This is an optimization exercise on Yosys and OpenROAD, whose aim is small area, not a production implementation. At most, simulation tests tie the RTL to the original design; equivalence was not proved. The series may have gaps, and a smaller design here may also do less where the tests do not look. For run 7, only the layout was checked, not whether the RTL still works.

--- flow/constraint.sdc ---
create_clock -name core_clock -period 40.0 [get_ports {clk}]
set_input_delay 8.0000 -clock core_clock [delete_from_list [all_inputs] [get_ports {clk}]]
set_output_delay 8.0000 -clock core_clock [all_outputs]
set_load 0.01 [all_outputs]
--- flow/config.mk ---
export PLATFORM = sky130hd
export DESIGN_NAME = snake
export DESIGN_NICKNAME = snake
export VERILOG_FILES = /design/flow/design.v
export SDC_FILE = /design/flow/constraint.sdc
export NUM_CORES = 4
export LEC_CHECK = 0
export CAP_MARGIN = 20
export CORE_MARGIN = 2
export CORE_UTILIZATION = 40
export SLEW_MARGIN = 20
--- flow/design.v ---
`timescale 1ns / 1ps
module snake(
    input clk,
    input UP,
    input DOWN,
    input LEFT,
    input RIGHT,
    input in_rst,
    input switch_J15,
    input switch_M13,
    input rx, 
    output O_hs,
	output O_vs,
    output po_flag, 
    output [4:0] move_state,
    output [1:0] general_state,
    output flag_isdead,
    output [3:0] O_red, 
    output [3:0] O_green, 
    output [3:0] O_blue 
);
parameter LENGTH_MAX = 20;
wire [1:0] difficulty_state;
wire rst_n;
wire UP_ns;
wire DOWN_ns;
wire LEFT_ns;
wire RIGHT_ns;
wire UP_bluetooth; 
wire DOWN_bluetooth; 
wire LEFT_bluetooth; 
wire RIGHT_bluetooth; 
wire [4:0] random_x;
wire [4:0] random_y;
wire [LENGTH_MAX * 10 - 1:0] snake_x;
wire [LENGTH_MAX * 10 - 1:0] snake_y;
wire [9:0] snake_length;
wire [7:0] po_data; 
reset reset_inst(
    .in_rst(in_rst),
    .rst_n(rst_n)
);
key_filter key_filter_left(
    .clk(clk),
    .rst_n(rst_n),
    .key(LEFT),
    .update(LEFT_ns)
);
key_filter key_filter_right(
    .clk(clk),
    .rst_n(rst_n),
    .key(RIGHT),
    .update(RIGHT_ns)
);
key_filter key_filter_up(
    .clk(clk),
    .rst_n(rst_n),
    .key(UP),
    .update(UP_ns)
);
key_filter key_filter_down(
    .clk(clk),
    .rst_n(rst_n),
    .key(DOWN),
    .update(DOWN_ns)
);
state_machine state_machine_inst(
    .clk(clk),
    .rst_n(rst_n),
    .up(UP_ns),
    .down(DOWN_ns),
    .right(RIGHT_ns),
    .left(LEFT_ns),
    .UP_bluetooth(UP_bluetooth),
    .DOWN_bluetooth(DOWN_bluetooth),
    .LEFT_bluetooth(LEFT_bluetooth),
    .RIGHT_bluetooth(RIGHT_bluetooth),
    .switch_J15(switch_J15),
    .switch_M13(switch_M13),
    .flag_isdead(flag_isdead),
    .general_state(general_state),
    .move_state(move_state),
    .difficulty_state(difficulty_state)
);
random_xy random_xy_inst(
    .clk(clk),
    .rst_n(rst_n),
    .rand_x(random_x),
    .rand_y(random_y),
    .snake_x(snake_x),
    .snake_y(snake_y),
    .snake_length(snake_length)
);
vga vga_inst(
    .clk(clk), 
    .rst_n(rst_n), 
    .general_state(general_state),
    .difficulty_state(difficulty_state),
    .move_state(move_state),
    .random_x(random_x),
    .random_y(random_y),
    .O_red(O_red),
    .O_green(O_green),
    .O_blue(O_blue),
    .flag_isdead(flag_isdead),
    .snake_x(snake_x),
    .snake_y(snake_y),
    .snake_length(snake_length),
    .O_hs(O_hs),
    .O_vs(O_vs)
);
uart_rx uart_rx_inst(
    .clk(clk),
    .rst_n(rst_n),  
    .rx(rx), 
    .po_flag(po_flag), 
    .po_data(po_data) 
);
translate translate_inst(
    .clk(clk),
    .rst_n(rst_n),
    .po_data(po_data),
    .UP_bluetooth(UP_bluetooth),
    .DOWN_bluetooth(DOWN_bluetooth),
    .LEFT_bluetooth(LEFT_bluetooth),
    .RIGHT_bluetooth(RIGHT_bluetooth)
);
endmodule
module reset(
    input in_rst,
    output rst_n
);
assign rst_n = (in_rst == 1)?1'b0:1'b1;
endmodule
module state_machine(
    input clk,
    input rst_n,
    input up,
    input down,
    input right,
    input left,
    input UP_bluetooth,
    input DOWN_bluetooth,
    input LEFT_bluetooth,
    input RIGHT_bluetooth, 
    input switch_J15,
    input switch_M13,
    input flag_isdead,
    output reg [1:0] general_state,
    output reg [1:0] difficulty_state,
    output reg [4:0] move_state
);
parameter hard = 2'b00; 
parameter mid = 2'b01; 
parameter easy = 2'b10; 
parameter start = 2'b00; 
parameter diff_menu = 2'b01; 
parameter game_start = 2'b10; 
parameter gaming = 2'b11; 
parameter stop = 5'b00001; 
parameter face_up = 5'b00010; 
parameter face_down = 5'b00100; 
parameter face_left = 5'b01000; 
parameter face_right = 5'b10000; 
always@(posedge clk or negedge rst_n)
begin
    if (!rst_n) begin
        general_state <= start;
    end
    else begin
        case (general_state) 
        start: 
        if (up == 1'b0 && down == 1'b1 && left == 1'b0 && right == 1'b0) begin
            general_state <= diff_menu;
        end
        else if (switch_J15 == 1'b1) begin
            general_state <= game_start;
        end
        else begin
            general_state <= start;
        end
        diff_menu:
        if (up == 1'b1 && down == 1'b0 && left == 1'b0 && right == 1'b0) begin
            general_state <= start;
        end
        else begin
            general_state <= general_state;
        end
        game_start:
        if (up == 1'b0 && down == 1'b0 && left == 1'b0 && right == 1'b1) begin
            general_state <= gaming;
        end
        else begin
            general_state <= game_start;
        end
        gaming:
        if (switch_M13 == 1'b1) begin
            general_state <= game_start;
        end
        else begin
            general_state <= gaming;
        end
        default: general_state <= start;
        endcase
    end
end
always@(posedge clk or negedge rst_n)
begin
    if(!rst_n) begin
        difficulty_state <= easy;
    end
    else if(general_state == diff_menu) begin
        case (difficulty_state)
        easy: 
        if (up == 1'b0 && down == 1'b0 && left == 1'b0 && right == 1'b1) begin
            difficulty_state <= mid;
        end
        else begin
            difficulty_state <= easy;
        end
        mid:
        if (up == 1'b0 && down == 1'b0 && left == 1'b1 && right == 1'b0) begin
            difficulty_state <= easy;
        end
        else if(up == 1'b0 && down == 1'b0 && left == 1'b0 && right == 1'b1) begin
            difficulty_state <= hard;
        end
        else begin
            difficulty_state <= mid;
        end
        hard:
        if (up == 1'b0 && down == 1'b0 && left == 1'b1 && right == 1'b0) begin
            difficulty_state <= mid;
        end
        else begin
            difficulty_state <= hard;
        end
        endcase
    end
end
always@(posedge clk or negedge rst_n)
begin
    if(!rst_n)
    begin
        move_state<=stop;
    end
    else if(general_state==game_start)
    begin
        move_state<=stop;
    end
    else if(flag_isdead == 1)
    begin
        move_state<=stop;
    end
    else if(general_state==gaming)
    begin
        case(move_state)
	    stop:
        if(RIGHT_bluetooth == 1'b1 && LEFT_bluetooth == 1'b0 && DOWN_bluetooth == 1'b0 && UP_bluetooth == 1'b0)
			move_state <= face_right;
		else if(RIGHT_bluetooth == 1'b0 && LEFT_bluetooth == 1'b1 && DOWN_bluetooth == 1'b0 && UP_bluetooth == 1'b0)
			move_state <= stop;
		else if(RIGHT_bluetooth == 1'b0 && LEFT_bluetooth == 1'b0 && DOWN_bluetooth == 1'b1 && UP_bluetooth == 1'b0)
			move_state <= face_down;
		else if(RIGHT_bluetooth == 1'b0 && LEFT_bluetooth == 1'b0 && DOWN_bluetooth == 1'b0 && UP_bluetooth == 1'b1)
			move_state <= face_up;
        else if(RIGHT_bluetooth == 1'b0 && LEFT_bluetooth == 1'b0 && DOWN_bluetooth == 1'b0 && UP_bluetooth == 1'b0)
            move_state <= stop;
        else 
            move_state <= stop;
	    face_left:
        if(RIGHT_bluetooth == 1'b1 && LEFT_bluetooth == 1'b0 && DOWN_bluetooth == 1'b0 && UP_bluetooth == 1'b0)
			move_state <= face_left;
		else if(RIGHT_bluetooth == 1'b0 && LEFT_bluetooth == 1'b1 && DOWN_bluetooth == 1'b0 && UP_bluetooth == 1'b0)
			move_state <= face_left;
		else if(RIGHT_bluetooth == 1'b0 && LEFT_bluetooth == 1'b0 && DOWN_bluetooth == 1'b1 && UP_bluetooth == 1'b0)
			move_state <= face_down;
		else if(RIGHT_bluetooth == 1'b0 && LEFT_bluetooth == 1'b0 && DOWN_bluetooth == 1'b0 && UP_bluetooth == 1'b1)
			move_state <= face_up;
        else if(RIGHT_bluetooth == 1'b0 && LEFT_bluetooth == 1'b0 && DOWN_bluetooth == 1'b0 && UP_bluetooth == 1'b0)
            move_state <= face_left;
        else 
            move_state <= face_left;
	    face_right:
        if(RIGHT_bluetooth == 1'b1 && LEFT_bluetooth == 1'b0 && DOWN_bluetooth == 1'b0 && UP_bluetooth == 1'b0)
			move_state <= face_right;
		else if(RIGHT_bluetooth == 1'b0 && LEFT_bluetooth == 1'b1 && DOWN_bluetooth == 1'b0 && UP_bluetooth == 1'b0)
			move_state <= face_right;
		else if(RIGHT_bluetooth == 1'b0 && LEFT_bluetooth == 1'b0 && DOWN_bluetooth == 1'b1 && UP_bluetooth == 1'b0)
			move_state <= face_down;
		else if(RIGHT_bluetooth == 1'b0 && LEFT_bluetooth == 1'b0 && DOWN_bluetooth == 1'b0 && UP_bluetooth == 1'b1)
			move_state <= face_up;
        else if(RIGHT_bluetooth == 1'b0 && LEFT_bluetooth == 1'b0 && DOWN_bluetooth == 1'b0 && UP_bluetooth == 1'b0)
            move_state <= face_right;
        else 
            move_state <= face_right;
	    face_up:
        if(RIGHT_bluetooth == 1'b1 && LEFT_bluetooth == 1'b0 && DOWN_bluetooth == 1'b0 && UP_bluetooth == 1'b0)
			move_state <= face_right;
		else if(RIGHT_bluetooth == 1'b0 && LEFT_bluetooth == 1'b1 && DOWN_bluetooth == 1'b0 && UP_bluetooth == 1'b0)
			move_state <= face_left;
		else if(RIGHT_bluetooth == 1'b0 && LEFT_bluetooth == 1'b0 && DOWN_bluetooth == 1'b1 && UP_bluetooth == 1'b0)
			move_state <= face_up;
		else if(RIGHT_bluetooth == 1'b0 && LEFT_bluetooth == 1'b0 && DOWN_bluetooth == 1'b0 && UP_bluetooth == 1'b1)
			move_state <= face_up;
        else if(RIGHT_bluetooth == 1'b0 && LEFT_bluetooth == 1'b0 && DOWN_bluetooth == 1'b0 && UP_bluetooth == 1'b0)
            move_state <= face_up;
        else 
            move_state <= face_up;
	    face_down:
        if(RIGHT_bluetooth == 1'b1 && LEFT_bluetooth == 1'b0 && DOWN_bluetooth == 1'b0 && UP_bluetooth == 1'b0)
			move_state <= face_right;
		else if(RIGHT_bluetooth == 1'b0 && LEFT_bluetooth == 1'b1 && DOWN_bluetooth == 1'b0 && UP_bluetooth == 1'b0)
			move_state <= face_left;
		else if(RIGHT_bluetooth == 1'b0 && LEFT_bluetooth == 1'b0 && DOWN_bluetooth == 1'b1 && UP_bluetooth == 1'b0)
			move_state <= face_down;
		else if(RIGHT_bluetooth == 1'b0 && LEFT_bluetooth == 1'b0 && DOWN_bluetooth == 1'b0 && UP_bluetooth == 1'b1)
			move_state <= face_down;
        else if(RIGHT_bluetooth == 1'b0 && LEFT_bluetooth == 1'b0 && DOWN_bluetooth == 1'b0 && UP_bluetooth == 1'b0)
            move_state <= face_down;
        else 
            move_state <= face_down;
	    default:
            move_state <= stop;
	    endcase
    end
end
endmodule
module vga
(
    input clk   ,  
    input rst_n ,  
    input [1:0] general_state,
    input [1:0] difficulty_state,
    input [4:0] move_state,
    input [4:0] random_x,
    input [4:0] random_y,
    output reg [3:0] O_red, 
    output reg [3:0] O_green, 
    output reg [3:0] O_blue, 
    output reg [199:0] snake_x,
    output reg [199:0] snake_y,
    output reg [9:0] snake_length,
    output O_hs, 
    output reg flag_isdead,
    output O_vs 
);
parameter start = 2'b00; 
parameter diff_menu = 2'b01; 
parameter game_start = 2'b10; 
parameter gaming = 2'b11; 
parameter hard = 2'b00; 
parameter mid = 2'b01; 
parameter easy = 2'b10; 
parameter length_init = 3; 
parameter headx_init = 340; 
parameter heady_init = 240; 
parameter stop = 5'b00001; 
parameter face_up = 5'b00010; 
parameter face_down = 5'b00100; 
parameter face_left = 5'b01000; 
parameter face_right = 5'b10000; 
parameter square_length = 20;
parameter square_width = 24;
reg [29:0] stay_cnt; 
reg [29:0] interval; 
reg[9:0] food_x; 
reg[8:0] food_y; 
reg flag_food; 
wire issnake; 
wire issnake_green; 
wire issnake_blue; 
wire issnake_pink; 
wire isfood; 
wire h_issnake;
wire v_issnake;
wire h_isfood;
wire v_isfood;
wire flag_printnew; 
parameter   C_H_SYNC_PULSE      =   96  , 
            C_H_BACK_PORCH      =   48  ,
            C_H_ACTIVE_TIME     =   640 ,
            C_H_FRONT_PORCH     =   16  ,
            C_H_LINE_PERIOD     =   800 ;
parameter   C_V_SYNC_PULSE      =   2   , 
            C_V_BACK_PORCH      =   33  ,
            C_V_ACTIVE_TIME     =   480 ,
            C_V_FRONT_PORCH     =   10  ,
            C_V_FRAME_PERIOD    =   525 ;
parameter   h_before = C_H_SYNC_PULSE + C_H_BACK_PORCH;
parameter   h_after = C_H_LINE_PERIOD - C_H_FRONT_PORCH;
parameter   v_before = C_V_SYNC_PULSE + C_V_BACK_PORCH;
parameter   v_after = C_V_FRAME_PERIOD - C_V_FRONT_PORCH;
reg [11:0]      R_h_cnt         ;  
reg [11:0]      R_v_cnt         ;  
wire            W_active_flag   ;  
always @(posedge clk or negedge rst_n)
begin
    if(!rst_n)
        R_h_cnt <=  12'd0   ;
    else if(R_h_cnt == C_H_LINE_PERIOD - 1'b1)
        R_h_cnt <=  12'd0   ;
    else
        R_h_cnt <=  R_h_cnt + 1'b1  ;                
end                
assign O_hs =   (R_h_cnt < C_H_SYNC_PULSE) ? 1'b0 : 1'b1    ; 
always @(posedge clk or negedge rst_n)
begin
    if(!rst_n)
        R_v_cnt <=  12'd0   ;
    else if(R_v_cnt == C_V_FRAME_PERIOD - 1'b1)
        R_v_cnt <=  12'd0   ;
    else if(R_h_cnt == C_H_LINE_PERIOD - 1'b1)
        R_v_cnt <=  R_v_cnt + 1'b1  ;
    else
        R_v_cnt <=  R_v_cnt ;                        
end                
assign O_vs =   (R_v_cnt < C_V_SYNC_PULSE) ? 1'b0 : 1'b1    ; 
assign W_active_flag =  (R_h_cnt >= h_before)  &&
                        (R_h_cnt < h_after)  && 
                        (R_v_cnt >= v_before)  &&
                        (R_v_cnt < v_after);
assign h_issnake = 
    (R_h_cnt >= h_before + snake_x[9:0] && R_h_cnt < h_before + snake_x[9:0] + square_length) ||
    (R_h_cnt >= h_before + snake_x[19:10] && R_h_cnt < h_before + snake_x[19:10] + square_length) ||
    (R_h_cnt >= h_before + snake_x[29:20] && R_h_cnt < h_before + snake_x[29:20] + square_length) ||
    (R_h_cnt >= h_before + snake_x[39:30] && R_h_cnt < h_before + snake_x[39:30] + square_length && snake_length >= 4) ||
    (R_h_cnt >= h_before + snake_x[49:40] && R_h_cnt < h_before + snake_x[49:40] + square_length && snake_length >= 5) ||
    (R_h_cnt >= h_before + snake_x[59:50] && R_h_cnt < h_before + snake_x[59:50] + square_length && snake_length >= 6) ||
    (R_h_cnt >= h_before + snake_x[69:60] && R_h_cnt < h_before + snake_x[69:60] + square_length && snake_length >= 7) ||
    (R_h_cnt >= h_before + snake_x[79:70] && R_h_cnt < h_before + snake_x[79:70] + square_length && snake_length >= 8) ||
    (R_h_cnt >= h_before + snake_x[89:80] && R_h_cnt < h_before + snake_x[89:80] + square_length && snake_length >= 9) ||
    (R_h_cnt >= h_before + snake_x[99:90] && R_h_cnt < h_before + snake_x[99:90] + square_length && snake_length >= 10) ||
    (R_h_cnt >= h_before + snake_x[109:100] && R_h_cnt < h_before + snake_x[109:100] + square_length && snake_length >= 11) ||
    (R_h_cnt >= h_before + snake_x[119:110] && R_h_cnt < h_before + snake_x[119:110] + square_length && snake_length >= 12) ||
    (R_h_cnt >= h_before + snake_x[129:120] && R_h_cnt < h_before + snake_x[129:120] + square_length && snake_length >= 13) || 
    (R_h_cnt >= h_before + snake_x[139:130] && R_h_cnt < h_before + snake_x[139:130] + square_length && snake_length >= 14) || 
    (R_h_cnt >= h_before + snake_x[149:140] && R_h_cnt < h_before + snake_x[149:140] + square_length && snake_length >= 15) || 
    (R_h_cnt >= h_before + snake_x[159:150] && R_h_cnt < h_before + snake_x[159:150] + square_length && snake_length >= 16) || 
    (R_h_cnt >= h_before + snake_x[169:160] && R_h_cnt < h_before + snake_x[169:160] + square_length && snake_length >= 17) || 
    (R_h_cnt >= h_before + snake_x[179:170] && R_h_cnt < h_before + snake_x[179:170] + square_length && snake_length >= 18) || 
    (R_h_cnt >= h_before + snake_x[189:180] && R_h_cnt < h_before + snake_x[189:180] + square_length && snake_length >= 19) || 
    (R_h_cnt >= h_before + snake_x[199:190] && R_h_cnt < h_before + snake_x[199:190] + square_length && snake_length == 20);
assign v_issnake = 
    (R_v_cnt >= v_before + snake_y[9:0] && R_v_cnt < v_before + snake_y[9:0] + square_width) ||
    (R_v_cnt >= v_before + snake_y[19:10] && R_v_cnt < v_before + snake_y[19:10] + square_width) ||
    (R_v_cnt >= v_before + snake_y[29:20] && R_v_cnt < v_before + snake_y[29:20] + square_width) ||
    (R_v_cnt >= v_before + snake_y[39:30] && R_v_cnt < v_before + snake_y[39:30] + square_width && snake_length >= 4) ||
    (R_v_cnt >= v_before + snake_y[49:40] && R_v_cnt < v_before + snake_y[49:40] + square_width && snake_length >= 5) ||
    (R_v_cnt >= v_before + snake_y[59:50] && R_v_cnt < v_before + snake_y[59:50] + square_width && snake_length >= 6) ||
    (R_v_cnt >= v_before + snake_y[69:60] && R_v_cnt < v_before + snake_y[69:60] + square_width && snake_length >= 7) ||
    (R_v_cnt >= v_before + snake_y[79:70] && R_v_cnt < v_before + snake_y[79:70] + square_width && snake_length >= 8) ||
    (R_v_cnt >= v_before + snake_y[89:80] && R_v_cnt < v_before + snake_y[89:80] + square_width && snake_length >= 9) ||
    (R_v_cnt >= v_before + snake_y[99:90] && R_v_cnt < v_before + snake_y[99:90] + square_width && snake_length >= 10) ||
    (R_v_cnt >= v_before + snake_y[109:100] && R_v_cnt < v_before + snake_y[109:100] + square_width && snake_length >= 11) ||
    (R_v_cnt >= v_before + snake_y[119:110] && R_v_cnt < v_before + snake_y[119:110] + square_width && snake_length >= 12) ||
    (R_v_cnt >= v_before + snake_y[129:120] && R_v_cnt < v_before + snake_y[129:120] + square_width && snake_length >= 13) || 
    (R_v_cnt >= v_before + snake_y[139:130] && R_v_cnt < v_before + snake_y[139:130] + square_width && snake_length >= 14) || 
    (R_v_cnt >= v_before + snake_y[149:140] && R_v_cnt < v_before + snake_y[149:140] + square_width && snake_length >= 15) || 
    (R_v_cnt >= v_before + snake_y[159:150] && R_v_cnt < v_before + snake_y[159:150] + square_width && snake_length >= 16) || 
    (R_v_cnt >= v_before + snake_y[169:160] && R_v_cnt < v_before + snake_y[169:160] + square_width && snake_length >= 17) || 
    (R_v_cnt >= v_before + snake_y[179:170] && R_v_cnt < v_before + snake_y[179:170] + square_width && snake_length >= 18) || 
    (R_v_cnt >= v_before + snake_y[189:180] && R_v_cnt < v_before + snake_y[189:180] + square_width && snake_length >= 19) || 
    (R_v_cnt >= v_before + snake_y[199:190] && R_v_cnt < v_before + snake_y[199:190] + square_width && snake_length == 20);
assign issnake = h_issnake && v_issnake;
assign issnake_green = (
 ((R_v_cnt >= v_before + snake_y[9:0] && R_v_cnt < v_before + snake_y[9:0] + square_width)
&&(R_h_cnt >= h_before + snake_x[9:0] && R_h_cnt < h_before + snake_x[9:0] + square_length)) ||
 ((R_v_cnt >= v_before + snake_y[39:30] && R_v_cnt < v_before + snake_y[39:30] + square_width)
&&(R_h_cnt >= h_before + snake_x[39:30] && R_h_cnt < h_before + snake_x[39:30] + square_length)) ||
 ((R_v_cnt >= v_before + snake_y[69:60] && R_v_cnt < v_before + snake_y[69:60] + square_width)
&&(R_h_cnt >= h_before + snake_x[69:60] && R_h_cnt < h_before + snake_x[69:60] + square_length)) ||
 ((R_v_cnt >= v_before + snake_y[99:90] && R_v_cnt < v_before + snake_y[99:90] + square_width)
&&(R_h_cnt >= h_before + snake_x[99:90] && R_h_cnt < h_before + snake_x[99:90] + square_length)) ||
 ((R_v_cnt >= v_before + snake_y[129:120] && R_v_cnt < v_before + snake_y[129:120] + square_width)
&&(R_h_cnt >= h_before + snake_x[129:120] && R_h_cnt < h_before + snake_x[129:120] + square_length)) ||
 ((R_v_cnt >= v_before + snake_y[159:150] && R_v_cnt < v_before + snake_y[159:150] + square_width)
&&(R_h_cnt >= h_before + snake_x[159:150] && R_h_cnt < h_before + snake_x[159:150] + square_length)) ||
 ((R_v_cnt >= v_before + snake_y[189:180] && R_v_cnt < v_before + snake_y[189:180] + square_width)
&&(R_h_cnt >= h_before + snake_x[189:180] && R_h_cnt < h_before + snake_x[189:180] + square_length))
);
assign issnake_blue = (
 ((R_v_cnt >= v_before + snake_y[19:10] && R_v_cnt < v_before + snake_y[19:10] + square_width)
&&(R_h_cnt >= h_before + snake_x[19:10] && R_h_cnt < h_before + snake_x[19:10] + square_length)) ||
 ((R_v_cnt >= v_before + snake_y[49:40] && R_v_cnt < v_before + snake_y[49:40] + square_width)
&&(R_h_cnt >= h_before + snake_x[49:40] && R_h_cnt < h_before + snake_x[49:40] + square_length)) ||
 ((R_v_cnt >= v_before + snake_y[79:70] && R_v_cnt < v_before + snake_y[79:70] + square_width)
&&(R_h_cnt >= h_before + snake_x[79:70] && R_h_cnt < h_before + snake_x[79:70] + square_length)) ||
 ((R_v_cnt >= v_before + snake_y[109:100] && R_v_cnt < v_before + snake_y[109:100] + square_width)
&&(R_h_cnt >= h_before + snake_x[109:100] && R_h_cnt < h_before + snake_x[109:100] + square_length)) ||
 ((R_v_cnt >= v_before + snake_y[139:130] && R_v_cnt < v_before + snake_y[139:130] + square_width)
&&(R_h_cnt >= h_before + snake_x[139:130] && R_h_cnt < h_before + snake_x[139:130] + square_length)) ||
 ((R_v_cnt >= v_before + snake_y[169:160] && R_v_cnt < v_before + snake_y[169:160] + square_width)
&&(R_h_cnt >= h_before + snake_x[169:160] && R_h_cnt < h_before + snake_x[169:160] + square_length)) ||
 ((R_v_cnt >= v_before + snake_y[199:190] && R_v_cnt < v_before + snake_y[199:190] + square_width)
&&(R_h_cnt >= h_before + snake_x[199:190] && R_h_cnt < h_before + snake_x[199:190] + square_length))
);
assign issnake_pink = (
 ((R_v_cnt >= v_before + snake_y[29:20] && R_v_cnt < v_before + snake_y[29:20] + square_width)
&&(R_h_cnt >= h_before + snake_x[29:20] && R_h_cnt < h_before + snake_x[29:20] + square_length)) ||
 ((R_v_cnt >= v_before + snake_y[59:50] && R_v_cnt < v_before + snake_y[59:50] + square_width)
&&(R_h_cnt >= h_before + snake_x[59:50] && R_h_cnt < h_before + snake_x[59:50] + square_length)) ||
 ((R_v_cnt >= v_before + snake_y[89:80] && R_v_cnt < v_before + snake_y[89:80] + square_width)
&&(R_h_cnt >= h_before + snake_x[89:80] && R_h_cnt < h_before + snake_x[89:80] + square_length)) ||
 ((R_v_cnt >= v_before + snake_y[119:110] && R_v_cnt < v_before + snake_y[119:110] + square_width)
&&(R_h_cnt >= h_before + snake_x[119:110] && R_h_cnt < h_before + snake_x[119:110] + square_length)) ||
 ((R_v_cnt >= v_before + snake_y[149:140] && R_v_cnt < v_before + snake_y[149:140] + square_width)
&&(R_h_cnt >= h_before + snake_x[149:140] && R_h_cnt < h_before + snake_x[149:140] + square_length)) ||
 ((R_v_cnt >= v_before + snake_y[179:170] && R_v_cnt < v_before + snake_y[179:170] + square_width)
&&(R_h_cnt >= h_before + snake_x[179:170] && R_h_cnt < h_before + snake_x[179:170] + square_length))
);
assign h_isfood = (R_h_cnt >= h_before + food_x) && (R_h_cnt < h_before + food_x + square_length);
assign v_isfood = (R_v_cnt >= v_before + food_y) && (R_v_cnt < v_before + food_y + square_width);
assign isfood = h_isfood && v_isfood;
always @(posedge clk or negedge rst_n)
begin
    if(!rst_n) 
    begin  
        O_red   <=  4'b0000;
        O_green <=  4'b0000;
        O_blue  <=  4'b0000; 
    end
    else if(W_active_flag)
    begin
        case (general_state) 
        start:
        begin
            O_red   <=  4'b0000;
            O_green <=  4'b0000;
            O_blue  <=  4'b0000; 
        end
        diff_menu:
        begin
            case (difficulty_state) 
            easy:
            begin
            if (R_v_cnt >= v_before + 220 && R_v_cnt < v_before + 260) 
            begin
                if (R_h_cnt >= h_before + 220 && R_h_cnt < h_before + 260) 
                begin
                    O_red   <=  4'b0000;
                    O_green <=  4'b0000;
                    O_blue  <=  4'b0000; 
                end 
                else if(R_h_cnt >= h_before + 300 && R_h_cnt < h_before + 340
                     || R_h_cnt >= h_before + 380 && R_h_cnt < h_before + 420) 
                begin
                    O_red   <=  4'b0000;
                    O_green <=  4'b0000;
                    O_blue  <=  4'b1111;
                end 
                else begin
                    O_red   <=  4'b1111;
                    O_green <=  4'b1111;
                    O_blue  <=  4'b1111; 
                end 
            end 
            else
            begin
                O_red   <=  4'b1111;
                O_green <=  4'b1111;
                O_blue  <=  4'b1111;  
            end 
            end 
            mid:
            begin
            if (R_v_cnt >= v_before + 220 && R_v_cnt < v_before + 260) 
            begin
                if (R_h_cnt >= h_before + 300 && R_h_cnt < h_before + 340) 
                begin
                    O_red   <=  4'b0000;
                    O_green <=  4'b0000;
                    O_blue  <=  4'b0000; 
                end 
                else if(R_h_cnt >= h_before + 220 && R_h_cnt < h_before + 260
                     || R_h_cnt >= h_before + 380 && R_h_cnt < h_before + 420) 
                begin
                    O_red   <=  4'b0000;
                    O_green <=  4'b0000;
                    O_blue  <=  4'b1111;
                end 
                else begin
                    O_red   <=  4'b1111;
                    O_green <=  4'b1111;
                    O_blue  <=  4'b1111; 
                end 
            end 
            else   
            begin           
                O_red   <=  4'b1111;
                O_green <=  4'b1111;
                O_blue  <=  4'b1111;  
            end
            end 
            hard:
            begin
            if (R_v_cnt >= v_before + 220 && R_v_cnt < v_before + 260) 
            begin
                if (R_h_cnt >= h_before + 380 && R_h_cnt < h_before + 420) 
                begin
                    O_red   <=  4'b0000;
                    O_green <=  4'b0000;
                    O_blue  <=  4'b0000; 
                end
                else if(R_h_cnt >= h_before + 300 && R_h_cnt < h_before + 340
                     || R_h_cnt >= h_before + 220 && R_h_cnt < h_before + 260) 
                begin
                    O_red   <=  4'b0000;
                    O_green <=  4'b0000;
                    O_blue  <=  4'b1111;
                end
                else begin
                    O_red   <=  4'b1111;
                    O_green <=  4'b1111;
                    O_blue  <=  4'b1111; 
                end
            end
            else
            begin           
                O_red   <=  4'b1111;
                O_green <=  4'b1111;
                O_blue  <=  4'b1111;  
            end
            end 
            endcase
        end
        game_start:
        begin
            if
            (
            (R_h_cnt >= h_before + snake_x[9:0] && R_h_cnt < h_before + snake_x[9:0] + square_length
            && R_v_cnt >= v_before + snake_y[9:0] && R_v_cnt < v_before + snake_y[9:0] + square_width)
            ||(R_h_cnt >= h_before + snake_x[19:10] && R_h_cnt < h_before + snake_x[19:10] + square_length
            && R_v_cnt >= v_before + snake_y[19:10] && R_v_cnt < v_before + snake_y[19:10] + square_width)
            ||(R_h_cnt >= h_before + snake_x[29:20] && R_h_cnt < h_before + snake_x[29:20] + square_length
            && R_v_cnt >= v_before + snake_y[29:20] && R_v_cnt < v_before + snake_y[29:20] + square_width)
            ) 
            begin
                O_red   <=  4'b0000;
                O_green <=  4'b1111;
                O_blue  <=  4'b0000;
            end
            else
            begin
                O_red   <=  4'b1111;
                O_green <=  4'b1111;
                O_blue  <=  4'b1111;
            end
        end
        gaming:
        begin
            if (isfood == 1) 
            begin
                O_red   <=  4'b1111;
                O_green <=  4'b0000;
                O_blue  <=  4'b0000;
            end
            else if(issnake_green == 1 && issnake == 1)
            begin
                O_red   <=  4'b0000;
                O_green <=  4'b1111;
                O_blue  <=  4'b0000;
            end
            else if(issnake_blue == 1 && issnake == 1)
            begin
                O_red   <=  4'b0000;
                O_green <=  4'b0000;
                O_blue  <=  4'b1111;
            end
            else if(issnake_pink == 1 && issnake == 1)
            begin
                O_red   <=  4'b1111;
                O_green <=  4'b0000;
                O_blue  <=  4'b1111;
            end
            else 
            begin
                O_red   <=  4'b1111;
                O_green <=  4'b1111;
                O_blue  <=  4'b1111;
            end
        end
        default: 
        begin
            O_red   <=  4'b0000;
            O_green <=  4'b0000;
            O_blue  <=  4'b0000; 
        end
        endcase
    end
    else
        begin
            O_red   <=  4'b0000;
            O_green <=  4'b0000;
            O_blue  <=  4'b0000; 
        end   
end
always@(posedge clk or negedge rst_n)
if (!rst_n)
	stay_cnt <= 0;
else if(general_state == game_start)
    stay_cnt <= 0;
else if (stay_cnt < interval - 1 && general_state == gaming && move_state != stop)
	stay_cnt <= stay_cnt + 1'b1;
else if (stay_cnt == interval - 1 && general_state == gaming && move_state != stop)
	stay_cnt <= 0;
assign flag_printnew = (stay_cnt == interval - 1)?1'b1:1'b0;
always@(posedge clk or negedge rst_n)
if (!rst_n)
	interval <= 4000;
else if (difficulty_state == easy && general_state == diff_menu)
	interval <= 4000;
else if (difficulty_state == mid && general_state == diff_menu)
	interval <= 2000;
else if (difficulty_state == hard && general_state == diff_menu)
	interval <= 1000;
else
    interval <= interval;
always@(posedge clk or negedge rst_n)
if(!rst_n)
	snake_length <= length_init;
else if(general_state == game_start)
	snake_length <= length_init;
else if(flag_food==1)
	snake_length <= snake_length+1;
else if(snake_length==20)
    snake_length <= snake_length;
else
    snake_length <= snake_length;
always@(posedge clk or negedge rst_n)
if(!rst_n)
	flag_food <= 0;
else if(food_x == snake_x[9:0] && food_y == snake_y[9:0] && general_state == gaming)
	flag_food <= 1;
else 
	flag_food <= 0;
always@(posedge clk or negedge rst_n)
if(!rst_n)
	food_x <= 0;
else if(flag_food == 1)
	food_x <= random_x * square_length;
else if(general_state==game_start)
	food_x <= random_x * square_length;
always@(posedge clk or negedge rst_n)
if(!rst_n)
	food_y <= 0;
else if(flag_food == 1)
	food_y <= random_y * square_width;
else if(general_state==game_start)
	food_y <= random_y * square_width;
always@(posedge clk or negedge rst_n)
if (!rst_n)
	flag_isdead <= 0;
else if(general_state == game_start)
	flag_isdead <= 0;
else if(flag_isdead == 0)
begin
	if (snake_x[9:0]<0 || snake_x[9:0]>640 - square_length || snake_y[9:0]<0 || snake_y[9:0]>480 - square_width)
		flag_isdead <= 1;
	else if (snake_x[9:0]==snake_x[19:10] && snake_y[9:0]==snake_y[19:10])
		flag_isdead <= 1;
	else if (snake_x[9:0]==snake_x[29:20] && snake_y[9:0]==snake_y[29:20])
		flag_isdead <= 1;
	else if (snake_x[9:0]==snake_x[39:30] && snake_y[9:0]==snake_y[39:30] && snake_length >= 4)
		flag_isdead <= 1;
	else if (snake_x[9:0]==snake_x[49:40] && snake_y[9:0]==snake_y[49:40] && snake_length >= 5)
		flag_isdead <= 1;
	else if (snake_x[9:0]==snake_x[59:50] && snake_y[9:0]==snake_y[59:50] && snake_length >= 6)
		flag_isdead <= 1;
	else if (snake_x[9:0]==snake_x[69:60] && snake_y[9:0]==snake_y[69:60] && snake_length >= 7)
		flag_isdead <= 1;
    else if (snake_x[9:0]==snake_x[79:70] && snake_y[9:0]==snake_y[79:70] && snake_length >= 8)
		flag_isdead <= 1;
	else if (snake_x[9:0]==snake_x[89:80] && snake_y[9:0]==snake_y[89:80] && snake_length >= 9)
		flag_isdead <= 1;
	else if (snake_x[9:0]==snake_x[99:90] && snake_y[9:0]==snake_y[99:90] && snake_length >= 10)
		flag_isdead <= 1;
	else if (snake_x[9:0]==snake_x[109:100] && snake_y[9:0]==snake_y[109:100] && snake_length >= 11)
		flag_isdead <= 1;
	else if (snake_x[9:0]==snake_x[119:110] && snake_y[9:0]==snake_y[119:110] && snake_length >= 12)
		flag_isdead <= 1;
	else if (snake_x[9:0]==snake_x[129:120] && snake_y[9:0]==snake_y[129:120] && snake_length >= 13)
		flag_isdead <= 1;
	else if (snake_x[9:0]==snake_x[139:130] && snake_y[9:0]==snake_y[139:130] && snake_length >= 14)
		flag_isdead <= 1;
	else if (snake_x[9:0]==snake_x[149:140] && snake_y[9:0]==snake_y[149:140] && snake_length >= 15)
		flag_isdead <= 1;
    else if (snake_x[9:0]==snake_x[159:150] && snake_y[9:0]==snake_y[159:150] && snake_length >= 16)
		flag_isdead <= 1;
	else if (snake_x[9:0]==snake_x[169:160] && snake_y[9:0]==snake_y[169:160] && snake_length >= 17)
		flag_isdead <= 1;
	else if (snake_x[9:0]==snake_x[179:170] && snake_y[9:0]==snake_y[179:170] && snake_length >= 18)
		flag_isdead <= 1;
	else if (snake_x[9:0]==snake_x[189:180] && snake_y[9:0]==snake_y[189:180] && snake_length >= 19)
		flag_isdead <= 1;
	else if (snake_x[9:0]==snake_x[199:190] && snake_y[9:0]==snake_y[199:190] && snake_length >= 20)
		flag_isdead <= 1;
	else
		flag_isdead <= 0;
end
always@(posedge clk or negedge rst_n)
if(!rst_n) 
begin
    snake_x[9:0] <= headx_init;                     snake_y[9:0] <= heady_init;
    snake_x[19:10] <= headx_init - square_length;   snake_y[19:10] <= heady_init;
    snake_x[29:20] <= headx_init - 2*square_length; snake_y[29:20] <= heady_init;
    snake_x[39:30] <= 0; snake_y[39:30] <= 0;
    snake_x[49:40] <= 0; snake_y[49:40] <= 0;
    snake_x[59:50] <= 0; snake_y[59:50] <= 0;
    snake_x[69:60] <= 0; snake_y[69:60] <= 0;
    snake_x[79:70] <= 0; snake_y[79:70] <= 0;
    snake_x[89:80] <= 0; snake_y[89:80] <= 0;
    snake_x[99:90] <= 0; snake_y[99:90] <= 0;
    snake_x[109:100] <= 0; snake_y[109:100] <= 0;
    snake_x[119:110] <= 0; snake_y[119:110] <= 0;
    snake_x[129:120] <= 0; snake_y[129:120] <= 0;
    snake_x[139:130] <= 0; snake_y[139:130] <= 0;
    snake_x[149:140] <= 0; snake_y[149:140] <= 0;
    snake_x[159:150] <= 0; snake_y[159:150] <= 0;
    snake_x[169:160] <= 0; snake_y[169:160] <= 0;
    snake_x[179:170] <= 0; snake_y[179:170] <= 0;
    snake_x[189:180] <= 0; snake_y[189:180] <= 0;
    snake_x[199:190] <= 0; snake_y[199:190] <= 0;
end
else if (general_state == game_start) 
begin
    snake_x[9:0] <= headx_init;                     snake_y[9:0] <= heady_init;
    snake_x[19:10] <= headx_init - square_length;   snake_y[19:10] <= heady_init;
    snake_x[29:20] <= headx_init - 2*square_length; snake_y[29:20] <= heady_init;
    snake_x[39:30] <= 0; snake_y[39:30] <= 0;
    snake_x[49:40] <= 0; snake_y[49:40] <= 0;
    snake_x[59:50] <= 0; snake_y[59:50] <= 0;
    snake_x[69:60] <= 0; snake_y[69:60] <= 0;
    snake_x[79:70] <= 0; snake_y[79:70] <= 0;
    snake_x[89:80] <= 0; snake_y[89:80] <= 0;
    snake_x[99:90] <= 0; snake_y[99:90] <= 0;
    snake_x[109:100] <= 0; snake_y[109:100] <= 0;
    snake_x[119:110] <= 0; snake_y[119:110] <= 0;
    snake_x[129:120] <= 0; snake_y[129:120] <= 0;
    snake_x[139:130] <= 0; snake_y[139:130] <= 0;
    snake_x[149:140] <= 0; snake_y[149:140] <= 0;
    snake_x[159:150] <= 0; snake_y[159:150] <= 0;
    snake_x[169:160] <= 0; snake_y[169:160] <= 0;
    snake_x[179:170] <= 0; snake_y[179:170] <= 0;
    snake_x[189:180] <= 0; snake_y[189:180] <= 0;
    snake_x[199:190] <= 0; snake_y[199:190] <= 0;
end
else if(move_state == stop)
begin
    snake_x[9:0] <= snake_x[9:0]; 
    snake_y[9:0] <= snake_y[9:0];
    snake_x[19:10] <= snake_x[19:10]; 
    snake_y[19:10] <= snake_y[19:10];
    snake_x[29:20] <= snake_x[29:20]; 
    snake_y[29:20] <= snake_y[29:20];
    snake_x[39:30] <= snake_x[39:30]; 
    snake_y[39:30] <= snake_y[39:30];
    snake_x[49:40] <= snake_x[49:40]; 
    snake_y[49:40] <= snake_y[49:40];
    snake_x[59:50] <= snake_x[59:50]; 
    snake_y[59:50] <= snake_y[59:50];
    snake_x[69:60] <= snake_x[69:60]; 
    snake_y[69:60] <= snake_y[69:60];
    snake_x[79:70] <= snake_x[79:70]; 
    snake_y[79:70] <= snake_y[79:70];
    snake_x[89:80] <= snake_x[89:80]; 
    snake_y[89:80] <= snake_y[89:80];
    snake_x[99:90] <= snake_x[99:90]; 
    snake_y[99:90] <= snake_y[99:90];
    snake_x[109:100] <= snake_x[109:100]; 
    snake_y[109:100] <= snake_y[109:100];
    snake_x[119:110] <= snake_x[119:110]; 
    snake_y[119:110] <= snake_y[119:110];
    snake_x[129:120] <= snake_x[129:120]; 
    snake_y[129:120] <= snake_y[129:120];
    snake_x[139:130] <= snake_x[139:130]; 
    snake_y[139:130] <= snake_y[139:130];
    snake_x[149:140] <= snake_x[149:140]; 
    snake_y[149:140] <= snake_y[149:140];
    snake_x[159:150] <= snake_x[159:150]; 
    snake_y[159:150] <= snake_y[159:150];
    snake_x[169:160] <= snake_x[169:160];
    snake_y[169:160] <= snake_y[169:160];
    snake_x[179:170] <= snake_x[179:170]; 
    snake_y[179:170] <= snake_y[179:170];
    snake_x[189:180] <= snake_x[189:180]; 
    snake_y[189:180] <= snake_y[189:180];
    snake_x[199:190] <= snake_x[199:190]; 
    snake_y[199:190] <= snake_y[199:190];
end
else if(flag_printnew == 1 && move_state != stop && general_state == gaming)
begin
    case (move_state)
        face_right:
        begin  
            snake_x[9:0] <= snake_x[9:0] + square_length;
            snake_y[9:0] <= snake_y[9:0];
        end
        face_left: 
        begin
            snake_x[9:0] <= snake_x[9:0] - square_length;
            snake_y[9:0] <= snake_y[9:0];
        end
        face_up:
        begin
            snake_y[9:0] <= snake_y[9:0] - square_width;
            snake_x[9:0] <= snake_x[9:0];
        end
        face_down:
        begin
            snake_y[9:0] <= snake_y[9:0] + square_width;
            snake_x[9:0] <= snake_x[9:0];
        end
    endcase
    snake_x[19:10] <= snake_x[9:0]; snake_y[19:10] <= snake_y[9:0];
    snake_x[29:20] <= snake_x[19:10]; snake_y[29:20] <= snake_y[19:10];
    snake_x[39:30] <= snake_x[29:20]; snake_y[39:30] <= snake_y[29:20];
    snake_x[49:40] <= snake_x[39:30]; snake_y[49:40] <= snake_y[39:30];
    snake_x[59:50] <= snake_x[49:40]; snake_y[59:50] <= snake_y[49:40];
    snake_x[69:60] <= snake_x[59:50]; snake_y[69:60] <= snake_y[59:50];
    snake_x[79:70] <= snake_x[69:60]; snake_y[79:70] <= snake_y[69:60];
    snake_x[89:80] <= snake_x[79:70]; snake_y[89:80] <= snake_y[79:70];
    snake_x[99:90] <= snake_x[89:80]; snake_y[99:90] <= snake_y[89:80];
    snake_x[109:100] <= snake_x[99:90]; snake_y[109:100] <= snake_y[99:90];
    snake_x[119:110] <= snake_x[109:100]; snake_y[119:110] <= snake_y[109:100];
    snake_x[129:120] <= snake_x[119:110]; snake_y[129:120] <= snake_y[119:110];
    snake_x[139:130] <= snake_x[129:120]; snake_y[139:130] <= snake_y[129:120];
    snake_x[149:140] <= snake_x[139:130]; snake_y[149:140] <= snake_y[139:130];
    snake_x[159:150] <= snake_x[149:140]; snake_y[159:150] <= snake_y[149:140];
    snake_x[169:160] <= snake_x[159:150]; snake_y[169:160] <= snake_y[159:150];
    snake_x[179:170] <= snake_x[169:160]; snake_y[179:170] <= snake_y[169:160];
    snake_x[189:180] <= snake_x[179:170]; snake_y[189:180] <= snake_y[179:170];
    snake_x[199:190] <= snake_x[189:180]; snake_y[199:190] <= snake_y[189:180];
end
endmodule
module key_filter(
    input clk,
    input rst_n,
    input key,
    output reg update
);
parameter cnt_max = 20'd999;
reg[19:0]	cnt;
always@(posedge clk or negedge rst_n)
begin
if(!rst_n)
	cnt <= 0;
else if (key == 1'b1)
	cnt <= 0;
else if (cnt == cnt_max)
	cnt <= cnt_max;
else
	cnt <= cnt+1'b1;
end
always@(posedge clk or negedge rst_n)
if(!rst_n)
	update <= 0;
else if (cnt == cnt_max - 1)
    update <= 1;
else 
    update <= 0;
endmodule
module random_xy(
    input clk,				
    input rst_n,
    input [199:0] snake_x,
    input [199:0] snake_y,
    input [9:0] snake_length,
    output reg [4:0] rand_x,				 
    output reg [4:0] rand_y
);
parameter square_length = 20;
parameter square_width = 24;
wire snake_coincide_rand;
assign snake_coincide_rand = (
(rand_x * square_length == snake_x[9:0] && rand_y * square_width == snake_y[9:0]) ||
(rand_x * square_length == snake_x[19:10] && rand_y * square_width == snake_y[19:10]) ||
(rand_x * square_length == snake_x[29:20] && rand_y * square_width == snake_y[29:20]) ||
(rand_x * square_length == snake_x[39:30] && rand_y * square_width == snake_y[39:30] && snake_length >= 4) ||
(rand_x * square_length == snake_x[49:40] && rand_y * square_width == snake_y[49:40] && snake_length >= 5) ||
(rand_x * square_length == snake_x[59:50] && rand_y * square_width == snake_y[59:50] && snake_length >= 6) ||
(rand_x * square_length == snake_x[69:60] && rand_y * square_width == snake_y[69:60] && snake_length >= 7) ||
(rand_x * square_length == snake_x[79:70] && rand_y * square_width == snake_y[79:70] && snake_length >= 8) ||
(rand_x * square_length == snake_x[89:80] && rand_y * square_width == snake_y[89:80] && snake_length >= 9) ||
(rand_x * square_length == snake_x[99:90] && rand_y * square_width == snake_y[99:90] && snake_length >= 10) ||
(rand_x * square_length == snake_x[109:100] && rand_y * square_width == snake_y[109:100] && snake_length >= 11) ||
(rand_x * square_length == snake_x[119:110] && rand_y * square_width == snake_y[119:110] && snake_length >= 12) ||
(rand_x * square_length == snake_x[129:120] && rand_y * square_width == snake_y[129:120] && snake_length >= 13) ||
(rand_x * square_length == snake_x[139:130] && rand_y * square_width == snake_y[139:130] && snake_length >= 14) ||
(rand_x * square_length == snake_x[149:140] && rand_y * square_width == snake_y[149:140] && snake_length >= 15) ||
(rand_x * square_length == snake_x[159:150] && rand_y * square_width == snake_y[159:150] && snake_length >= 16) ||
(rand_x * square_length == snake_x[169:160] && rand_y * square_width == snake_y[169:160] && snake_length >= 17) ||
(rand_x * square_length == snake_x[179:170] && rand_y * square_width == snake_y[179:170] && snake_length >= 18) ||
(rand_x * square_length == snake_x[189:180] && rand_y * square_width == snake_y[189:180] && snake_length >= 19) ||
(rand_x * square_length == snake_x[199:190] && rand_y * square_width == snake_y[199:190] && snake_length == 20)
);
always@(posedge clk or negedge rst_n)
if (!rst_n)
	rand_x <= 0;
else
begin
    if (snake_coincide_rand == 1)
        rand_x <= 0;
    else
    begin
        if (rand_x == 31)
	        rand_x <= 0;
        else
	        rand_x <= rand_x+1;
    end
end
always@(posedge clk or negedge rst_n)
if (!rst_n)
	rand_y <= 0;
else
begin
    if (snake_coincide_rand == 1)
        rand_y <= 0;
    else
    begin
        if (rand_y == 19 && rand_x == 31)
	        rand_y <= 0;
        else if (rand_x == 31)
	        rand_y <= rand_y+1;  
    end
end
endmodule 
module uart_rx(
    input clk,    
    input rst_n,  
    input rx, 
    output reg po_flag,
    output reg [7:0] po_data 
);
localparam   UART_BPS    = 1_562_500;
localparam   CLK_FREQ    = 25_000_000;
localparam  BAUD_CNT_MAX = CLK_FREQ/UART_BPS;
reg         rx_reg1     ;
reg         rx_reg2     ;
reg         rx_reg3     ;
reg         start_nedge ;
reg         work_en     ;
reg [12:0]  baud_cnt    ;
reg         bit_flag    ;
reg [3:0]   bit_cnt     ;
reg [7:0]   rx_data     ;
reg         rx_flag     ;
always@(posedge clk or negedge rst_n)
    if(!rst_n)
        rx_reg1 <= 1'b1;
    else
        rx_reg1 <= rx;
always@(posedge clk or negedge rst_n)
    if(!rst_n)
        rx_reg2 <= 1'b1;
    else
        rx_reg2 <= rx_reg1;
always@(posedge clk or negedge rst_n)
    if(!rst_n)
        rx_reg3 <= 1'b1;
    else
        rx_reg3 <= rx_reg2;
always@(posedge clk or negedge rst_n)
    if(!rst_n)
        start_nedge <= 1'b0;
    else    if((~rx_reg2) && (rx_reg3))
        start_nedge <= 1'b1;
    else
        start_nedge <= 1'b0;
always@(posedge clk or negedge rst_n)
    if(!rst_n)
        work_en <= 1'b0;
    else    if(start_nedge == 1'b1)
        work_en <= 1'b1;
    else    if((bit_cnt == 4'd8) && (bit_flag == 1'b1))
        work_en <= 1'b0;
always@(posedge clk or negedge rst_n)
    if(!rst_n)
        baud_cnt <= 13'b0;
    else    if((baud_cnt == BAUD_CNT_MAX - 1) || (work_en == 1'b0))
        baud_cnt <= 13'b0;
    else    if(work_en == 1'b1)
        baud_cnt <= baud_cnt + 1'b1;
always@(posedge clk or negedge rst_n)
    if(!rst_n)
        bit_flag <= 1'b0;
    else    if(baud_cnt == BAUD_CNT_MAX/2 - 1)
        bit_flag <= 1'b1;
    else
        bit_flag <= 1'b0;
always@(posedge clk or negedge rst_n)
    if(!rst_n)
        bit_cnt <= 4'b0;
    else    if((bit_cnt == 4'd8) && (bit_flag == 1'b1))
        bit_cnt <= 4'b0;
     else    if(bit_flag ==1'b1)
         bit_cnt <= bit_cnt + 1'b1;
always@(posedge clk or negedge rst_n)
    if(!rst_n)
        rx_data <= 8'b0;
    else    if((bit_cnt >= 4'd1)&&(bit_cnt <= 4'd8)&&(bit_flag == 1'b1))
        rx_data <= {rx_reg3, rx_data[7:1]};
always@(posedge clk or negedge rst_n)
    if(!rst_n)
        rx_flag <= 1'b0;
    else    if((bit_cnt == 4'd8) && (bit_flag == 1'b1))
        rx_flag <= 1'b1;
    else
        rx_flag <= 1'b0;
always@(posedge clk or negedge rst_n)
    if(!rst_n)
        po_data <= 8'b0;
    else    if(rx_flag == 1'b1)
        po_data <= rx_data;
always@(posedge clk or negedge rst_n)
    if(!rst_n)
        po_flag <= 1'b0;
    else
        po_flag <= rx_flag;
endmodule
module translate(
    input clk,
    input rst_n,
    input [7:0] po_data,
    output reg UP_bluetooth,
    output reg DOWN_bluetooth,
    output reg LEFT_bluetooth,
    output reg RIGHT_bluetooth    
);
always@(posedge clk or negedge rst_n)
if (!rst_n)
begin
    UP_bluetooth <= 0;
    DOWN_bluetooth <= 0;
    LEFT_bluetooth <= 0;
    RIGHT_bluetooth <= 0;
end
else
begin
    case (po_data)
    8'h01:
    begin
        UP_bluetooth <= 1;
    end
    8'h02:
    begin
        DOWN_bluetooth <= 1;
    end
    8'h03:
    begin
        LEFT_bluetooth <= 1;
    end
    8'h04:
    begin
        RIGHT_bluetooth <= 1;
    end
    8'hf1:
    begin
        UP_bluetooth <= 0;
    end
    8'hf2:
    begin
        DOWN_bluetooth <= 0;
    end
    8'hf3:
    begin
        LEFT_bluetooth <= 0;
    end
    8'hf4:
    begin
        RIGHT_bluetooth <= 0;
    end
    default:
    begin
        UP_bluetooth <= 0;
        DOWN_bluetooth <= 0;
        LEFT_bluetooth <= 0;
        RIGHT_bluetooth <= 0;
    end
    endcase
end
endmodule
--- flow/run.sh ---
#!/bin/bash
# synth_recipe.tcl (not shown) runs the flow's synth.tcl, then flattens the netlist and writes it again
# the make line also repeats each setting of config.mk as NAME=value (left out here)
make -C /OpenROAD-flow-scripts/flow DESIGN_CONFIG=/design/flow/config.mk WORK_HOME=/design/flow/orfs CLKGATE_MAP_FILE= SYNTH_SCRIPT=/design/flow/synth_recipe.tcl finish
Figure 1. Ports around the boundary (run 1).
Pins as bars across the die edge, other pins in gray.
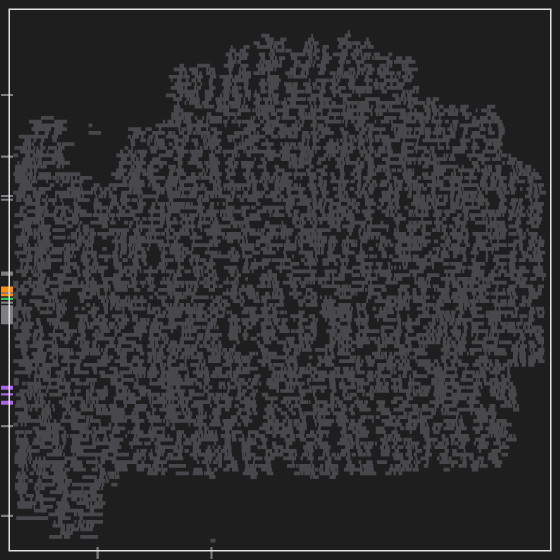
- move_state: purple (pins 5; direction output; edge left)
- switch_M13: green (pins 1; direction input; edge left)
- O_blue: orange (pins 4; direction output; edge left)
- all pins by edge: 30 left, 2 bottom

Figure 2. Drive-strength map (run 1).
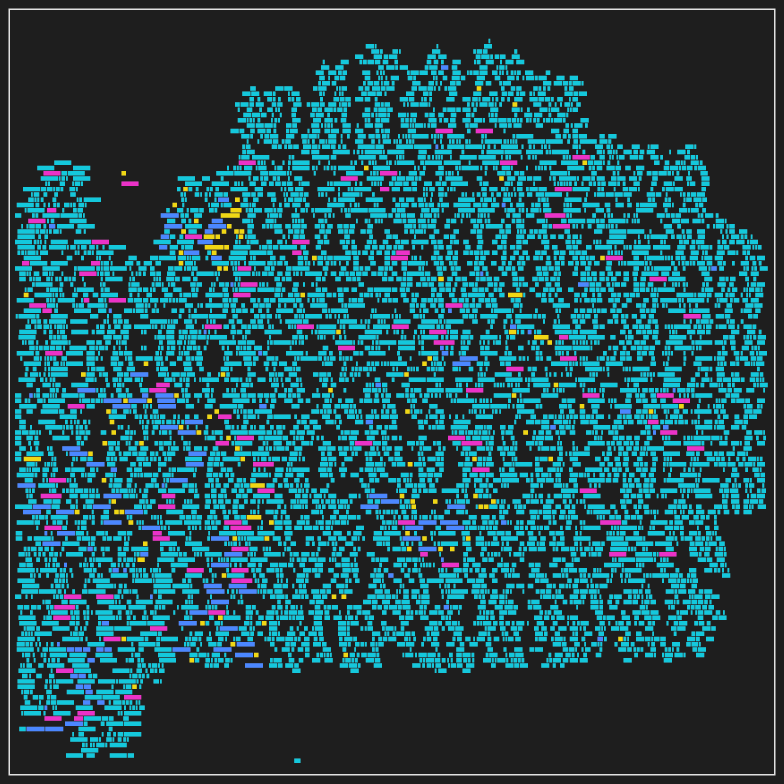
- drive 2: blue (cells 126)
- drive 3 to 4: yellow (cells 111)
- drive 1 or less: cyan (cells 6769)
- drive 6 and up: magenta (cells 96)

Figure 3. Top view of the die (run 1).
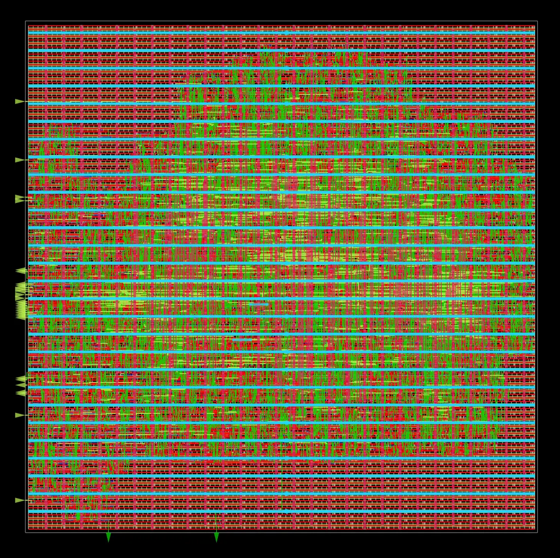
Die X: 393 µm
final wirelength: 202 mm
Die Span Y: 393 µm

Figure 4. Gate families picked out (run 1).
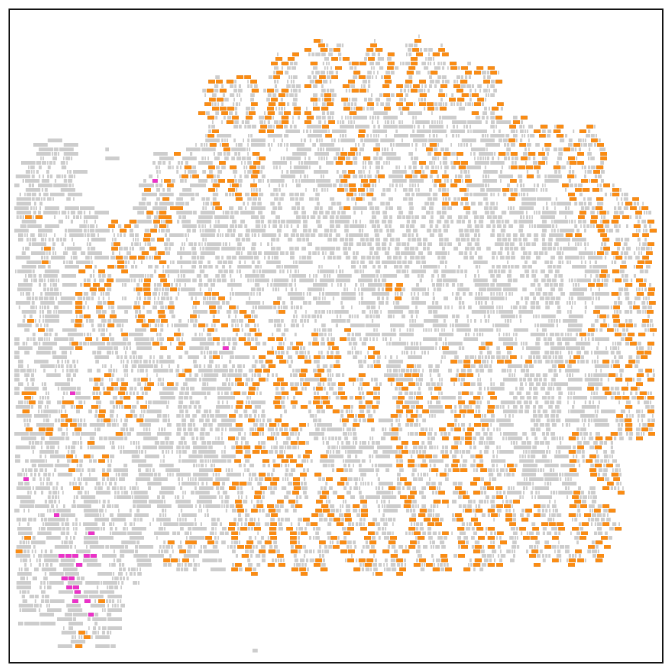
- multiplexers: magenta (cells 20; most used mux2_2; where bottom left)
- adder and majority cells: orange (cells 1043; most used ha_1; where widely spread)

==> metrics.md, run 1 <==
| Metric | Value |
|---|---|
| Run status | `finished clean` |
| Skew final | `31.8 ps` |
| Synth Area in Adders | `0.217` |
| Met2 wire len | `around 90 mm` |
| Hold path endpoint | `uart_rx_inst.rx_reg2$_DFF_PP1_` |
| Synth Area in Simple Gates | `0.178` |
| Worst Tran Pin Value | `1170 ps` |
| Mean Syn Cell Area | `8.27 µm²` |
| Die area | `154000 µm²` |
| Pre-CTS WS | `about 29000 ps` |
| Synth top cells by count | `1039 x ha_1, 910 x nand2_1, 633 x a21oi_1` |
| Compound-cell area share of the yosys netlist | `0.149` |
| Clock buffers | `between 90 and 100` |
| Area occupied by multi-input gates | `43600 µm²` |
| Final hold viol count | `0` |
| First-pass GRT wire length | `310 mm` |
| Most common cell after layout, fill and taps aside | `ha_1` |
| Layout cells sized above 1 | `0.0469` |
| Register area share after synthesis | `0.231` |
| Initial antenna violation count | `4` |
| Hold path startpoint | `uart_rx_inst.rx_reg1$_DFF_PP1_` |
| Starting Density | `0.403` |
| FF-to-FF Start | `vga_inst.snake_y[122]$_DFFE_PP0P_` |
| Vias in the first global route | `52000` |
| # IOs | `32` |
| Max Cap Viol | `0` |
| Setup ws final | `28960 ps` |
| Placed insts | `8993` |
| GR Layer Usage met2 | `0.421` |
| Crit-path max FO | `22` |
| Hold WC Path Type | `reg -> reg` |
| Top cell type's share of synthesized area | `0.217` |
| Critical Path AT | `3040 ps` |
| Clock sinks | `556` |
| Non-clock buffers | `129` |
| CP Class | `reg -> out` |
| Regs by FF count | `vga_inst.snake_x x160, vga_inst.snake_y x159, vga_inst.stay_cnt x30` |
| Critical path buffer and inverter count | `1` |
| Most frequent cells in the layout | `1038 x ha_1, 910 x nand2_1, 632 x a21oi_1, 596 x xor2_1, 568 x xnor2_1` |
| Total congestion overflow | `0` |
| Post-synth top flop | `dfrtp_1` |
| Seq cells | `around 560` |
| Hold_ws | `~360 ps` |
| CP Capture Type | `output pin` |
| Area Overhead vs Synth | `7.20%` |
| N_diodes | `0` |
| Post-synth EDFFs | `0` |
| Tot GR Track Use | `0.259` |
| Root buffer cell | `clkbuf_16` |
| Most common cell in the netlist | `ha_1` |
| Biggest register | `vga_inst.snake_x` |
| Multi-input combinational area share | `0.674` |
| Initial drt markers | `~4300` |
| DRC Markers | `0` |
| FF+latch area | `14000 µm²` |
| Most area-consuming cells after synthesis | `dfrtp_1 22%, ha_1 22%, xor2_1 8.7%, xnor2_1 8.3%, nand2_1 5.7%` |
| Max incr delay on CP | `660 ps` |
| Setup violators final | `0` |
| Inverters | `309` |
| Dpl hpwl | `147 mm` |
| Fin cells | `9118` |
| Post-CTS setup buffer count | `0` |
| Setup tns final | `0 ps` |
| Met3 GRT Util | `0.0529` |
| Count of multi-input gates | `approximately 6000` |
| Clock buffer count from CTS | `69` |
| Seq area share | `0.216` |
| Largest family of logic cells by synthesized area | `adder cells` |
| Critical path cell sequence | `nor3_1, nand3b_1, or4_1, clkdlybuf4s50_1` |
| CP startpoint kind | `flip-flop` |
| Synth Warn # | `6` |
| Multiplexer share of the synthesized area | `0.00362` |
| Vias per cell | `5.79` |
| Fin util | `0.432` |
| Hold_buf cts | `0` |
| CTS tree | `done` |
| Max-slew violations | `0` |
| CP Data Required Time | `32000 ps` |
| Worst setup path start | `vga_inst.R_v_cnt[7]$_DFFE_PP0P_` |
| NonClk Buf Share | `0.0169` |
| GRT Max-Usage Layer | `met2` |
| Max_slew headroom | `0.215` |
Figure 5. Wires at chosen ports, followed through buffers (run 1).
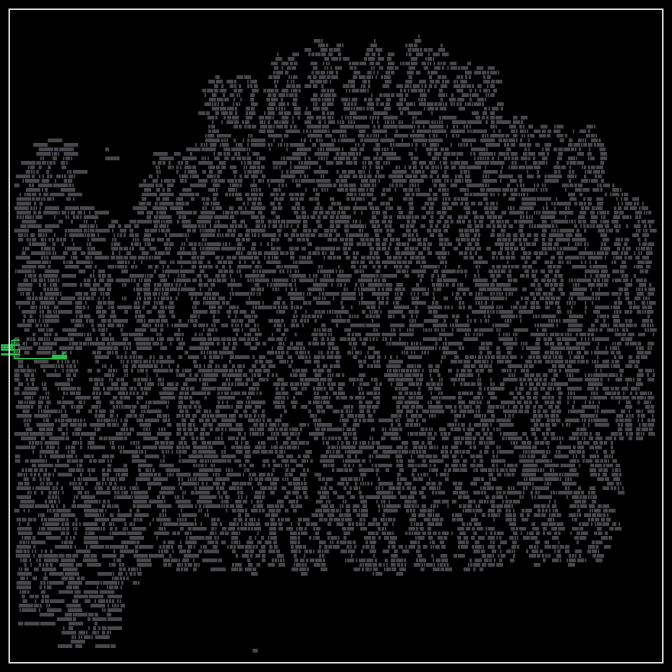

--- run 2 (changed files replaced; the others as in run 1) ---
removed: flow/run.sh
==> flow/design.v <==
`timescale 1ns / 1ps
module snake(
    input clk,
    input UP,
    input DOWN,
    input LEFT,
    input RIGHT,
    input in_rst,
    input switch_J15,
    input switch_M13,
    input rx,
    output O_hs,
    output O_vs,
    output reg po_flag,
    output reg [4:0] move_state,
    output reg [1:0] general_state,
    output reg flag_isdead,
    output [3:0] O_red,
    output [3:0] O_green,
    output [3:0] O_blue
);
localparam GS_START = 2'b00, GS_MENU = 2'b01, GS_READY = 2'b10, GS_GAME = 2'b11;
localparam D_HARD = 2'b00, D_MID = 2'b01, D_EASY = 2'b10;
localparam MS_STOP = 5'b00001, MS_UP = 5'b00010, MS_DOWN = 5'b00100,
           MS_LEFT = 5'b01000, MS_RIGHT = 5'b10000;
wire rst_n = ~in_rst;
reg [9:0] kc_u, kc_d, kc_l, kc_r;
reg up, down, left, right;
always @(posedge clk or negedge rst_n)
    if (!rst_n) begin
        kc_u <= 0; kc_d <= 0; kc_l <= 0; kc_r <= 0;
        up <= 0; down <= 0; left <= 0; right <= 0;
    end else begin
        kc_u <= UP    ? 10'd0 : (kc_u == 10'd999) ? kc_u : kc_u + 1'b1;
        kc_d <= DOWN  ? 10'd0 : (kc_d == 10'd999) ? kc_d : kc_d + 1'b1;
        kc_l <= LEFT  ? 10'd0 : (kc_l == 10'd999) ? kc_l : kc_l + 1'b1;
        kc_r <= RIGHT ? 10'd0 : (kc_r == 10'd999) ? kc_r : kc_r + 1'b1;
        up    <= (kc_u == 10'd998);
        down  <= (kc_d == 10'd998);
        left  <= (kc_l == 10'd998);
        right <= (kc_r == 10'd998);
    end
reg rx_reg1, rx_reg2, rx_reg3, start_nedge, work_en, bit_flag, rx_flag;
reg [3:0] baud_cnt, bit_cnt;
reg [7:0] rx_data;
reg bt_up, bt_down, bt_left, bt_right;
always @(posedge clk or negedge rst_n)
    if (!rst_n) begin
        rx_reg1 <= 1'b1; rx_reg2 <= 1'b1; rx_reg3 <= 1'b1;
        start_nedge <= 1'b0; work_en <= 1'b0; bit_flag <= 1'b0; rx_flag <= 1'b0;
        baud_cnt <= 4'd0; bit_cnt <= 4'd0; po_flag <= 1'b0;
    end else begin
        rx_reg1 <= rx;
        rx_reg2 <= rx_reg1;
        rx_reg3 <= rx_reg2;
        start_nedge <= ~rx_reg2 & rx_reg3;
        if (start_nedge)
            work_en <= 1'b1;
        else if (bit_cnt == 4'd8 && bit_flag)
            work_en <= 1'b0;
        baud_cnt <= work_en ? baud_cnt + 1'b1 : 4'd0;
        bit_flag <= (baud_cnt == 4'd7);
        if (bit_flag)
            bit_cnt <= (bit_cnt == 4'd8) ? 4'd0 : bit_cnt + 1'b1;
        rx_flag <= (bit_cnt == 4'd8) && bit_flag;
        po_flag <= rx_flag;
    end
always @(posedge clk)
    if (bit_flag && bit_cnt != 4'd0 && bit_cnt <= 4'd8)
        rx_data <= {rx_reg3, rx_data[7:1]};
always @(posedge clk or negedge rst_n)
    if (!rst_n) begin
        bt_up <= 0; bt_down <= 0; bt_left <= 0; bt_right <= 0;
    end else if (po_flag) begin
        case (rx_data)
        8'h01: bt_up <= 1'b1;
        8'h02: bt_down <= 1'b1;
        8'h03: bt_left <= 1'b1;
        8'h04: bt_right <= 1'b1;
        8'hf1: bt_up <= 1'b0;
        8'hf2: bt_down <= 1'b0;
        8'hf3: bt_left <= 1'b0;
        8'hf4: bt_right <= 1'b0;
        default: begin bt_up <= 0; bt_down <= 0; bt_left <= 0; bt_right <= 0; end
        endcase
    end
reg [1:0] difficulty_state;
wire k_up    = up & ~down & ~left & ~right;
wire k_down  = ~up & down & ~left & ~right;
wire k_left  = ~up & ~down & left & ~right;
wire k_right = ~up & ~down & ~left & right;
always @(posedge clk or negedge rst_n)
    if (!rst_n)
        general_state <= GS_START;
    else case (general_state)
        GS_START: if (k_down) general_state <= GS_MENU;
                  else if (switch_J15) general_state <= GS_READY;
        GS_MENU:  if (k_up) general_state <= GS_START;
        GS_READY: if (k_right) general_state <= GS_GAME;
        GS_GAME:  if (switch_M13) general_state <= GS_READY;
    endcase
always @(posedge clk or negedge rst_n)
    if (!rst_n)
        difficulty_state <= D_EASY;
    else if (general_state == GS_MENU) case (difficulty_state)
        D_EASY: if (k_right) difficulty_state <= D_MID;
        D_MID:  if (k_left) difficulty_state <= D_EASY;
                else if (k_right) difficulty_state <= D_HARD;
        D_HARD: if (k_left) difficulty_state <= D_MID;
        default: ;
    endcase
wire b_up    = bt_up & ~bt_down & ~bt_left & ~bt_right;
wire b_down  = ~bt_up & bt_down & ~bt_left & ~bt_right;
wire b_left  = ~bt_up & ~bt_down & bt_left & ~bt_right;
wire b_right = ~bt_up & ~bt_down & ~bt_left & bt_right;
always @(posedge clk or negedge rst_n)
    if (!rst_n)
        move_state <= MS_STOP;
    else if (general_state == GS_READY || flag_isdead)
        move_state <= MS_STOP;
    else if (general_state == GS_GAME) case (move_state)
        MS_STOP:  move_state <= b_right ? MS_RIGHT : b_down ? MS_DOWN : b_up ? MS_UP : MS_STOP;
        MS_LEFT,
        MS_RIGHT: if (b_down) move_state <= MS_DOWN; else if (b_up) move_state <= MS_UP;
        MS_UP,
        MS_DOWN:  if (b_right) move_state <= MS_RIGHT; else if (b_left) move_state <= MS_LEFT;
        default:  move_state <= MS_STOP;
    endcase
reg [11:0] stay_cnt;
wire [11:0] step_last = (difficulty_state == D_EASY) ? 12'd3999 :
                        (difficulty_state == D_MID)  ? 12'd1999 : 12'd999;
wire moving = (general_state == GS_GAME) && (move_state != MS_STOP);
wire step = moving && (stay_cnt == 12'd0);
always @(posedge clk)
    if (general_state != GS_GAME || step)
        stay_cnt <= step_last;
    else if (moving)
        stay_cnt <= stay_cnt - 1'b1;
reg [5:0] hx;             
reg [4:0] hy;             
reg [4:0] sx [1:19];
reg [4:0] sy [1:19];
reg [9:0] snake_length;
reg flag_food;
reg [4:0] food_x, food_y;
reg [4:0] rand_x, rand_y;
integer i;
wire in_ready = (general_state == GS_READY);
always @(posedge clk or negedge rst_n)
    if (!rst_n) begin
        hx <= 6'd17; hy <= 5'd10;
        sx[1] <= 5'd16; sy[1] <= 5'd10;
        sx[2] <= 5'd15; sy[2] <= 5'd10;
    end else if (in_ready) begin
        hx <= 6'd17; hy <= 5'd10;
        sx[1] <= 5'd16; sy[1] <= 5'd10;
        sx[2] <= 5'd15; sy[2] <= 5'd10;
    end else if (step) begin
        case (move_state)
        MS_RIGHT: hx <= hx + 1'b1;
        MS_LEFT:  hx <= hx - 1'b1;
        MS_UP:    hy <= hy - 1'b1;
        MS_DOWN:  hy <= hy + 1'b1;
        default: ;
        endcase
        sx[1] <= hx[4:0]; sy[1] <= hy;
        sx[2] <= sx[1];   sy[2] <= sy[1];
    end
always @(posedge clk)
    if (in_ready) begin
        for (i = 3; i < 20; i = i + 1) begin sx[i] <= 5'd0; sy[i] <= 5'd0; end
    end else if (step) begin
        for (i = 3; i < 20; i = i + 1) begin sx[i] <= sx[i-1]; sy[i] <= sy[i-1]; end
    end
wire [19:0] drawn;
wire [19:0] alive_chk;
genvar g;
generate for (g = 0; g < 20; g = g + 1) begin : g_drawn
    if (g < 3) begin : g_lo
        assign drawn[g] = 1'b1;
        assign alive_chk[g] = 1'b1;
    end else if (g < 19) begin : g_mid
        assign drawn[g] = (snake_length >= g + 1);
        assign alive_chk[g] = drawn[g];
    end else begin : g_top
        assign drawn[g] = (snake_length == 10'd20);
        assign alive_chk[g] = (snake_length >= 10'd20);
    end
end endgenerate
always @(posedge clk or negedge rst_n)
    if (!rst_n)
        snake_length <= 10'd3;
    else if (in_ready)
        snake_length <= 10'd3;
    else if (flag_food)
        snake_length <= snake_length + 1'b1;
always @(posedge clk or negedge rst_n)
    if (!rst_n)
        flag_food <= 1'b0;
    else
        flag_food <= ({1'b0, food_x} == hx) && (food_y == hy) && (general_state == GS_GAME);
always @(posedge clk)
    if (flag_food || in_ready) begin
        food_x <= rand_x;
        food_y <= rand_y;
    end
reg hit;
always @(*) begin
    hit = hx[5] || (hy > 5'd19);
    for (i = 1; i < 20; i = i + 1)
        if (alive_chk[i] && hx[4:0] == sx[i] && hy == sy[i]) hit = 1'b1;
end
always @(posedge clk or negedge rst_n)
    if (!rst_n)
        flag_isdead <= 1'b0;
    else if (in_ready)
        flag_isdead <= 1'b0;
    else if (!flag_isdead)
        flag_isdead <= hit;
reg coincide;
always @(*) begin
    coincide = ({1'b0, rand_x} == hx) && (rand_y == hy);
    for (i = 1; i < 20; i = i + 1)
        if (drawn[i] && rand_x == sx[i] && rand_y == sy[i]) coincide = 1'b1;
end
always @(posedge clk or negedge rst_n)
    if (!rst_n) begin
        rand_x <= 5'd0; rand_y <= 5'd0;
    end else if (coincide) begin
        rand_x <= 5'd0; rand_y <= 5'd0;
    end else begin
        rand_x <= rand_x + 1'b1;
        if (rand_x == 5'd31)
            rand_y <= (rand_y == 5'd19) ? 5'd0 : rand_y + 1'b1;
    end
reg [5:0] col;
reg [4:0] hsub;
reg [4:0] row;
reg [4:0] vsub;
wire h_end = (col == 6'd32) && (hsub == 5'd15);       
always @(posedge clk or negedge rst_n)
    if (!rst_n) begin
        col <= 6'd32; hsub <= 5'd16;
    end else if (hsub == 5'd19) begin
        hsub <= 5'd0;
        col <= (col == 6'd39) ? 6'd0 : col + 1'b1;
    end else
        hsub <= hsub + 1'b1;
always @(posedge clk or negedge rst_n)
    if (!rst_n) begin
        row <= 5'd20; vsub <= 5'd10;
    end else if (row == 5'd20 && vsub == 5'd9)           
        vsub <= 5'd10;
    else if (h_end) begin
        if (row == 5'd21 && vsub == 5'd20) begin
            row <= 5'd0; vsub <= 5'd0;
        end else if (vsub == 5'd23) begin
            row <= row + 1'b1; vsub <= 5'd0;
        end else
            vsub <= vsub + 1'b1;
    end
assign O_hs = ~((col == 6'd32 && hsub >= 5'd16) || (col >= 6'd33 && col <= 6'd36) ||
                (col == 6'd37 && hsub < 5'd12));
assign O_vs = ~(row == 5'd20 && (vsub == 5'd10 || vsub == 5'd11));
wire active = ~col[5] && (row < 5'd20);
reg [19:0] hm, vm;
always @(*) begin
    hm[0] = (hx == col);
    vm[0] = (hy == row);
    for (i = 1; i < 20; i = i + 1) begin
        hm[i] = (sx[i] == col[4:0]);
        vm[i] = (sy[i] == row);
    end
end
wire h_any = |(hm & drawn);
wire v_any = |(vm & drawn);
wire [19:0] sq = hm & vm;
wire sq_green = sq[0] | sq[3] | sq[6] | sq[9]  | sq[12] | sq[15] | sq[18];
wire sq_blue  = sq[1] | sq[4] | sq[7] | sq[10] | sq[13] | sq[16] | sq[19];
wire sq_pink  = sq[2] | sq[5] | sq[8] | sq[11] | sq[14] | sq[17];
wire issnake = h_any & v_any;
wire isfood = (food_x == col[4:0]) && (food_y == row);
wire menu_band = (row == 5'd9 && vsub >= 5'd4) || (row == 5'd10 && vsub < 5'd20);
wire c_easy = (col == 6'd11 || col == 6'd12);
wire c_mid  = (col == 6'd15 || col == 6'd16);
wire c_hard = (col == 6'd19 || col == 6'd20);
wire c_sel  = (difficulty_state == D_EASY) ? c_easy :
              (difficulty_state == D_MID)  ? c_mid  :
              (difficulty_state == D_HARD) ? c_hard : 1'b0;
reg [2:0] rgb_n;
always @(*) begin
    rgb_n = 3'b000;
    if (active) case (general_state)
    GS_MENU:
        if (difficulty_state == 2'b11) rgb_n = 3'b000;
        else if (!menu_band) rgb_n = 3'b111;
        else if (c_sel) rgb_n = 3'b000;
        else if (c_easy || c_mid || c_hard) rgb_n = 3'b001;
        else rgb_n = 3'b111;
    GS_READY:
        rgb_n = (sq[0] | sq[1] | sq[2]) ? 3'b010 : 3'b111;
    GS_GAME:
        if (isfood) rgb_n = 3'b100;
        else if (issnake && sq_green) rgb_n = 3'b010;
        else if (issnake && sq_blue) rgb_n = 3'b001;
        else if (issnake && sq_pink) rgb_n = 3'b101;
        else rgb_n = 3'b111;
    default: rgb_n = 3'b000;
    endcase
end
reg [2:0] rgb;
always @(posedge clk or negedge rst_n)
    if (!rst_n)
        rgb <= 3'b000;
    else
        rgb <= rgb_n;
assign O_red   = {4{rgb[2]}};
assign O_green = {4{rgb[1]}};
assign O_blue  = {4{rgb[0]}};
endmodule
==> flow/flow/run.sh <==
#!/bin/bash
# Standard ORFS layout, with an area-oriented ABC script for the combinational
# mapping. Everything before ABC (including flip-flop mapping) and every step
# after synthesis is the standard flow, so registers keep their names and cells.
set -euo pipefail
WORK="$(cd "$(dirname "${BASH_SOURCE[0]}")/.." && pwd)"
cd "$WORK"
SCRIPT="$WORK/flow/area.script"

# synthesis script: synth_recipe.tcl with abc given the area script
{
  cat <<TCL
proc abc {args} {
  set i [lsearch \$args -script]
  if {\$i >= 0} { set args [lreplace \$args [expr {\$i+1}] [expr {\$i+1}] {$SCRIPT}] }
  set j [lsearch \$args -D]
  if {\$j >= 0} { set args [lreplace \$args \$j [expr {\$j+1}]] }
  yosys abc {*}\$args
}
TCL
  cat "$WORK/synth_recipe.tcl"
} > "$WORK/area_synth.tcl"

sed "s|$WORK/synth_recipe.tcl|$WORK/area_synth.tcl|g" "$WORK/standard.sh" > "$WORK/area_standard.sh"
grep -q "area_synth.tcl" "$WORK/area_standard.sh"

bash "$WORK/area_standard.sh" finish > "$WORK/orfs_make.log" 2>&1
test -f "$WORK/out/final.def"
==> flow/flow/area.script <==
strash
dc2
dch
map -a
mfs2 -a
strash
dch
map -a
topo
==> flow/standard.sh <==
#!/bin/bash
# synth_recipe.tcl (not shown) runs the flow's synth.tcl, then flattens the netlist and writes it again
# the make line also repeats each setting of config.mk as NAME=value (left out here)
make -C /OpenROAD-flow-scripts/flow DESIGN_CONFIG=/design/flow/config.mk WORK_HOME=/design/flow/orfs CLKGATE_MAP_FILE= SYNTH_SCRIPT=/design/flow/synth_recipe.tcl "${@:-finish}"
Figure 6. Wires at chosen ports, followed through buffers (run 2).
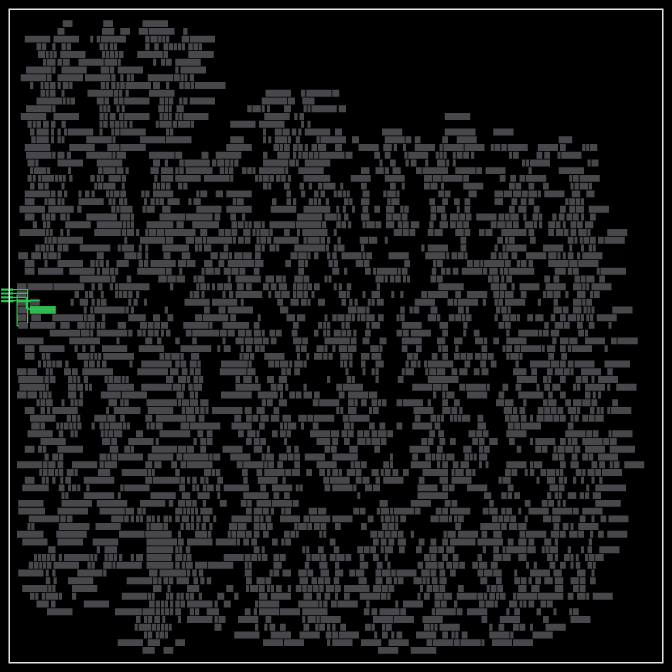
- O_blue: green (bits 4; direction output; end cells 1; buffers 4; wire 67.9 µm)
# IOs: 32
Port Buf Inserts: 31

==> run 2 against run 1 <==
Largest cell class unchanged; global-route usage grew 8.4 points; first-iteration DRC count shrank 3.8%; critical path type unchanged; critical path depth grew 1; still clean; clock-buffer cell count shrank 34; register-to-register slack gained 540 ps; sequential cell count shrank 206; area after synthesis shrank 66%; utilization grew 3.6 points; via count shrank 56%; cell count shrank 63%.
==> metrics.md, run 2 <==
| Metric | Value |
|---|---|
| Run status | `finished clean` |
| Post-synth EDFFs | `30` |
| FF+latch area | `~8100 µm²` |
| Mean Syn Cell Area | `8.12 µm²` |
| Most area-consuming cells after synthesis | `dfxtp_1 17%, dfrtp_1 15%, o22ai_1 15%, clkinv_1 7.3%, edfxtp_1 4.4%` |
| Dpl hpwl | `57.8 mm` |
| CP Data Required Time | `32000 ps` |
| NonClk Buf Share | `0.0337` |
| Count of multi-input gates | `1746` |
| Final wirelength | `between 90 and 100 mm` |
| Setup tns final | `0 ps` |
| Most common cell in the netlist | `o22ai_1` |
| Synth top cells by count | `476 x o22ai_1, 393 x clkinv_1, 192 x nor2_1` |
| Crit-path max FO | `15` |
| Starting Density | `0.405` |
| Vias in the first global route | `21600` |
| Final hold viol count | `0` |
| Die Span Y | `about 230 µm` |
| Max Cap Viol | `0` |
| Hold path endpoint | `rx_reg2$_DFF_PP1_` |
| Synth Warn # | `3` |
| Multi-input combinational area share | `0.456` |
| Clock buffer count from CTS | `44` |
| CP Capture Type | `output pin` |
| GR Layer Usage met2 | `0.486` |
| Most frequent cells in the layout | `476 x o22ai_1, 392 x clkinv_1, 192 x nor2_1, 189 x nand2_1, 170 x dfxtp_1` |
| Tot GR Track Use | `0.343` |
| Critical path buffer and inverter count | `2` |
| Root buffer cell | `clkbuf_16` |
| Layout cells sized above 1 | `0.0658` |
| Compound-cell area share of the yosys netlist | `0.286` |
| First-pass GRT wire length | `around 140 mm` |
| N_diodes | `2` |
| Post-CTS setup buffer count | `0` |
| Met2 wire len | `36.8 mm` |
| Setup ws final | `28730 ps` |
| Worst setup path start | `col[3]$_DFFE_PP0N_` |
| Hold path startpoint | `rx_reg1$_DFF_PP1_` |
| Hold_buf cts | `0` |
| Initial drt markers | `4163` |
| Placed insts | `between 3000 and 4000` |
| FF-to-FF Start | `snake_length[9]$_DFFE_PP0P_` |
| Inverters | `393` |
| Critical Path AT | `3270 ps` |
| Max incr delay on CP | `about 940 ps` |
| Skew final | `23.7 ps` |
| Max_slew headroom | `0.169` |
| Clock buffers | `57` |
| Max-slew violations | `0` |
| CP Class | `reg -> out` |
| GRT Max-Usage Layer | `met2` |
| Most common cell after layout, fill and taps aside | `o22ai_1` |
| Hold WC Path Type | `reg -> reg` |
| Die area | `between 50000 and 60000 µm²` |
| Critical path cell sequence | `clkinv_1, a21oi_1, o21ai_0, nand2_1, clkdlybuf4s50_1` |
| Register area share after synthesis | `0.399` |
Figure 7. Top view of the die (run 2).
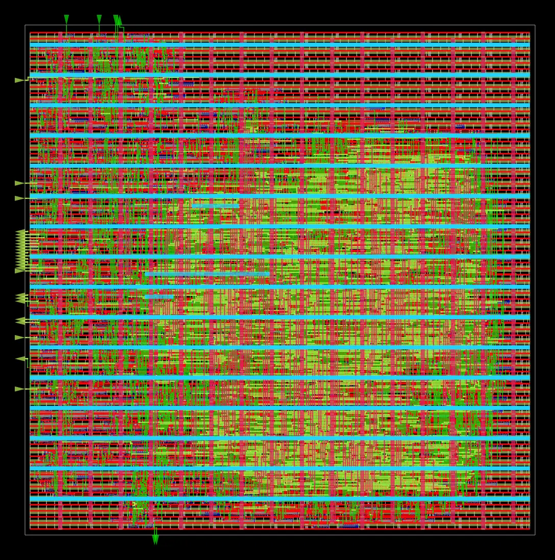
fin util: 0.468
row cnt: 82
fin cells: 3335

Figure 8. Drive-strength map (run 2).
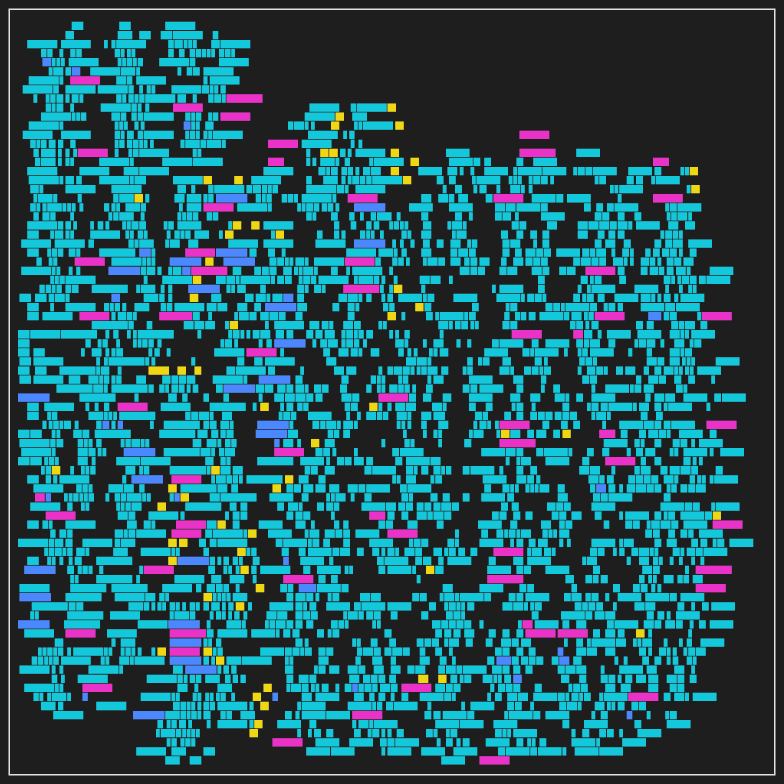

--- run 3 (diff from run 2) ---
==> flow/run.sh (new file) <==
#!/bin/bash
# synth_recipe.tcl (not shown) runs the flow's synth.tcl, then flattens the netlist and writes it again
# the make line also repeats each setting of config.mk as NAME=value (left out here)
make -C /OpenROAD-flow-scripts/flow DESIGN_CONFIG=/design/flow/config.mk WORK_HOME=/design/flow/orfs CLKGATE_MAP_FILE= SYNTH_SCRIPT=/design/flow/synth_recipe.tcl finish
removed: flow/flow/run.sh
removed: flow/flow/area.script
removed: flow/standard.sh
Figure 9. Drive-strength map (run 3).
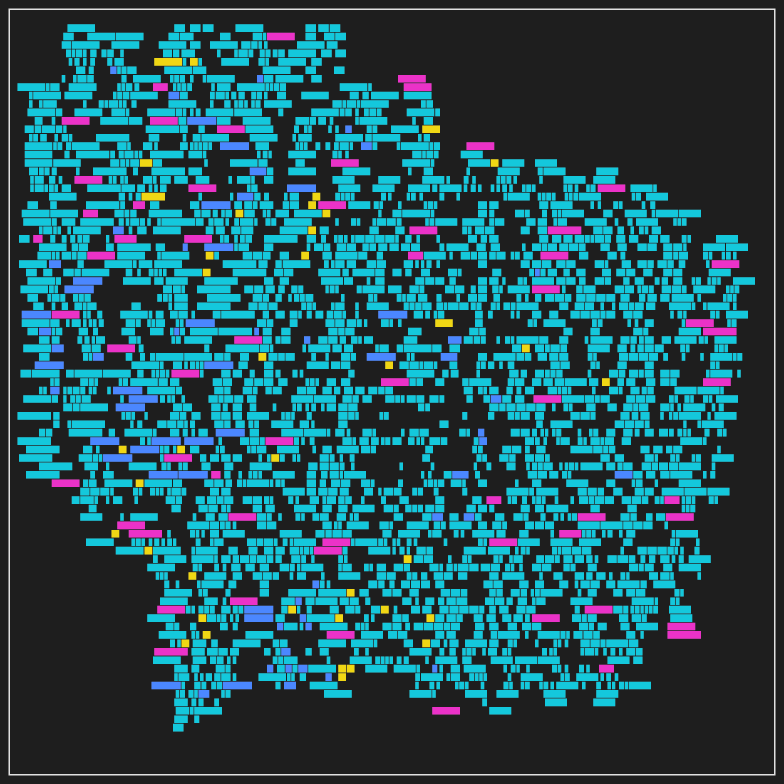
- drive 2: blue (cells 68)
- drive 6 and up: magenta (cells 59)
- drive 1 or less: cyan (cells 2501)
- drive 3 to 4: yellow (cells 39)

Figure 10. Gate families picked out (run 3).
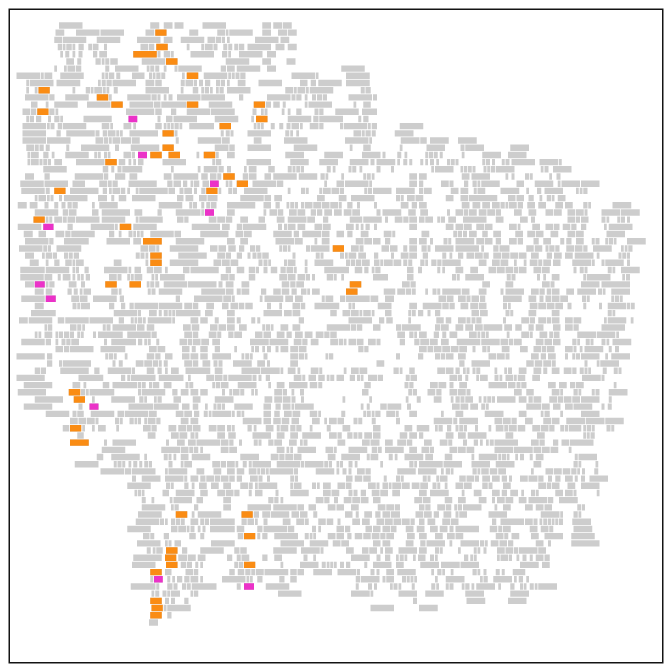
- multiplexers: magenta (cells 10; most used mux2i_1)
- adder and majority cells: orange (cells 48; most used ha_1)

==> run 3 against run 2 <==
Area after synthesis rose by 16%; critical path depth is 1 lower; synthesized cell count is 15% higher; final area is 6.3% higher; die area rose by 16%; critical endpoint is now O_vs; critical path type unchanged; largest cell class unchanged; non-clock buffer count shrank 25; first-iteration DRC count fell by 51%; wire length down 22%; fmax grew 3.2%; cell count up 2.9%.
==> metrics.md, run 3 <==
| Metric | Value |
|---|---|
| Starting Density | `0.406` |
| Critical path buffer and inverter count | `1` |
| Synth Area in Simple Gates | `0.206` |
| Most common cell after layout, fill and taps aside | `nand2_1` |
| Clock buffer count from CTS | `42` |
| Area Overhead vs Synth | `5.83%` |
| Placed insts | `between 3000 and 4000` |
| CP startpoint kind | `flip-flop` |
| Clock Path Buffers | `3` |
| Max-slew violations | `0` |
| Die Span Y | `around 250 µm` |
| Max Cap Viol | `0` |
| Hold path startpoint | `rx_reg2$_DFF_PP1_` |
| DRC Markers | `0` |
| Seq area share | `0.325` |
| Final hold viol count | `0` |
| Run status | `finished clean` |
| Post-CTS setup buffer count | `0` |
| CTS tree | `done` |
| Critical path cell sequence | `and3b_1, and2_1, o21ai_0, clkdlybuf4s50_1` |
| Compound-cell area share of the yosys netlist | `0.0913` |
| Setup ws final | `29070 ps` |
| Tot GR Track Use | `0.240` |
| Port Buf Inserts | `31` |
| Most common cell in the netlist | `nand2_1` |
| FF-to-FF Start | `general_state[1]$_DFFE_PP0P_` |
| Root buffer cell | `clkbuf_16` |
| Layout cells sized above 1 | `0.0622` |
| Die X | `247 µm` |
| Most frequent cells in the layout | `478 x nand2_1, 423 x xor2_1, 251 x xnor2_1, 235 x a21oi_1, 170 x dfxtp_1` |
| Mean Syn Cell Area | `8.21 µm²` |
| Worst setup path start | `row[4]$_DFFE_PP1P_` |
| Tcrit/Tclk final | `0.273` |
| Setup tns final | `0 ps` |
| Pre-CTS WS | `about 30000 ps` |
| Non-clock buffers | `67` |
| Inverters | `46` |
| Synth Warn # | `3` |
| Multiplexer share of the synthesized area | `0.00447` |
| Fin cells | `about 3400` |
| # IOs | `32` |
| Initial antenna violation count | `1` |
| N_diodes | `0` |
| Hold_ws | `366 ps` |
| Hold WC Path Type | `reg -> reg` |
| Register area share after synthesis | `0.344` |
| Slowest CP cell | `dfstp_2` |
| Skew final | `32.5 ps` |
| Largest family of logic cells by synthesized area | `XOR/XNOR gates` |
| FF+latch area | `around 8100 µm²` |
| Multi-input combinational area share | `0.548` |
| Routed len/inst | `21.3 µm` |
| Fin util | `0.430` |
| CP Capture Type | `output pin` |
| Post-synth EDFFs | `30` |
| Max_slew headroom | `0.288` |
| Total congestion overflow | `0` |
| Regs by FF count | `sx x95, sy x95, stay_cnt x12` |
| Synth Area in Adders | `0.0262` |
| Post-synth top flop | `dfxtp_1` |
| Die area | `60800 µm²` |
| Clock transition at path regs | `60 ps` |
| Top cell type's share of synthesized area | `0.157` |
| Max incr delay on CP | `between 1000 and 1500 ps` |
| Hold_buf cts | `0` |
| Hold path endpoint | `rx_reg3$_DFF_PP1_` |
| Row cnt | `88` |
| CP Class | `reg -> out` |
| Area occupied by multi-input gates | `13700 µm²` |
| GR Layer Usage met2 | `0.391` |
| Dpl hpwl | `47.8 mm` |
| Setup violators final | `0` |
| Count of multi-input gates | `2127` |
| Seq cells | `350` |
| Clock buffers | `59` |
| Critical Path AT | `2930 ps` |
| Met2 wire len | `33.8 mm` |
| Final wirelength | `73.2 mm` |
| Crit-path max FO | `27` |
| Vias per cell | `about 5.7` |
| NonClk Buf Share | `0.0240` |
| Worst Tran Pin Value | `1070 ps` |
| Initial drt markers | `slightly above 2000` |
| Most area-consuming cells after synthesis | `xor2_1 16%, dfxtp_1 14%, dfrtp_1 13%, xnor2_1 9.3%, nand2_1 7.6%` |
| Met3 GRT Util | `0.0319` |
| Vias in the first global route | `18800` |
Figure 11. Wires at chosen ports, followed through buffers (run 3).
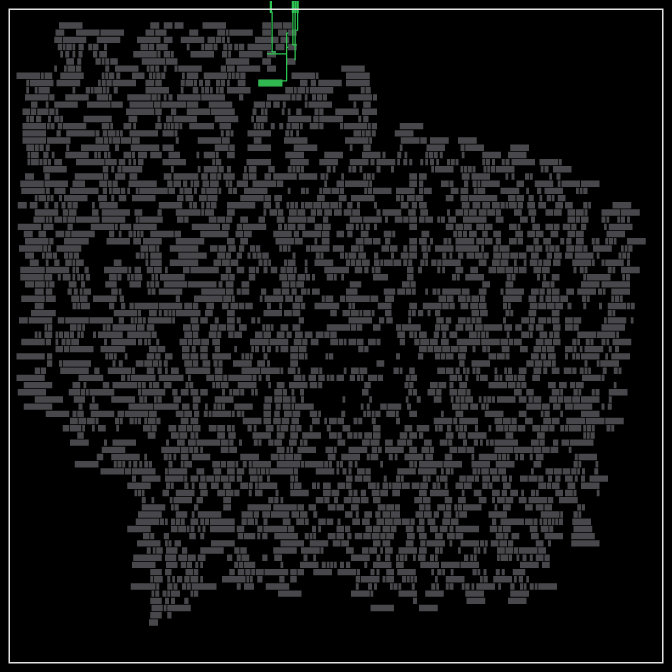

--- run 4 (diff from run 3) ---
--- a/flow/design.v
+++ b/flow/design.v
@@ -25,19 +25,27 @@
            MS_LEFT = 5'b01000, MS_RIGHT = 5'b10000;
 wire rst_n = ~in_rst;
+localparam [9:0] KEY_S0 = 10'b1111100110, KEY_S998 = 10'b0111111111;
+function [9:0] key_next;
+    input [9:0] s;
+    input key;
+    begin
+        key_next = key ? KEY_S0 : {s[8:0], ~(s[9] ^ s[6]) | (s == KEY_S998)};
+    end
+endfunction
 reg [9:0] kc_u, kc_d, kc_l, kc_r;
 reg up, down, left, right;
 always @(posedge clk or negedge rst_n)
     if (!rst_n) begin
-        kc_u <= 0; kc_d <= 0; kc_l <= 0; kc_r <= 0;
+        kc_u <= KEY_S0; kc_d <= KEY_S0; kc_l <= KEY_S0; kc_r <= KEY_S0;
         up <= 0; down <= 0; left <= 0; right <= 0;
     end else begin
-        kc_u <= UP    ? 10'd0 : (kc_u == 10'd999) ? kc_u : kc_u + 1'b1;
-        kc_d <= DOWN  ? 10'd0 : (kc_d == 10'd999) ? kc_d : kc_d + 1'b1;
-        kc_l <= LEFT  ? 10'd0 : (kc_l == 10'd999) ? kc_l : kc_l + 1'b1;
-        kc_r <= RIGHT ? 10'd0 : (kc_r == 10'd999) ? kc_r : kc_r + 1'b1;
-        up    <= (kc_u == 10'd998);
-        down  <= (kc_d == 10'd998);
-        left  <= (kc_l == 10'd998);
-        right <= (kc_r == 10'd998);
+        kc_u <= key_next(kc_u, UP);
+        kc_d <= key_next(kc_d, DOWN);
+        kc_l <= key_next(kc_l, LEFT);
+        kc_r <= key_next(kc_r, RIGHT);
+        up    <= (kc_u == KEY_S998);
+        down  <= (kc_d == KEY_S998);
+        left  <= (kc_l == KEY_S998);
+        right <= (kc_r == KEY_S998);
     end
 reg rx_reg1, rx_reg2, rx_reg3, start_nedge, work_en, bit_flag, rx_flag;
@@ -128,13 +136,13 @@
     endcase
 reg [11:0] stay_cnt;
-wire [11:0] step_last = (difficulty_state == D_EASY) ? 12'd3999 :
-                        (difficulty_state == D_MID)  ? 12'd1999 : 12'd999;
+wire [11:0] step_load = (difficulty_state == D_EASY) ? 12'h1c3 :
+                        (difficulty_state == D_MID)  ? 12'he77 : 12'h0de;
 wire moving = (general_state == GS_GAME) && (move_state != MS_STOP);
 wire step = moving && (stay_cnt == 12'd0);
 always @(posedge clk)
-    if (general_state != GS_GAME || step)
-        stay_cnt <= step_last;
-    else if (moving)
-        stay_cnt <= stay_cnt - 1'b1;
+    if (!moving || step)
+        stay_cnt <= step_load;
+    else
+        stay_cnt <= {stay_cnt[10:0], ~(stay_cnt[11] ^ stay_cnt[10] ^ stay_cnt[9] ^ stay_cnt[3])};
 reg [5:0] hx;             
 reg [4:0] hy;             
@@ -205,9 +213,12 @@
         food_y <= rand_y;
     end
+wire head_zero = (hx == 6'd0) && (hy == 5'd0);
 reg hit;
 always @(*) begin
     hit = hx[5] || (hy > 5'd19);
-    for (i = 1; i < 20; i = i + 1)
+    for (i = 2; i < 20; i = i + 2)
         if (alive_chk[i] && hx[4:0] == sx[i] && hy == sy[i]) hit = 1'b1;
+    for (i = 3; i < 20; i = i + 2)
+        if (alive_chk[i] && head_zero && sx[i] == 5'd0 && sy[i] == 5'd0) hit = 1'b1;
 end
 always @(posedge clk or negedge rst_n)
--- a/flow/config.mk
+++ b/flow/config.mk
@@ -8,4 +8,6 @@
 export CAP_MARGIN = 20
 export CORE_MARGIN = 2
-export CORE_UTILIZATION = 40
+export CORE_UTILIZATION = 70
+export CTS_BUF_LIST = sky130_fd_sc_hd__clkbuf_4 sky130_fd_sc_hd__clkbuf_8
+export CTS_CLUSTER_SIZE = 30
 export SLEW_MARGIN = 20
Figure 12. Wires at chosen ports, followed through buffers (run 4).
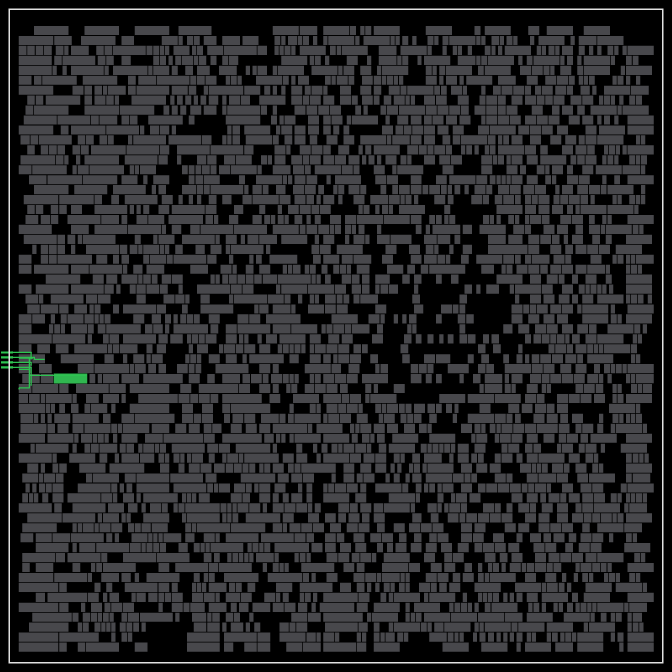
- O_blue: green (bits 4; direction output; end cells 1; buffers 4; wire 66.3 µm)

==> run 4 against run 3 <==
Die area is 48% lower; clock skew fell by 13 ps; hold slack worse by 8.0 ps; final area is 9.8% lower; sequential cell count stayed put; clock-buffer cell count rose by 24; global-route usage up 15 points; cell count is 17% lower; sequential share of layout area up 3.2 points; highest routed layer unchanged.
==> metrics.md, run 4 <==
| Metric | Value |
|---|---|
| Run status | `finished clean` |
| Total congestion overflow | `0` |
| Routed Antenna Nets | `0` |
| Worst Tran Pin Value | `1120 ps` |
| Max incr delay on CP | `630 ps` |
| CP Depth | `6` |
| GRT Max-Usage Layer | `met2` |
| First-pass GRT wire length | `96.4 mm` |
| Dpl hpwl | `between 30 and 40 mm` |
| Multiplexer share of the synthesized area | `0.00447` |
| Yosys cell types | `73` |
| Hold WC Path Type | `reg -> reg` |
| Pre-CTS WS | `roughly 30000 ps` |
| Clock buffers | `83` |
| CP startpoint kind | `flip-flop` |
| NonClk Buf Share | `0.0242` |
| Hold path startpoint | `rx_reg1$_DFF_PP1_` |
| Area Overhead vs Synth | `5.55%` |
| Most common cell after layout, fill and taps aside | `nand2_1` |
| Hold_ws | `around 360 ps` |
| Met2 wire len | `27.6 mm` |
| Fin cells | `2855` |
| Die Span Y | `178 µm` |
| Post-synth EDFFs | `18` |
| Hold path endpoint | `rx_reg2$_DFF_PP1_` |
| DRC Markers | `0` |
| FF-to-FF Start | `general_state[1]$_DFFE_PP0P_` |
| Max_slew headroom | `0.256` |
| Clock Path Buffers | `3` |
| Regs by FF count | `sx x95, sy x95, stay_cnt x12` |
| Worst setup path start | `col[0]$_DFFE_PP0N_` |
| R2r setup slk | `36460 ps` |
| Die area | `31800 µm²` |
| Initial drt markers | `1942` |
| Met3 GRT Util | `0.0880` |
| Non-clock buffers | `62` |
| Critical path cell sequence | `buf_4, inv_1, ha_1, o21a_1, o31ai_1, clkdlybuf4s50_1` |
| Post-synth top flop | `dfxtp_1` |
| Tot GR Track Use | `0.392` |
| Setup tns final | `0 ps` |
| Starting Density | `0.714` |
| Critical path buffer and inverter count | `3` |
| Area occupied by multi-input gates | `12000 µm²` |
| Hold_buf cts | `0` |
| Multi-input combinational area share | `0.536` |
| Tcrit/Tclk final | `0.273` |
| CP Class | `reg -> out` |
| Clock sinks | `350` |
| Count of multi-input gates | `1907` |
| Post-CTS setup buffer count | `0` |
| Vias per cell | `6.36` |
| Root buffer cell | `clkbuf_8` |
| Clock transition at path regs | `60 ps` |
| Final wirelength | `61.8 mm` |
| Placed insts | `2754` |
| Max-slew violations | `0` |
| Die X | `~180 µm` |
| Most common cell in the netlist | `nand2_1` |
| # IOs | `32` |
| Seq cells | `350` |
| CP Data Required Time | `around 32000 ps` |
| Critical Path AT | `2920 ps` |
| Row cnt | `63` |
| Synth Area in Simple Gates | `0.212` |
| Largest family of logic cells by synthesized area | `XOR/XNOR gates` |
| N_diodes | `0` |
| Compound-cell area share of the yosys netlist | `0.0944` |
| Most frequent cells in the layout | `455 x nand2_1, 310 x xor2_1, 245 x xnor2_1, 229 x a21oi_1, 182 x dfxtp_1` |
| Routed len/inst | `21.6 µm` |
| Skew final | `19.4 ps` |
| Initial antenna violation count | `1` |
| GR Layer Usage met2 | `0.609` |
| Mean Syn Cell Area | `8.32 µm²` |
| CP Capture Type | `output pin` |
| Final hold viol count | `0` |
| Slowest CP cell | `clkdlybuf4s50_1` |
| Fin crit period | `between 10000 and 15000 ps` |
| CTS tree | `done` |
| Synth Area in Adders | `0.0259` |
| Max Cap Viol | `0` |
| Clock buffer count from CTS | `56` |
| Top cell type's share of synthesized area | `0.171` |
| FF+latch area | `8010 µm²` |
| Synth Warn # | `3` |
| Synth top cells by count | `455 x nand2_1, 310 x xor2_1, 245 x xnor2_1` |
| Inverters | `45` |
| Most area-consuming cells after synthesis | `dfxtp_1 17%, xor2_1 13%, dfrtp_1 11%, xnor2_1 10%, nand2_1 8.0%` |
| Setup violators final | `0` |
| Vias in the first global route | `17300` |
| Seq area share | `0.357` |
Figure 13. Gate families picked out (run 4).
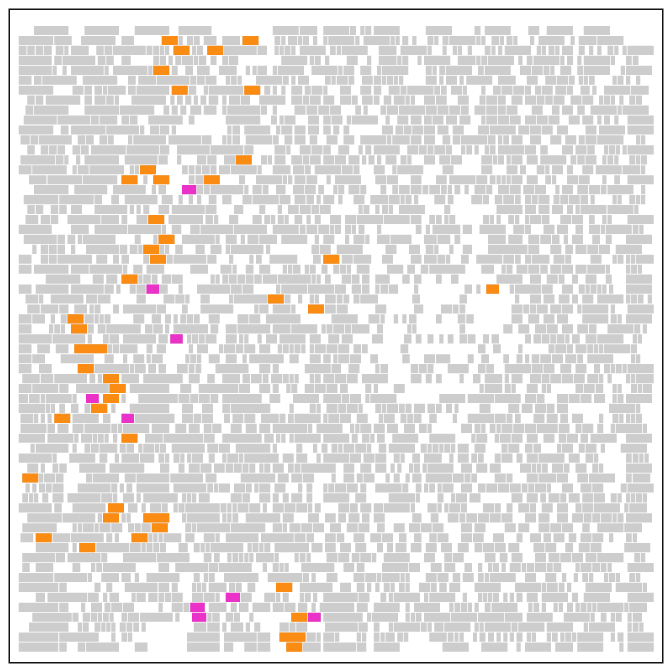
- adder and majority cells: orange (cells 43; most used ha_1)
- multiplexers: magenta (cells 9; most used mux2i_1)

Figure 14. Top view of the die (run 4).
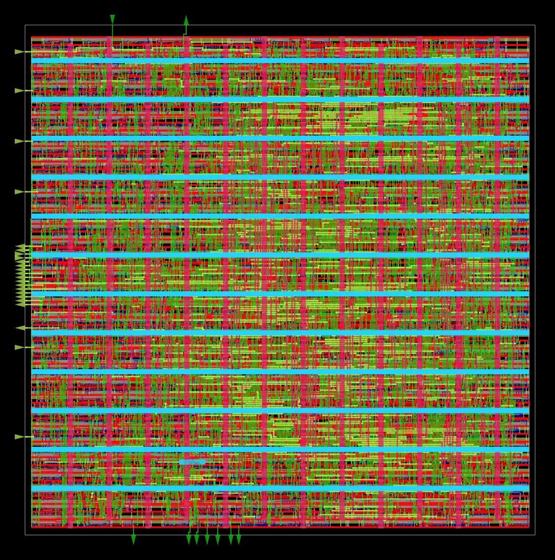

--- run 5 (diff from run 4) ---
--- a/flow/config.mk
+++ b/flow/config.mk
@@ -8,6 +8,4 @@
 export CAP_MARGIN = 20
 export CORE_MARGIN = 2
-export CORE_UTILIZATION = 70
-export CTS_BUF_LIST = sky130_fd_sc_hd__clkbuf_4 sky130_fd_sc_hd__clkbuf_8
-export CTS_CLUSTER_SIZE = 30
+export CORE_UTILIZATION = 40
 export SLEW_MARGIN = 20
Figure 15. Top view of the die (run 5).
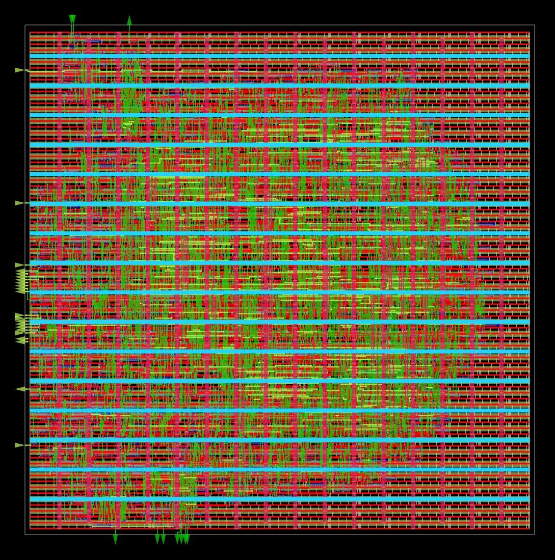
Die Span Y: 235 µm
die area: 55100 µm²
fin area: 23100 µm²

Figure 16. Ports around the boundary (run 5).
Pins as bars across the die edge, other pins in gray.
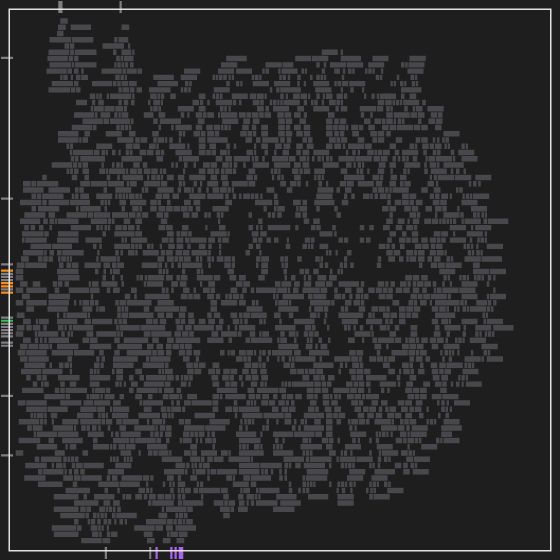
- O_blue: orange (pins 4; direction output; edge left)
- switch_M13: green (pins 1; direction input; edge left)
- move_state: purple (pins 5; direction output; edge bottom)
- all pins by edge: 22 left, 7 bottom, 3 top

==> run 5 against run 4 <==
Global-route usage is 16 points lower; highest routed layer is now met4; area after synthesis is the same; die area rose by 73%.
==> metrics.md, run 5 <==
| Metric | Value |
|---|---|
| Synth Warn # | `3` |
| Post-synth EDFFs | `18` |
| FF+latch area | `approximately 8000 µm²` |
| Most common cell in the netlist | `nand2_1` |
| Worst Tran Pin Value | `1020 ps` |
| Most common cell after layout, fill and taps aside | `nand2_1` |
| Routed len/inst | `20.7 µm` |
| Inverters | `45` |
| Crit-path max FO | `26` |
| CP Depth | `6` |
| Fin cells | `~3100` |
| Setup tns final | `0 ps` |
| Run status | `finished clean` |
| # IOs | `32` |
| Worst setup path start | `col[0]$_DFFE_PP0N_` |
| CP Data Required Time | `32000 ps` |
| GR Layer Usage met2 | `0.369` |
| GRT Max-Usage Layer | `met2` |
| Skew final | `between 10 and 15 ps` |
| Final wirelength | `64.9 mm` |
| First-pass GRT wire length | `slightly above 100 mm` |
| Fin util | `0.440` |
| Clock buffer count from CTS | `41` |
| Synth Area in Simple Gates | `0.212` |
| Met2 wire len | `approximately 30 mm` |
| Max_slew headroom | `0.302` |
| Mean Syn Cell Area | `about 8.3 µm²` |
| Layout cells sized above 1 | `0.0868` |
| Row cnt | `84` |
| Synth top cells by count | `455 x nand2_1, 310 x xor2_1, 245 x xnor2_1` |
| Slowest CP cell | `clkdlybuf4s50_1` |
| Met3 GRT Util | `0.0320` |
| CP startpoint kind | `flip-flop` |
| Final hold viol count | `0` |
| Multi-input combinational area share | `0.521` |
| NonClk Buf Share | `0.0241` |
| Starting Density | `0.405` |
| Clock buffers | `61` |
| Seq area share | `0.346` |
| Count of multi-input gates | `1907` |
| Port Buf Inserts | `31` |
| Vias in the first global route | `17100` |
| R2r setup slk | `36200 ps` |
| Seq cells | `350` |
| Register area share after synthesis | `0.376` |
| Multiplexer share of the synthesized area | `0.00447` |
| Hold path endpoint | `po_flag$_DFF_PP0_` |
| Max incr delay on CP | `630 ps` |
| Root buffer cell | `clkbuf_16` |
| Most area-consuming cells after synthesis | `dfxtp_1 17%, xor2_1 13%, dfrtp_1 11%, xnor2_1 10%, nand2_1 8.0%` |
| Hold_ws | `356 ps` |
| Hold path startpoint | `rx_flag$_DFF_PP0_` |
| Synth Area in Adders | `0.0259` |
| Placeable Area | `52600 µm²` |
| Critical Path AT | `2960 ps` |
| Regs by FF count | `sx x95, sy x95, stay_cnt x12` |
| Critical path buffer and inverter count | `3` |
| Compound-cell area share of the yosys netlist | `0.0944` |
| Clock transition at path regs | `~60 ps` |
| Area Overhead vs Synth | `8.65%` |
| Critical path cell sequence | `buf_4, inv_1, ha_1, o21a_1, o31ai_1, clkdlybuf4s50_1` |
| CTS tree | `done` |
| Placed insts | `3054` |
| Yosys cell types | `73` |
| Fin crit period | `10960 ps` |
| Hold WC Path Type | `reg -> reg` |
| Setup ws final | `just under 30000 ps` |
| Dpl hpwl | `42.7 mm` |
| CP Capture Type | `output pin` |
| FF-to-FF path depth | `7` |
| Max Cap Viol | `0` |
| FF-to-FF Start | `general_state[1]$_DFFE_PP0P_` |
| Max-slew violations | `0` |
| Clock Path Buffers | `3` |
| Hold_buf cts | `0` |
| Routed Antenna Nets | `0` |
| N_diodes | `0` |
| Post-synth top flop | `dfxtp_1` |
| Vias per cell | `5.58` |
| Die X | `235 µm` |
| Most frequent cells in the layout | `455 x nand2_1, 310 x xor2_1, 245 x xnor2_1, 229 x a21oi_1, 182 x dfxtp_1` |
| Setup violators final | `0` |
| Total congestion overflow | `0` |
| Non-clock buffers | `64` |
| Largest family of logic cells by synthesized area | `XOR/XNOR gates` |
| Top cell type's share of synthesized area | `0.171` |
Figure 17. Gate families picked out (run 5).
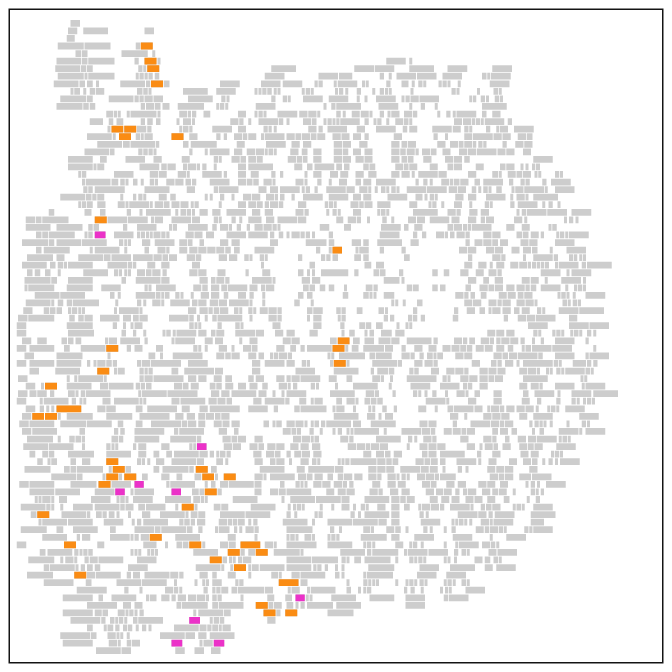

--- run 6 (diff from run 5) ---
==> flow/flow/run.sh (new file) <==
#!/bin/bash
# The standard ORFS layout with two changes:
#  - synthesis maps the combinational logic with an area-oriented ABC script
#    (flow/area.script); everything before ABC, flip-flop mapping included,
#    is the standard flow's synthesis script unchanged, so registers keep names and cells;
#  - clock tree synthesis uses larger sink clusters and no dummy loads.
# Each tool's output goes to the ORFS logs under orfs/logs; make's own output
# goes to orfs_make.log in this folder.
set -euo pipefail
WORK="$(cd "$(dirname "${BASH_SOURCE[0]}")/.." && pwd)"
cd "$WORK"
SCRIPT="$WORK/flow/area.script"

{
  cat <<TCL
proc abc {args} {
  set i [lsearch \$args -script]
  if {\$i >= 0} { set args [lreplace \$args [expr {\$i+1}] [expr {\$i+1}] {$SCRIPT}] }
  set j [lsearch \$args -D]
  if {\$j >= 0} { set args [lreplace \$args \$j [expr {\$j+1}]] }
  yosys abc {*}\$args
}
TCL
  cat "$WORK/synth_recipe.tcl"
} > "$WORK/area_synth.tcl"

sed "s|$WORK/synth_recipe.tcl|$WORK/area_synth.tcl|g" "$WORK/standard.sh" > "$WORK/area_standard.sh"
grep -q "area_synth.tcl" "$WORK/area_standard.sh"

export CTS_ARGS="$(cat "$WORK/flow/cts_args.txt")"
bash "$WORK/area_standard.sh" finish > "$WORK/orfs_make.log" 2>&1
test -f "$WORK/out/final.def"
==> flow/flow/area.script (new file) <==
strash
dc2
dch -f
amap
strash
dch -f
amap
topo
==> flow/flow/cts_args.txt (new file) <==
-sink_clustering_enable -repair_clock_nets -dont_use_dummy_load -buf_list {sky130_fd_sc_hd__clkbuf_8 sky130_fd_sc_hd__clkbuf_16} -sink_clustering_size 30 -sink_clustering_max_diameter 120
==> flow/standard.sh (new file) <==
#!/bin/bash
# synth_recipe.tcl (not shown) runs the flow's synth.tcl, then flattens the netlist and writes it again
# the make line also repeats each setting of config.mk as NAME=value (left out here)
make -C /OpenROAD-flow-scripts/flow DESIGN_CONFIG=/design/flow/config.mk WORK_HOME=/design/flow/orfs CLKGATE_MAP_FILE= SYNTH_SCRIPT=/design/flow/synth_recipe.tcl "${@:-finish}"
--- a/flow/config.mk
+++ b/flow/config.mk
@@ -8,4 +8,4 @@
 export CAP_MARGIN = 20
 export CORE_MARGIN = 2
-export CORE_UTILIZATION = 40
+export CORE_UTILIZATION = 70
 export SLEW_MARGIN = 20
removed: flow/run.sh
Figure 18. Gate families picked out (run 6).
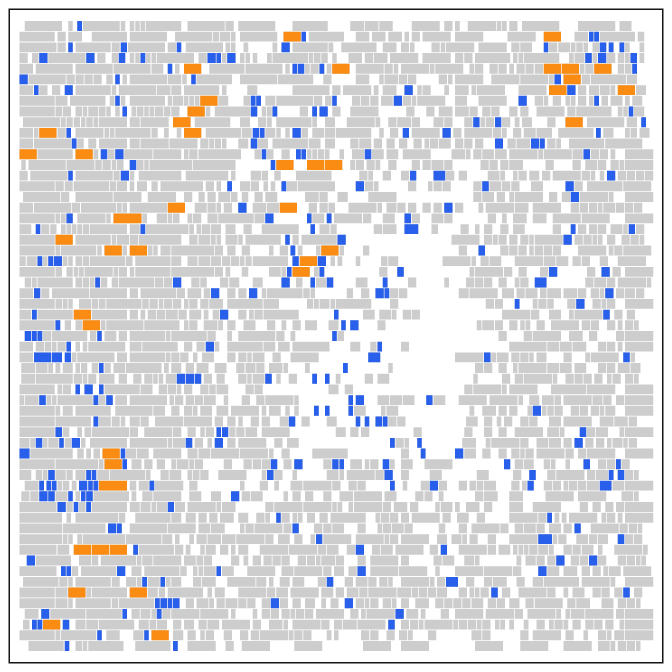
- NOR gates: blue (cells 273; most used nor2_1; where widely spread)
- adder and majority cells: orange (cells 42; most used ha_1; where widely spread)
most common cell after layout, fill and taps aside: o22ai_1
multi-input combinational area share: 0.458
fin cells: 2525

==> run 6 against run 5 <==
Utilization grew 33 points; clock skew grew 35 ps; die area fell by 50%; cell count decreased by 19%; non-clock buffer count increased by 17; hold slack improved by 8.4 ps; via count up 22%.
==> metrics.md, run 6 <==
| Metric | Value |
|---|---|
| Fin area | `19800 µm²` |
| Area occupied by multi-input gates | `9080 µm²` |
| GR Layer Usage met2 | `0.789` |
| Multiplexer share of the synthesized area | `0` |
| Vias in the first global route | `between 20000 and 25000` |
| Die Span Y | `~170 µm` |
| Die X | `166 µm` |
| Hold WC Path Type | `reg -> reg` |
| Setup violators final | `0` |
| Compound-cell area share of the yosys netlist | `0.336` |
| Seq cells | `350` |
| # IOs | `32` |
| Die area | `27500 µm²` |
| Tcrit/Tclk final | `0.311` |
| Yosys cell types | `51` |
| Synth Warn # | `3` |
| Final hold viol count | `0` |
| Hold_ws | `364 ps` |
| Post-synth top flop | `dfxtp_1` |
| Most frequent cells in the layout | `532 x o22ai_1, 330 x clkinv_1, 182 x dfxtp_1, 124 x nor2_1, 95 x dfrtp_1` |
| Routed Antenna Nets | `0` |
| GRT Max-Usage Layer | `met2` |
| Critical path buffer and inverter count | `2` |
| DRC Markers | `0` |
| Post-synth EDFFs | `18` |
| Area Overhead vs Synth | `8.03%` |
| Clock buffers | `15` |
| Worst Tran Pin Value | `1180 ps` |
| Most common cell in the netlist | `o22ai_1` |
| CP Capture Type | `output pin` |
| Top cell type's share of synthesized area | `0.199` |
| Hold path endpoint | `po_flag$_DFF_PP0_` |
| Count of multi-input gates | `roughly 1400` |
| Initial drt markers | `5462` |
| Critical Path AT | `between 4000 and 5000 ps` |
| CP Class | `reg -> out` |
| Fin util | `0.765` |
| Initial antenna violation count | `5` |
| FF+latch area | `approximately 8000 µm²` |
| NonClk Buf Share | `0.0346` |
| Placed insts | `2507` |
| Largest family of logic cells by synthesized area | `compound AO/OA/AOI/OAI gates` |
| Routed len/inst | `31.5 µm` |
| Setup tns final | `0 ps` |
| First-pass GRT wire length | `121 mm` |
| Met3 GRT Util | `0.299` |
| Max_slew headroom | `0.206` |
| Final wirelength | `approximately 80 mm` |
| Post-CTS setup buffer count | `0` |
| Starting Density | `0.708` |
| Run status | `finished clean` |
| Pre-antenna DRT Iters | `22` |
| Vias per cell | `8.45` |
| Synth top cells by count | `532 x o22ai_1, 332 x clkinv_1, 182 x dfxtp_1` |
| Setup ws final | `27560 ps` |
| Regs by FF count | `sx x95, sy x95, stay_cnt x12` |
| Tot GR Track Use | `0.566` |
| Clock transition at path regs | `120 ps` |
| Placeable Area | `between 20000 and 30000 µm²` |
| Clock buffer count from CTS | `15` |
| Inverters | `332` |
| Row cnt | `59` |
| Hold path startpoint | `rx_flag$_DFF_PP0_` |
| FF-to-FF Start | `snake_length[7]$_DFFE_PP0P_` |
| Most area-consuming cells after synthesis | `dfxtp_1 20%, o22ai_1 18%, dfrtp_1 13%, dfstp_2 7.7%, clkinv_1 6.8%` |
| FF-to-FF path depth | `12` |
| CP Depth | `8` |
| Hold_buf cts | `0` |
| Seq area share | `0.404` |
| N_diodes | `3` |
| Layout cells sized above 1 | `0.0576` |
| Synth Area in Simple Gates | `0.126` |
| Dpl hpwl | `50.0 mm` |
| Pre-CTS WS | `between 20000 and 30000 ps` |
| Crit-path max FO | `32` |
| Max incr delay on CP | `1110 ps` |
| Clock sinks | `350` |
Figure 19. Wires at chosen ports, followed through buffers (run 6).
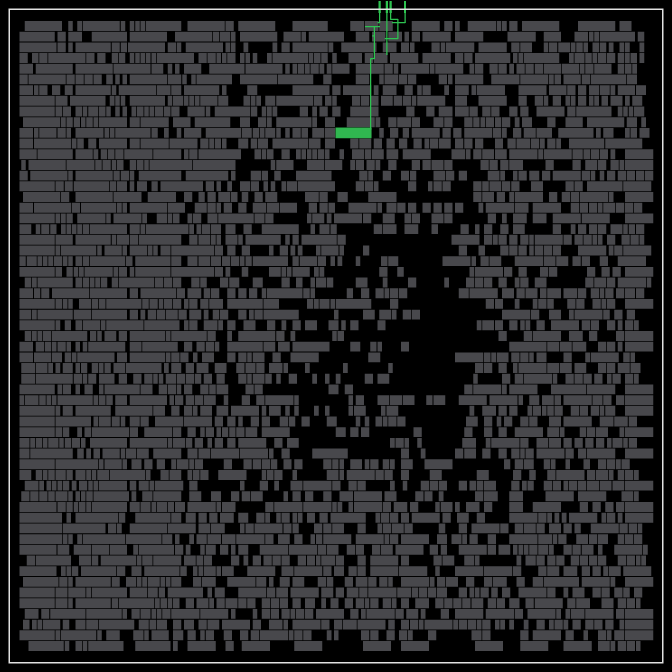
- O_blue: green (bits 4; direction output; end cells 1; buffers 4; wire 63.8 µm)

Figure 20. Ports around the boundary (run 6).
Pins as bars across the die edge, other pins in gray.
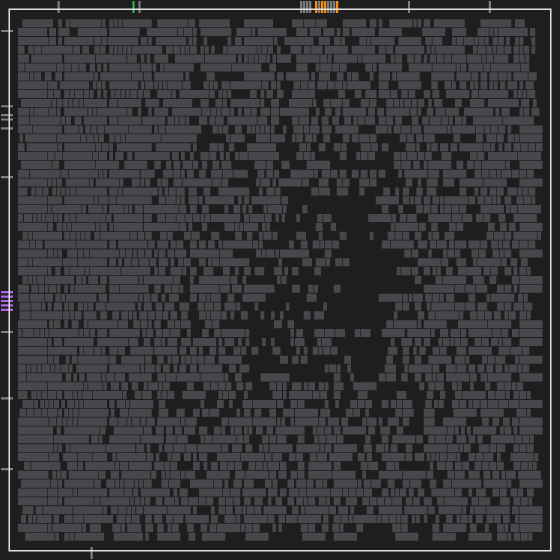

--- run 7 (diff from run 6) ---
--- a/flow/design.v
+++ b/flow/design.v
@@ -49,12 +49,14 @@
         right <= (kc_r == KEY_S998);
     end
-reg rx_reg1, rx_reg2, rx_reg3, start_nedge, work_en, bit_flag, rx_flag;
+reg rx_reg1, rx_reg2, rx_reg3, start_nedge, work_en;
 reg [3:0] baud_cnt, bit_cnt;
 reg [7:0] rx_data;
 reg bt_up, bt_down, bt_left, bt_right;
+wire bit_flag = (baud_cnt == 4'd8);
+wire rx_flag = (baud_cnt == 4'd9) && (bit_cnt == 4'd0);
 always @(posedge clk or negedge rst_n)
     if (!rst_n) begin
         rx_reg1 <= 1'b1; rx_reg2 <= 1'b1; rx_reg3 <= 1'b1;
-        start_nedge <= 1'b0; work_en <= 1'b0; bit_flag <= 1'b0; rx_flag <= 1'b0;
+        start_nedge <= 1'b0; work_en <= 1'b0;
         baud_cnt <= 4'd0; bit_cnt <= 4'd0; po_flag <= 1'b0;
     end else begin
@@ -68,8 +70,6 @@
             work_en <= 1'b0;
         baud_cnt <= work_en ? baud_cnt + 1'b1 : 4'd0;
-        bit_flag <= (baud_cnt == 4'd7);
         if (bit_flag)
             bit_cnt <= (bit_cnt == 4'd8) ? 4'd0 : bit_cnt + 1'b1;
-        rx_flag <= (bit_cnt == 4'd8) && bit_flag;
         po_flag <= rx_flag;
     end
==> flow/flow/cts_args.txt (replaced) <==
-sink_clustering_enable -repair_clock_nets -dont_use_dummy_load -buf_list {sky130_fd_sc_hd__clkbuf_8 sky130_fd_sc_hd__clkbuf_16} -sink_clustering_size 20 -sink_clustering_max_diameter 80
--- a/flow/config.mk
+++ b/flow/config.mk
@@ -8,4 +8,4 @@
 export CAP_MARGIN = 20
 export CORE_MARGIN = 2
-export CORE_UTILIZATION = 70
+export CORE_UTILIZATION = 50
 export SLEW_MARGIN = 20
Figure 21. Ports around the boundary (run 7).
Pins as bars across the die edge, other pins in gray.
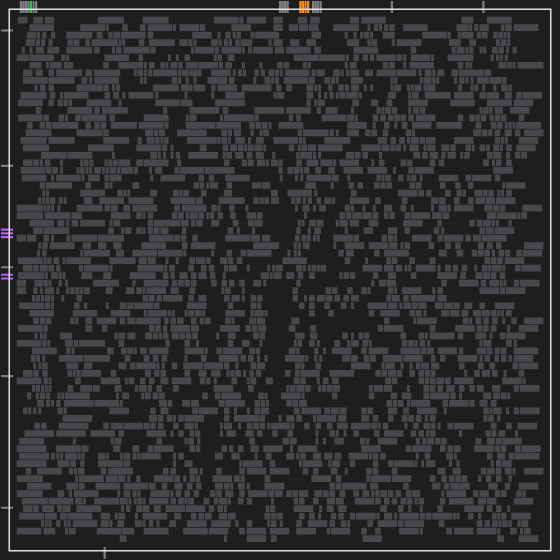
- O_blue: orange (pins 4; direction output; edge top)
- switch_M13: green (pins 1; direction input; edge top)
- move_state: purple (pins 5; direction output; edge left)
- all pins by edge: 21 top, 10 left, 1 bottom

Figure 22. Top view of the die (run 7).
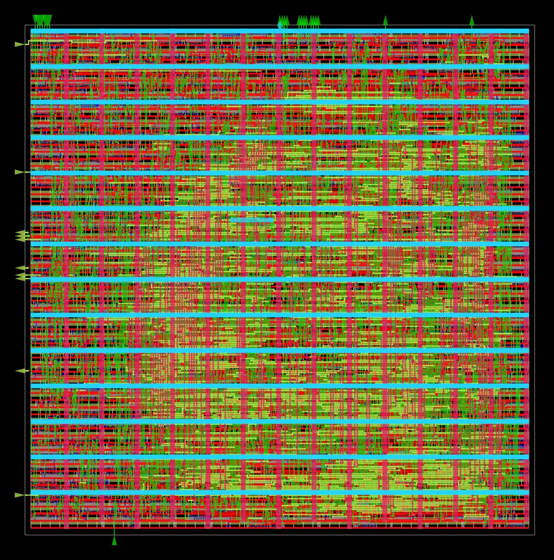
fin area: 20300 µm²
die area: 38200 µm²
fin util: 0.558
fin cells: 2680

==> run 7 against run 6 <==
Hold slack worse by 3.1 ps; final area is 2.3% higher; critical path depth is 3 lower; die area is 39% higher; sequential share of layout area is 1.2 points lower; non-clock buffer count is 11 higher; wire length is 0.22% higher.
==> metrics.md, run 7 <==
| Metric | Value |
|---|---|
| Root buffer cell | `clkbuf_16` |
| Final wirelength | `79.7 mm` |
| Max-slew violations | `0` |
| Tcrit/Tclk final | `0.283` |
| Starting Density | `0.504` |
| Hold_buf cts | `0` |
| Hold_ws | `about 360 ps` |
| CP startpoint kind | `flip-flop` |
| Setup violators final | `0` |
| First-pass GRT wire length | `120 mm` |
| Run status | `finished clean` |
| N_diodes | `5` |
| NonClk Buf Share | `0.0381` |
| Placed insts | `about 2700` |
| FF+latch area | `between 7000 and 8000 µm²` |
| Slowest CP cell | `dfrtp_1` |
| Clock buffers | `25` |
| Pre-antenna DRT Iters | `10` |
| Skew final | `35.7 ps` |
| Count of multi-input gates | `about 1400` |
| Critical path buffer and inverter count | `2` |
| Die Span Y | `195 µm` |
| Routed Antenna Nets | `0` |
| Max_slew headroom | `0.249` |
| Port Buf Inserts | `31` |
| Layout cells sized above 1 | `0.0657` |
| Most common cell after layout, fill and taps aside | `o22ai_1` |
| Clock Path Buffers | `3` |
| FF-to-FF Start | `snake_length[8]$_DFFE_PP0P_` |
| Most frequent cells in the layout | `530 x o22ai_1, 317 x clkinv_1, 182 x dfxtp_1, 126 x nor2_1, 94 x dfrtp_1` |
| Worst setup path start | `col[1]$_DFFE_PP0N_` |
| Met3 GRT Util | `0.144` |
| Compound-cell area share of the yosys netlist | `0.332` |
| Critical path cell sequence | `clkinv_1, ha_1, nor4b_1, o32a_1, clkdlybuf4s50_1` |
| DRC Markers | `0` |
| GR Layer Usage met2 | `0.604` |
| Synth top cells by count | `530 x o22ai_1, 318 x clkinv_1, 182 x dfxtp_1` |
| FF-to-FF path depth | `14` |
| Most area-consuming cells after synthesis | `dfxtp_1 20%, o22ai_1 18%, dfrtp_1 13%, dfstp_2 7.7%, clkinv_1 6.5%` |
| Seq area share | `0.392` |
| Tot GR Track Use | `0.410` |
| CP Depth | `5` |
| R2r setup slk | `34910 ps` |
| Max incr delay on CP | `1000 ps` |
| Row cnt | `70` |
| Setup ws final | `28690 ps` |
| Die X | `195 µm` |
| Largest family of logic cells by synthesized area | `compound AO/OA/AOI/OAI gates` |
| Crit-path max FO | `20` |
| Worst Tran Pin Value | `1130 ps` |
| Synth Warn # | `3` |
| Clock buffer count from CTS | `25` |
| CP Data Required Time | `roughly 32000 ps` |
| Routed len/inst | `around 30 µm` |
| GRT Max-Usage Layer | `met2` |
| Clock transition at path regs | `80 ps` |
| Post-synth top flop | `dfxtp_1` |
| Fin crit period | `11310 ps` |
| Multi-input combinational area share | `0.450` |
| CTS tree | `done` |
| Regs by FF count | `sx x95, sy x95, stay_cnt x12` |
| Hold path startpoint | `rx_reg1$_DFF_PP1_` |
| Inverters | `318` |
| Final hold viol count | `0` |
| Vias in the first global route | `19300` |
| Synth Area in Adders | `0.0309` |
| CP Class | `reg -> out` |
| Hold path endpoint | `rx_reg2$_DFF_PP1_` |
| Mean Syn Cell Area | `8.73 µm²` |
| Post-synth EDFFs | `18` |
| Most common cell in the netlist | `o22ai_1` |
| Critical Path AT | `3310 ps` |
| Dpl hpwl | `51.0 mm` |
| Placeable Area | `36300 µm²` |
| Area Overhead vs Synth | `10.7%` |
| # IOs | `32` |
| Vias per cell | `7.62` |
| Max Cap Viol | `0` |
| Post-CTS setup buffer count | `0` |
Figure 23. Drive-strength map (run 7).
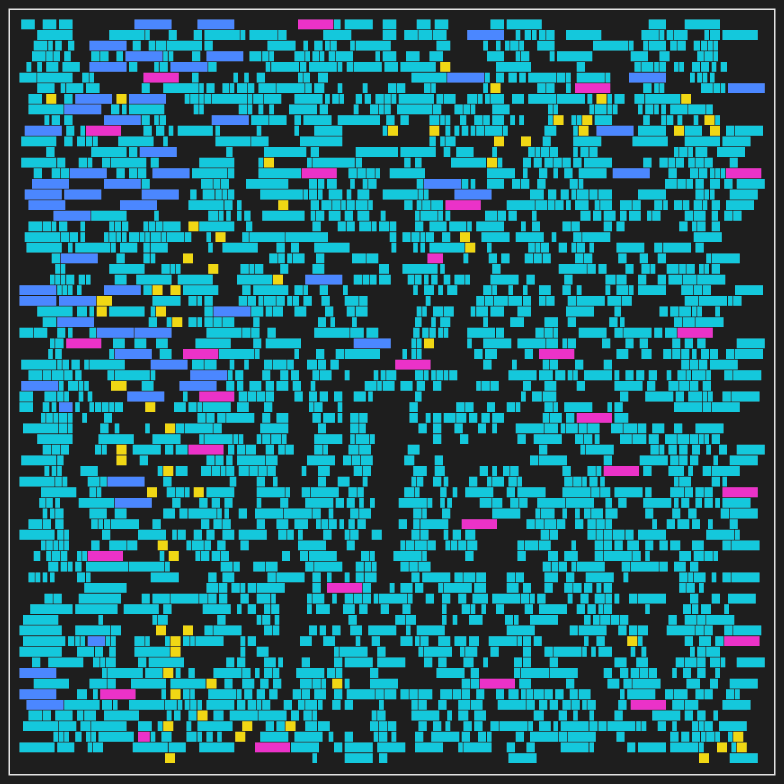

--- run 8 (diff from run 7) ---
--- a/flow/design.v
+++ b/flow/design.v
@@ -13,5 +13,5 @@
     output O_vs,
     output reg po_flag,
-    output reg [4:0] move_state,
+    output [4:0] move_state,
     output reg [1:0] general_state,
     output reg flag_isdead,
@@ -122,21 +122,24 @@
 wire b_left  = ~bt_up & ~bt_down & bt_left & ~bt_right;
 wire b_right = ~bt_up & ~bt_down & ~bt_left & bt_right;
+localparam M_STOP = 3'd0, M_UP = 3'd1, M_DOWN = 3'd2, M_LEFT = 3'd3, M_RIGHT = 3'd4;
+reg [2:0] mv;
 always @(posedge clk or negedge rst_n)
     if (!rst_n)
-        move_state <= MS_STOP;
+        mv <= M_STOP;
     else if (general_state == GS_READY || flag_isdead)
-        move_state <= MS_STOP;
-    else if (general_state == GS_GAME) case (move_state)
-        MS_STOP:  move_state <= b_right ? MS_RIGHT : b_down ? MS_DOWN : b_up ? MS_UP : MS_STOP;
-        MS_LEFT,
-        MS_RIGHT: if (b_down) move_state <= MS_DOWN; else if (b_up) move_state <= MS_UP;
-        MS_UP,
-        MS_DOWN:  if (b_right) move_state <= MS_RIGHT; else if (b_left) move_state <= MS_LEFT;
-        default:  move_state <= MS_STOP;
+        mv <= M_STOP;
+    else if (general_state == GS_GAME) case (mv)
+        M_STOP:  mv <= b_right ? M_RIGHT : b_down ? M_DOWN : b_up ? M_UP : M_STOP;
+        M_LEFT,
+        M_RIGHT: if (b_down) mv <= M_DOWN; else if (b_up) mv <= M_UP;
+        M_UP,
+        M_DOWN:  if (b_right) mv <= M_RIGHT; else if (b_left) mv <= M_LEFT;
+        default: mv <= M_STOP;
     endcase
+assign move_state = {mv == M_RIGHT, mv == M_LEFT, mv == M_DOWN, mv == M_UP, mv == M_STOP};
 reg [11:0] stay_cnt;
 wire [11:0] step_load = (difficulty_state == D_EASY) ? 12'h1c3 :
                         (difficulty_state == D_MID)  ? 12'he77 : 12'h0de;
-wire moving = (general_state == GS_GAME) && (move_state != MS_STOP);
+wire moving = (general_state == GS_GAME) && (mv != M_STOP);
 wire step = moving && (stay_cnt == 12'd0);
 always @(posedge clk)
@@ -165,9 +168,9 @@
         sx[2] <= 5'd15; sy[2] <= 5'd10;
     end else if (step) begin
-        case (move_state)
-        MS_RIGHT: hx <= hx + 1'b1;
-        MS_LEFT:  hx <= hx - 1'b1;
-        MS_UP:    hy <= hy - 1'b1;
-        MS_DOWN:  hy <= hy + 1'b1;
+        case (mv)
+        M_RIGHT: hx <= hx + 1'b1;
+        M_LEFT:  hx <= hx - 1'b1;
+        M_UP:    hy <= hy - 1'b1;
+        M_DOWN:  hy <= hy + 1'b1;
         default: ;
         endcase
==> flow/flow/cts_args.txt (replaced) <==
-sink_clustering_enable -repair_clock_nets -dont_use_dummy_load -buf_list {sky130_fd_sc_hd__clkbuf_16} -sink_clustering_size 25 -sink_clustering_max_diameter 100
--- a/flow/config.mk
+++ b/flow/config.mk
@@ -9,3 +9,4 @@
 export CORE_MARGIN = 2
 export CORE_UTILIZATION = 50
+export GPL_TIMING_DRIVEN = 0
 export SLEW_MARGIN = 20
Figure 24. Drive-strength map (run 8).
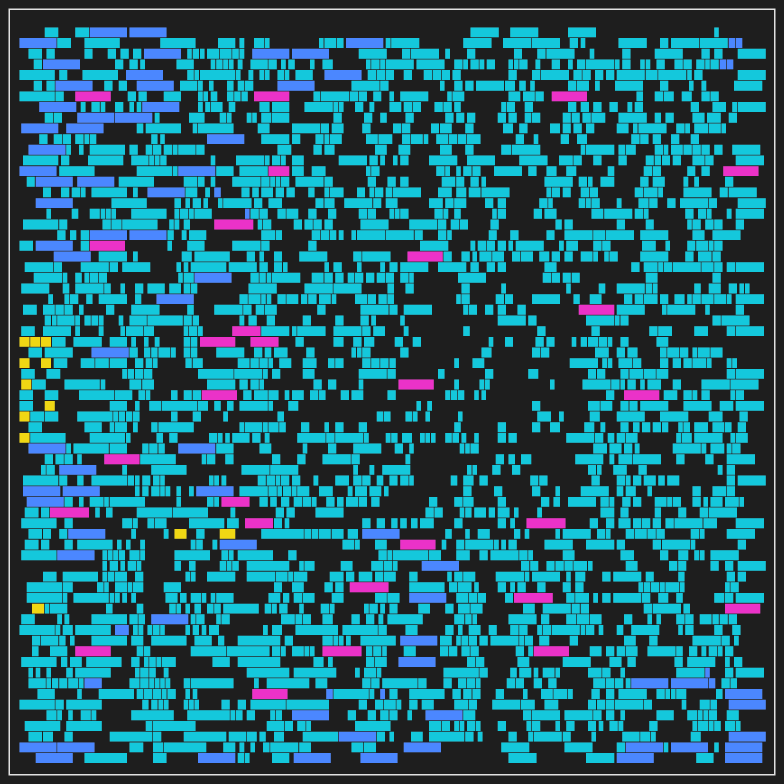
- drive 1 or less: cyan (cells 1996)
- drive 3 to 4: yellow (cells 12)
- drive 6 and up: magenta (cells 28)
- drive 2: blue (cells 82)

==> run 8 against run 7 <==
Hold slack is essentially flat; fmax shrank 13%; cell count shrank 3.8%; critical endpoint unchanged; largest cell class unchanged.
==> metrics.md, run 8 <==
| Metric | Value |
|---|---|
| Tot GR Track Use | `0.406` |
| Largest family of logic cells by synthesized area | `compound AO/OA/AOI/OAI gates` |
| Fin crit period | `12980 ps` |
| Run status | `finished clean` |
| Setup ws final | `27020 ps` |
| N_diodes | `0` |
| Max Cap Viol | `0` |
| Routed Antenna Nets | `0` |
| Crit-path max FO | `27` |
| Regs by FF count | `sx x95, sy x95, stay_cnt x12` |
| Dpl hpwl | `a little under 50 mm` |
| Compound-cell area share of the yosys netlist | `0.340` |
| Fin area | `around 20000 µm²` |
| Vias per cell | `~7.7` |
| Hold path startpoint | `rx_reg1$_DFF_PP1_` |
| Post-CTS setup buffer count | `0` |
| First-pass GRT wire length | `118 mm` |
| Starting Density | `0.509` |
| Die Span Y | `195 µm` |
| Post-synth EDFFs | `18` |
| Hold_ws | `362 ps` |
| FF-to-FF Start | `rand_x[3]$_DFF_PP0_` |
| Worst Tran Pin Value | `approximately 1300 ps` |
| Non-clock buffers | `around 50` |
| Placed insts | `2559` |
| Synth Area in Adders | `0.0311` |
| Die X | `approximately 190 µm` |
| Final wirelength | `79.4 mm` |
| Most common cell in the netlist | `o22ai_1` |
| Synth Warn # | `3` |
| # IOs | `32` |
| Synth top cells by count | `498 x o22ai_1, 313 x clkinv_1, 182 x dfxtp_1` |
| Mean Syn Cell Area | `8.83 µm²` |
| Placeable Area | `roughly 36000 µm²` |
| Critical Path AT | `between 4000 and 5000 ps` |
| Total congestion overflow | `0` |
| Row cnt | `69` |
| Max_slew headroom | `0.129` |
| Worst setup path start | `col[0]$_DFFE_PP0N_` |
| Met3 GRT Util | `0.127` |
| Multiplexer share of the synthesized area | `0` |
| GR Layer Usage met2 | `0.596` |
| Max-slew violations | `0` |
| Most frequent cells in the layout | `498 x o22ai_1, 302 x clkinv_1, 182 x dfxtp_1, 122 x nor2_1, 76 x dfrtp_1` |
| Max incr delay on CP | `around 1400 ps` |
| Slowest CP cell | `clkinv_1` |
| Hold WC Path Type | `reg -> reg` |
| Initial antenna violation count | `2` |
| Count of multi-input gates | `1391` |
| DRC Markers | `0` |
| Initial drt markers | `3858` |
| CP Class | `reg -> out` |
| Layout cells sized above 1 | `0.0576` |
| Routed len/inst | `30.8 µm` |
| Final hold viol count | `0` |
| Seq area share | `0.400` |
| Most area-consuming cells after synthesis | `dfxtp_1 20%, o22ai_1 17%, dfrtp_1 13%, dfstp_2 7.7%, clkinv_1 6.5%` |
| Setup tns final | `0 ps` |
| GRT Max-Usage Layer | `met2` |
| Pre-antenna DRT Iters | `9` |
| Critical path buffer and inverter count | `2` |
| Met2 wire len | `32.6 mm` |
| Area occupied by multi-input gates | `9070 µm²` |
| Pre-CTS WS | `~28000 ps` |
| Hold_buf cts | `0` |
| Clock sinks | `approximately 350` |
| Inverters | `313` |
| Hold path endpoint | `rx_reg2$_DFF_PP1_` |
| Tcrit/Tclk final | `0.325` |
| R2r setup slk | `34400 ps` |
| Yosys cell types | `53` |
| Clock buffers | `17` |
| Setup violators final | `0` |
| CP Depth | `7` |
| Post-synth top flop | `dfxtp_1` |
| Clock transition at path regs | `100 ps` |
Figure 25. Gate families picked out (run 8).
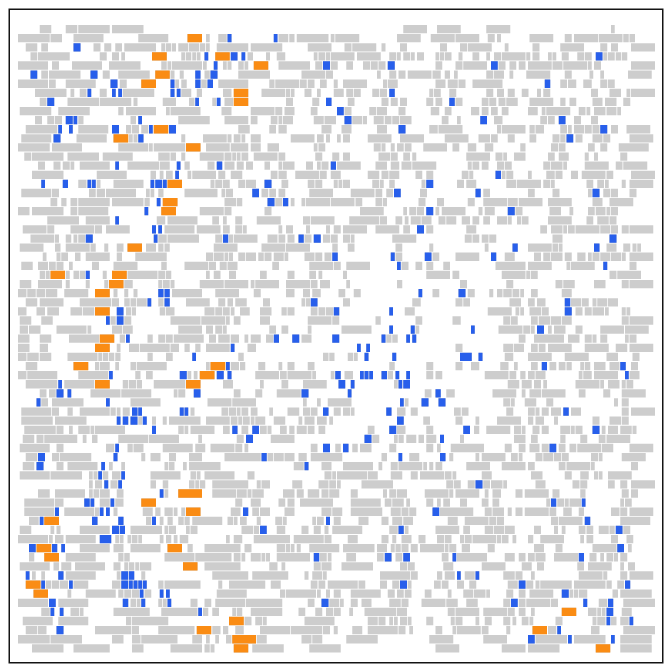
- NOR gates: blue (cells 265; most used nor2_1; where widely spread)
- adder and majority cells: orange (cells 44; most used ha_1)
fin cells: 2579
multi-input combinational area share: 0.457

Figure 26. Top view of the die (run 8).
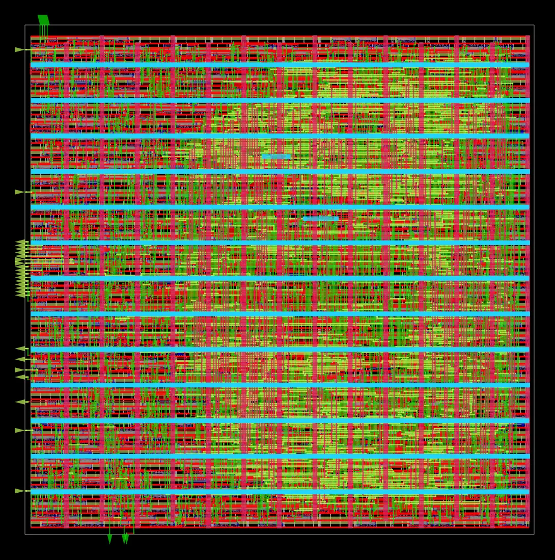

--- run 9 (diff from run 8) ---
--- a/flow/flow/run.sh
+++ b/flow/flow/run.sh
@@ -4,5 +4,6 @@
 #    (flow/area.script); everything before ABC, flip-flop mapping included,
 #    is the standard flow's synthesis script unchanged, so registers keep names and cells;
-#  - clock tree synthesis uses larger sink clusters and no dummy loads.
+#  - clock tree synthesis uses larger sink clusters and no dummy loads;
+#  - every port still gets its own buffer, a buf_1.
 # Each tool's output goes to the ORFS logs under orfs/logs; make's own output
 # goes to orfs_make.log in this folder.
@@ -29,4 +30,5 @@
 
 export CTS_ARGS="$(cat "$WORK/flow/cts_args.txt")"
+export BUFFER_PORTS_ARGS="-buffer_cell sky130_fd_sc_hd__buf_1"
 bash "$WORK/area_standard.sh" finish > "$WORK/orfs_make.log" 2>&1
 test -f "$WORK/out/final.def"
Figure 27. Top view of the die (run 9).
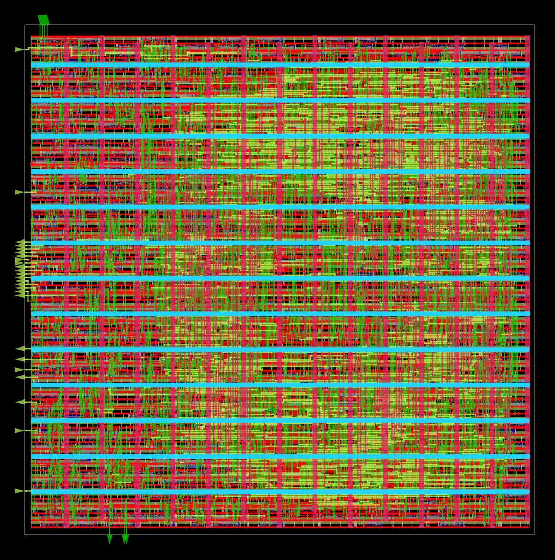
final wirelength: 79.1 mm
row cnt: 69
Die Span Y: 195 µm
fin cells: 2583
fin area: 19700 µm²

Figure 28. Drive-strength map (run 9).
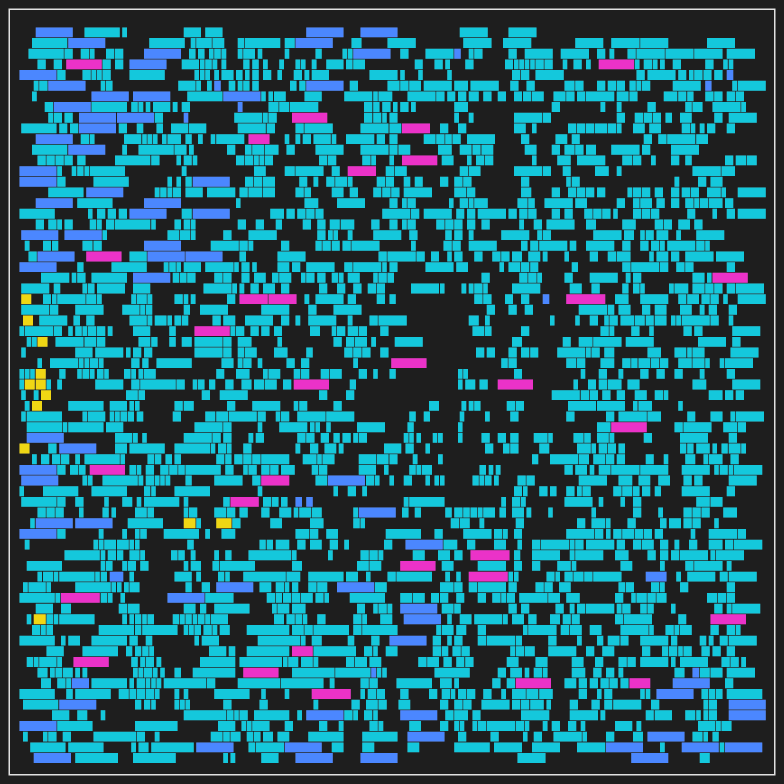
- drive 3 to 4: yellow (cells 12)
- drive 1 or less: cyan (cells 1993)
- drive 2: blue (cells 85)
- drive 6 and up: magenta (cells 31)

==> run 9 against run 8 <==
Still clean on timing, DRC and antenna; cell count grew 0.16%; synthesized cell count is the same; clock skew grew 10 ps; register-to-register slack lost 30 ps; critical path depth is the same; global-route usage shrank 0.095 points; hold slack gained 2.6 ps; via count shrank 0.32%; fmax grew 13%; worst setup slack gained 1500 ps; non-clock buffer count grew 3; largest cell class unchanged; highest routed layer is now met4.
==> metrics.md, run 9 <==
| Metric | Value |
|---|---|
| Hold WC Path Type | `reg -> reg` |
| Met2 wire len | `32.6 mm` |
| DRC Markers | `0` |
| Regs by FF count | `sx x95, sy x95, stay_cnt x12` |
| # IOs | `32` |
| Post-synth top flop | `dfxtp_1` |
| Yosys cell types | `53` |
| Max Cap Viol | `0` |
| CP Depth | `7` |
| N_diodes | `1` |
| Vias per cell | `7.68` |
| Initial antenna violation count | `0` |
| Most area-consuming cells after synthesis | `dfxtp_1 20%, o22ai_1 17%, dfrtp_1 13%, dfstp_2 7.7%, clkinv_1 6.5%` |
| Non-clock buffers | `54` |
| Max incr delay on CP | `840 ps` |
| Count of multi-input gates | `1391` |
| Die area | `around 38000 µm²` |
| Hold_ws | `364 ps` |
| Area occupied by multi-input gates | `9070 µm²` |
| Total congestion overflow | `0` |
| Clock buffers | `17` |
| GRT Max-Usage Layer | `met2` |
| Tcrit/Tclk final | `0.287` |
| Area Overhead vs Synth | `8.18%` |
| Setup tns final | `0 ps` |
| Most common cell after layout, fill and taps aside | `o22ai_1` |
| Initial drt markers | `3451` |
| Synth Area in Simple Gates | `0.126` |
| Run status | `finished clean` |
| Worst setup path start | `col[1]$_DFFE_PP0N_` |
| Top cell type's share of synthesized area | `0.200` |
| Setup ws final | `28520 ps` |
| Hold path startpoint | `rx_reg1$_DFF_PP1_` |
| Pre-CTS WS | `around 28000 ps` |
| CP Capture Type | `output pin` |
| FF+latch area | `7930 µm²` |
| Synth Area in Adders | `0.0311` |
| Most common cell in the netlist | `o22ai_1` |
| Hold_buf cts | `0` |
| Skew final | `30.0 ps` |
| Clock buffer count from CTS | `17` |
| Largest family of logic cells by synthesized area | `compound AO/OA/AOI/OAI gates` |
| Max_slew headroom | `0.140` |
| Final hold viol count | `0` |
| Worst Tran Pin Value | `roughly 1300 ps` |
| Port Buf Inserts | `31` |
| Critical path cell sequence | `clkinv_1, ha_1, nor2_1, nor2_1, a41oi_1, o32a_1, buf_1` |
| CP Data Required Time | `32000 ps` |
| GR Layer Usage met2 | `0.592` |
| Fin util | `0.551` |
| CP Class | `reg -> out` |
| FF-to-FF path depth | `12` |
| Vias in the first global route | `between 15000 and 20000` |
Figure 29. Wires at chosen ports, followed through buffers (run 9).
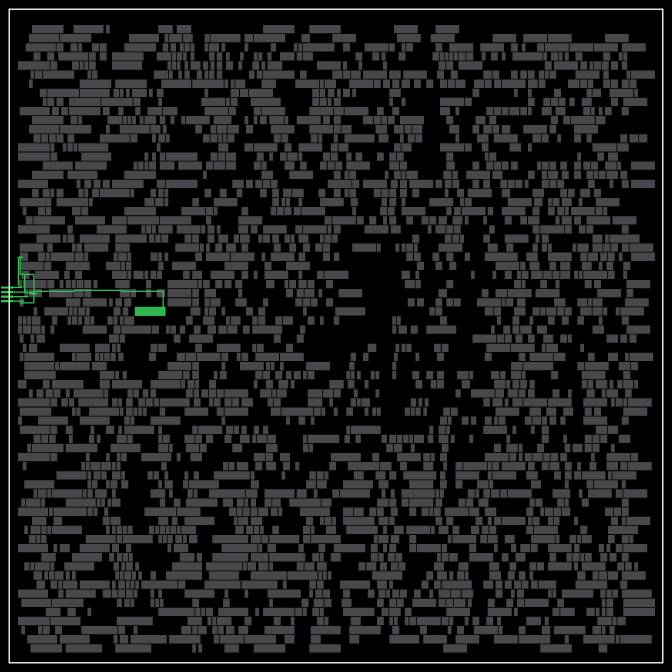

--- run 10 (diff from run 9) ---
--- a/flow/config.mk
+++ b/flow/config.mk
@@ -6,7 +6,7 @@
 export NUM_CORES = 4
 export LEC_CHECK = 0
-export CAP_MARGIN = 20
+export CAP_MARGIN = 5
 export CORE_MARGIN = 2
 export CORE_UTILIZATION = 50
 export GPL_TIMING_DRIVEN = 0
-export SLEW_MARGIN = 20
+export SLEW_MARGIN = 5
Figure 30. Wires at chosen ports, followed through buffers (run 10).
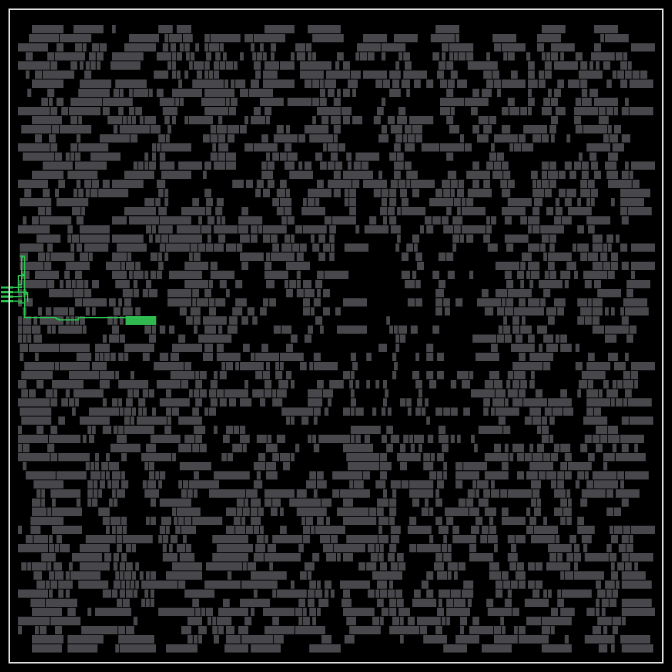
- O_blue: green (bits 4; direction output; end cells 1; buffers 7; wire 98.2 µm)

==> run 10 against run 9 <==
The layout now fails its checks (capacitance limit, slew limit); utilization decreased by 0.21 points; hold slack got worse by 0.55 ps; register-to-register slack got worse by 670 ps; via count increased by 0.16%; critical endpoint unchanged; largest cell class unchanged; highest routed layer is now met5.
==> metrics.md, run 10 <==
| Metric | Value |
|---|---|
| Run status | `failed layout checks` |
| SO Viols | `capacitance limit, slew limit` |
| Setup tns final | `0 ps` |
| Max_slew headroom | `-0.0220` |
| Tot GR Track Use | `0.406` |
| NonClk Buf Share | `0.0224` |
| Routed Antenna Nets | `0` |
| Starting Density | `0.509` |
| Regs by FF count | `sx x95, sy x95, stay_cnt x12` |
| Synth Area in Adders | `0.0311` |
| Max-slew violations | `78` |
| Most area-consuming cells after synthesis | `dfxtp_1 20%, o22ai_1 17%, dfrtp_1 13%, dfstp_2 7.7%, clkinv_1 6.5%` |
| CP Capture Type | `output pin` |
| FF-to-FF Start | `rand_y[2]$_DFFE_PP0P_` |
| Yosys cell types | `53` |
| Clock Path Buffers | `3` |
| Mean Syn Cell Area | `between 8 and 9 µm²` |
| CP startpoint kind | `flip-flop` |
| Crit-path max FO | `28` |
| Die Span Y | `just under 200 µm` |
| Count of multi-input gates | `1391` |
| Synth Area in Simple Gates | `0.126` |
| Final hold viol count | `0` |
| Top cell type's share of synthesized area | `0.200` |
| FF-to-FF path depth | `15` |
| Worst Tran Pin Value | `1530 ps` |
| Hold_buf cts | `0` |
| Routed len/inst | `30.6 µm` |
| Area Overhead vs Synth | `7.77%` |
| Total congestion overflow | `0` |
| Setup violators final | `0` |
| Compound-cell area share of the yosys netlist | `0.340` |
| Max Cap Viol | `6` |
| Placeable Area | `35700 µm²` |
| Post-CTS setup buffer count | `0` |
| Multi-input combinational area share | `0.462` |
| CP Class | `reg -> out` |
| Area occupied by multi-input gates | `9070 µm²` |
| Synth top cells by count | `498 x o22ai_1, 313 x clkinv_1, 182 x dfxtp_1` |
| Dpl hpwl | `48.9 mm` |
| GRT Max-Usage Layer | `met2` |
| Port Buf Inserts | `31` |
Figure 31. Drive-strength map (run 10).
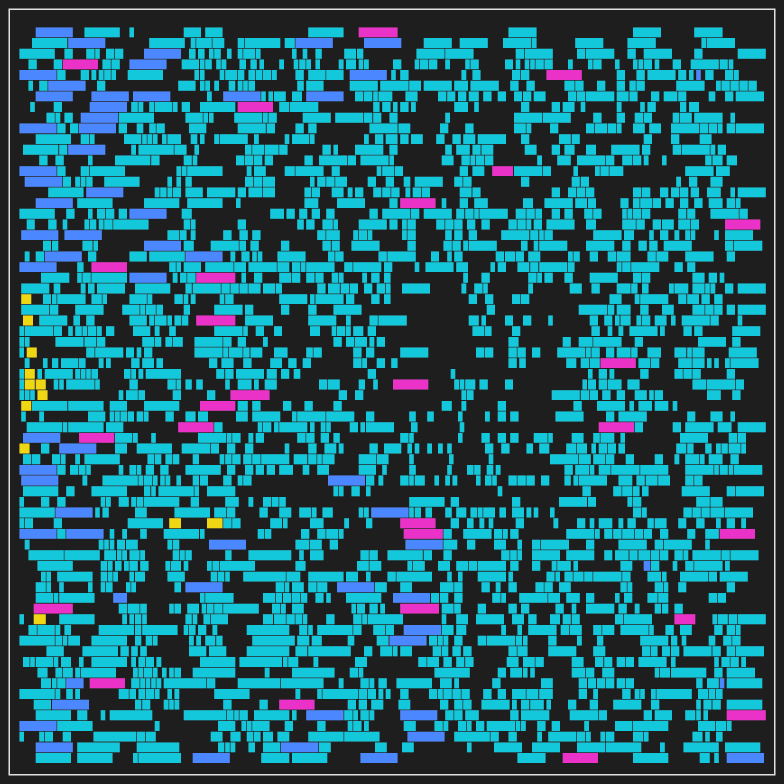
- drive 2: blue (cells 62)
- drive 3 to 4: yellow (cells 12)
- drive 1 or less: cyan (cells 2017)
- drive 6 and up: magenta (cells 27)

Figure 32. Top view of the die (run 10).
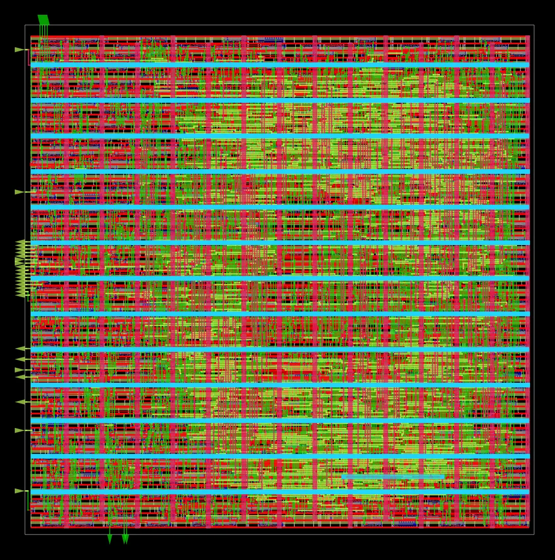

--- run 11 (diff from run 10) ---
--- a/flow/flow/run.sh
+++ b/flow/flow/run.sh
@@ -4,6 +4,5 @@
 #    (flow/area.script); everything before ABC, flip-flop mapping included,
 #    is the standard flow's synthesis script unchanged, so registers keep names and cells;
-#  - clock tree synthesis uses larger sink clusters and no dummy loads;
-#  - every port still gets its own buffer, a buf_1.
+#  - clock tree synthesis uses larger sink clusters and no dummy loads.
 # Each tool's output goes to the ORFS logs under orfs/logs; make's own output
 # goes to orfs_make.log in this folder.
@@ -30,5 +29,4 @@
 
 export CTS_ARGS="$(cat "$WORK/flow/cts_args.txt")"
-export BUFFER_PORTS_ARGS="-buffer_cell sky130_fd_sc_hd__buf_1"
 bash "$WORK/area_standard.sh" finish > "$WORK/orfs_make.log" 2>&1
 test -f "$WORK/out/final.def"
==> flow/flow/cts_args.txt (replaced) <==
-sink_clustering_enable -repair_clock_nets -dont_use_dummy_load -buf_list {sky130_fd_sc_hd__clkbuf_8 sky130_fd_sc_hd__clkbuf_16} -sink_clustering_size 20 -sink_clustering_max_diameter 80
--- a/flow/config.mk
+++ b/flow/config.mk
@@ -6,7 +6,6 @@
 export NUM_CORES = 4
 export LEC_CHECK = 0
-export CAP_MARGIN = 5
+export CAP_MARGIN = 20
 export CORE_MARGIN = 2
 export CORE_UTILIZATION = 50
-export GPL_TIMING_DRIVEN = 0
-export SLEW_MARGIN = 5
+export SLEW_MARGIN = 20
Figure 33. Top view of the die (run 11).
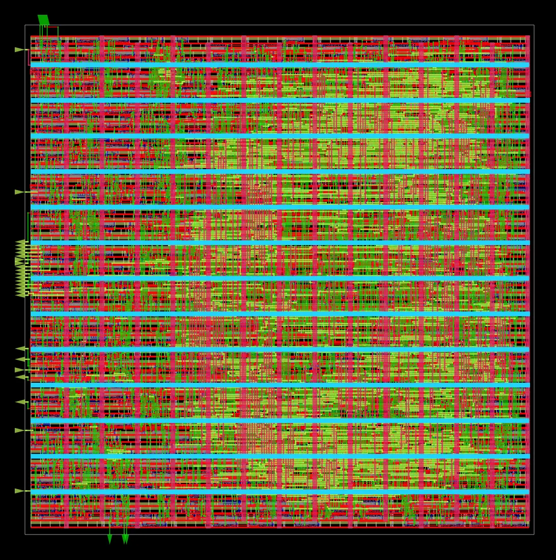
Die X: 195 µm
fin area: 20100 µm²
fin util: 0.562
fin cells: 2629

Figure 34. Gate families picked out (run 11).
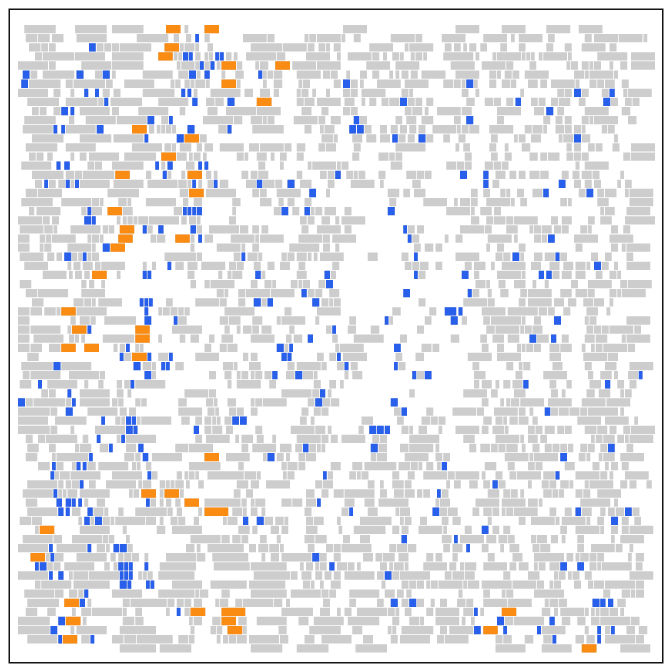
- NOR gates: blue (cells 265; most used nor2_1; where widely spread)
- adder and majority cells: orange (cells 44; most used ha_1)

==> run 11 against run 10 <==
Now clean on timing, DRC and antenna; largest cell class unchanged; register-to-register slack better by 760 ps; cell count is 1.8% higher; critical endpoint is now O_vs; hold slack better by 1.8 ps; final area is 2.5% higher.
==> metrics.md, run 11 <==
| Metric | Value |
|---|---|
| N_diodes | `2` |
| Layout cells sized above 1 | `0.0656` |
| Clock transition at path regs | `90 ps` |
| Count of multi-input gates | `1391` |
| Most common cell after layout, fill and taps aside | `o22ai_1` |
| Seq cells | `346` |
| CTS tree | `done` |
| Clock Path Buffers | `3` |
| Area Overhead vs Synth | `10.5%` |
| Routed len/inst | `30.8 µm` |
| Starting Density | `0.509` |
| Dpl hpwl | `51.7 mm` |
| # IOs | `32` |
| CP Class | `reg -> out` |
| Worst setup path start | `row[1]$_DFFE_PP0P_` |
| Multi-input combinational area share | `0.451` |
| Max-slew violations | `0` |
| Multiplexer share of the synthesized area | `0` |
| Setup ws final | `28120 ps` |
| Vias per cell | `7.74` |
| Skew final | `43.7 ps` |
| Synth Warn # | `3` |
| GR Layer Usage met2 | `0.619` |
| CP Capture Type | `output pin` |
| DRC Markers | `0` |
| Mean Syn Cell Area | `8.83 µm²` |
| Met2 wire len | `between 30 and 40 mm` |
| Routed Antenna Nets | `0` |
| First-pass GRT wire length | `roughly 120 mm` |
| Hold_buf cts | `0` |
| Most frequent cells in the layout | `498 x o22ai_1, 312 x clkinv_1, 182 x dfxtp_1, 122 x nor2_1, 93 x dfrtp_1` |
| Hold_ws | `366 ps` |
| Largest family of logic cells by synthesized area | `compound AO/OA/AOI/OAI gates` |
| Yosys cell types | `53` |
| Clock sinks | `about 350` |
| Pre-antenna DRT Iters | `11` |
| Most area-consuming cells after synthesis | `dfxtp_1 20%, o22ai_1 17%, dfrtp_1 13%, dfstp_2 7.7%, clkinv_1 6.5%` |
| Setup violators final | `0` |
| Placed insts | `2602` |
| Met3 GRT Util | `0.149` |
| Final wirelength | `between 80 and 90 mm` |
| Max Cap Viol | `0` |
| Hold path startpoint | `rx_reg1$_DFF_PP1_` |
| Post-synth EDFFs | `18` |
| CP startpoint kind | `flip-flop` |
| Top cell type's share of synthesized area | `0.200` |
| Critical path cell sequence | `buf_4, clkinv_1, ha_1, nand2_1, nor4_1, o21ai_0, clkdlybuf4s50_1` |
| Critical Path AT | `3880 ps` |
| NonClk Buf Share | `0.0381` |
| Run status | `finished clean` |
| Hold path endpoint | `rx_reg2$_DFF_PP1_` |
| Critical path buffer and inverter count | `3` |
| Port Buf Inserts | `31` |
| Seq area share | `0.393` |
| Pre-CTS WS | `28910 ps` |
| Post-CTS setup buffer count | `0` |
| Hold WC Path Type | `reg -> reg` |
| Max incr delay on CP | `1070 ps` |
| FF-to-FF path depth | `16` |
| Fin crit period | `11880 ps` |
| Regs by FF count | `sx x95, sy x95, stay_cnt x12` |
| Max_slew headroom | `0.136` |
| Synth top cells by count | `498 x o22ai_1, 313 x clkinv_1, 182 x dfxtp_1` |
| Root buffer cell | `clkbuf_16` |
| Register area share after synthesis | `0.434` |
| Setup tns final | `0 ps` |
| FF+latch area | `7900 µm²` |
| Post-synth top flop | `dfxtp_1` |
| Clock buffers | `24` |
| CP Depth | `7` |
Figure 35. Drive-strength map (run 11).
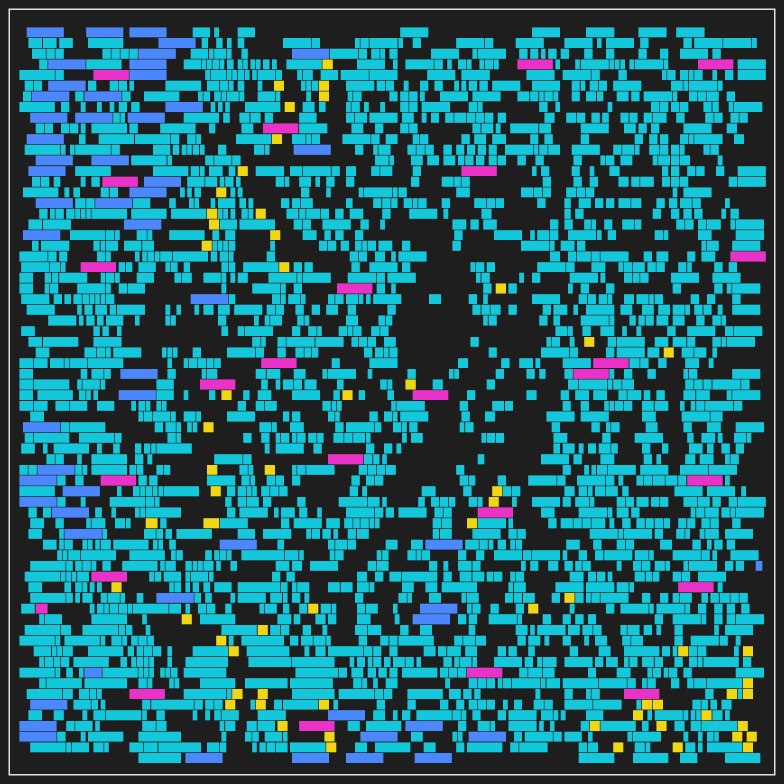

--- run 12 (diff from run 11) ---
--- a/flow/design.v
+++ b/flow/design.v
@@ -27,8 +27,10 @@
 localparam [9:0] KEY_S0 = 10'b1111100110, KEY_S998 = 10'b0111111111;
 function [9:0] key_next;
-    input [9:0] s;
+    input [9:0] r;
     input key;
+    reg [9:0] s;
     begin
-        key_next = key ? KEY_S0 : {s[8:0], ~(s[9] ^ s[6]) | (s == KEY_S998)};
+        s = r ^ KEY_S0;
+        key_next = key ? 10'd0 : {s[8:0], ~(s[9] ^ s[6]) | (s == KEY_S998)} ^ KEY_S0;
     end
 endfunction
@@ -37,5 +39,5 @@
 always @(posedge clk or negedge rst_n)
     if (!rst_n) begin
-        kc_u <= KEY_S0; kc_d <= KEY_S0; kc_l <= KEY_S0; kc_r <= KEY_S0;
+        kc_u <= 10'd0; kc_d <= 10'd0; kc_l <= 10'd0; kc_r <= 10'd0;
         up <= 0; down <= 0; left <= 0; right <= 0;
     end else begin
@@ -44,8 +46,8 @@
         kc_l <= key_next(kc_l, LEFT);
         kc_r <= key_next(kc_r, RIGHT);
-        up    <= (kc_u == KEY_S998);
-        down  <= (kc_d == KEY_S998);
-        left  <= (kc_l == KEY_S998);
-        right <= (kc_r == KEY_S998);
+        up    <= (kc_u == (KEY_S998 ^ KEY_S0));
+        down  <= (kc_d == (KEY_S998 ^ KEY_S0));
+        left  <= (kc_l == (KEY_S998 ^ KEY_S0));
+        right <= (kc_r == (KEY_S998 ^ KEY_S0));
     end
 reg rx_reg1, rx_reg2, rx_reg3, start_nedge, work_en;
--- a/flow/flow/run.sh
+++ b/flow/flow/run.sh
@@ -4,5 +4,6 @@
 #    (flow/area.script); everything before ABC, flip-flop mapping included,
 #    is the standard flow's synthesis script unchanged, so registers keep names and cells;
-#  - clock tree synthesis uses larger sink clusters and no dummy loads.
+#  - clock tree synthesis uses larger sink clusters and no dummy loads;
+#  - every port still gets its own buffer, a buf_1.
 # Each tool's output goes to the ORFS logs under orfs/logs; make's own output
 # goes to orfs_make.log in this folder.
@@ -29,4 +30,5 @@
 
 export CTS_ARGS="$(cat "$WORK/flow/cts_args.txt")"
+export BUFFER_PORTS_ARGS="-buffer_cell sky130_fd_sc_hd__buf_1"
 bash "$WORK/area_standard.sh" finish > "$WORK/orfs_make.log" 2>&1
 test -f "$WORK/out/final.def"
==> flow/flow/cts_args.txt (replaced) <==
-sink_clustering_enable -repair_clock_nets -dont_use_dummy_load -buf_list {sky130_fd_sc_hd__clkbuf_16} -sink_clustering_size 30 -sink_clustering_max_diameter 80
--- a/flow/config.mk
+++ b/flow/config.mk
@@ -8,4 +8,6 @@
 export CAP_MARGIN = 20
 export CORE_MARGIN = 2
-export CORE_UTILIZATION = 50
+export CORE_UTILIZATION = 65
+export GPL_TIMING_DRIVEN = 0
+export PLACE_DENSITY = 0.75
 export SLEW_MARGIN = 20
Figure 36. Drive-strength map (run 12).
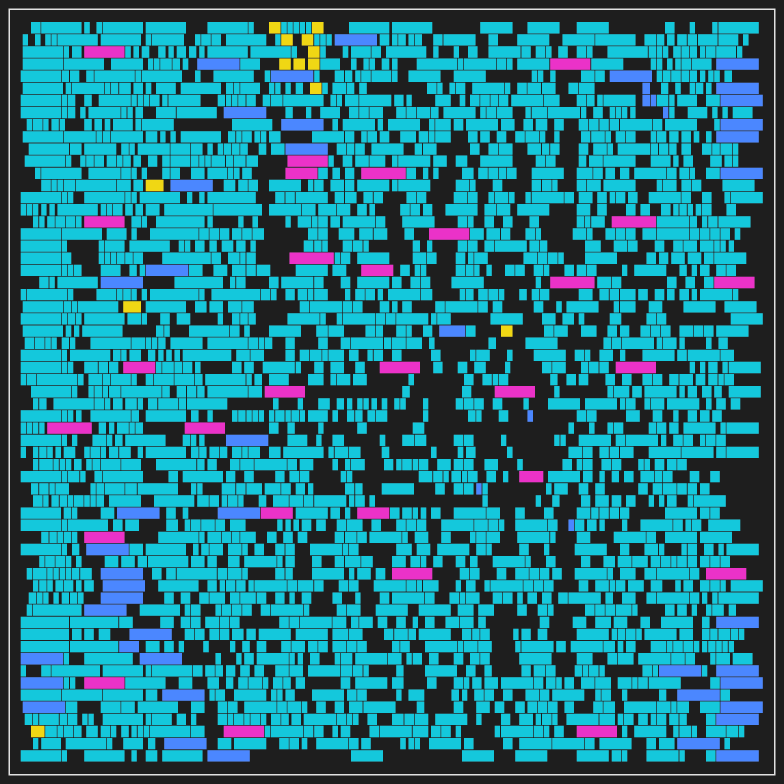
- drive 3 to 4: yellow (cells 13)
- drive 6 and up: magenta (cells 28)
- drive 1 or less: cyan (cells 2061)
- drive 2: blue (cells 50)
fin area: 19500 µm²
Non-clock buffers: 52
Area Overhead vs Synth: 7.32%

Figure 37. Wires at chosen ports, followed through buffers (run 12).
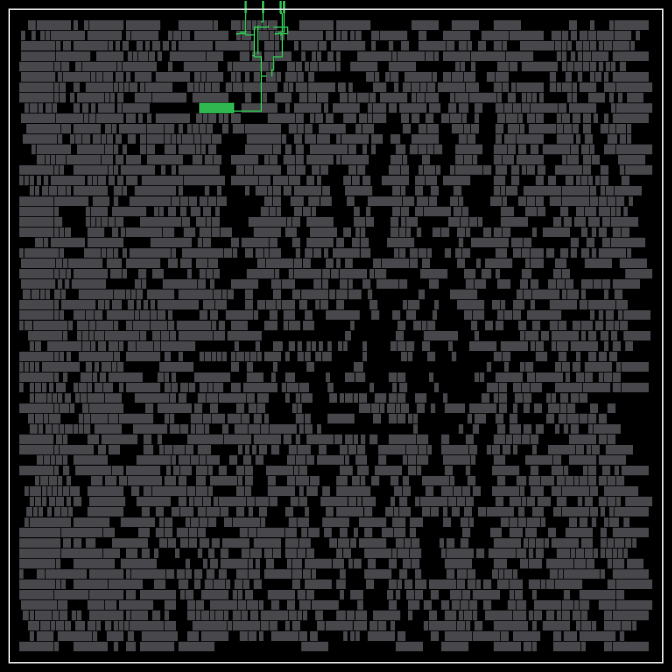
- O_blue: green (bits 4; direction output; end cells 1; buffers 7; wire 95.9 µm)

==> run 12 against run 11 <==
Worst setup slack worse by 63 ps; critical path type unchanged; area after synthesis is essentially flat.
==> metrics.md, run 12 <==
| Metric | Value |
|---|---|
| Vias in the first global route | `19000` |
| Synth top cells by count | `522 x o22ai_1, 316 x clkinv_1, 182 x dfxtp_1` |
| CTS tree | `done` |
| Multi-input combinational area share | `0.466` |
| Setup ws final | `around 28000 ps` |
| Clock Path Buffers | `3` |
| Fin cells | `2530` |
| First-pass GRT wire length | `112 mm` |
| Yosys cell types | `56` |
| Mean Syn Cell Area | `8.69 µm²` |
| Post-CTS setup buffer count | `0` |
| N_diodes | `0` |
| Crit-path max FO | `33` |
| Slowest CP cell | `dfrtp_1` |
| Critical path cell sequence | `clkinv_2, ha_1, a32oi_1, a31o_1, buf_1` |
| Met3 GRT Util | `0.220` |
| CP startpoint kind | `flip-flop` |
| Clock sinks | `approximately 350` |
| Clock transition at path regs | `approximately 110 ps` |
| Post-synth EDFFs | `18` |
| GRT Max-Usage Layer | `met2` |
| Worst Tran Pin Value | `1380 ps` |
| Top cell type's share of synthesized area | `0.200` |
| Met2 wire len | `29.3 mm` |
| Max Cap Viol | `0` |
| CP Depth | `5` |
| Clock buffers | `17` |
| Run status | `finished clean` |
| Compound-cell area share of the yosys netlist | `0.336` |
| Skew final | `49.4 ps` |
| Root buffer cell | `clkbuf_16` |
| Fin util | `0.706` |
| Setup violators final | `0` |
| CP Data Required Time | `32000 ps` |
| Critical Path AT | `3940 ps` |
| Tot GR Track Use | `0.506` |
| Starting Density | `0.658` |
| Register area share after synthesis | `0.433` |
| Max-slew violations | `0` |
| Die area | `around 29000 µm²` |
| Placed insts | `about 2500` |
| Max_slew headroom | `0.0801` |
| Max incr delay on CP | `1190 ps` |
| Most area-consuming cells after synthesis | `dfxtp_1 20%, o22ai_1 18%, dfrtp_1 17%, clkinv_1 6.5%, dfstp_2 3.6%` |
| Die X | `~170 µm` |
| Hold path startpoint | `rx_reg2$_DFF_PP1_` |
| NonClk Buf Share | `0.0228` |
| Setup tns final | `0 ps` |
| Initial drt markers | `between 5000 and 6000` |
| Regs by FF count | `sx x95, sy x95, stay_cnt x12` |
| Hold_buf cts | `0` |
| FF-to-FF Start | `rand_y[3]$_DFFE_PP0P_` |
| CP Class | `reg -> out` |
Figure 38. Ports around the boundary (run 12).
Pins as bars across the die edge, other pins in gray.
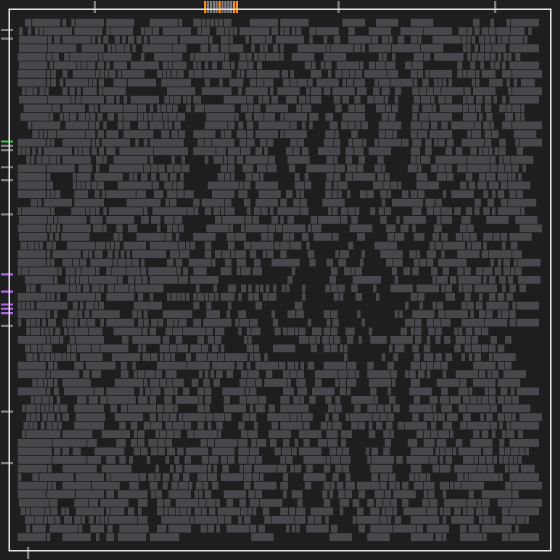

--- run 13 (diff from run 12) ---
==> flow/flow/cts_args.txt (replaced) <==
-sink_clustering_enable -repair_clock_nets -dont_use_dummy_load -buf_list {sky130_fd_sc_hd__clkbuf_16} -sink_clustering_size 22 -sink_clustering_max_diameter 90
--- a/flow/config.mk
+++ b/flow/config.mk
@@ -8,6 +8,5 @@
 export CAP_MARGIN = 20
 export CORE_MARGIN = 2
-export CORE_UTILIZATION = 65
+export CORE_UTILIZATION = 50
 export GPL_TIMING_DRIVEN = 0
-export PLACE_DENSITY = 0.75
 export SLEW_MARGIN = 20
Figure 39. Ports around the boundary (run 13).
Pins as bars across the die edge, other pins in gray.
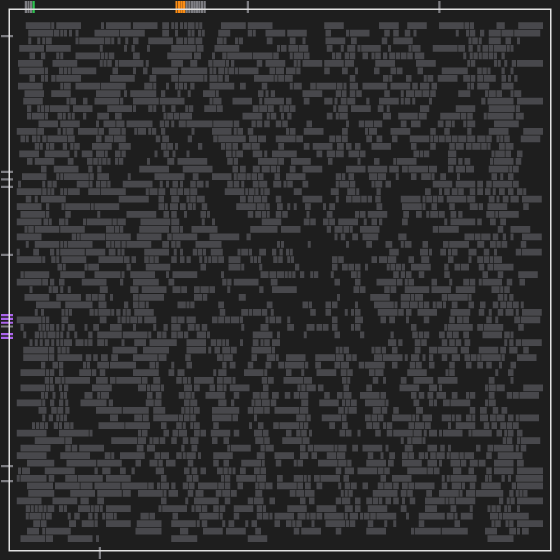
- switch_M13: green (pins 1; direction input; edge top)
- O_blue: orange (pins 4; direction output; edge top)
- move_state: purple (pins 5; direction output; edge left)
- all pins by edge: 18 top, 13 left, 1 bottom
Die X: 195 µm
Die Span Y: 195 µm

Figure 40. Drive-strength map (run 13).
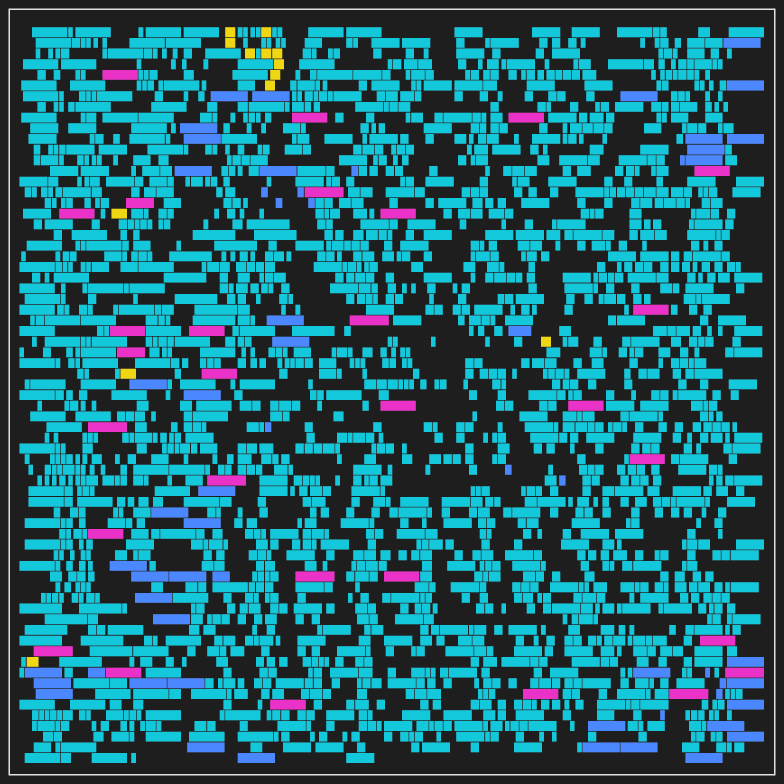
- drive 6 and up: magenta (cells 29)
- drive 3 to 4: yellow (cells 13)
- drive 1 or less: cyan (cells 2053)
- drive 2: blue (cells 58)
setup ws final: 28190 ps
fin area: 19700 µm²
Non-clock buffers: 51
Area Overhead vs Synth: 8.31%

==> run 13 against run 12 <==
Still clean on timing, DRC and antenna; critical path depth up 1; non-clock buffer count down 1; first-iteration DRC count down 32%.
==> metrics.md, run 13 <==
| Metric | Value |
|---|---|
| CP Capture Type | `output pin` |
| Hold path endpoint | `rx_reg2$_DFF_PP1_` |
| Register area share after synthesis | `0.433` |
| Met2 wire len | `31.9 mm` |
| Crit-path max FO | `33` |
| Root buffer cell | `clkbuf_16` |
| GR Layer Usage met2 | `0.584` |
| Most common cell in the netlist | `o22ai_1` |
| Critical Path AT | `about 3800 ps` |
| Count of multi-input gates | `1421` |
| CTS tree | `done` |
| Pre-CTS WS | `29020 ps` |
| Worst Tran Pin Value | `roughly 1300 ps` |
| Most common cell after layout, fill and taps aside | `o22ai_1` |
| First-pass GRT wire length | `117 mm` |
| Critical path cell sequence | `clkinv_2, ha_1, nand2b_1, a32oi_1, a31o_1, buf_1` |
| Tot GR Track Use | `0.406` |
| Area occupied by multi-input gates | `9090 µm²` |
| GRT Max-Usage Layer | `met2` |
| Most area-consuming cells after synthesis | `dfxtp_1 20%, o22ai_1 18%, dfrtp_1 17%, clkinv_1 6.5%, dfstp_2 3.6%` |
| Clock sinks | `346` |
| Vias per cell | `7.61` |
| Final wirelength | `79.0 mm` |
| Synth Warn # | `3` |
| Seq cells | `346` |
| Run status | `finished clean` |
| Clock Path Buffers | `3` |
| Synth Area in Adders | `0.0311` |
| Setup tns final | `0 ps` |
| Max_slew headroom | `0.110` |
| Most frequent cells in the layout | `522 x o22ai_1, 302 x clkinv_1, 182 x dfxtp_1, 158 x nor2_1, 104 x dfrtp_1` |
| Synth top cells by count | `522 x o22ai_1, 316 x clkinv_1, 182 x dfxtp_1` |
| Routed Antenna Nets | `0` |
| Mean Syn Cell Area | `8.69 µm²` |
| Dpl hpwl | `about 49 mm` |
| Top cell type's share of synthesized area | `0.200` |
| FF-to-FF path depth | `12` |
| Clock transition at path regs | `90 ps` |
| Vias in the first global route | `18600` |
| Setup violators final | `0` |
| Final hold viol count | `0` |
| Initial drt markers | `approximately 3400` |
| Synth Area in Simple Gates | `0.130` |
| Row cnt | `69` |
| Tcrit/Tclk final | `0.295` |
| Routed len/inst | `30.2 µm` |
| Die area | `37900 µm²` |
| Max Cap Viol | `0` |
| Starting Density | `0.510` |
| Multiplexer share of the synthesized area | `0` |
| Hold WC Path Type | `reg -> reg` |
| Met3 GRT Util | `0.125` |
| N_diodes | `0` |
| Max incr delay on CP | `1120 ps` |
| Max-slew violations | `0` |
| # IOs | `32` |
| Multi-input combinational area share | `0.462` |
| Slowest CP cell | `dfrtp_1` |
| Seq area share | `0.401` |
| Post-synth top flop | `dfxtp_1` |
| Fin crit period | `about 12000 ps` |
| Compound-cell area share of the yosys netlist | `0.336` |
| Post-synth EDFFs | `18` |
Figure 41. Top view of the die (run 13).
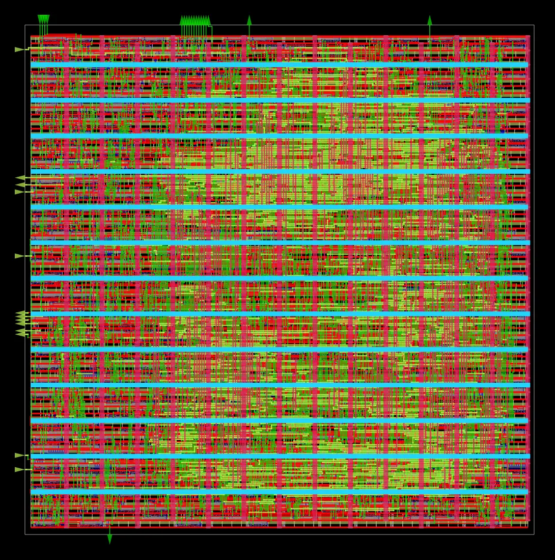

--- run 14 (diff from run 13) ---
==> flow/flow/cts_args.txt (replaced) <==
-sink_clustering_enable -repair_clock_nets -dont_use_dummy_load -buf_list {sky130_fd_sc_hd__clkbuf_16} -sink_clustering_size 25 -sink_clustering_max_diameter 100
Figure 42. Top view of the die (run 14).
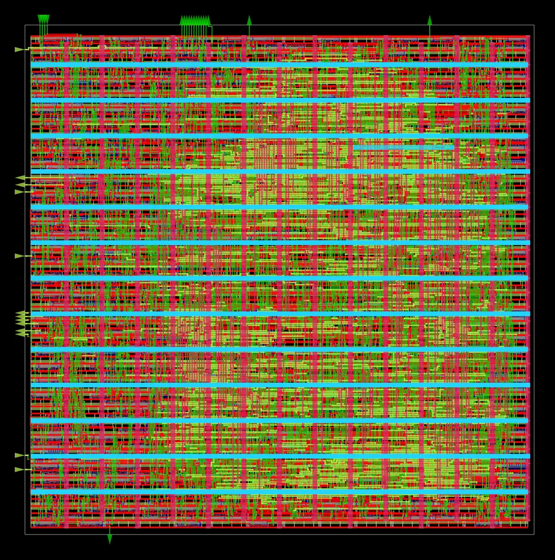
fin area: 19600 µm²
final wirelength: 78.8 mm
die area: 37900 µm²
fin util: 0.551

Figure 43. Drive-strength map (run 14).
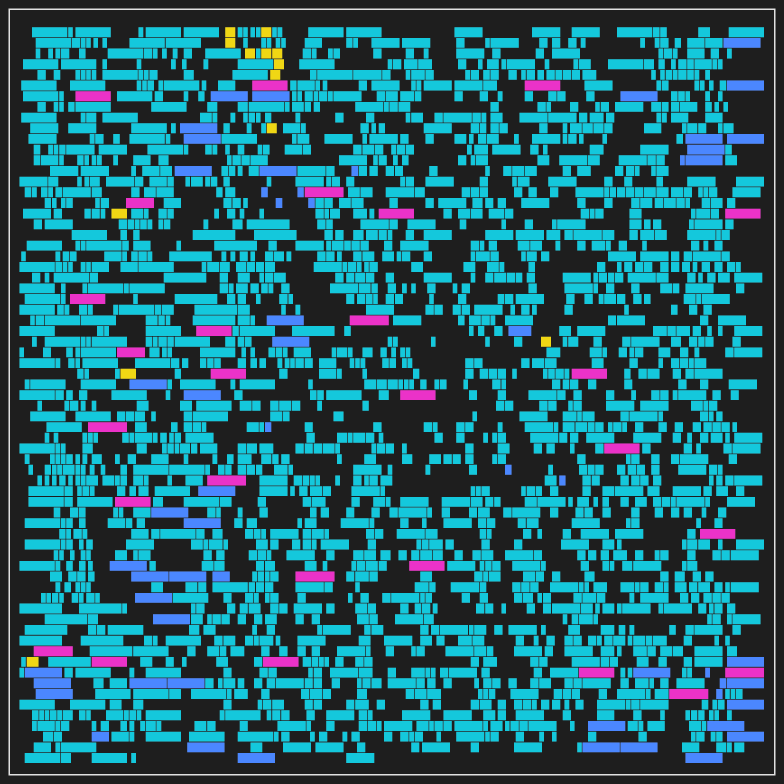
- drive 2: blue (cells 57)
- drive 1 or less: cyan (cells 2054)
- drive 3 to 4: yellow (cells 13)
- drive 6 and up: magenta (cells 27)
setup ws final: 28250 ps
Area Overhead vs Synth: 8.03%

==> run 14 against run 13 <==
Still clean; hold slack better by 1.7 ps; clock-buffer cell count down 2; first-iteration DRC count down 1.9%; critical path type unchanged; largest cell class unchanged; highest routed layer is now met5.
==> metrics.md, run 14 <==
| Metric | Value |
|---|---|
| Routed Antenna Nets | `0` |
| Final hold viol count | `0` |
| Run status | `finished clean` |
| Hold WC Path Type | `reg -> reg` |
| Clock sinks | `346` |
| Max incr delay on CP | `between 1000 and 1500 ps` |
| # IOs | `32` |
| Hold_ws | `361 ps` |
| Area occupied by multi-input gates | `9090 µm²` |
| Compound-cell area share of the yosys netlist | `0.336` |
| Clock transition at path regs | `90 ps` |
| Post-CTS setup buffer count | `0` |
| DRC Markers | `0` |
| Pre-antenna DRT Iters | `11` |
| Setup tns final | `0 ps` |
| CP Depth | `6` |
| Placed insts | `~2600` |
| N_diodes | `0` |
| Crit-path max FO | `33` |
| FF+latch area | `7890 µm²` |
| Setup violators final | `0` |
| Die Span Y | `195 µm` |
| Non-clock buffers | `51` |
| CP Data Required Time | `32000 ps` |
| Tcrit/Tclk final | `0.294` |
| Layout cells sized above 1 | `0.0451` |
| Fin cells | `approximately 2600` |
| Total congestion overflow | `0` |
| Post-synth EDFFs | `18` |
| Routed len/inst | `30.2 µm` |
| Multiplexer share of the synthesized area | `0` |
| Root buffer cell | `clkbuf_16` |
| Synth top cells by count | `522 x o22ai_1, 316 x clkinv_1, 182 x dfxtp_1` |
| R2r setup slk | `34540 ps` |
| Synth Warn # | `3` |
| Met2 wire len | `roughly 32 mm` |
| Row cnt | `69` |
| Count of multi-input gates | `1421` |
| Regs by FF count | `sx x95, sy x95, stay_cnt x12` |
| Hold path endpoint | `rx_reg2$_DFF_PP1_` |
| GR Layer Usage met2 | `0.588` |
| Max_slew headroom | `0.119` |
| Vias per cell | `between 7 and 8` |
| Most frequent cells in the layout | `522 x o22ai_1, 303 x clkinv_1, 182 x dfxtp_1, 158 x nor2_1, 104 x dfrtp_1` |
| Max-slew violations | `0` |
| Critical path buffer and inverter count | `2` |
| Skew final | `32.2 ps` |
| Fin crit period | `between 10000 and 15000 ps` |
| Critical Path AT | `3750 ps` |
| Met3 GRT Util | `0.119` |
| FF-to-FF Start | `rand_y[1]$_DFFE_PP0P_` |
| Port Buf Inserts | `31` |
| Seq cells | `roughly 350` |
| Synth Area in Adders | `0.0311` |
| Pre-CTS WS | `slightly below 30000 ps` |
| Yosys cell types | `56` |
| Most common cell after layout, fill and taps aside | `o22ai_1` |
| Xor-xnor portion of the synthesized cell area | `0.000482` |
| Top cell type's share of synthesized area | `0.200` |
| Clock buffers | `17` |
| Clock buffer count from CTS | `17` |
| Critical path cell sequence | `clkinv_2, ha_1, nand2b_1, a32oi_1, a31o_1, buf_1` |
| Seq area share | `0.402` |
| CP startpoint kind | `flip-flop` |
| Clock Path Buffers | `3` |
| Largest family of logic cells by synthesized area | `compound AO/OA/AOI/OAI gates` |
| Dpl hpwl | `49.4 mm` |
| Vias in the first global route | `between 15000 and 20000` |
| Initial antenna violation count | `0` |
| CP Class | `reg -> out` |
| Hold path startpoint | `rx_reg1$_DFF_PP1_` |
| CP Capture Type | `output pin` |
| Starting Density | `0.510` |
| Initial drt markers | `3333` |
| Most common cell in the netlist | `o22ai_1` |
| Hold_buf cts | `0` |
| FF-to-FF path depth | `13` |
| Placeable Area | `between 30000 and 40000 µm²` |
| Register area share after synthesis | `0.433` |
| Mean Syn Cell Area | `8.69 µm²` |
| Synth Area in Simple Gates | `0.130` |
| Routability cong. | `about 1` |
| Die X | `195 µm` |
| Tot GR Track Use | `0.407` |
| CTS tree | `done` |
| Most area-consuming cells after synthesis | `dfxtp_1 20%, o22ai_1 18%, dfrtp_1 17%, clkinv_1 6.5%, dfstp_2 3.6%` |
| First-pass GRT wire length | `between 100 and 150 mm` |
| GRT Max-Usage Layer | `met2` |
| Worst Tran Pin Value | `1320 ps` |
| NonClk Buf Share | `0.0230` |
| Inverters | `316` |
| Worst setup path start | `col[1]$_DFFE_PP0N_` |
| Multi-input combinational area share | `0.463` |
| Max Cap Viol | `0` |
| Slowest CP cell | `dfrtp_1` |
| Post-synth top flop | `dfxtp_1` |

[afterwards: timing with drivers on the ports]
How much do the figures lean on ideal ports? The routed layouts below were timed once more, with nothing changed but the port constraints. Step 1 sets driving cells, clkbuf_16 on the clock port and buf_2 on the other inputs (assumed; they add their load-dependent delay and slew). Step 2 times the ports against the registers' clock, not the clock port: input delays grow and output delays shrink by t, the midpoint of the rising clock arrivals with the driver on. Three values: no drivers, after step 1, after step 2; two values: the first two.
| run | shift t [ns] | slack for setup (ns) | worst data-port slew with drivers (ns) |
|---|---|---|---|
| run 1 | 0.753 | 28.955 / 28.877 / 29.264 | 0.03 |
| run 2 | 0.645 | 28.726 / 28.667 / 29.312 | 0.04 |
| run 3 | 0.649 | 29.074 / 29.011 / 29.660 | 0.04 |
| run 4 | 0.674 | 29.081 / 29.031 / 29.705 | 0.03 |
| run 5 | 0.631 | 29.039 / 28.982 / 29.613 | 0.03 |
| run 6 | 0.572 | 27.559 / 27.505 / 28.077 | 0.04 |
| run 7 | 0.631 | 28.688 / 28.632 / 29.263 | 0.04 |
| run 8 | 0.603 | 27.016 / 26.960 / 27.562 | 0.04 |
| run 9 | 0.595 | 28.523 / 28.467 / 29.062 | 0.04 |
| run 10 | 0.602 | 27.231 / 27.175 / 27.777 | 0.04 |
| run 11 | 0.623 | 28.124 / 28.065 / 28.687 | 0.03 |
| run 12 | 0.571 | 28.061 / 28.005 / 28.576 | 0.03 |
| run 13 | 0.599 | 28.195 / 28.139 / 28.738 | 0.04 |
| run 14 | 0.605 | 28.246 / 28.186 / 28.790 | 0.04 |
The worst setup slack also covers recovery checks on asynchronous resets.
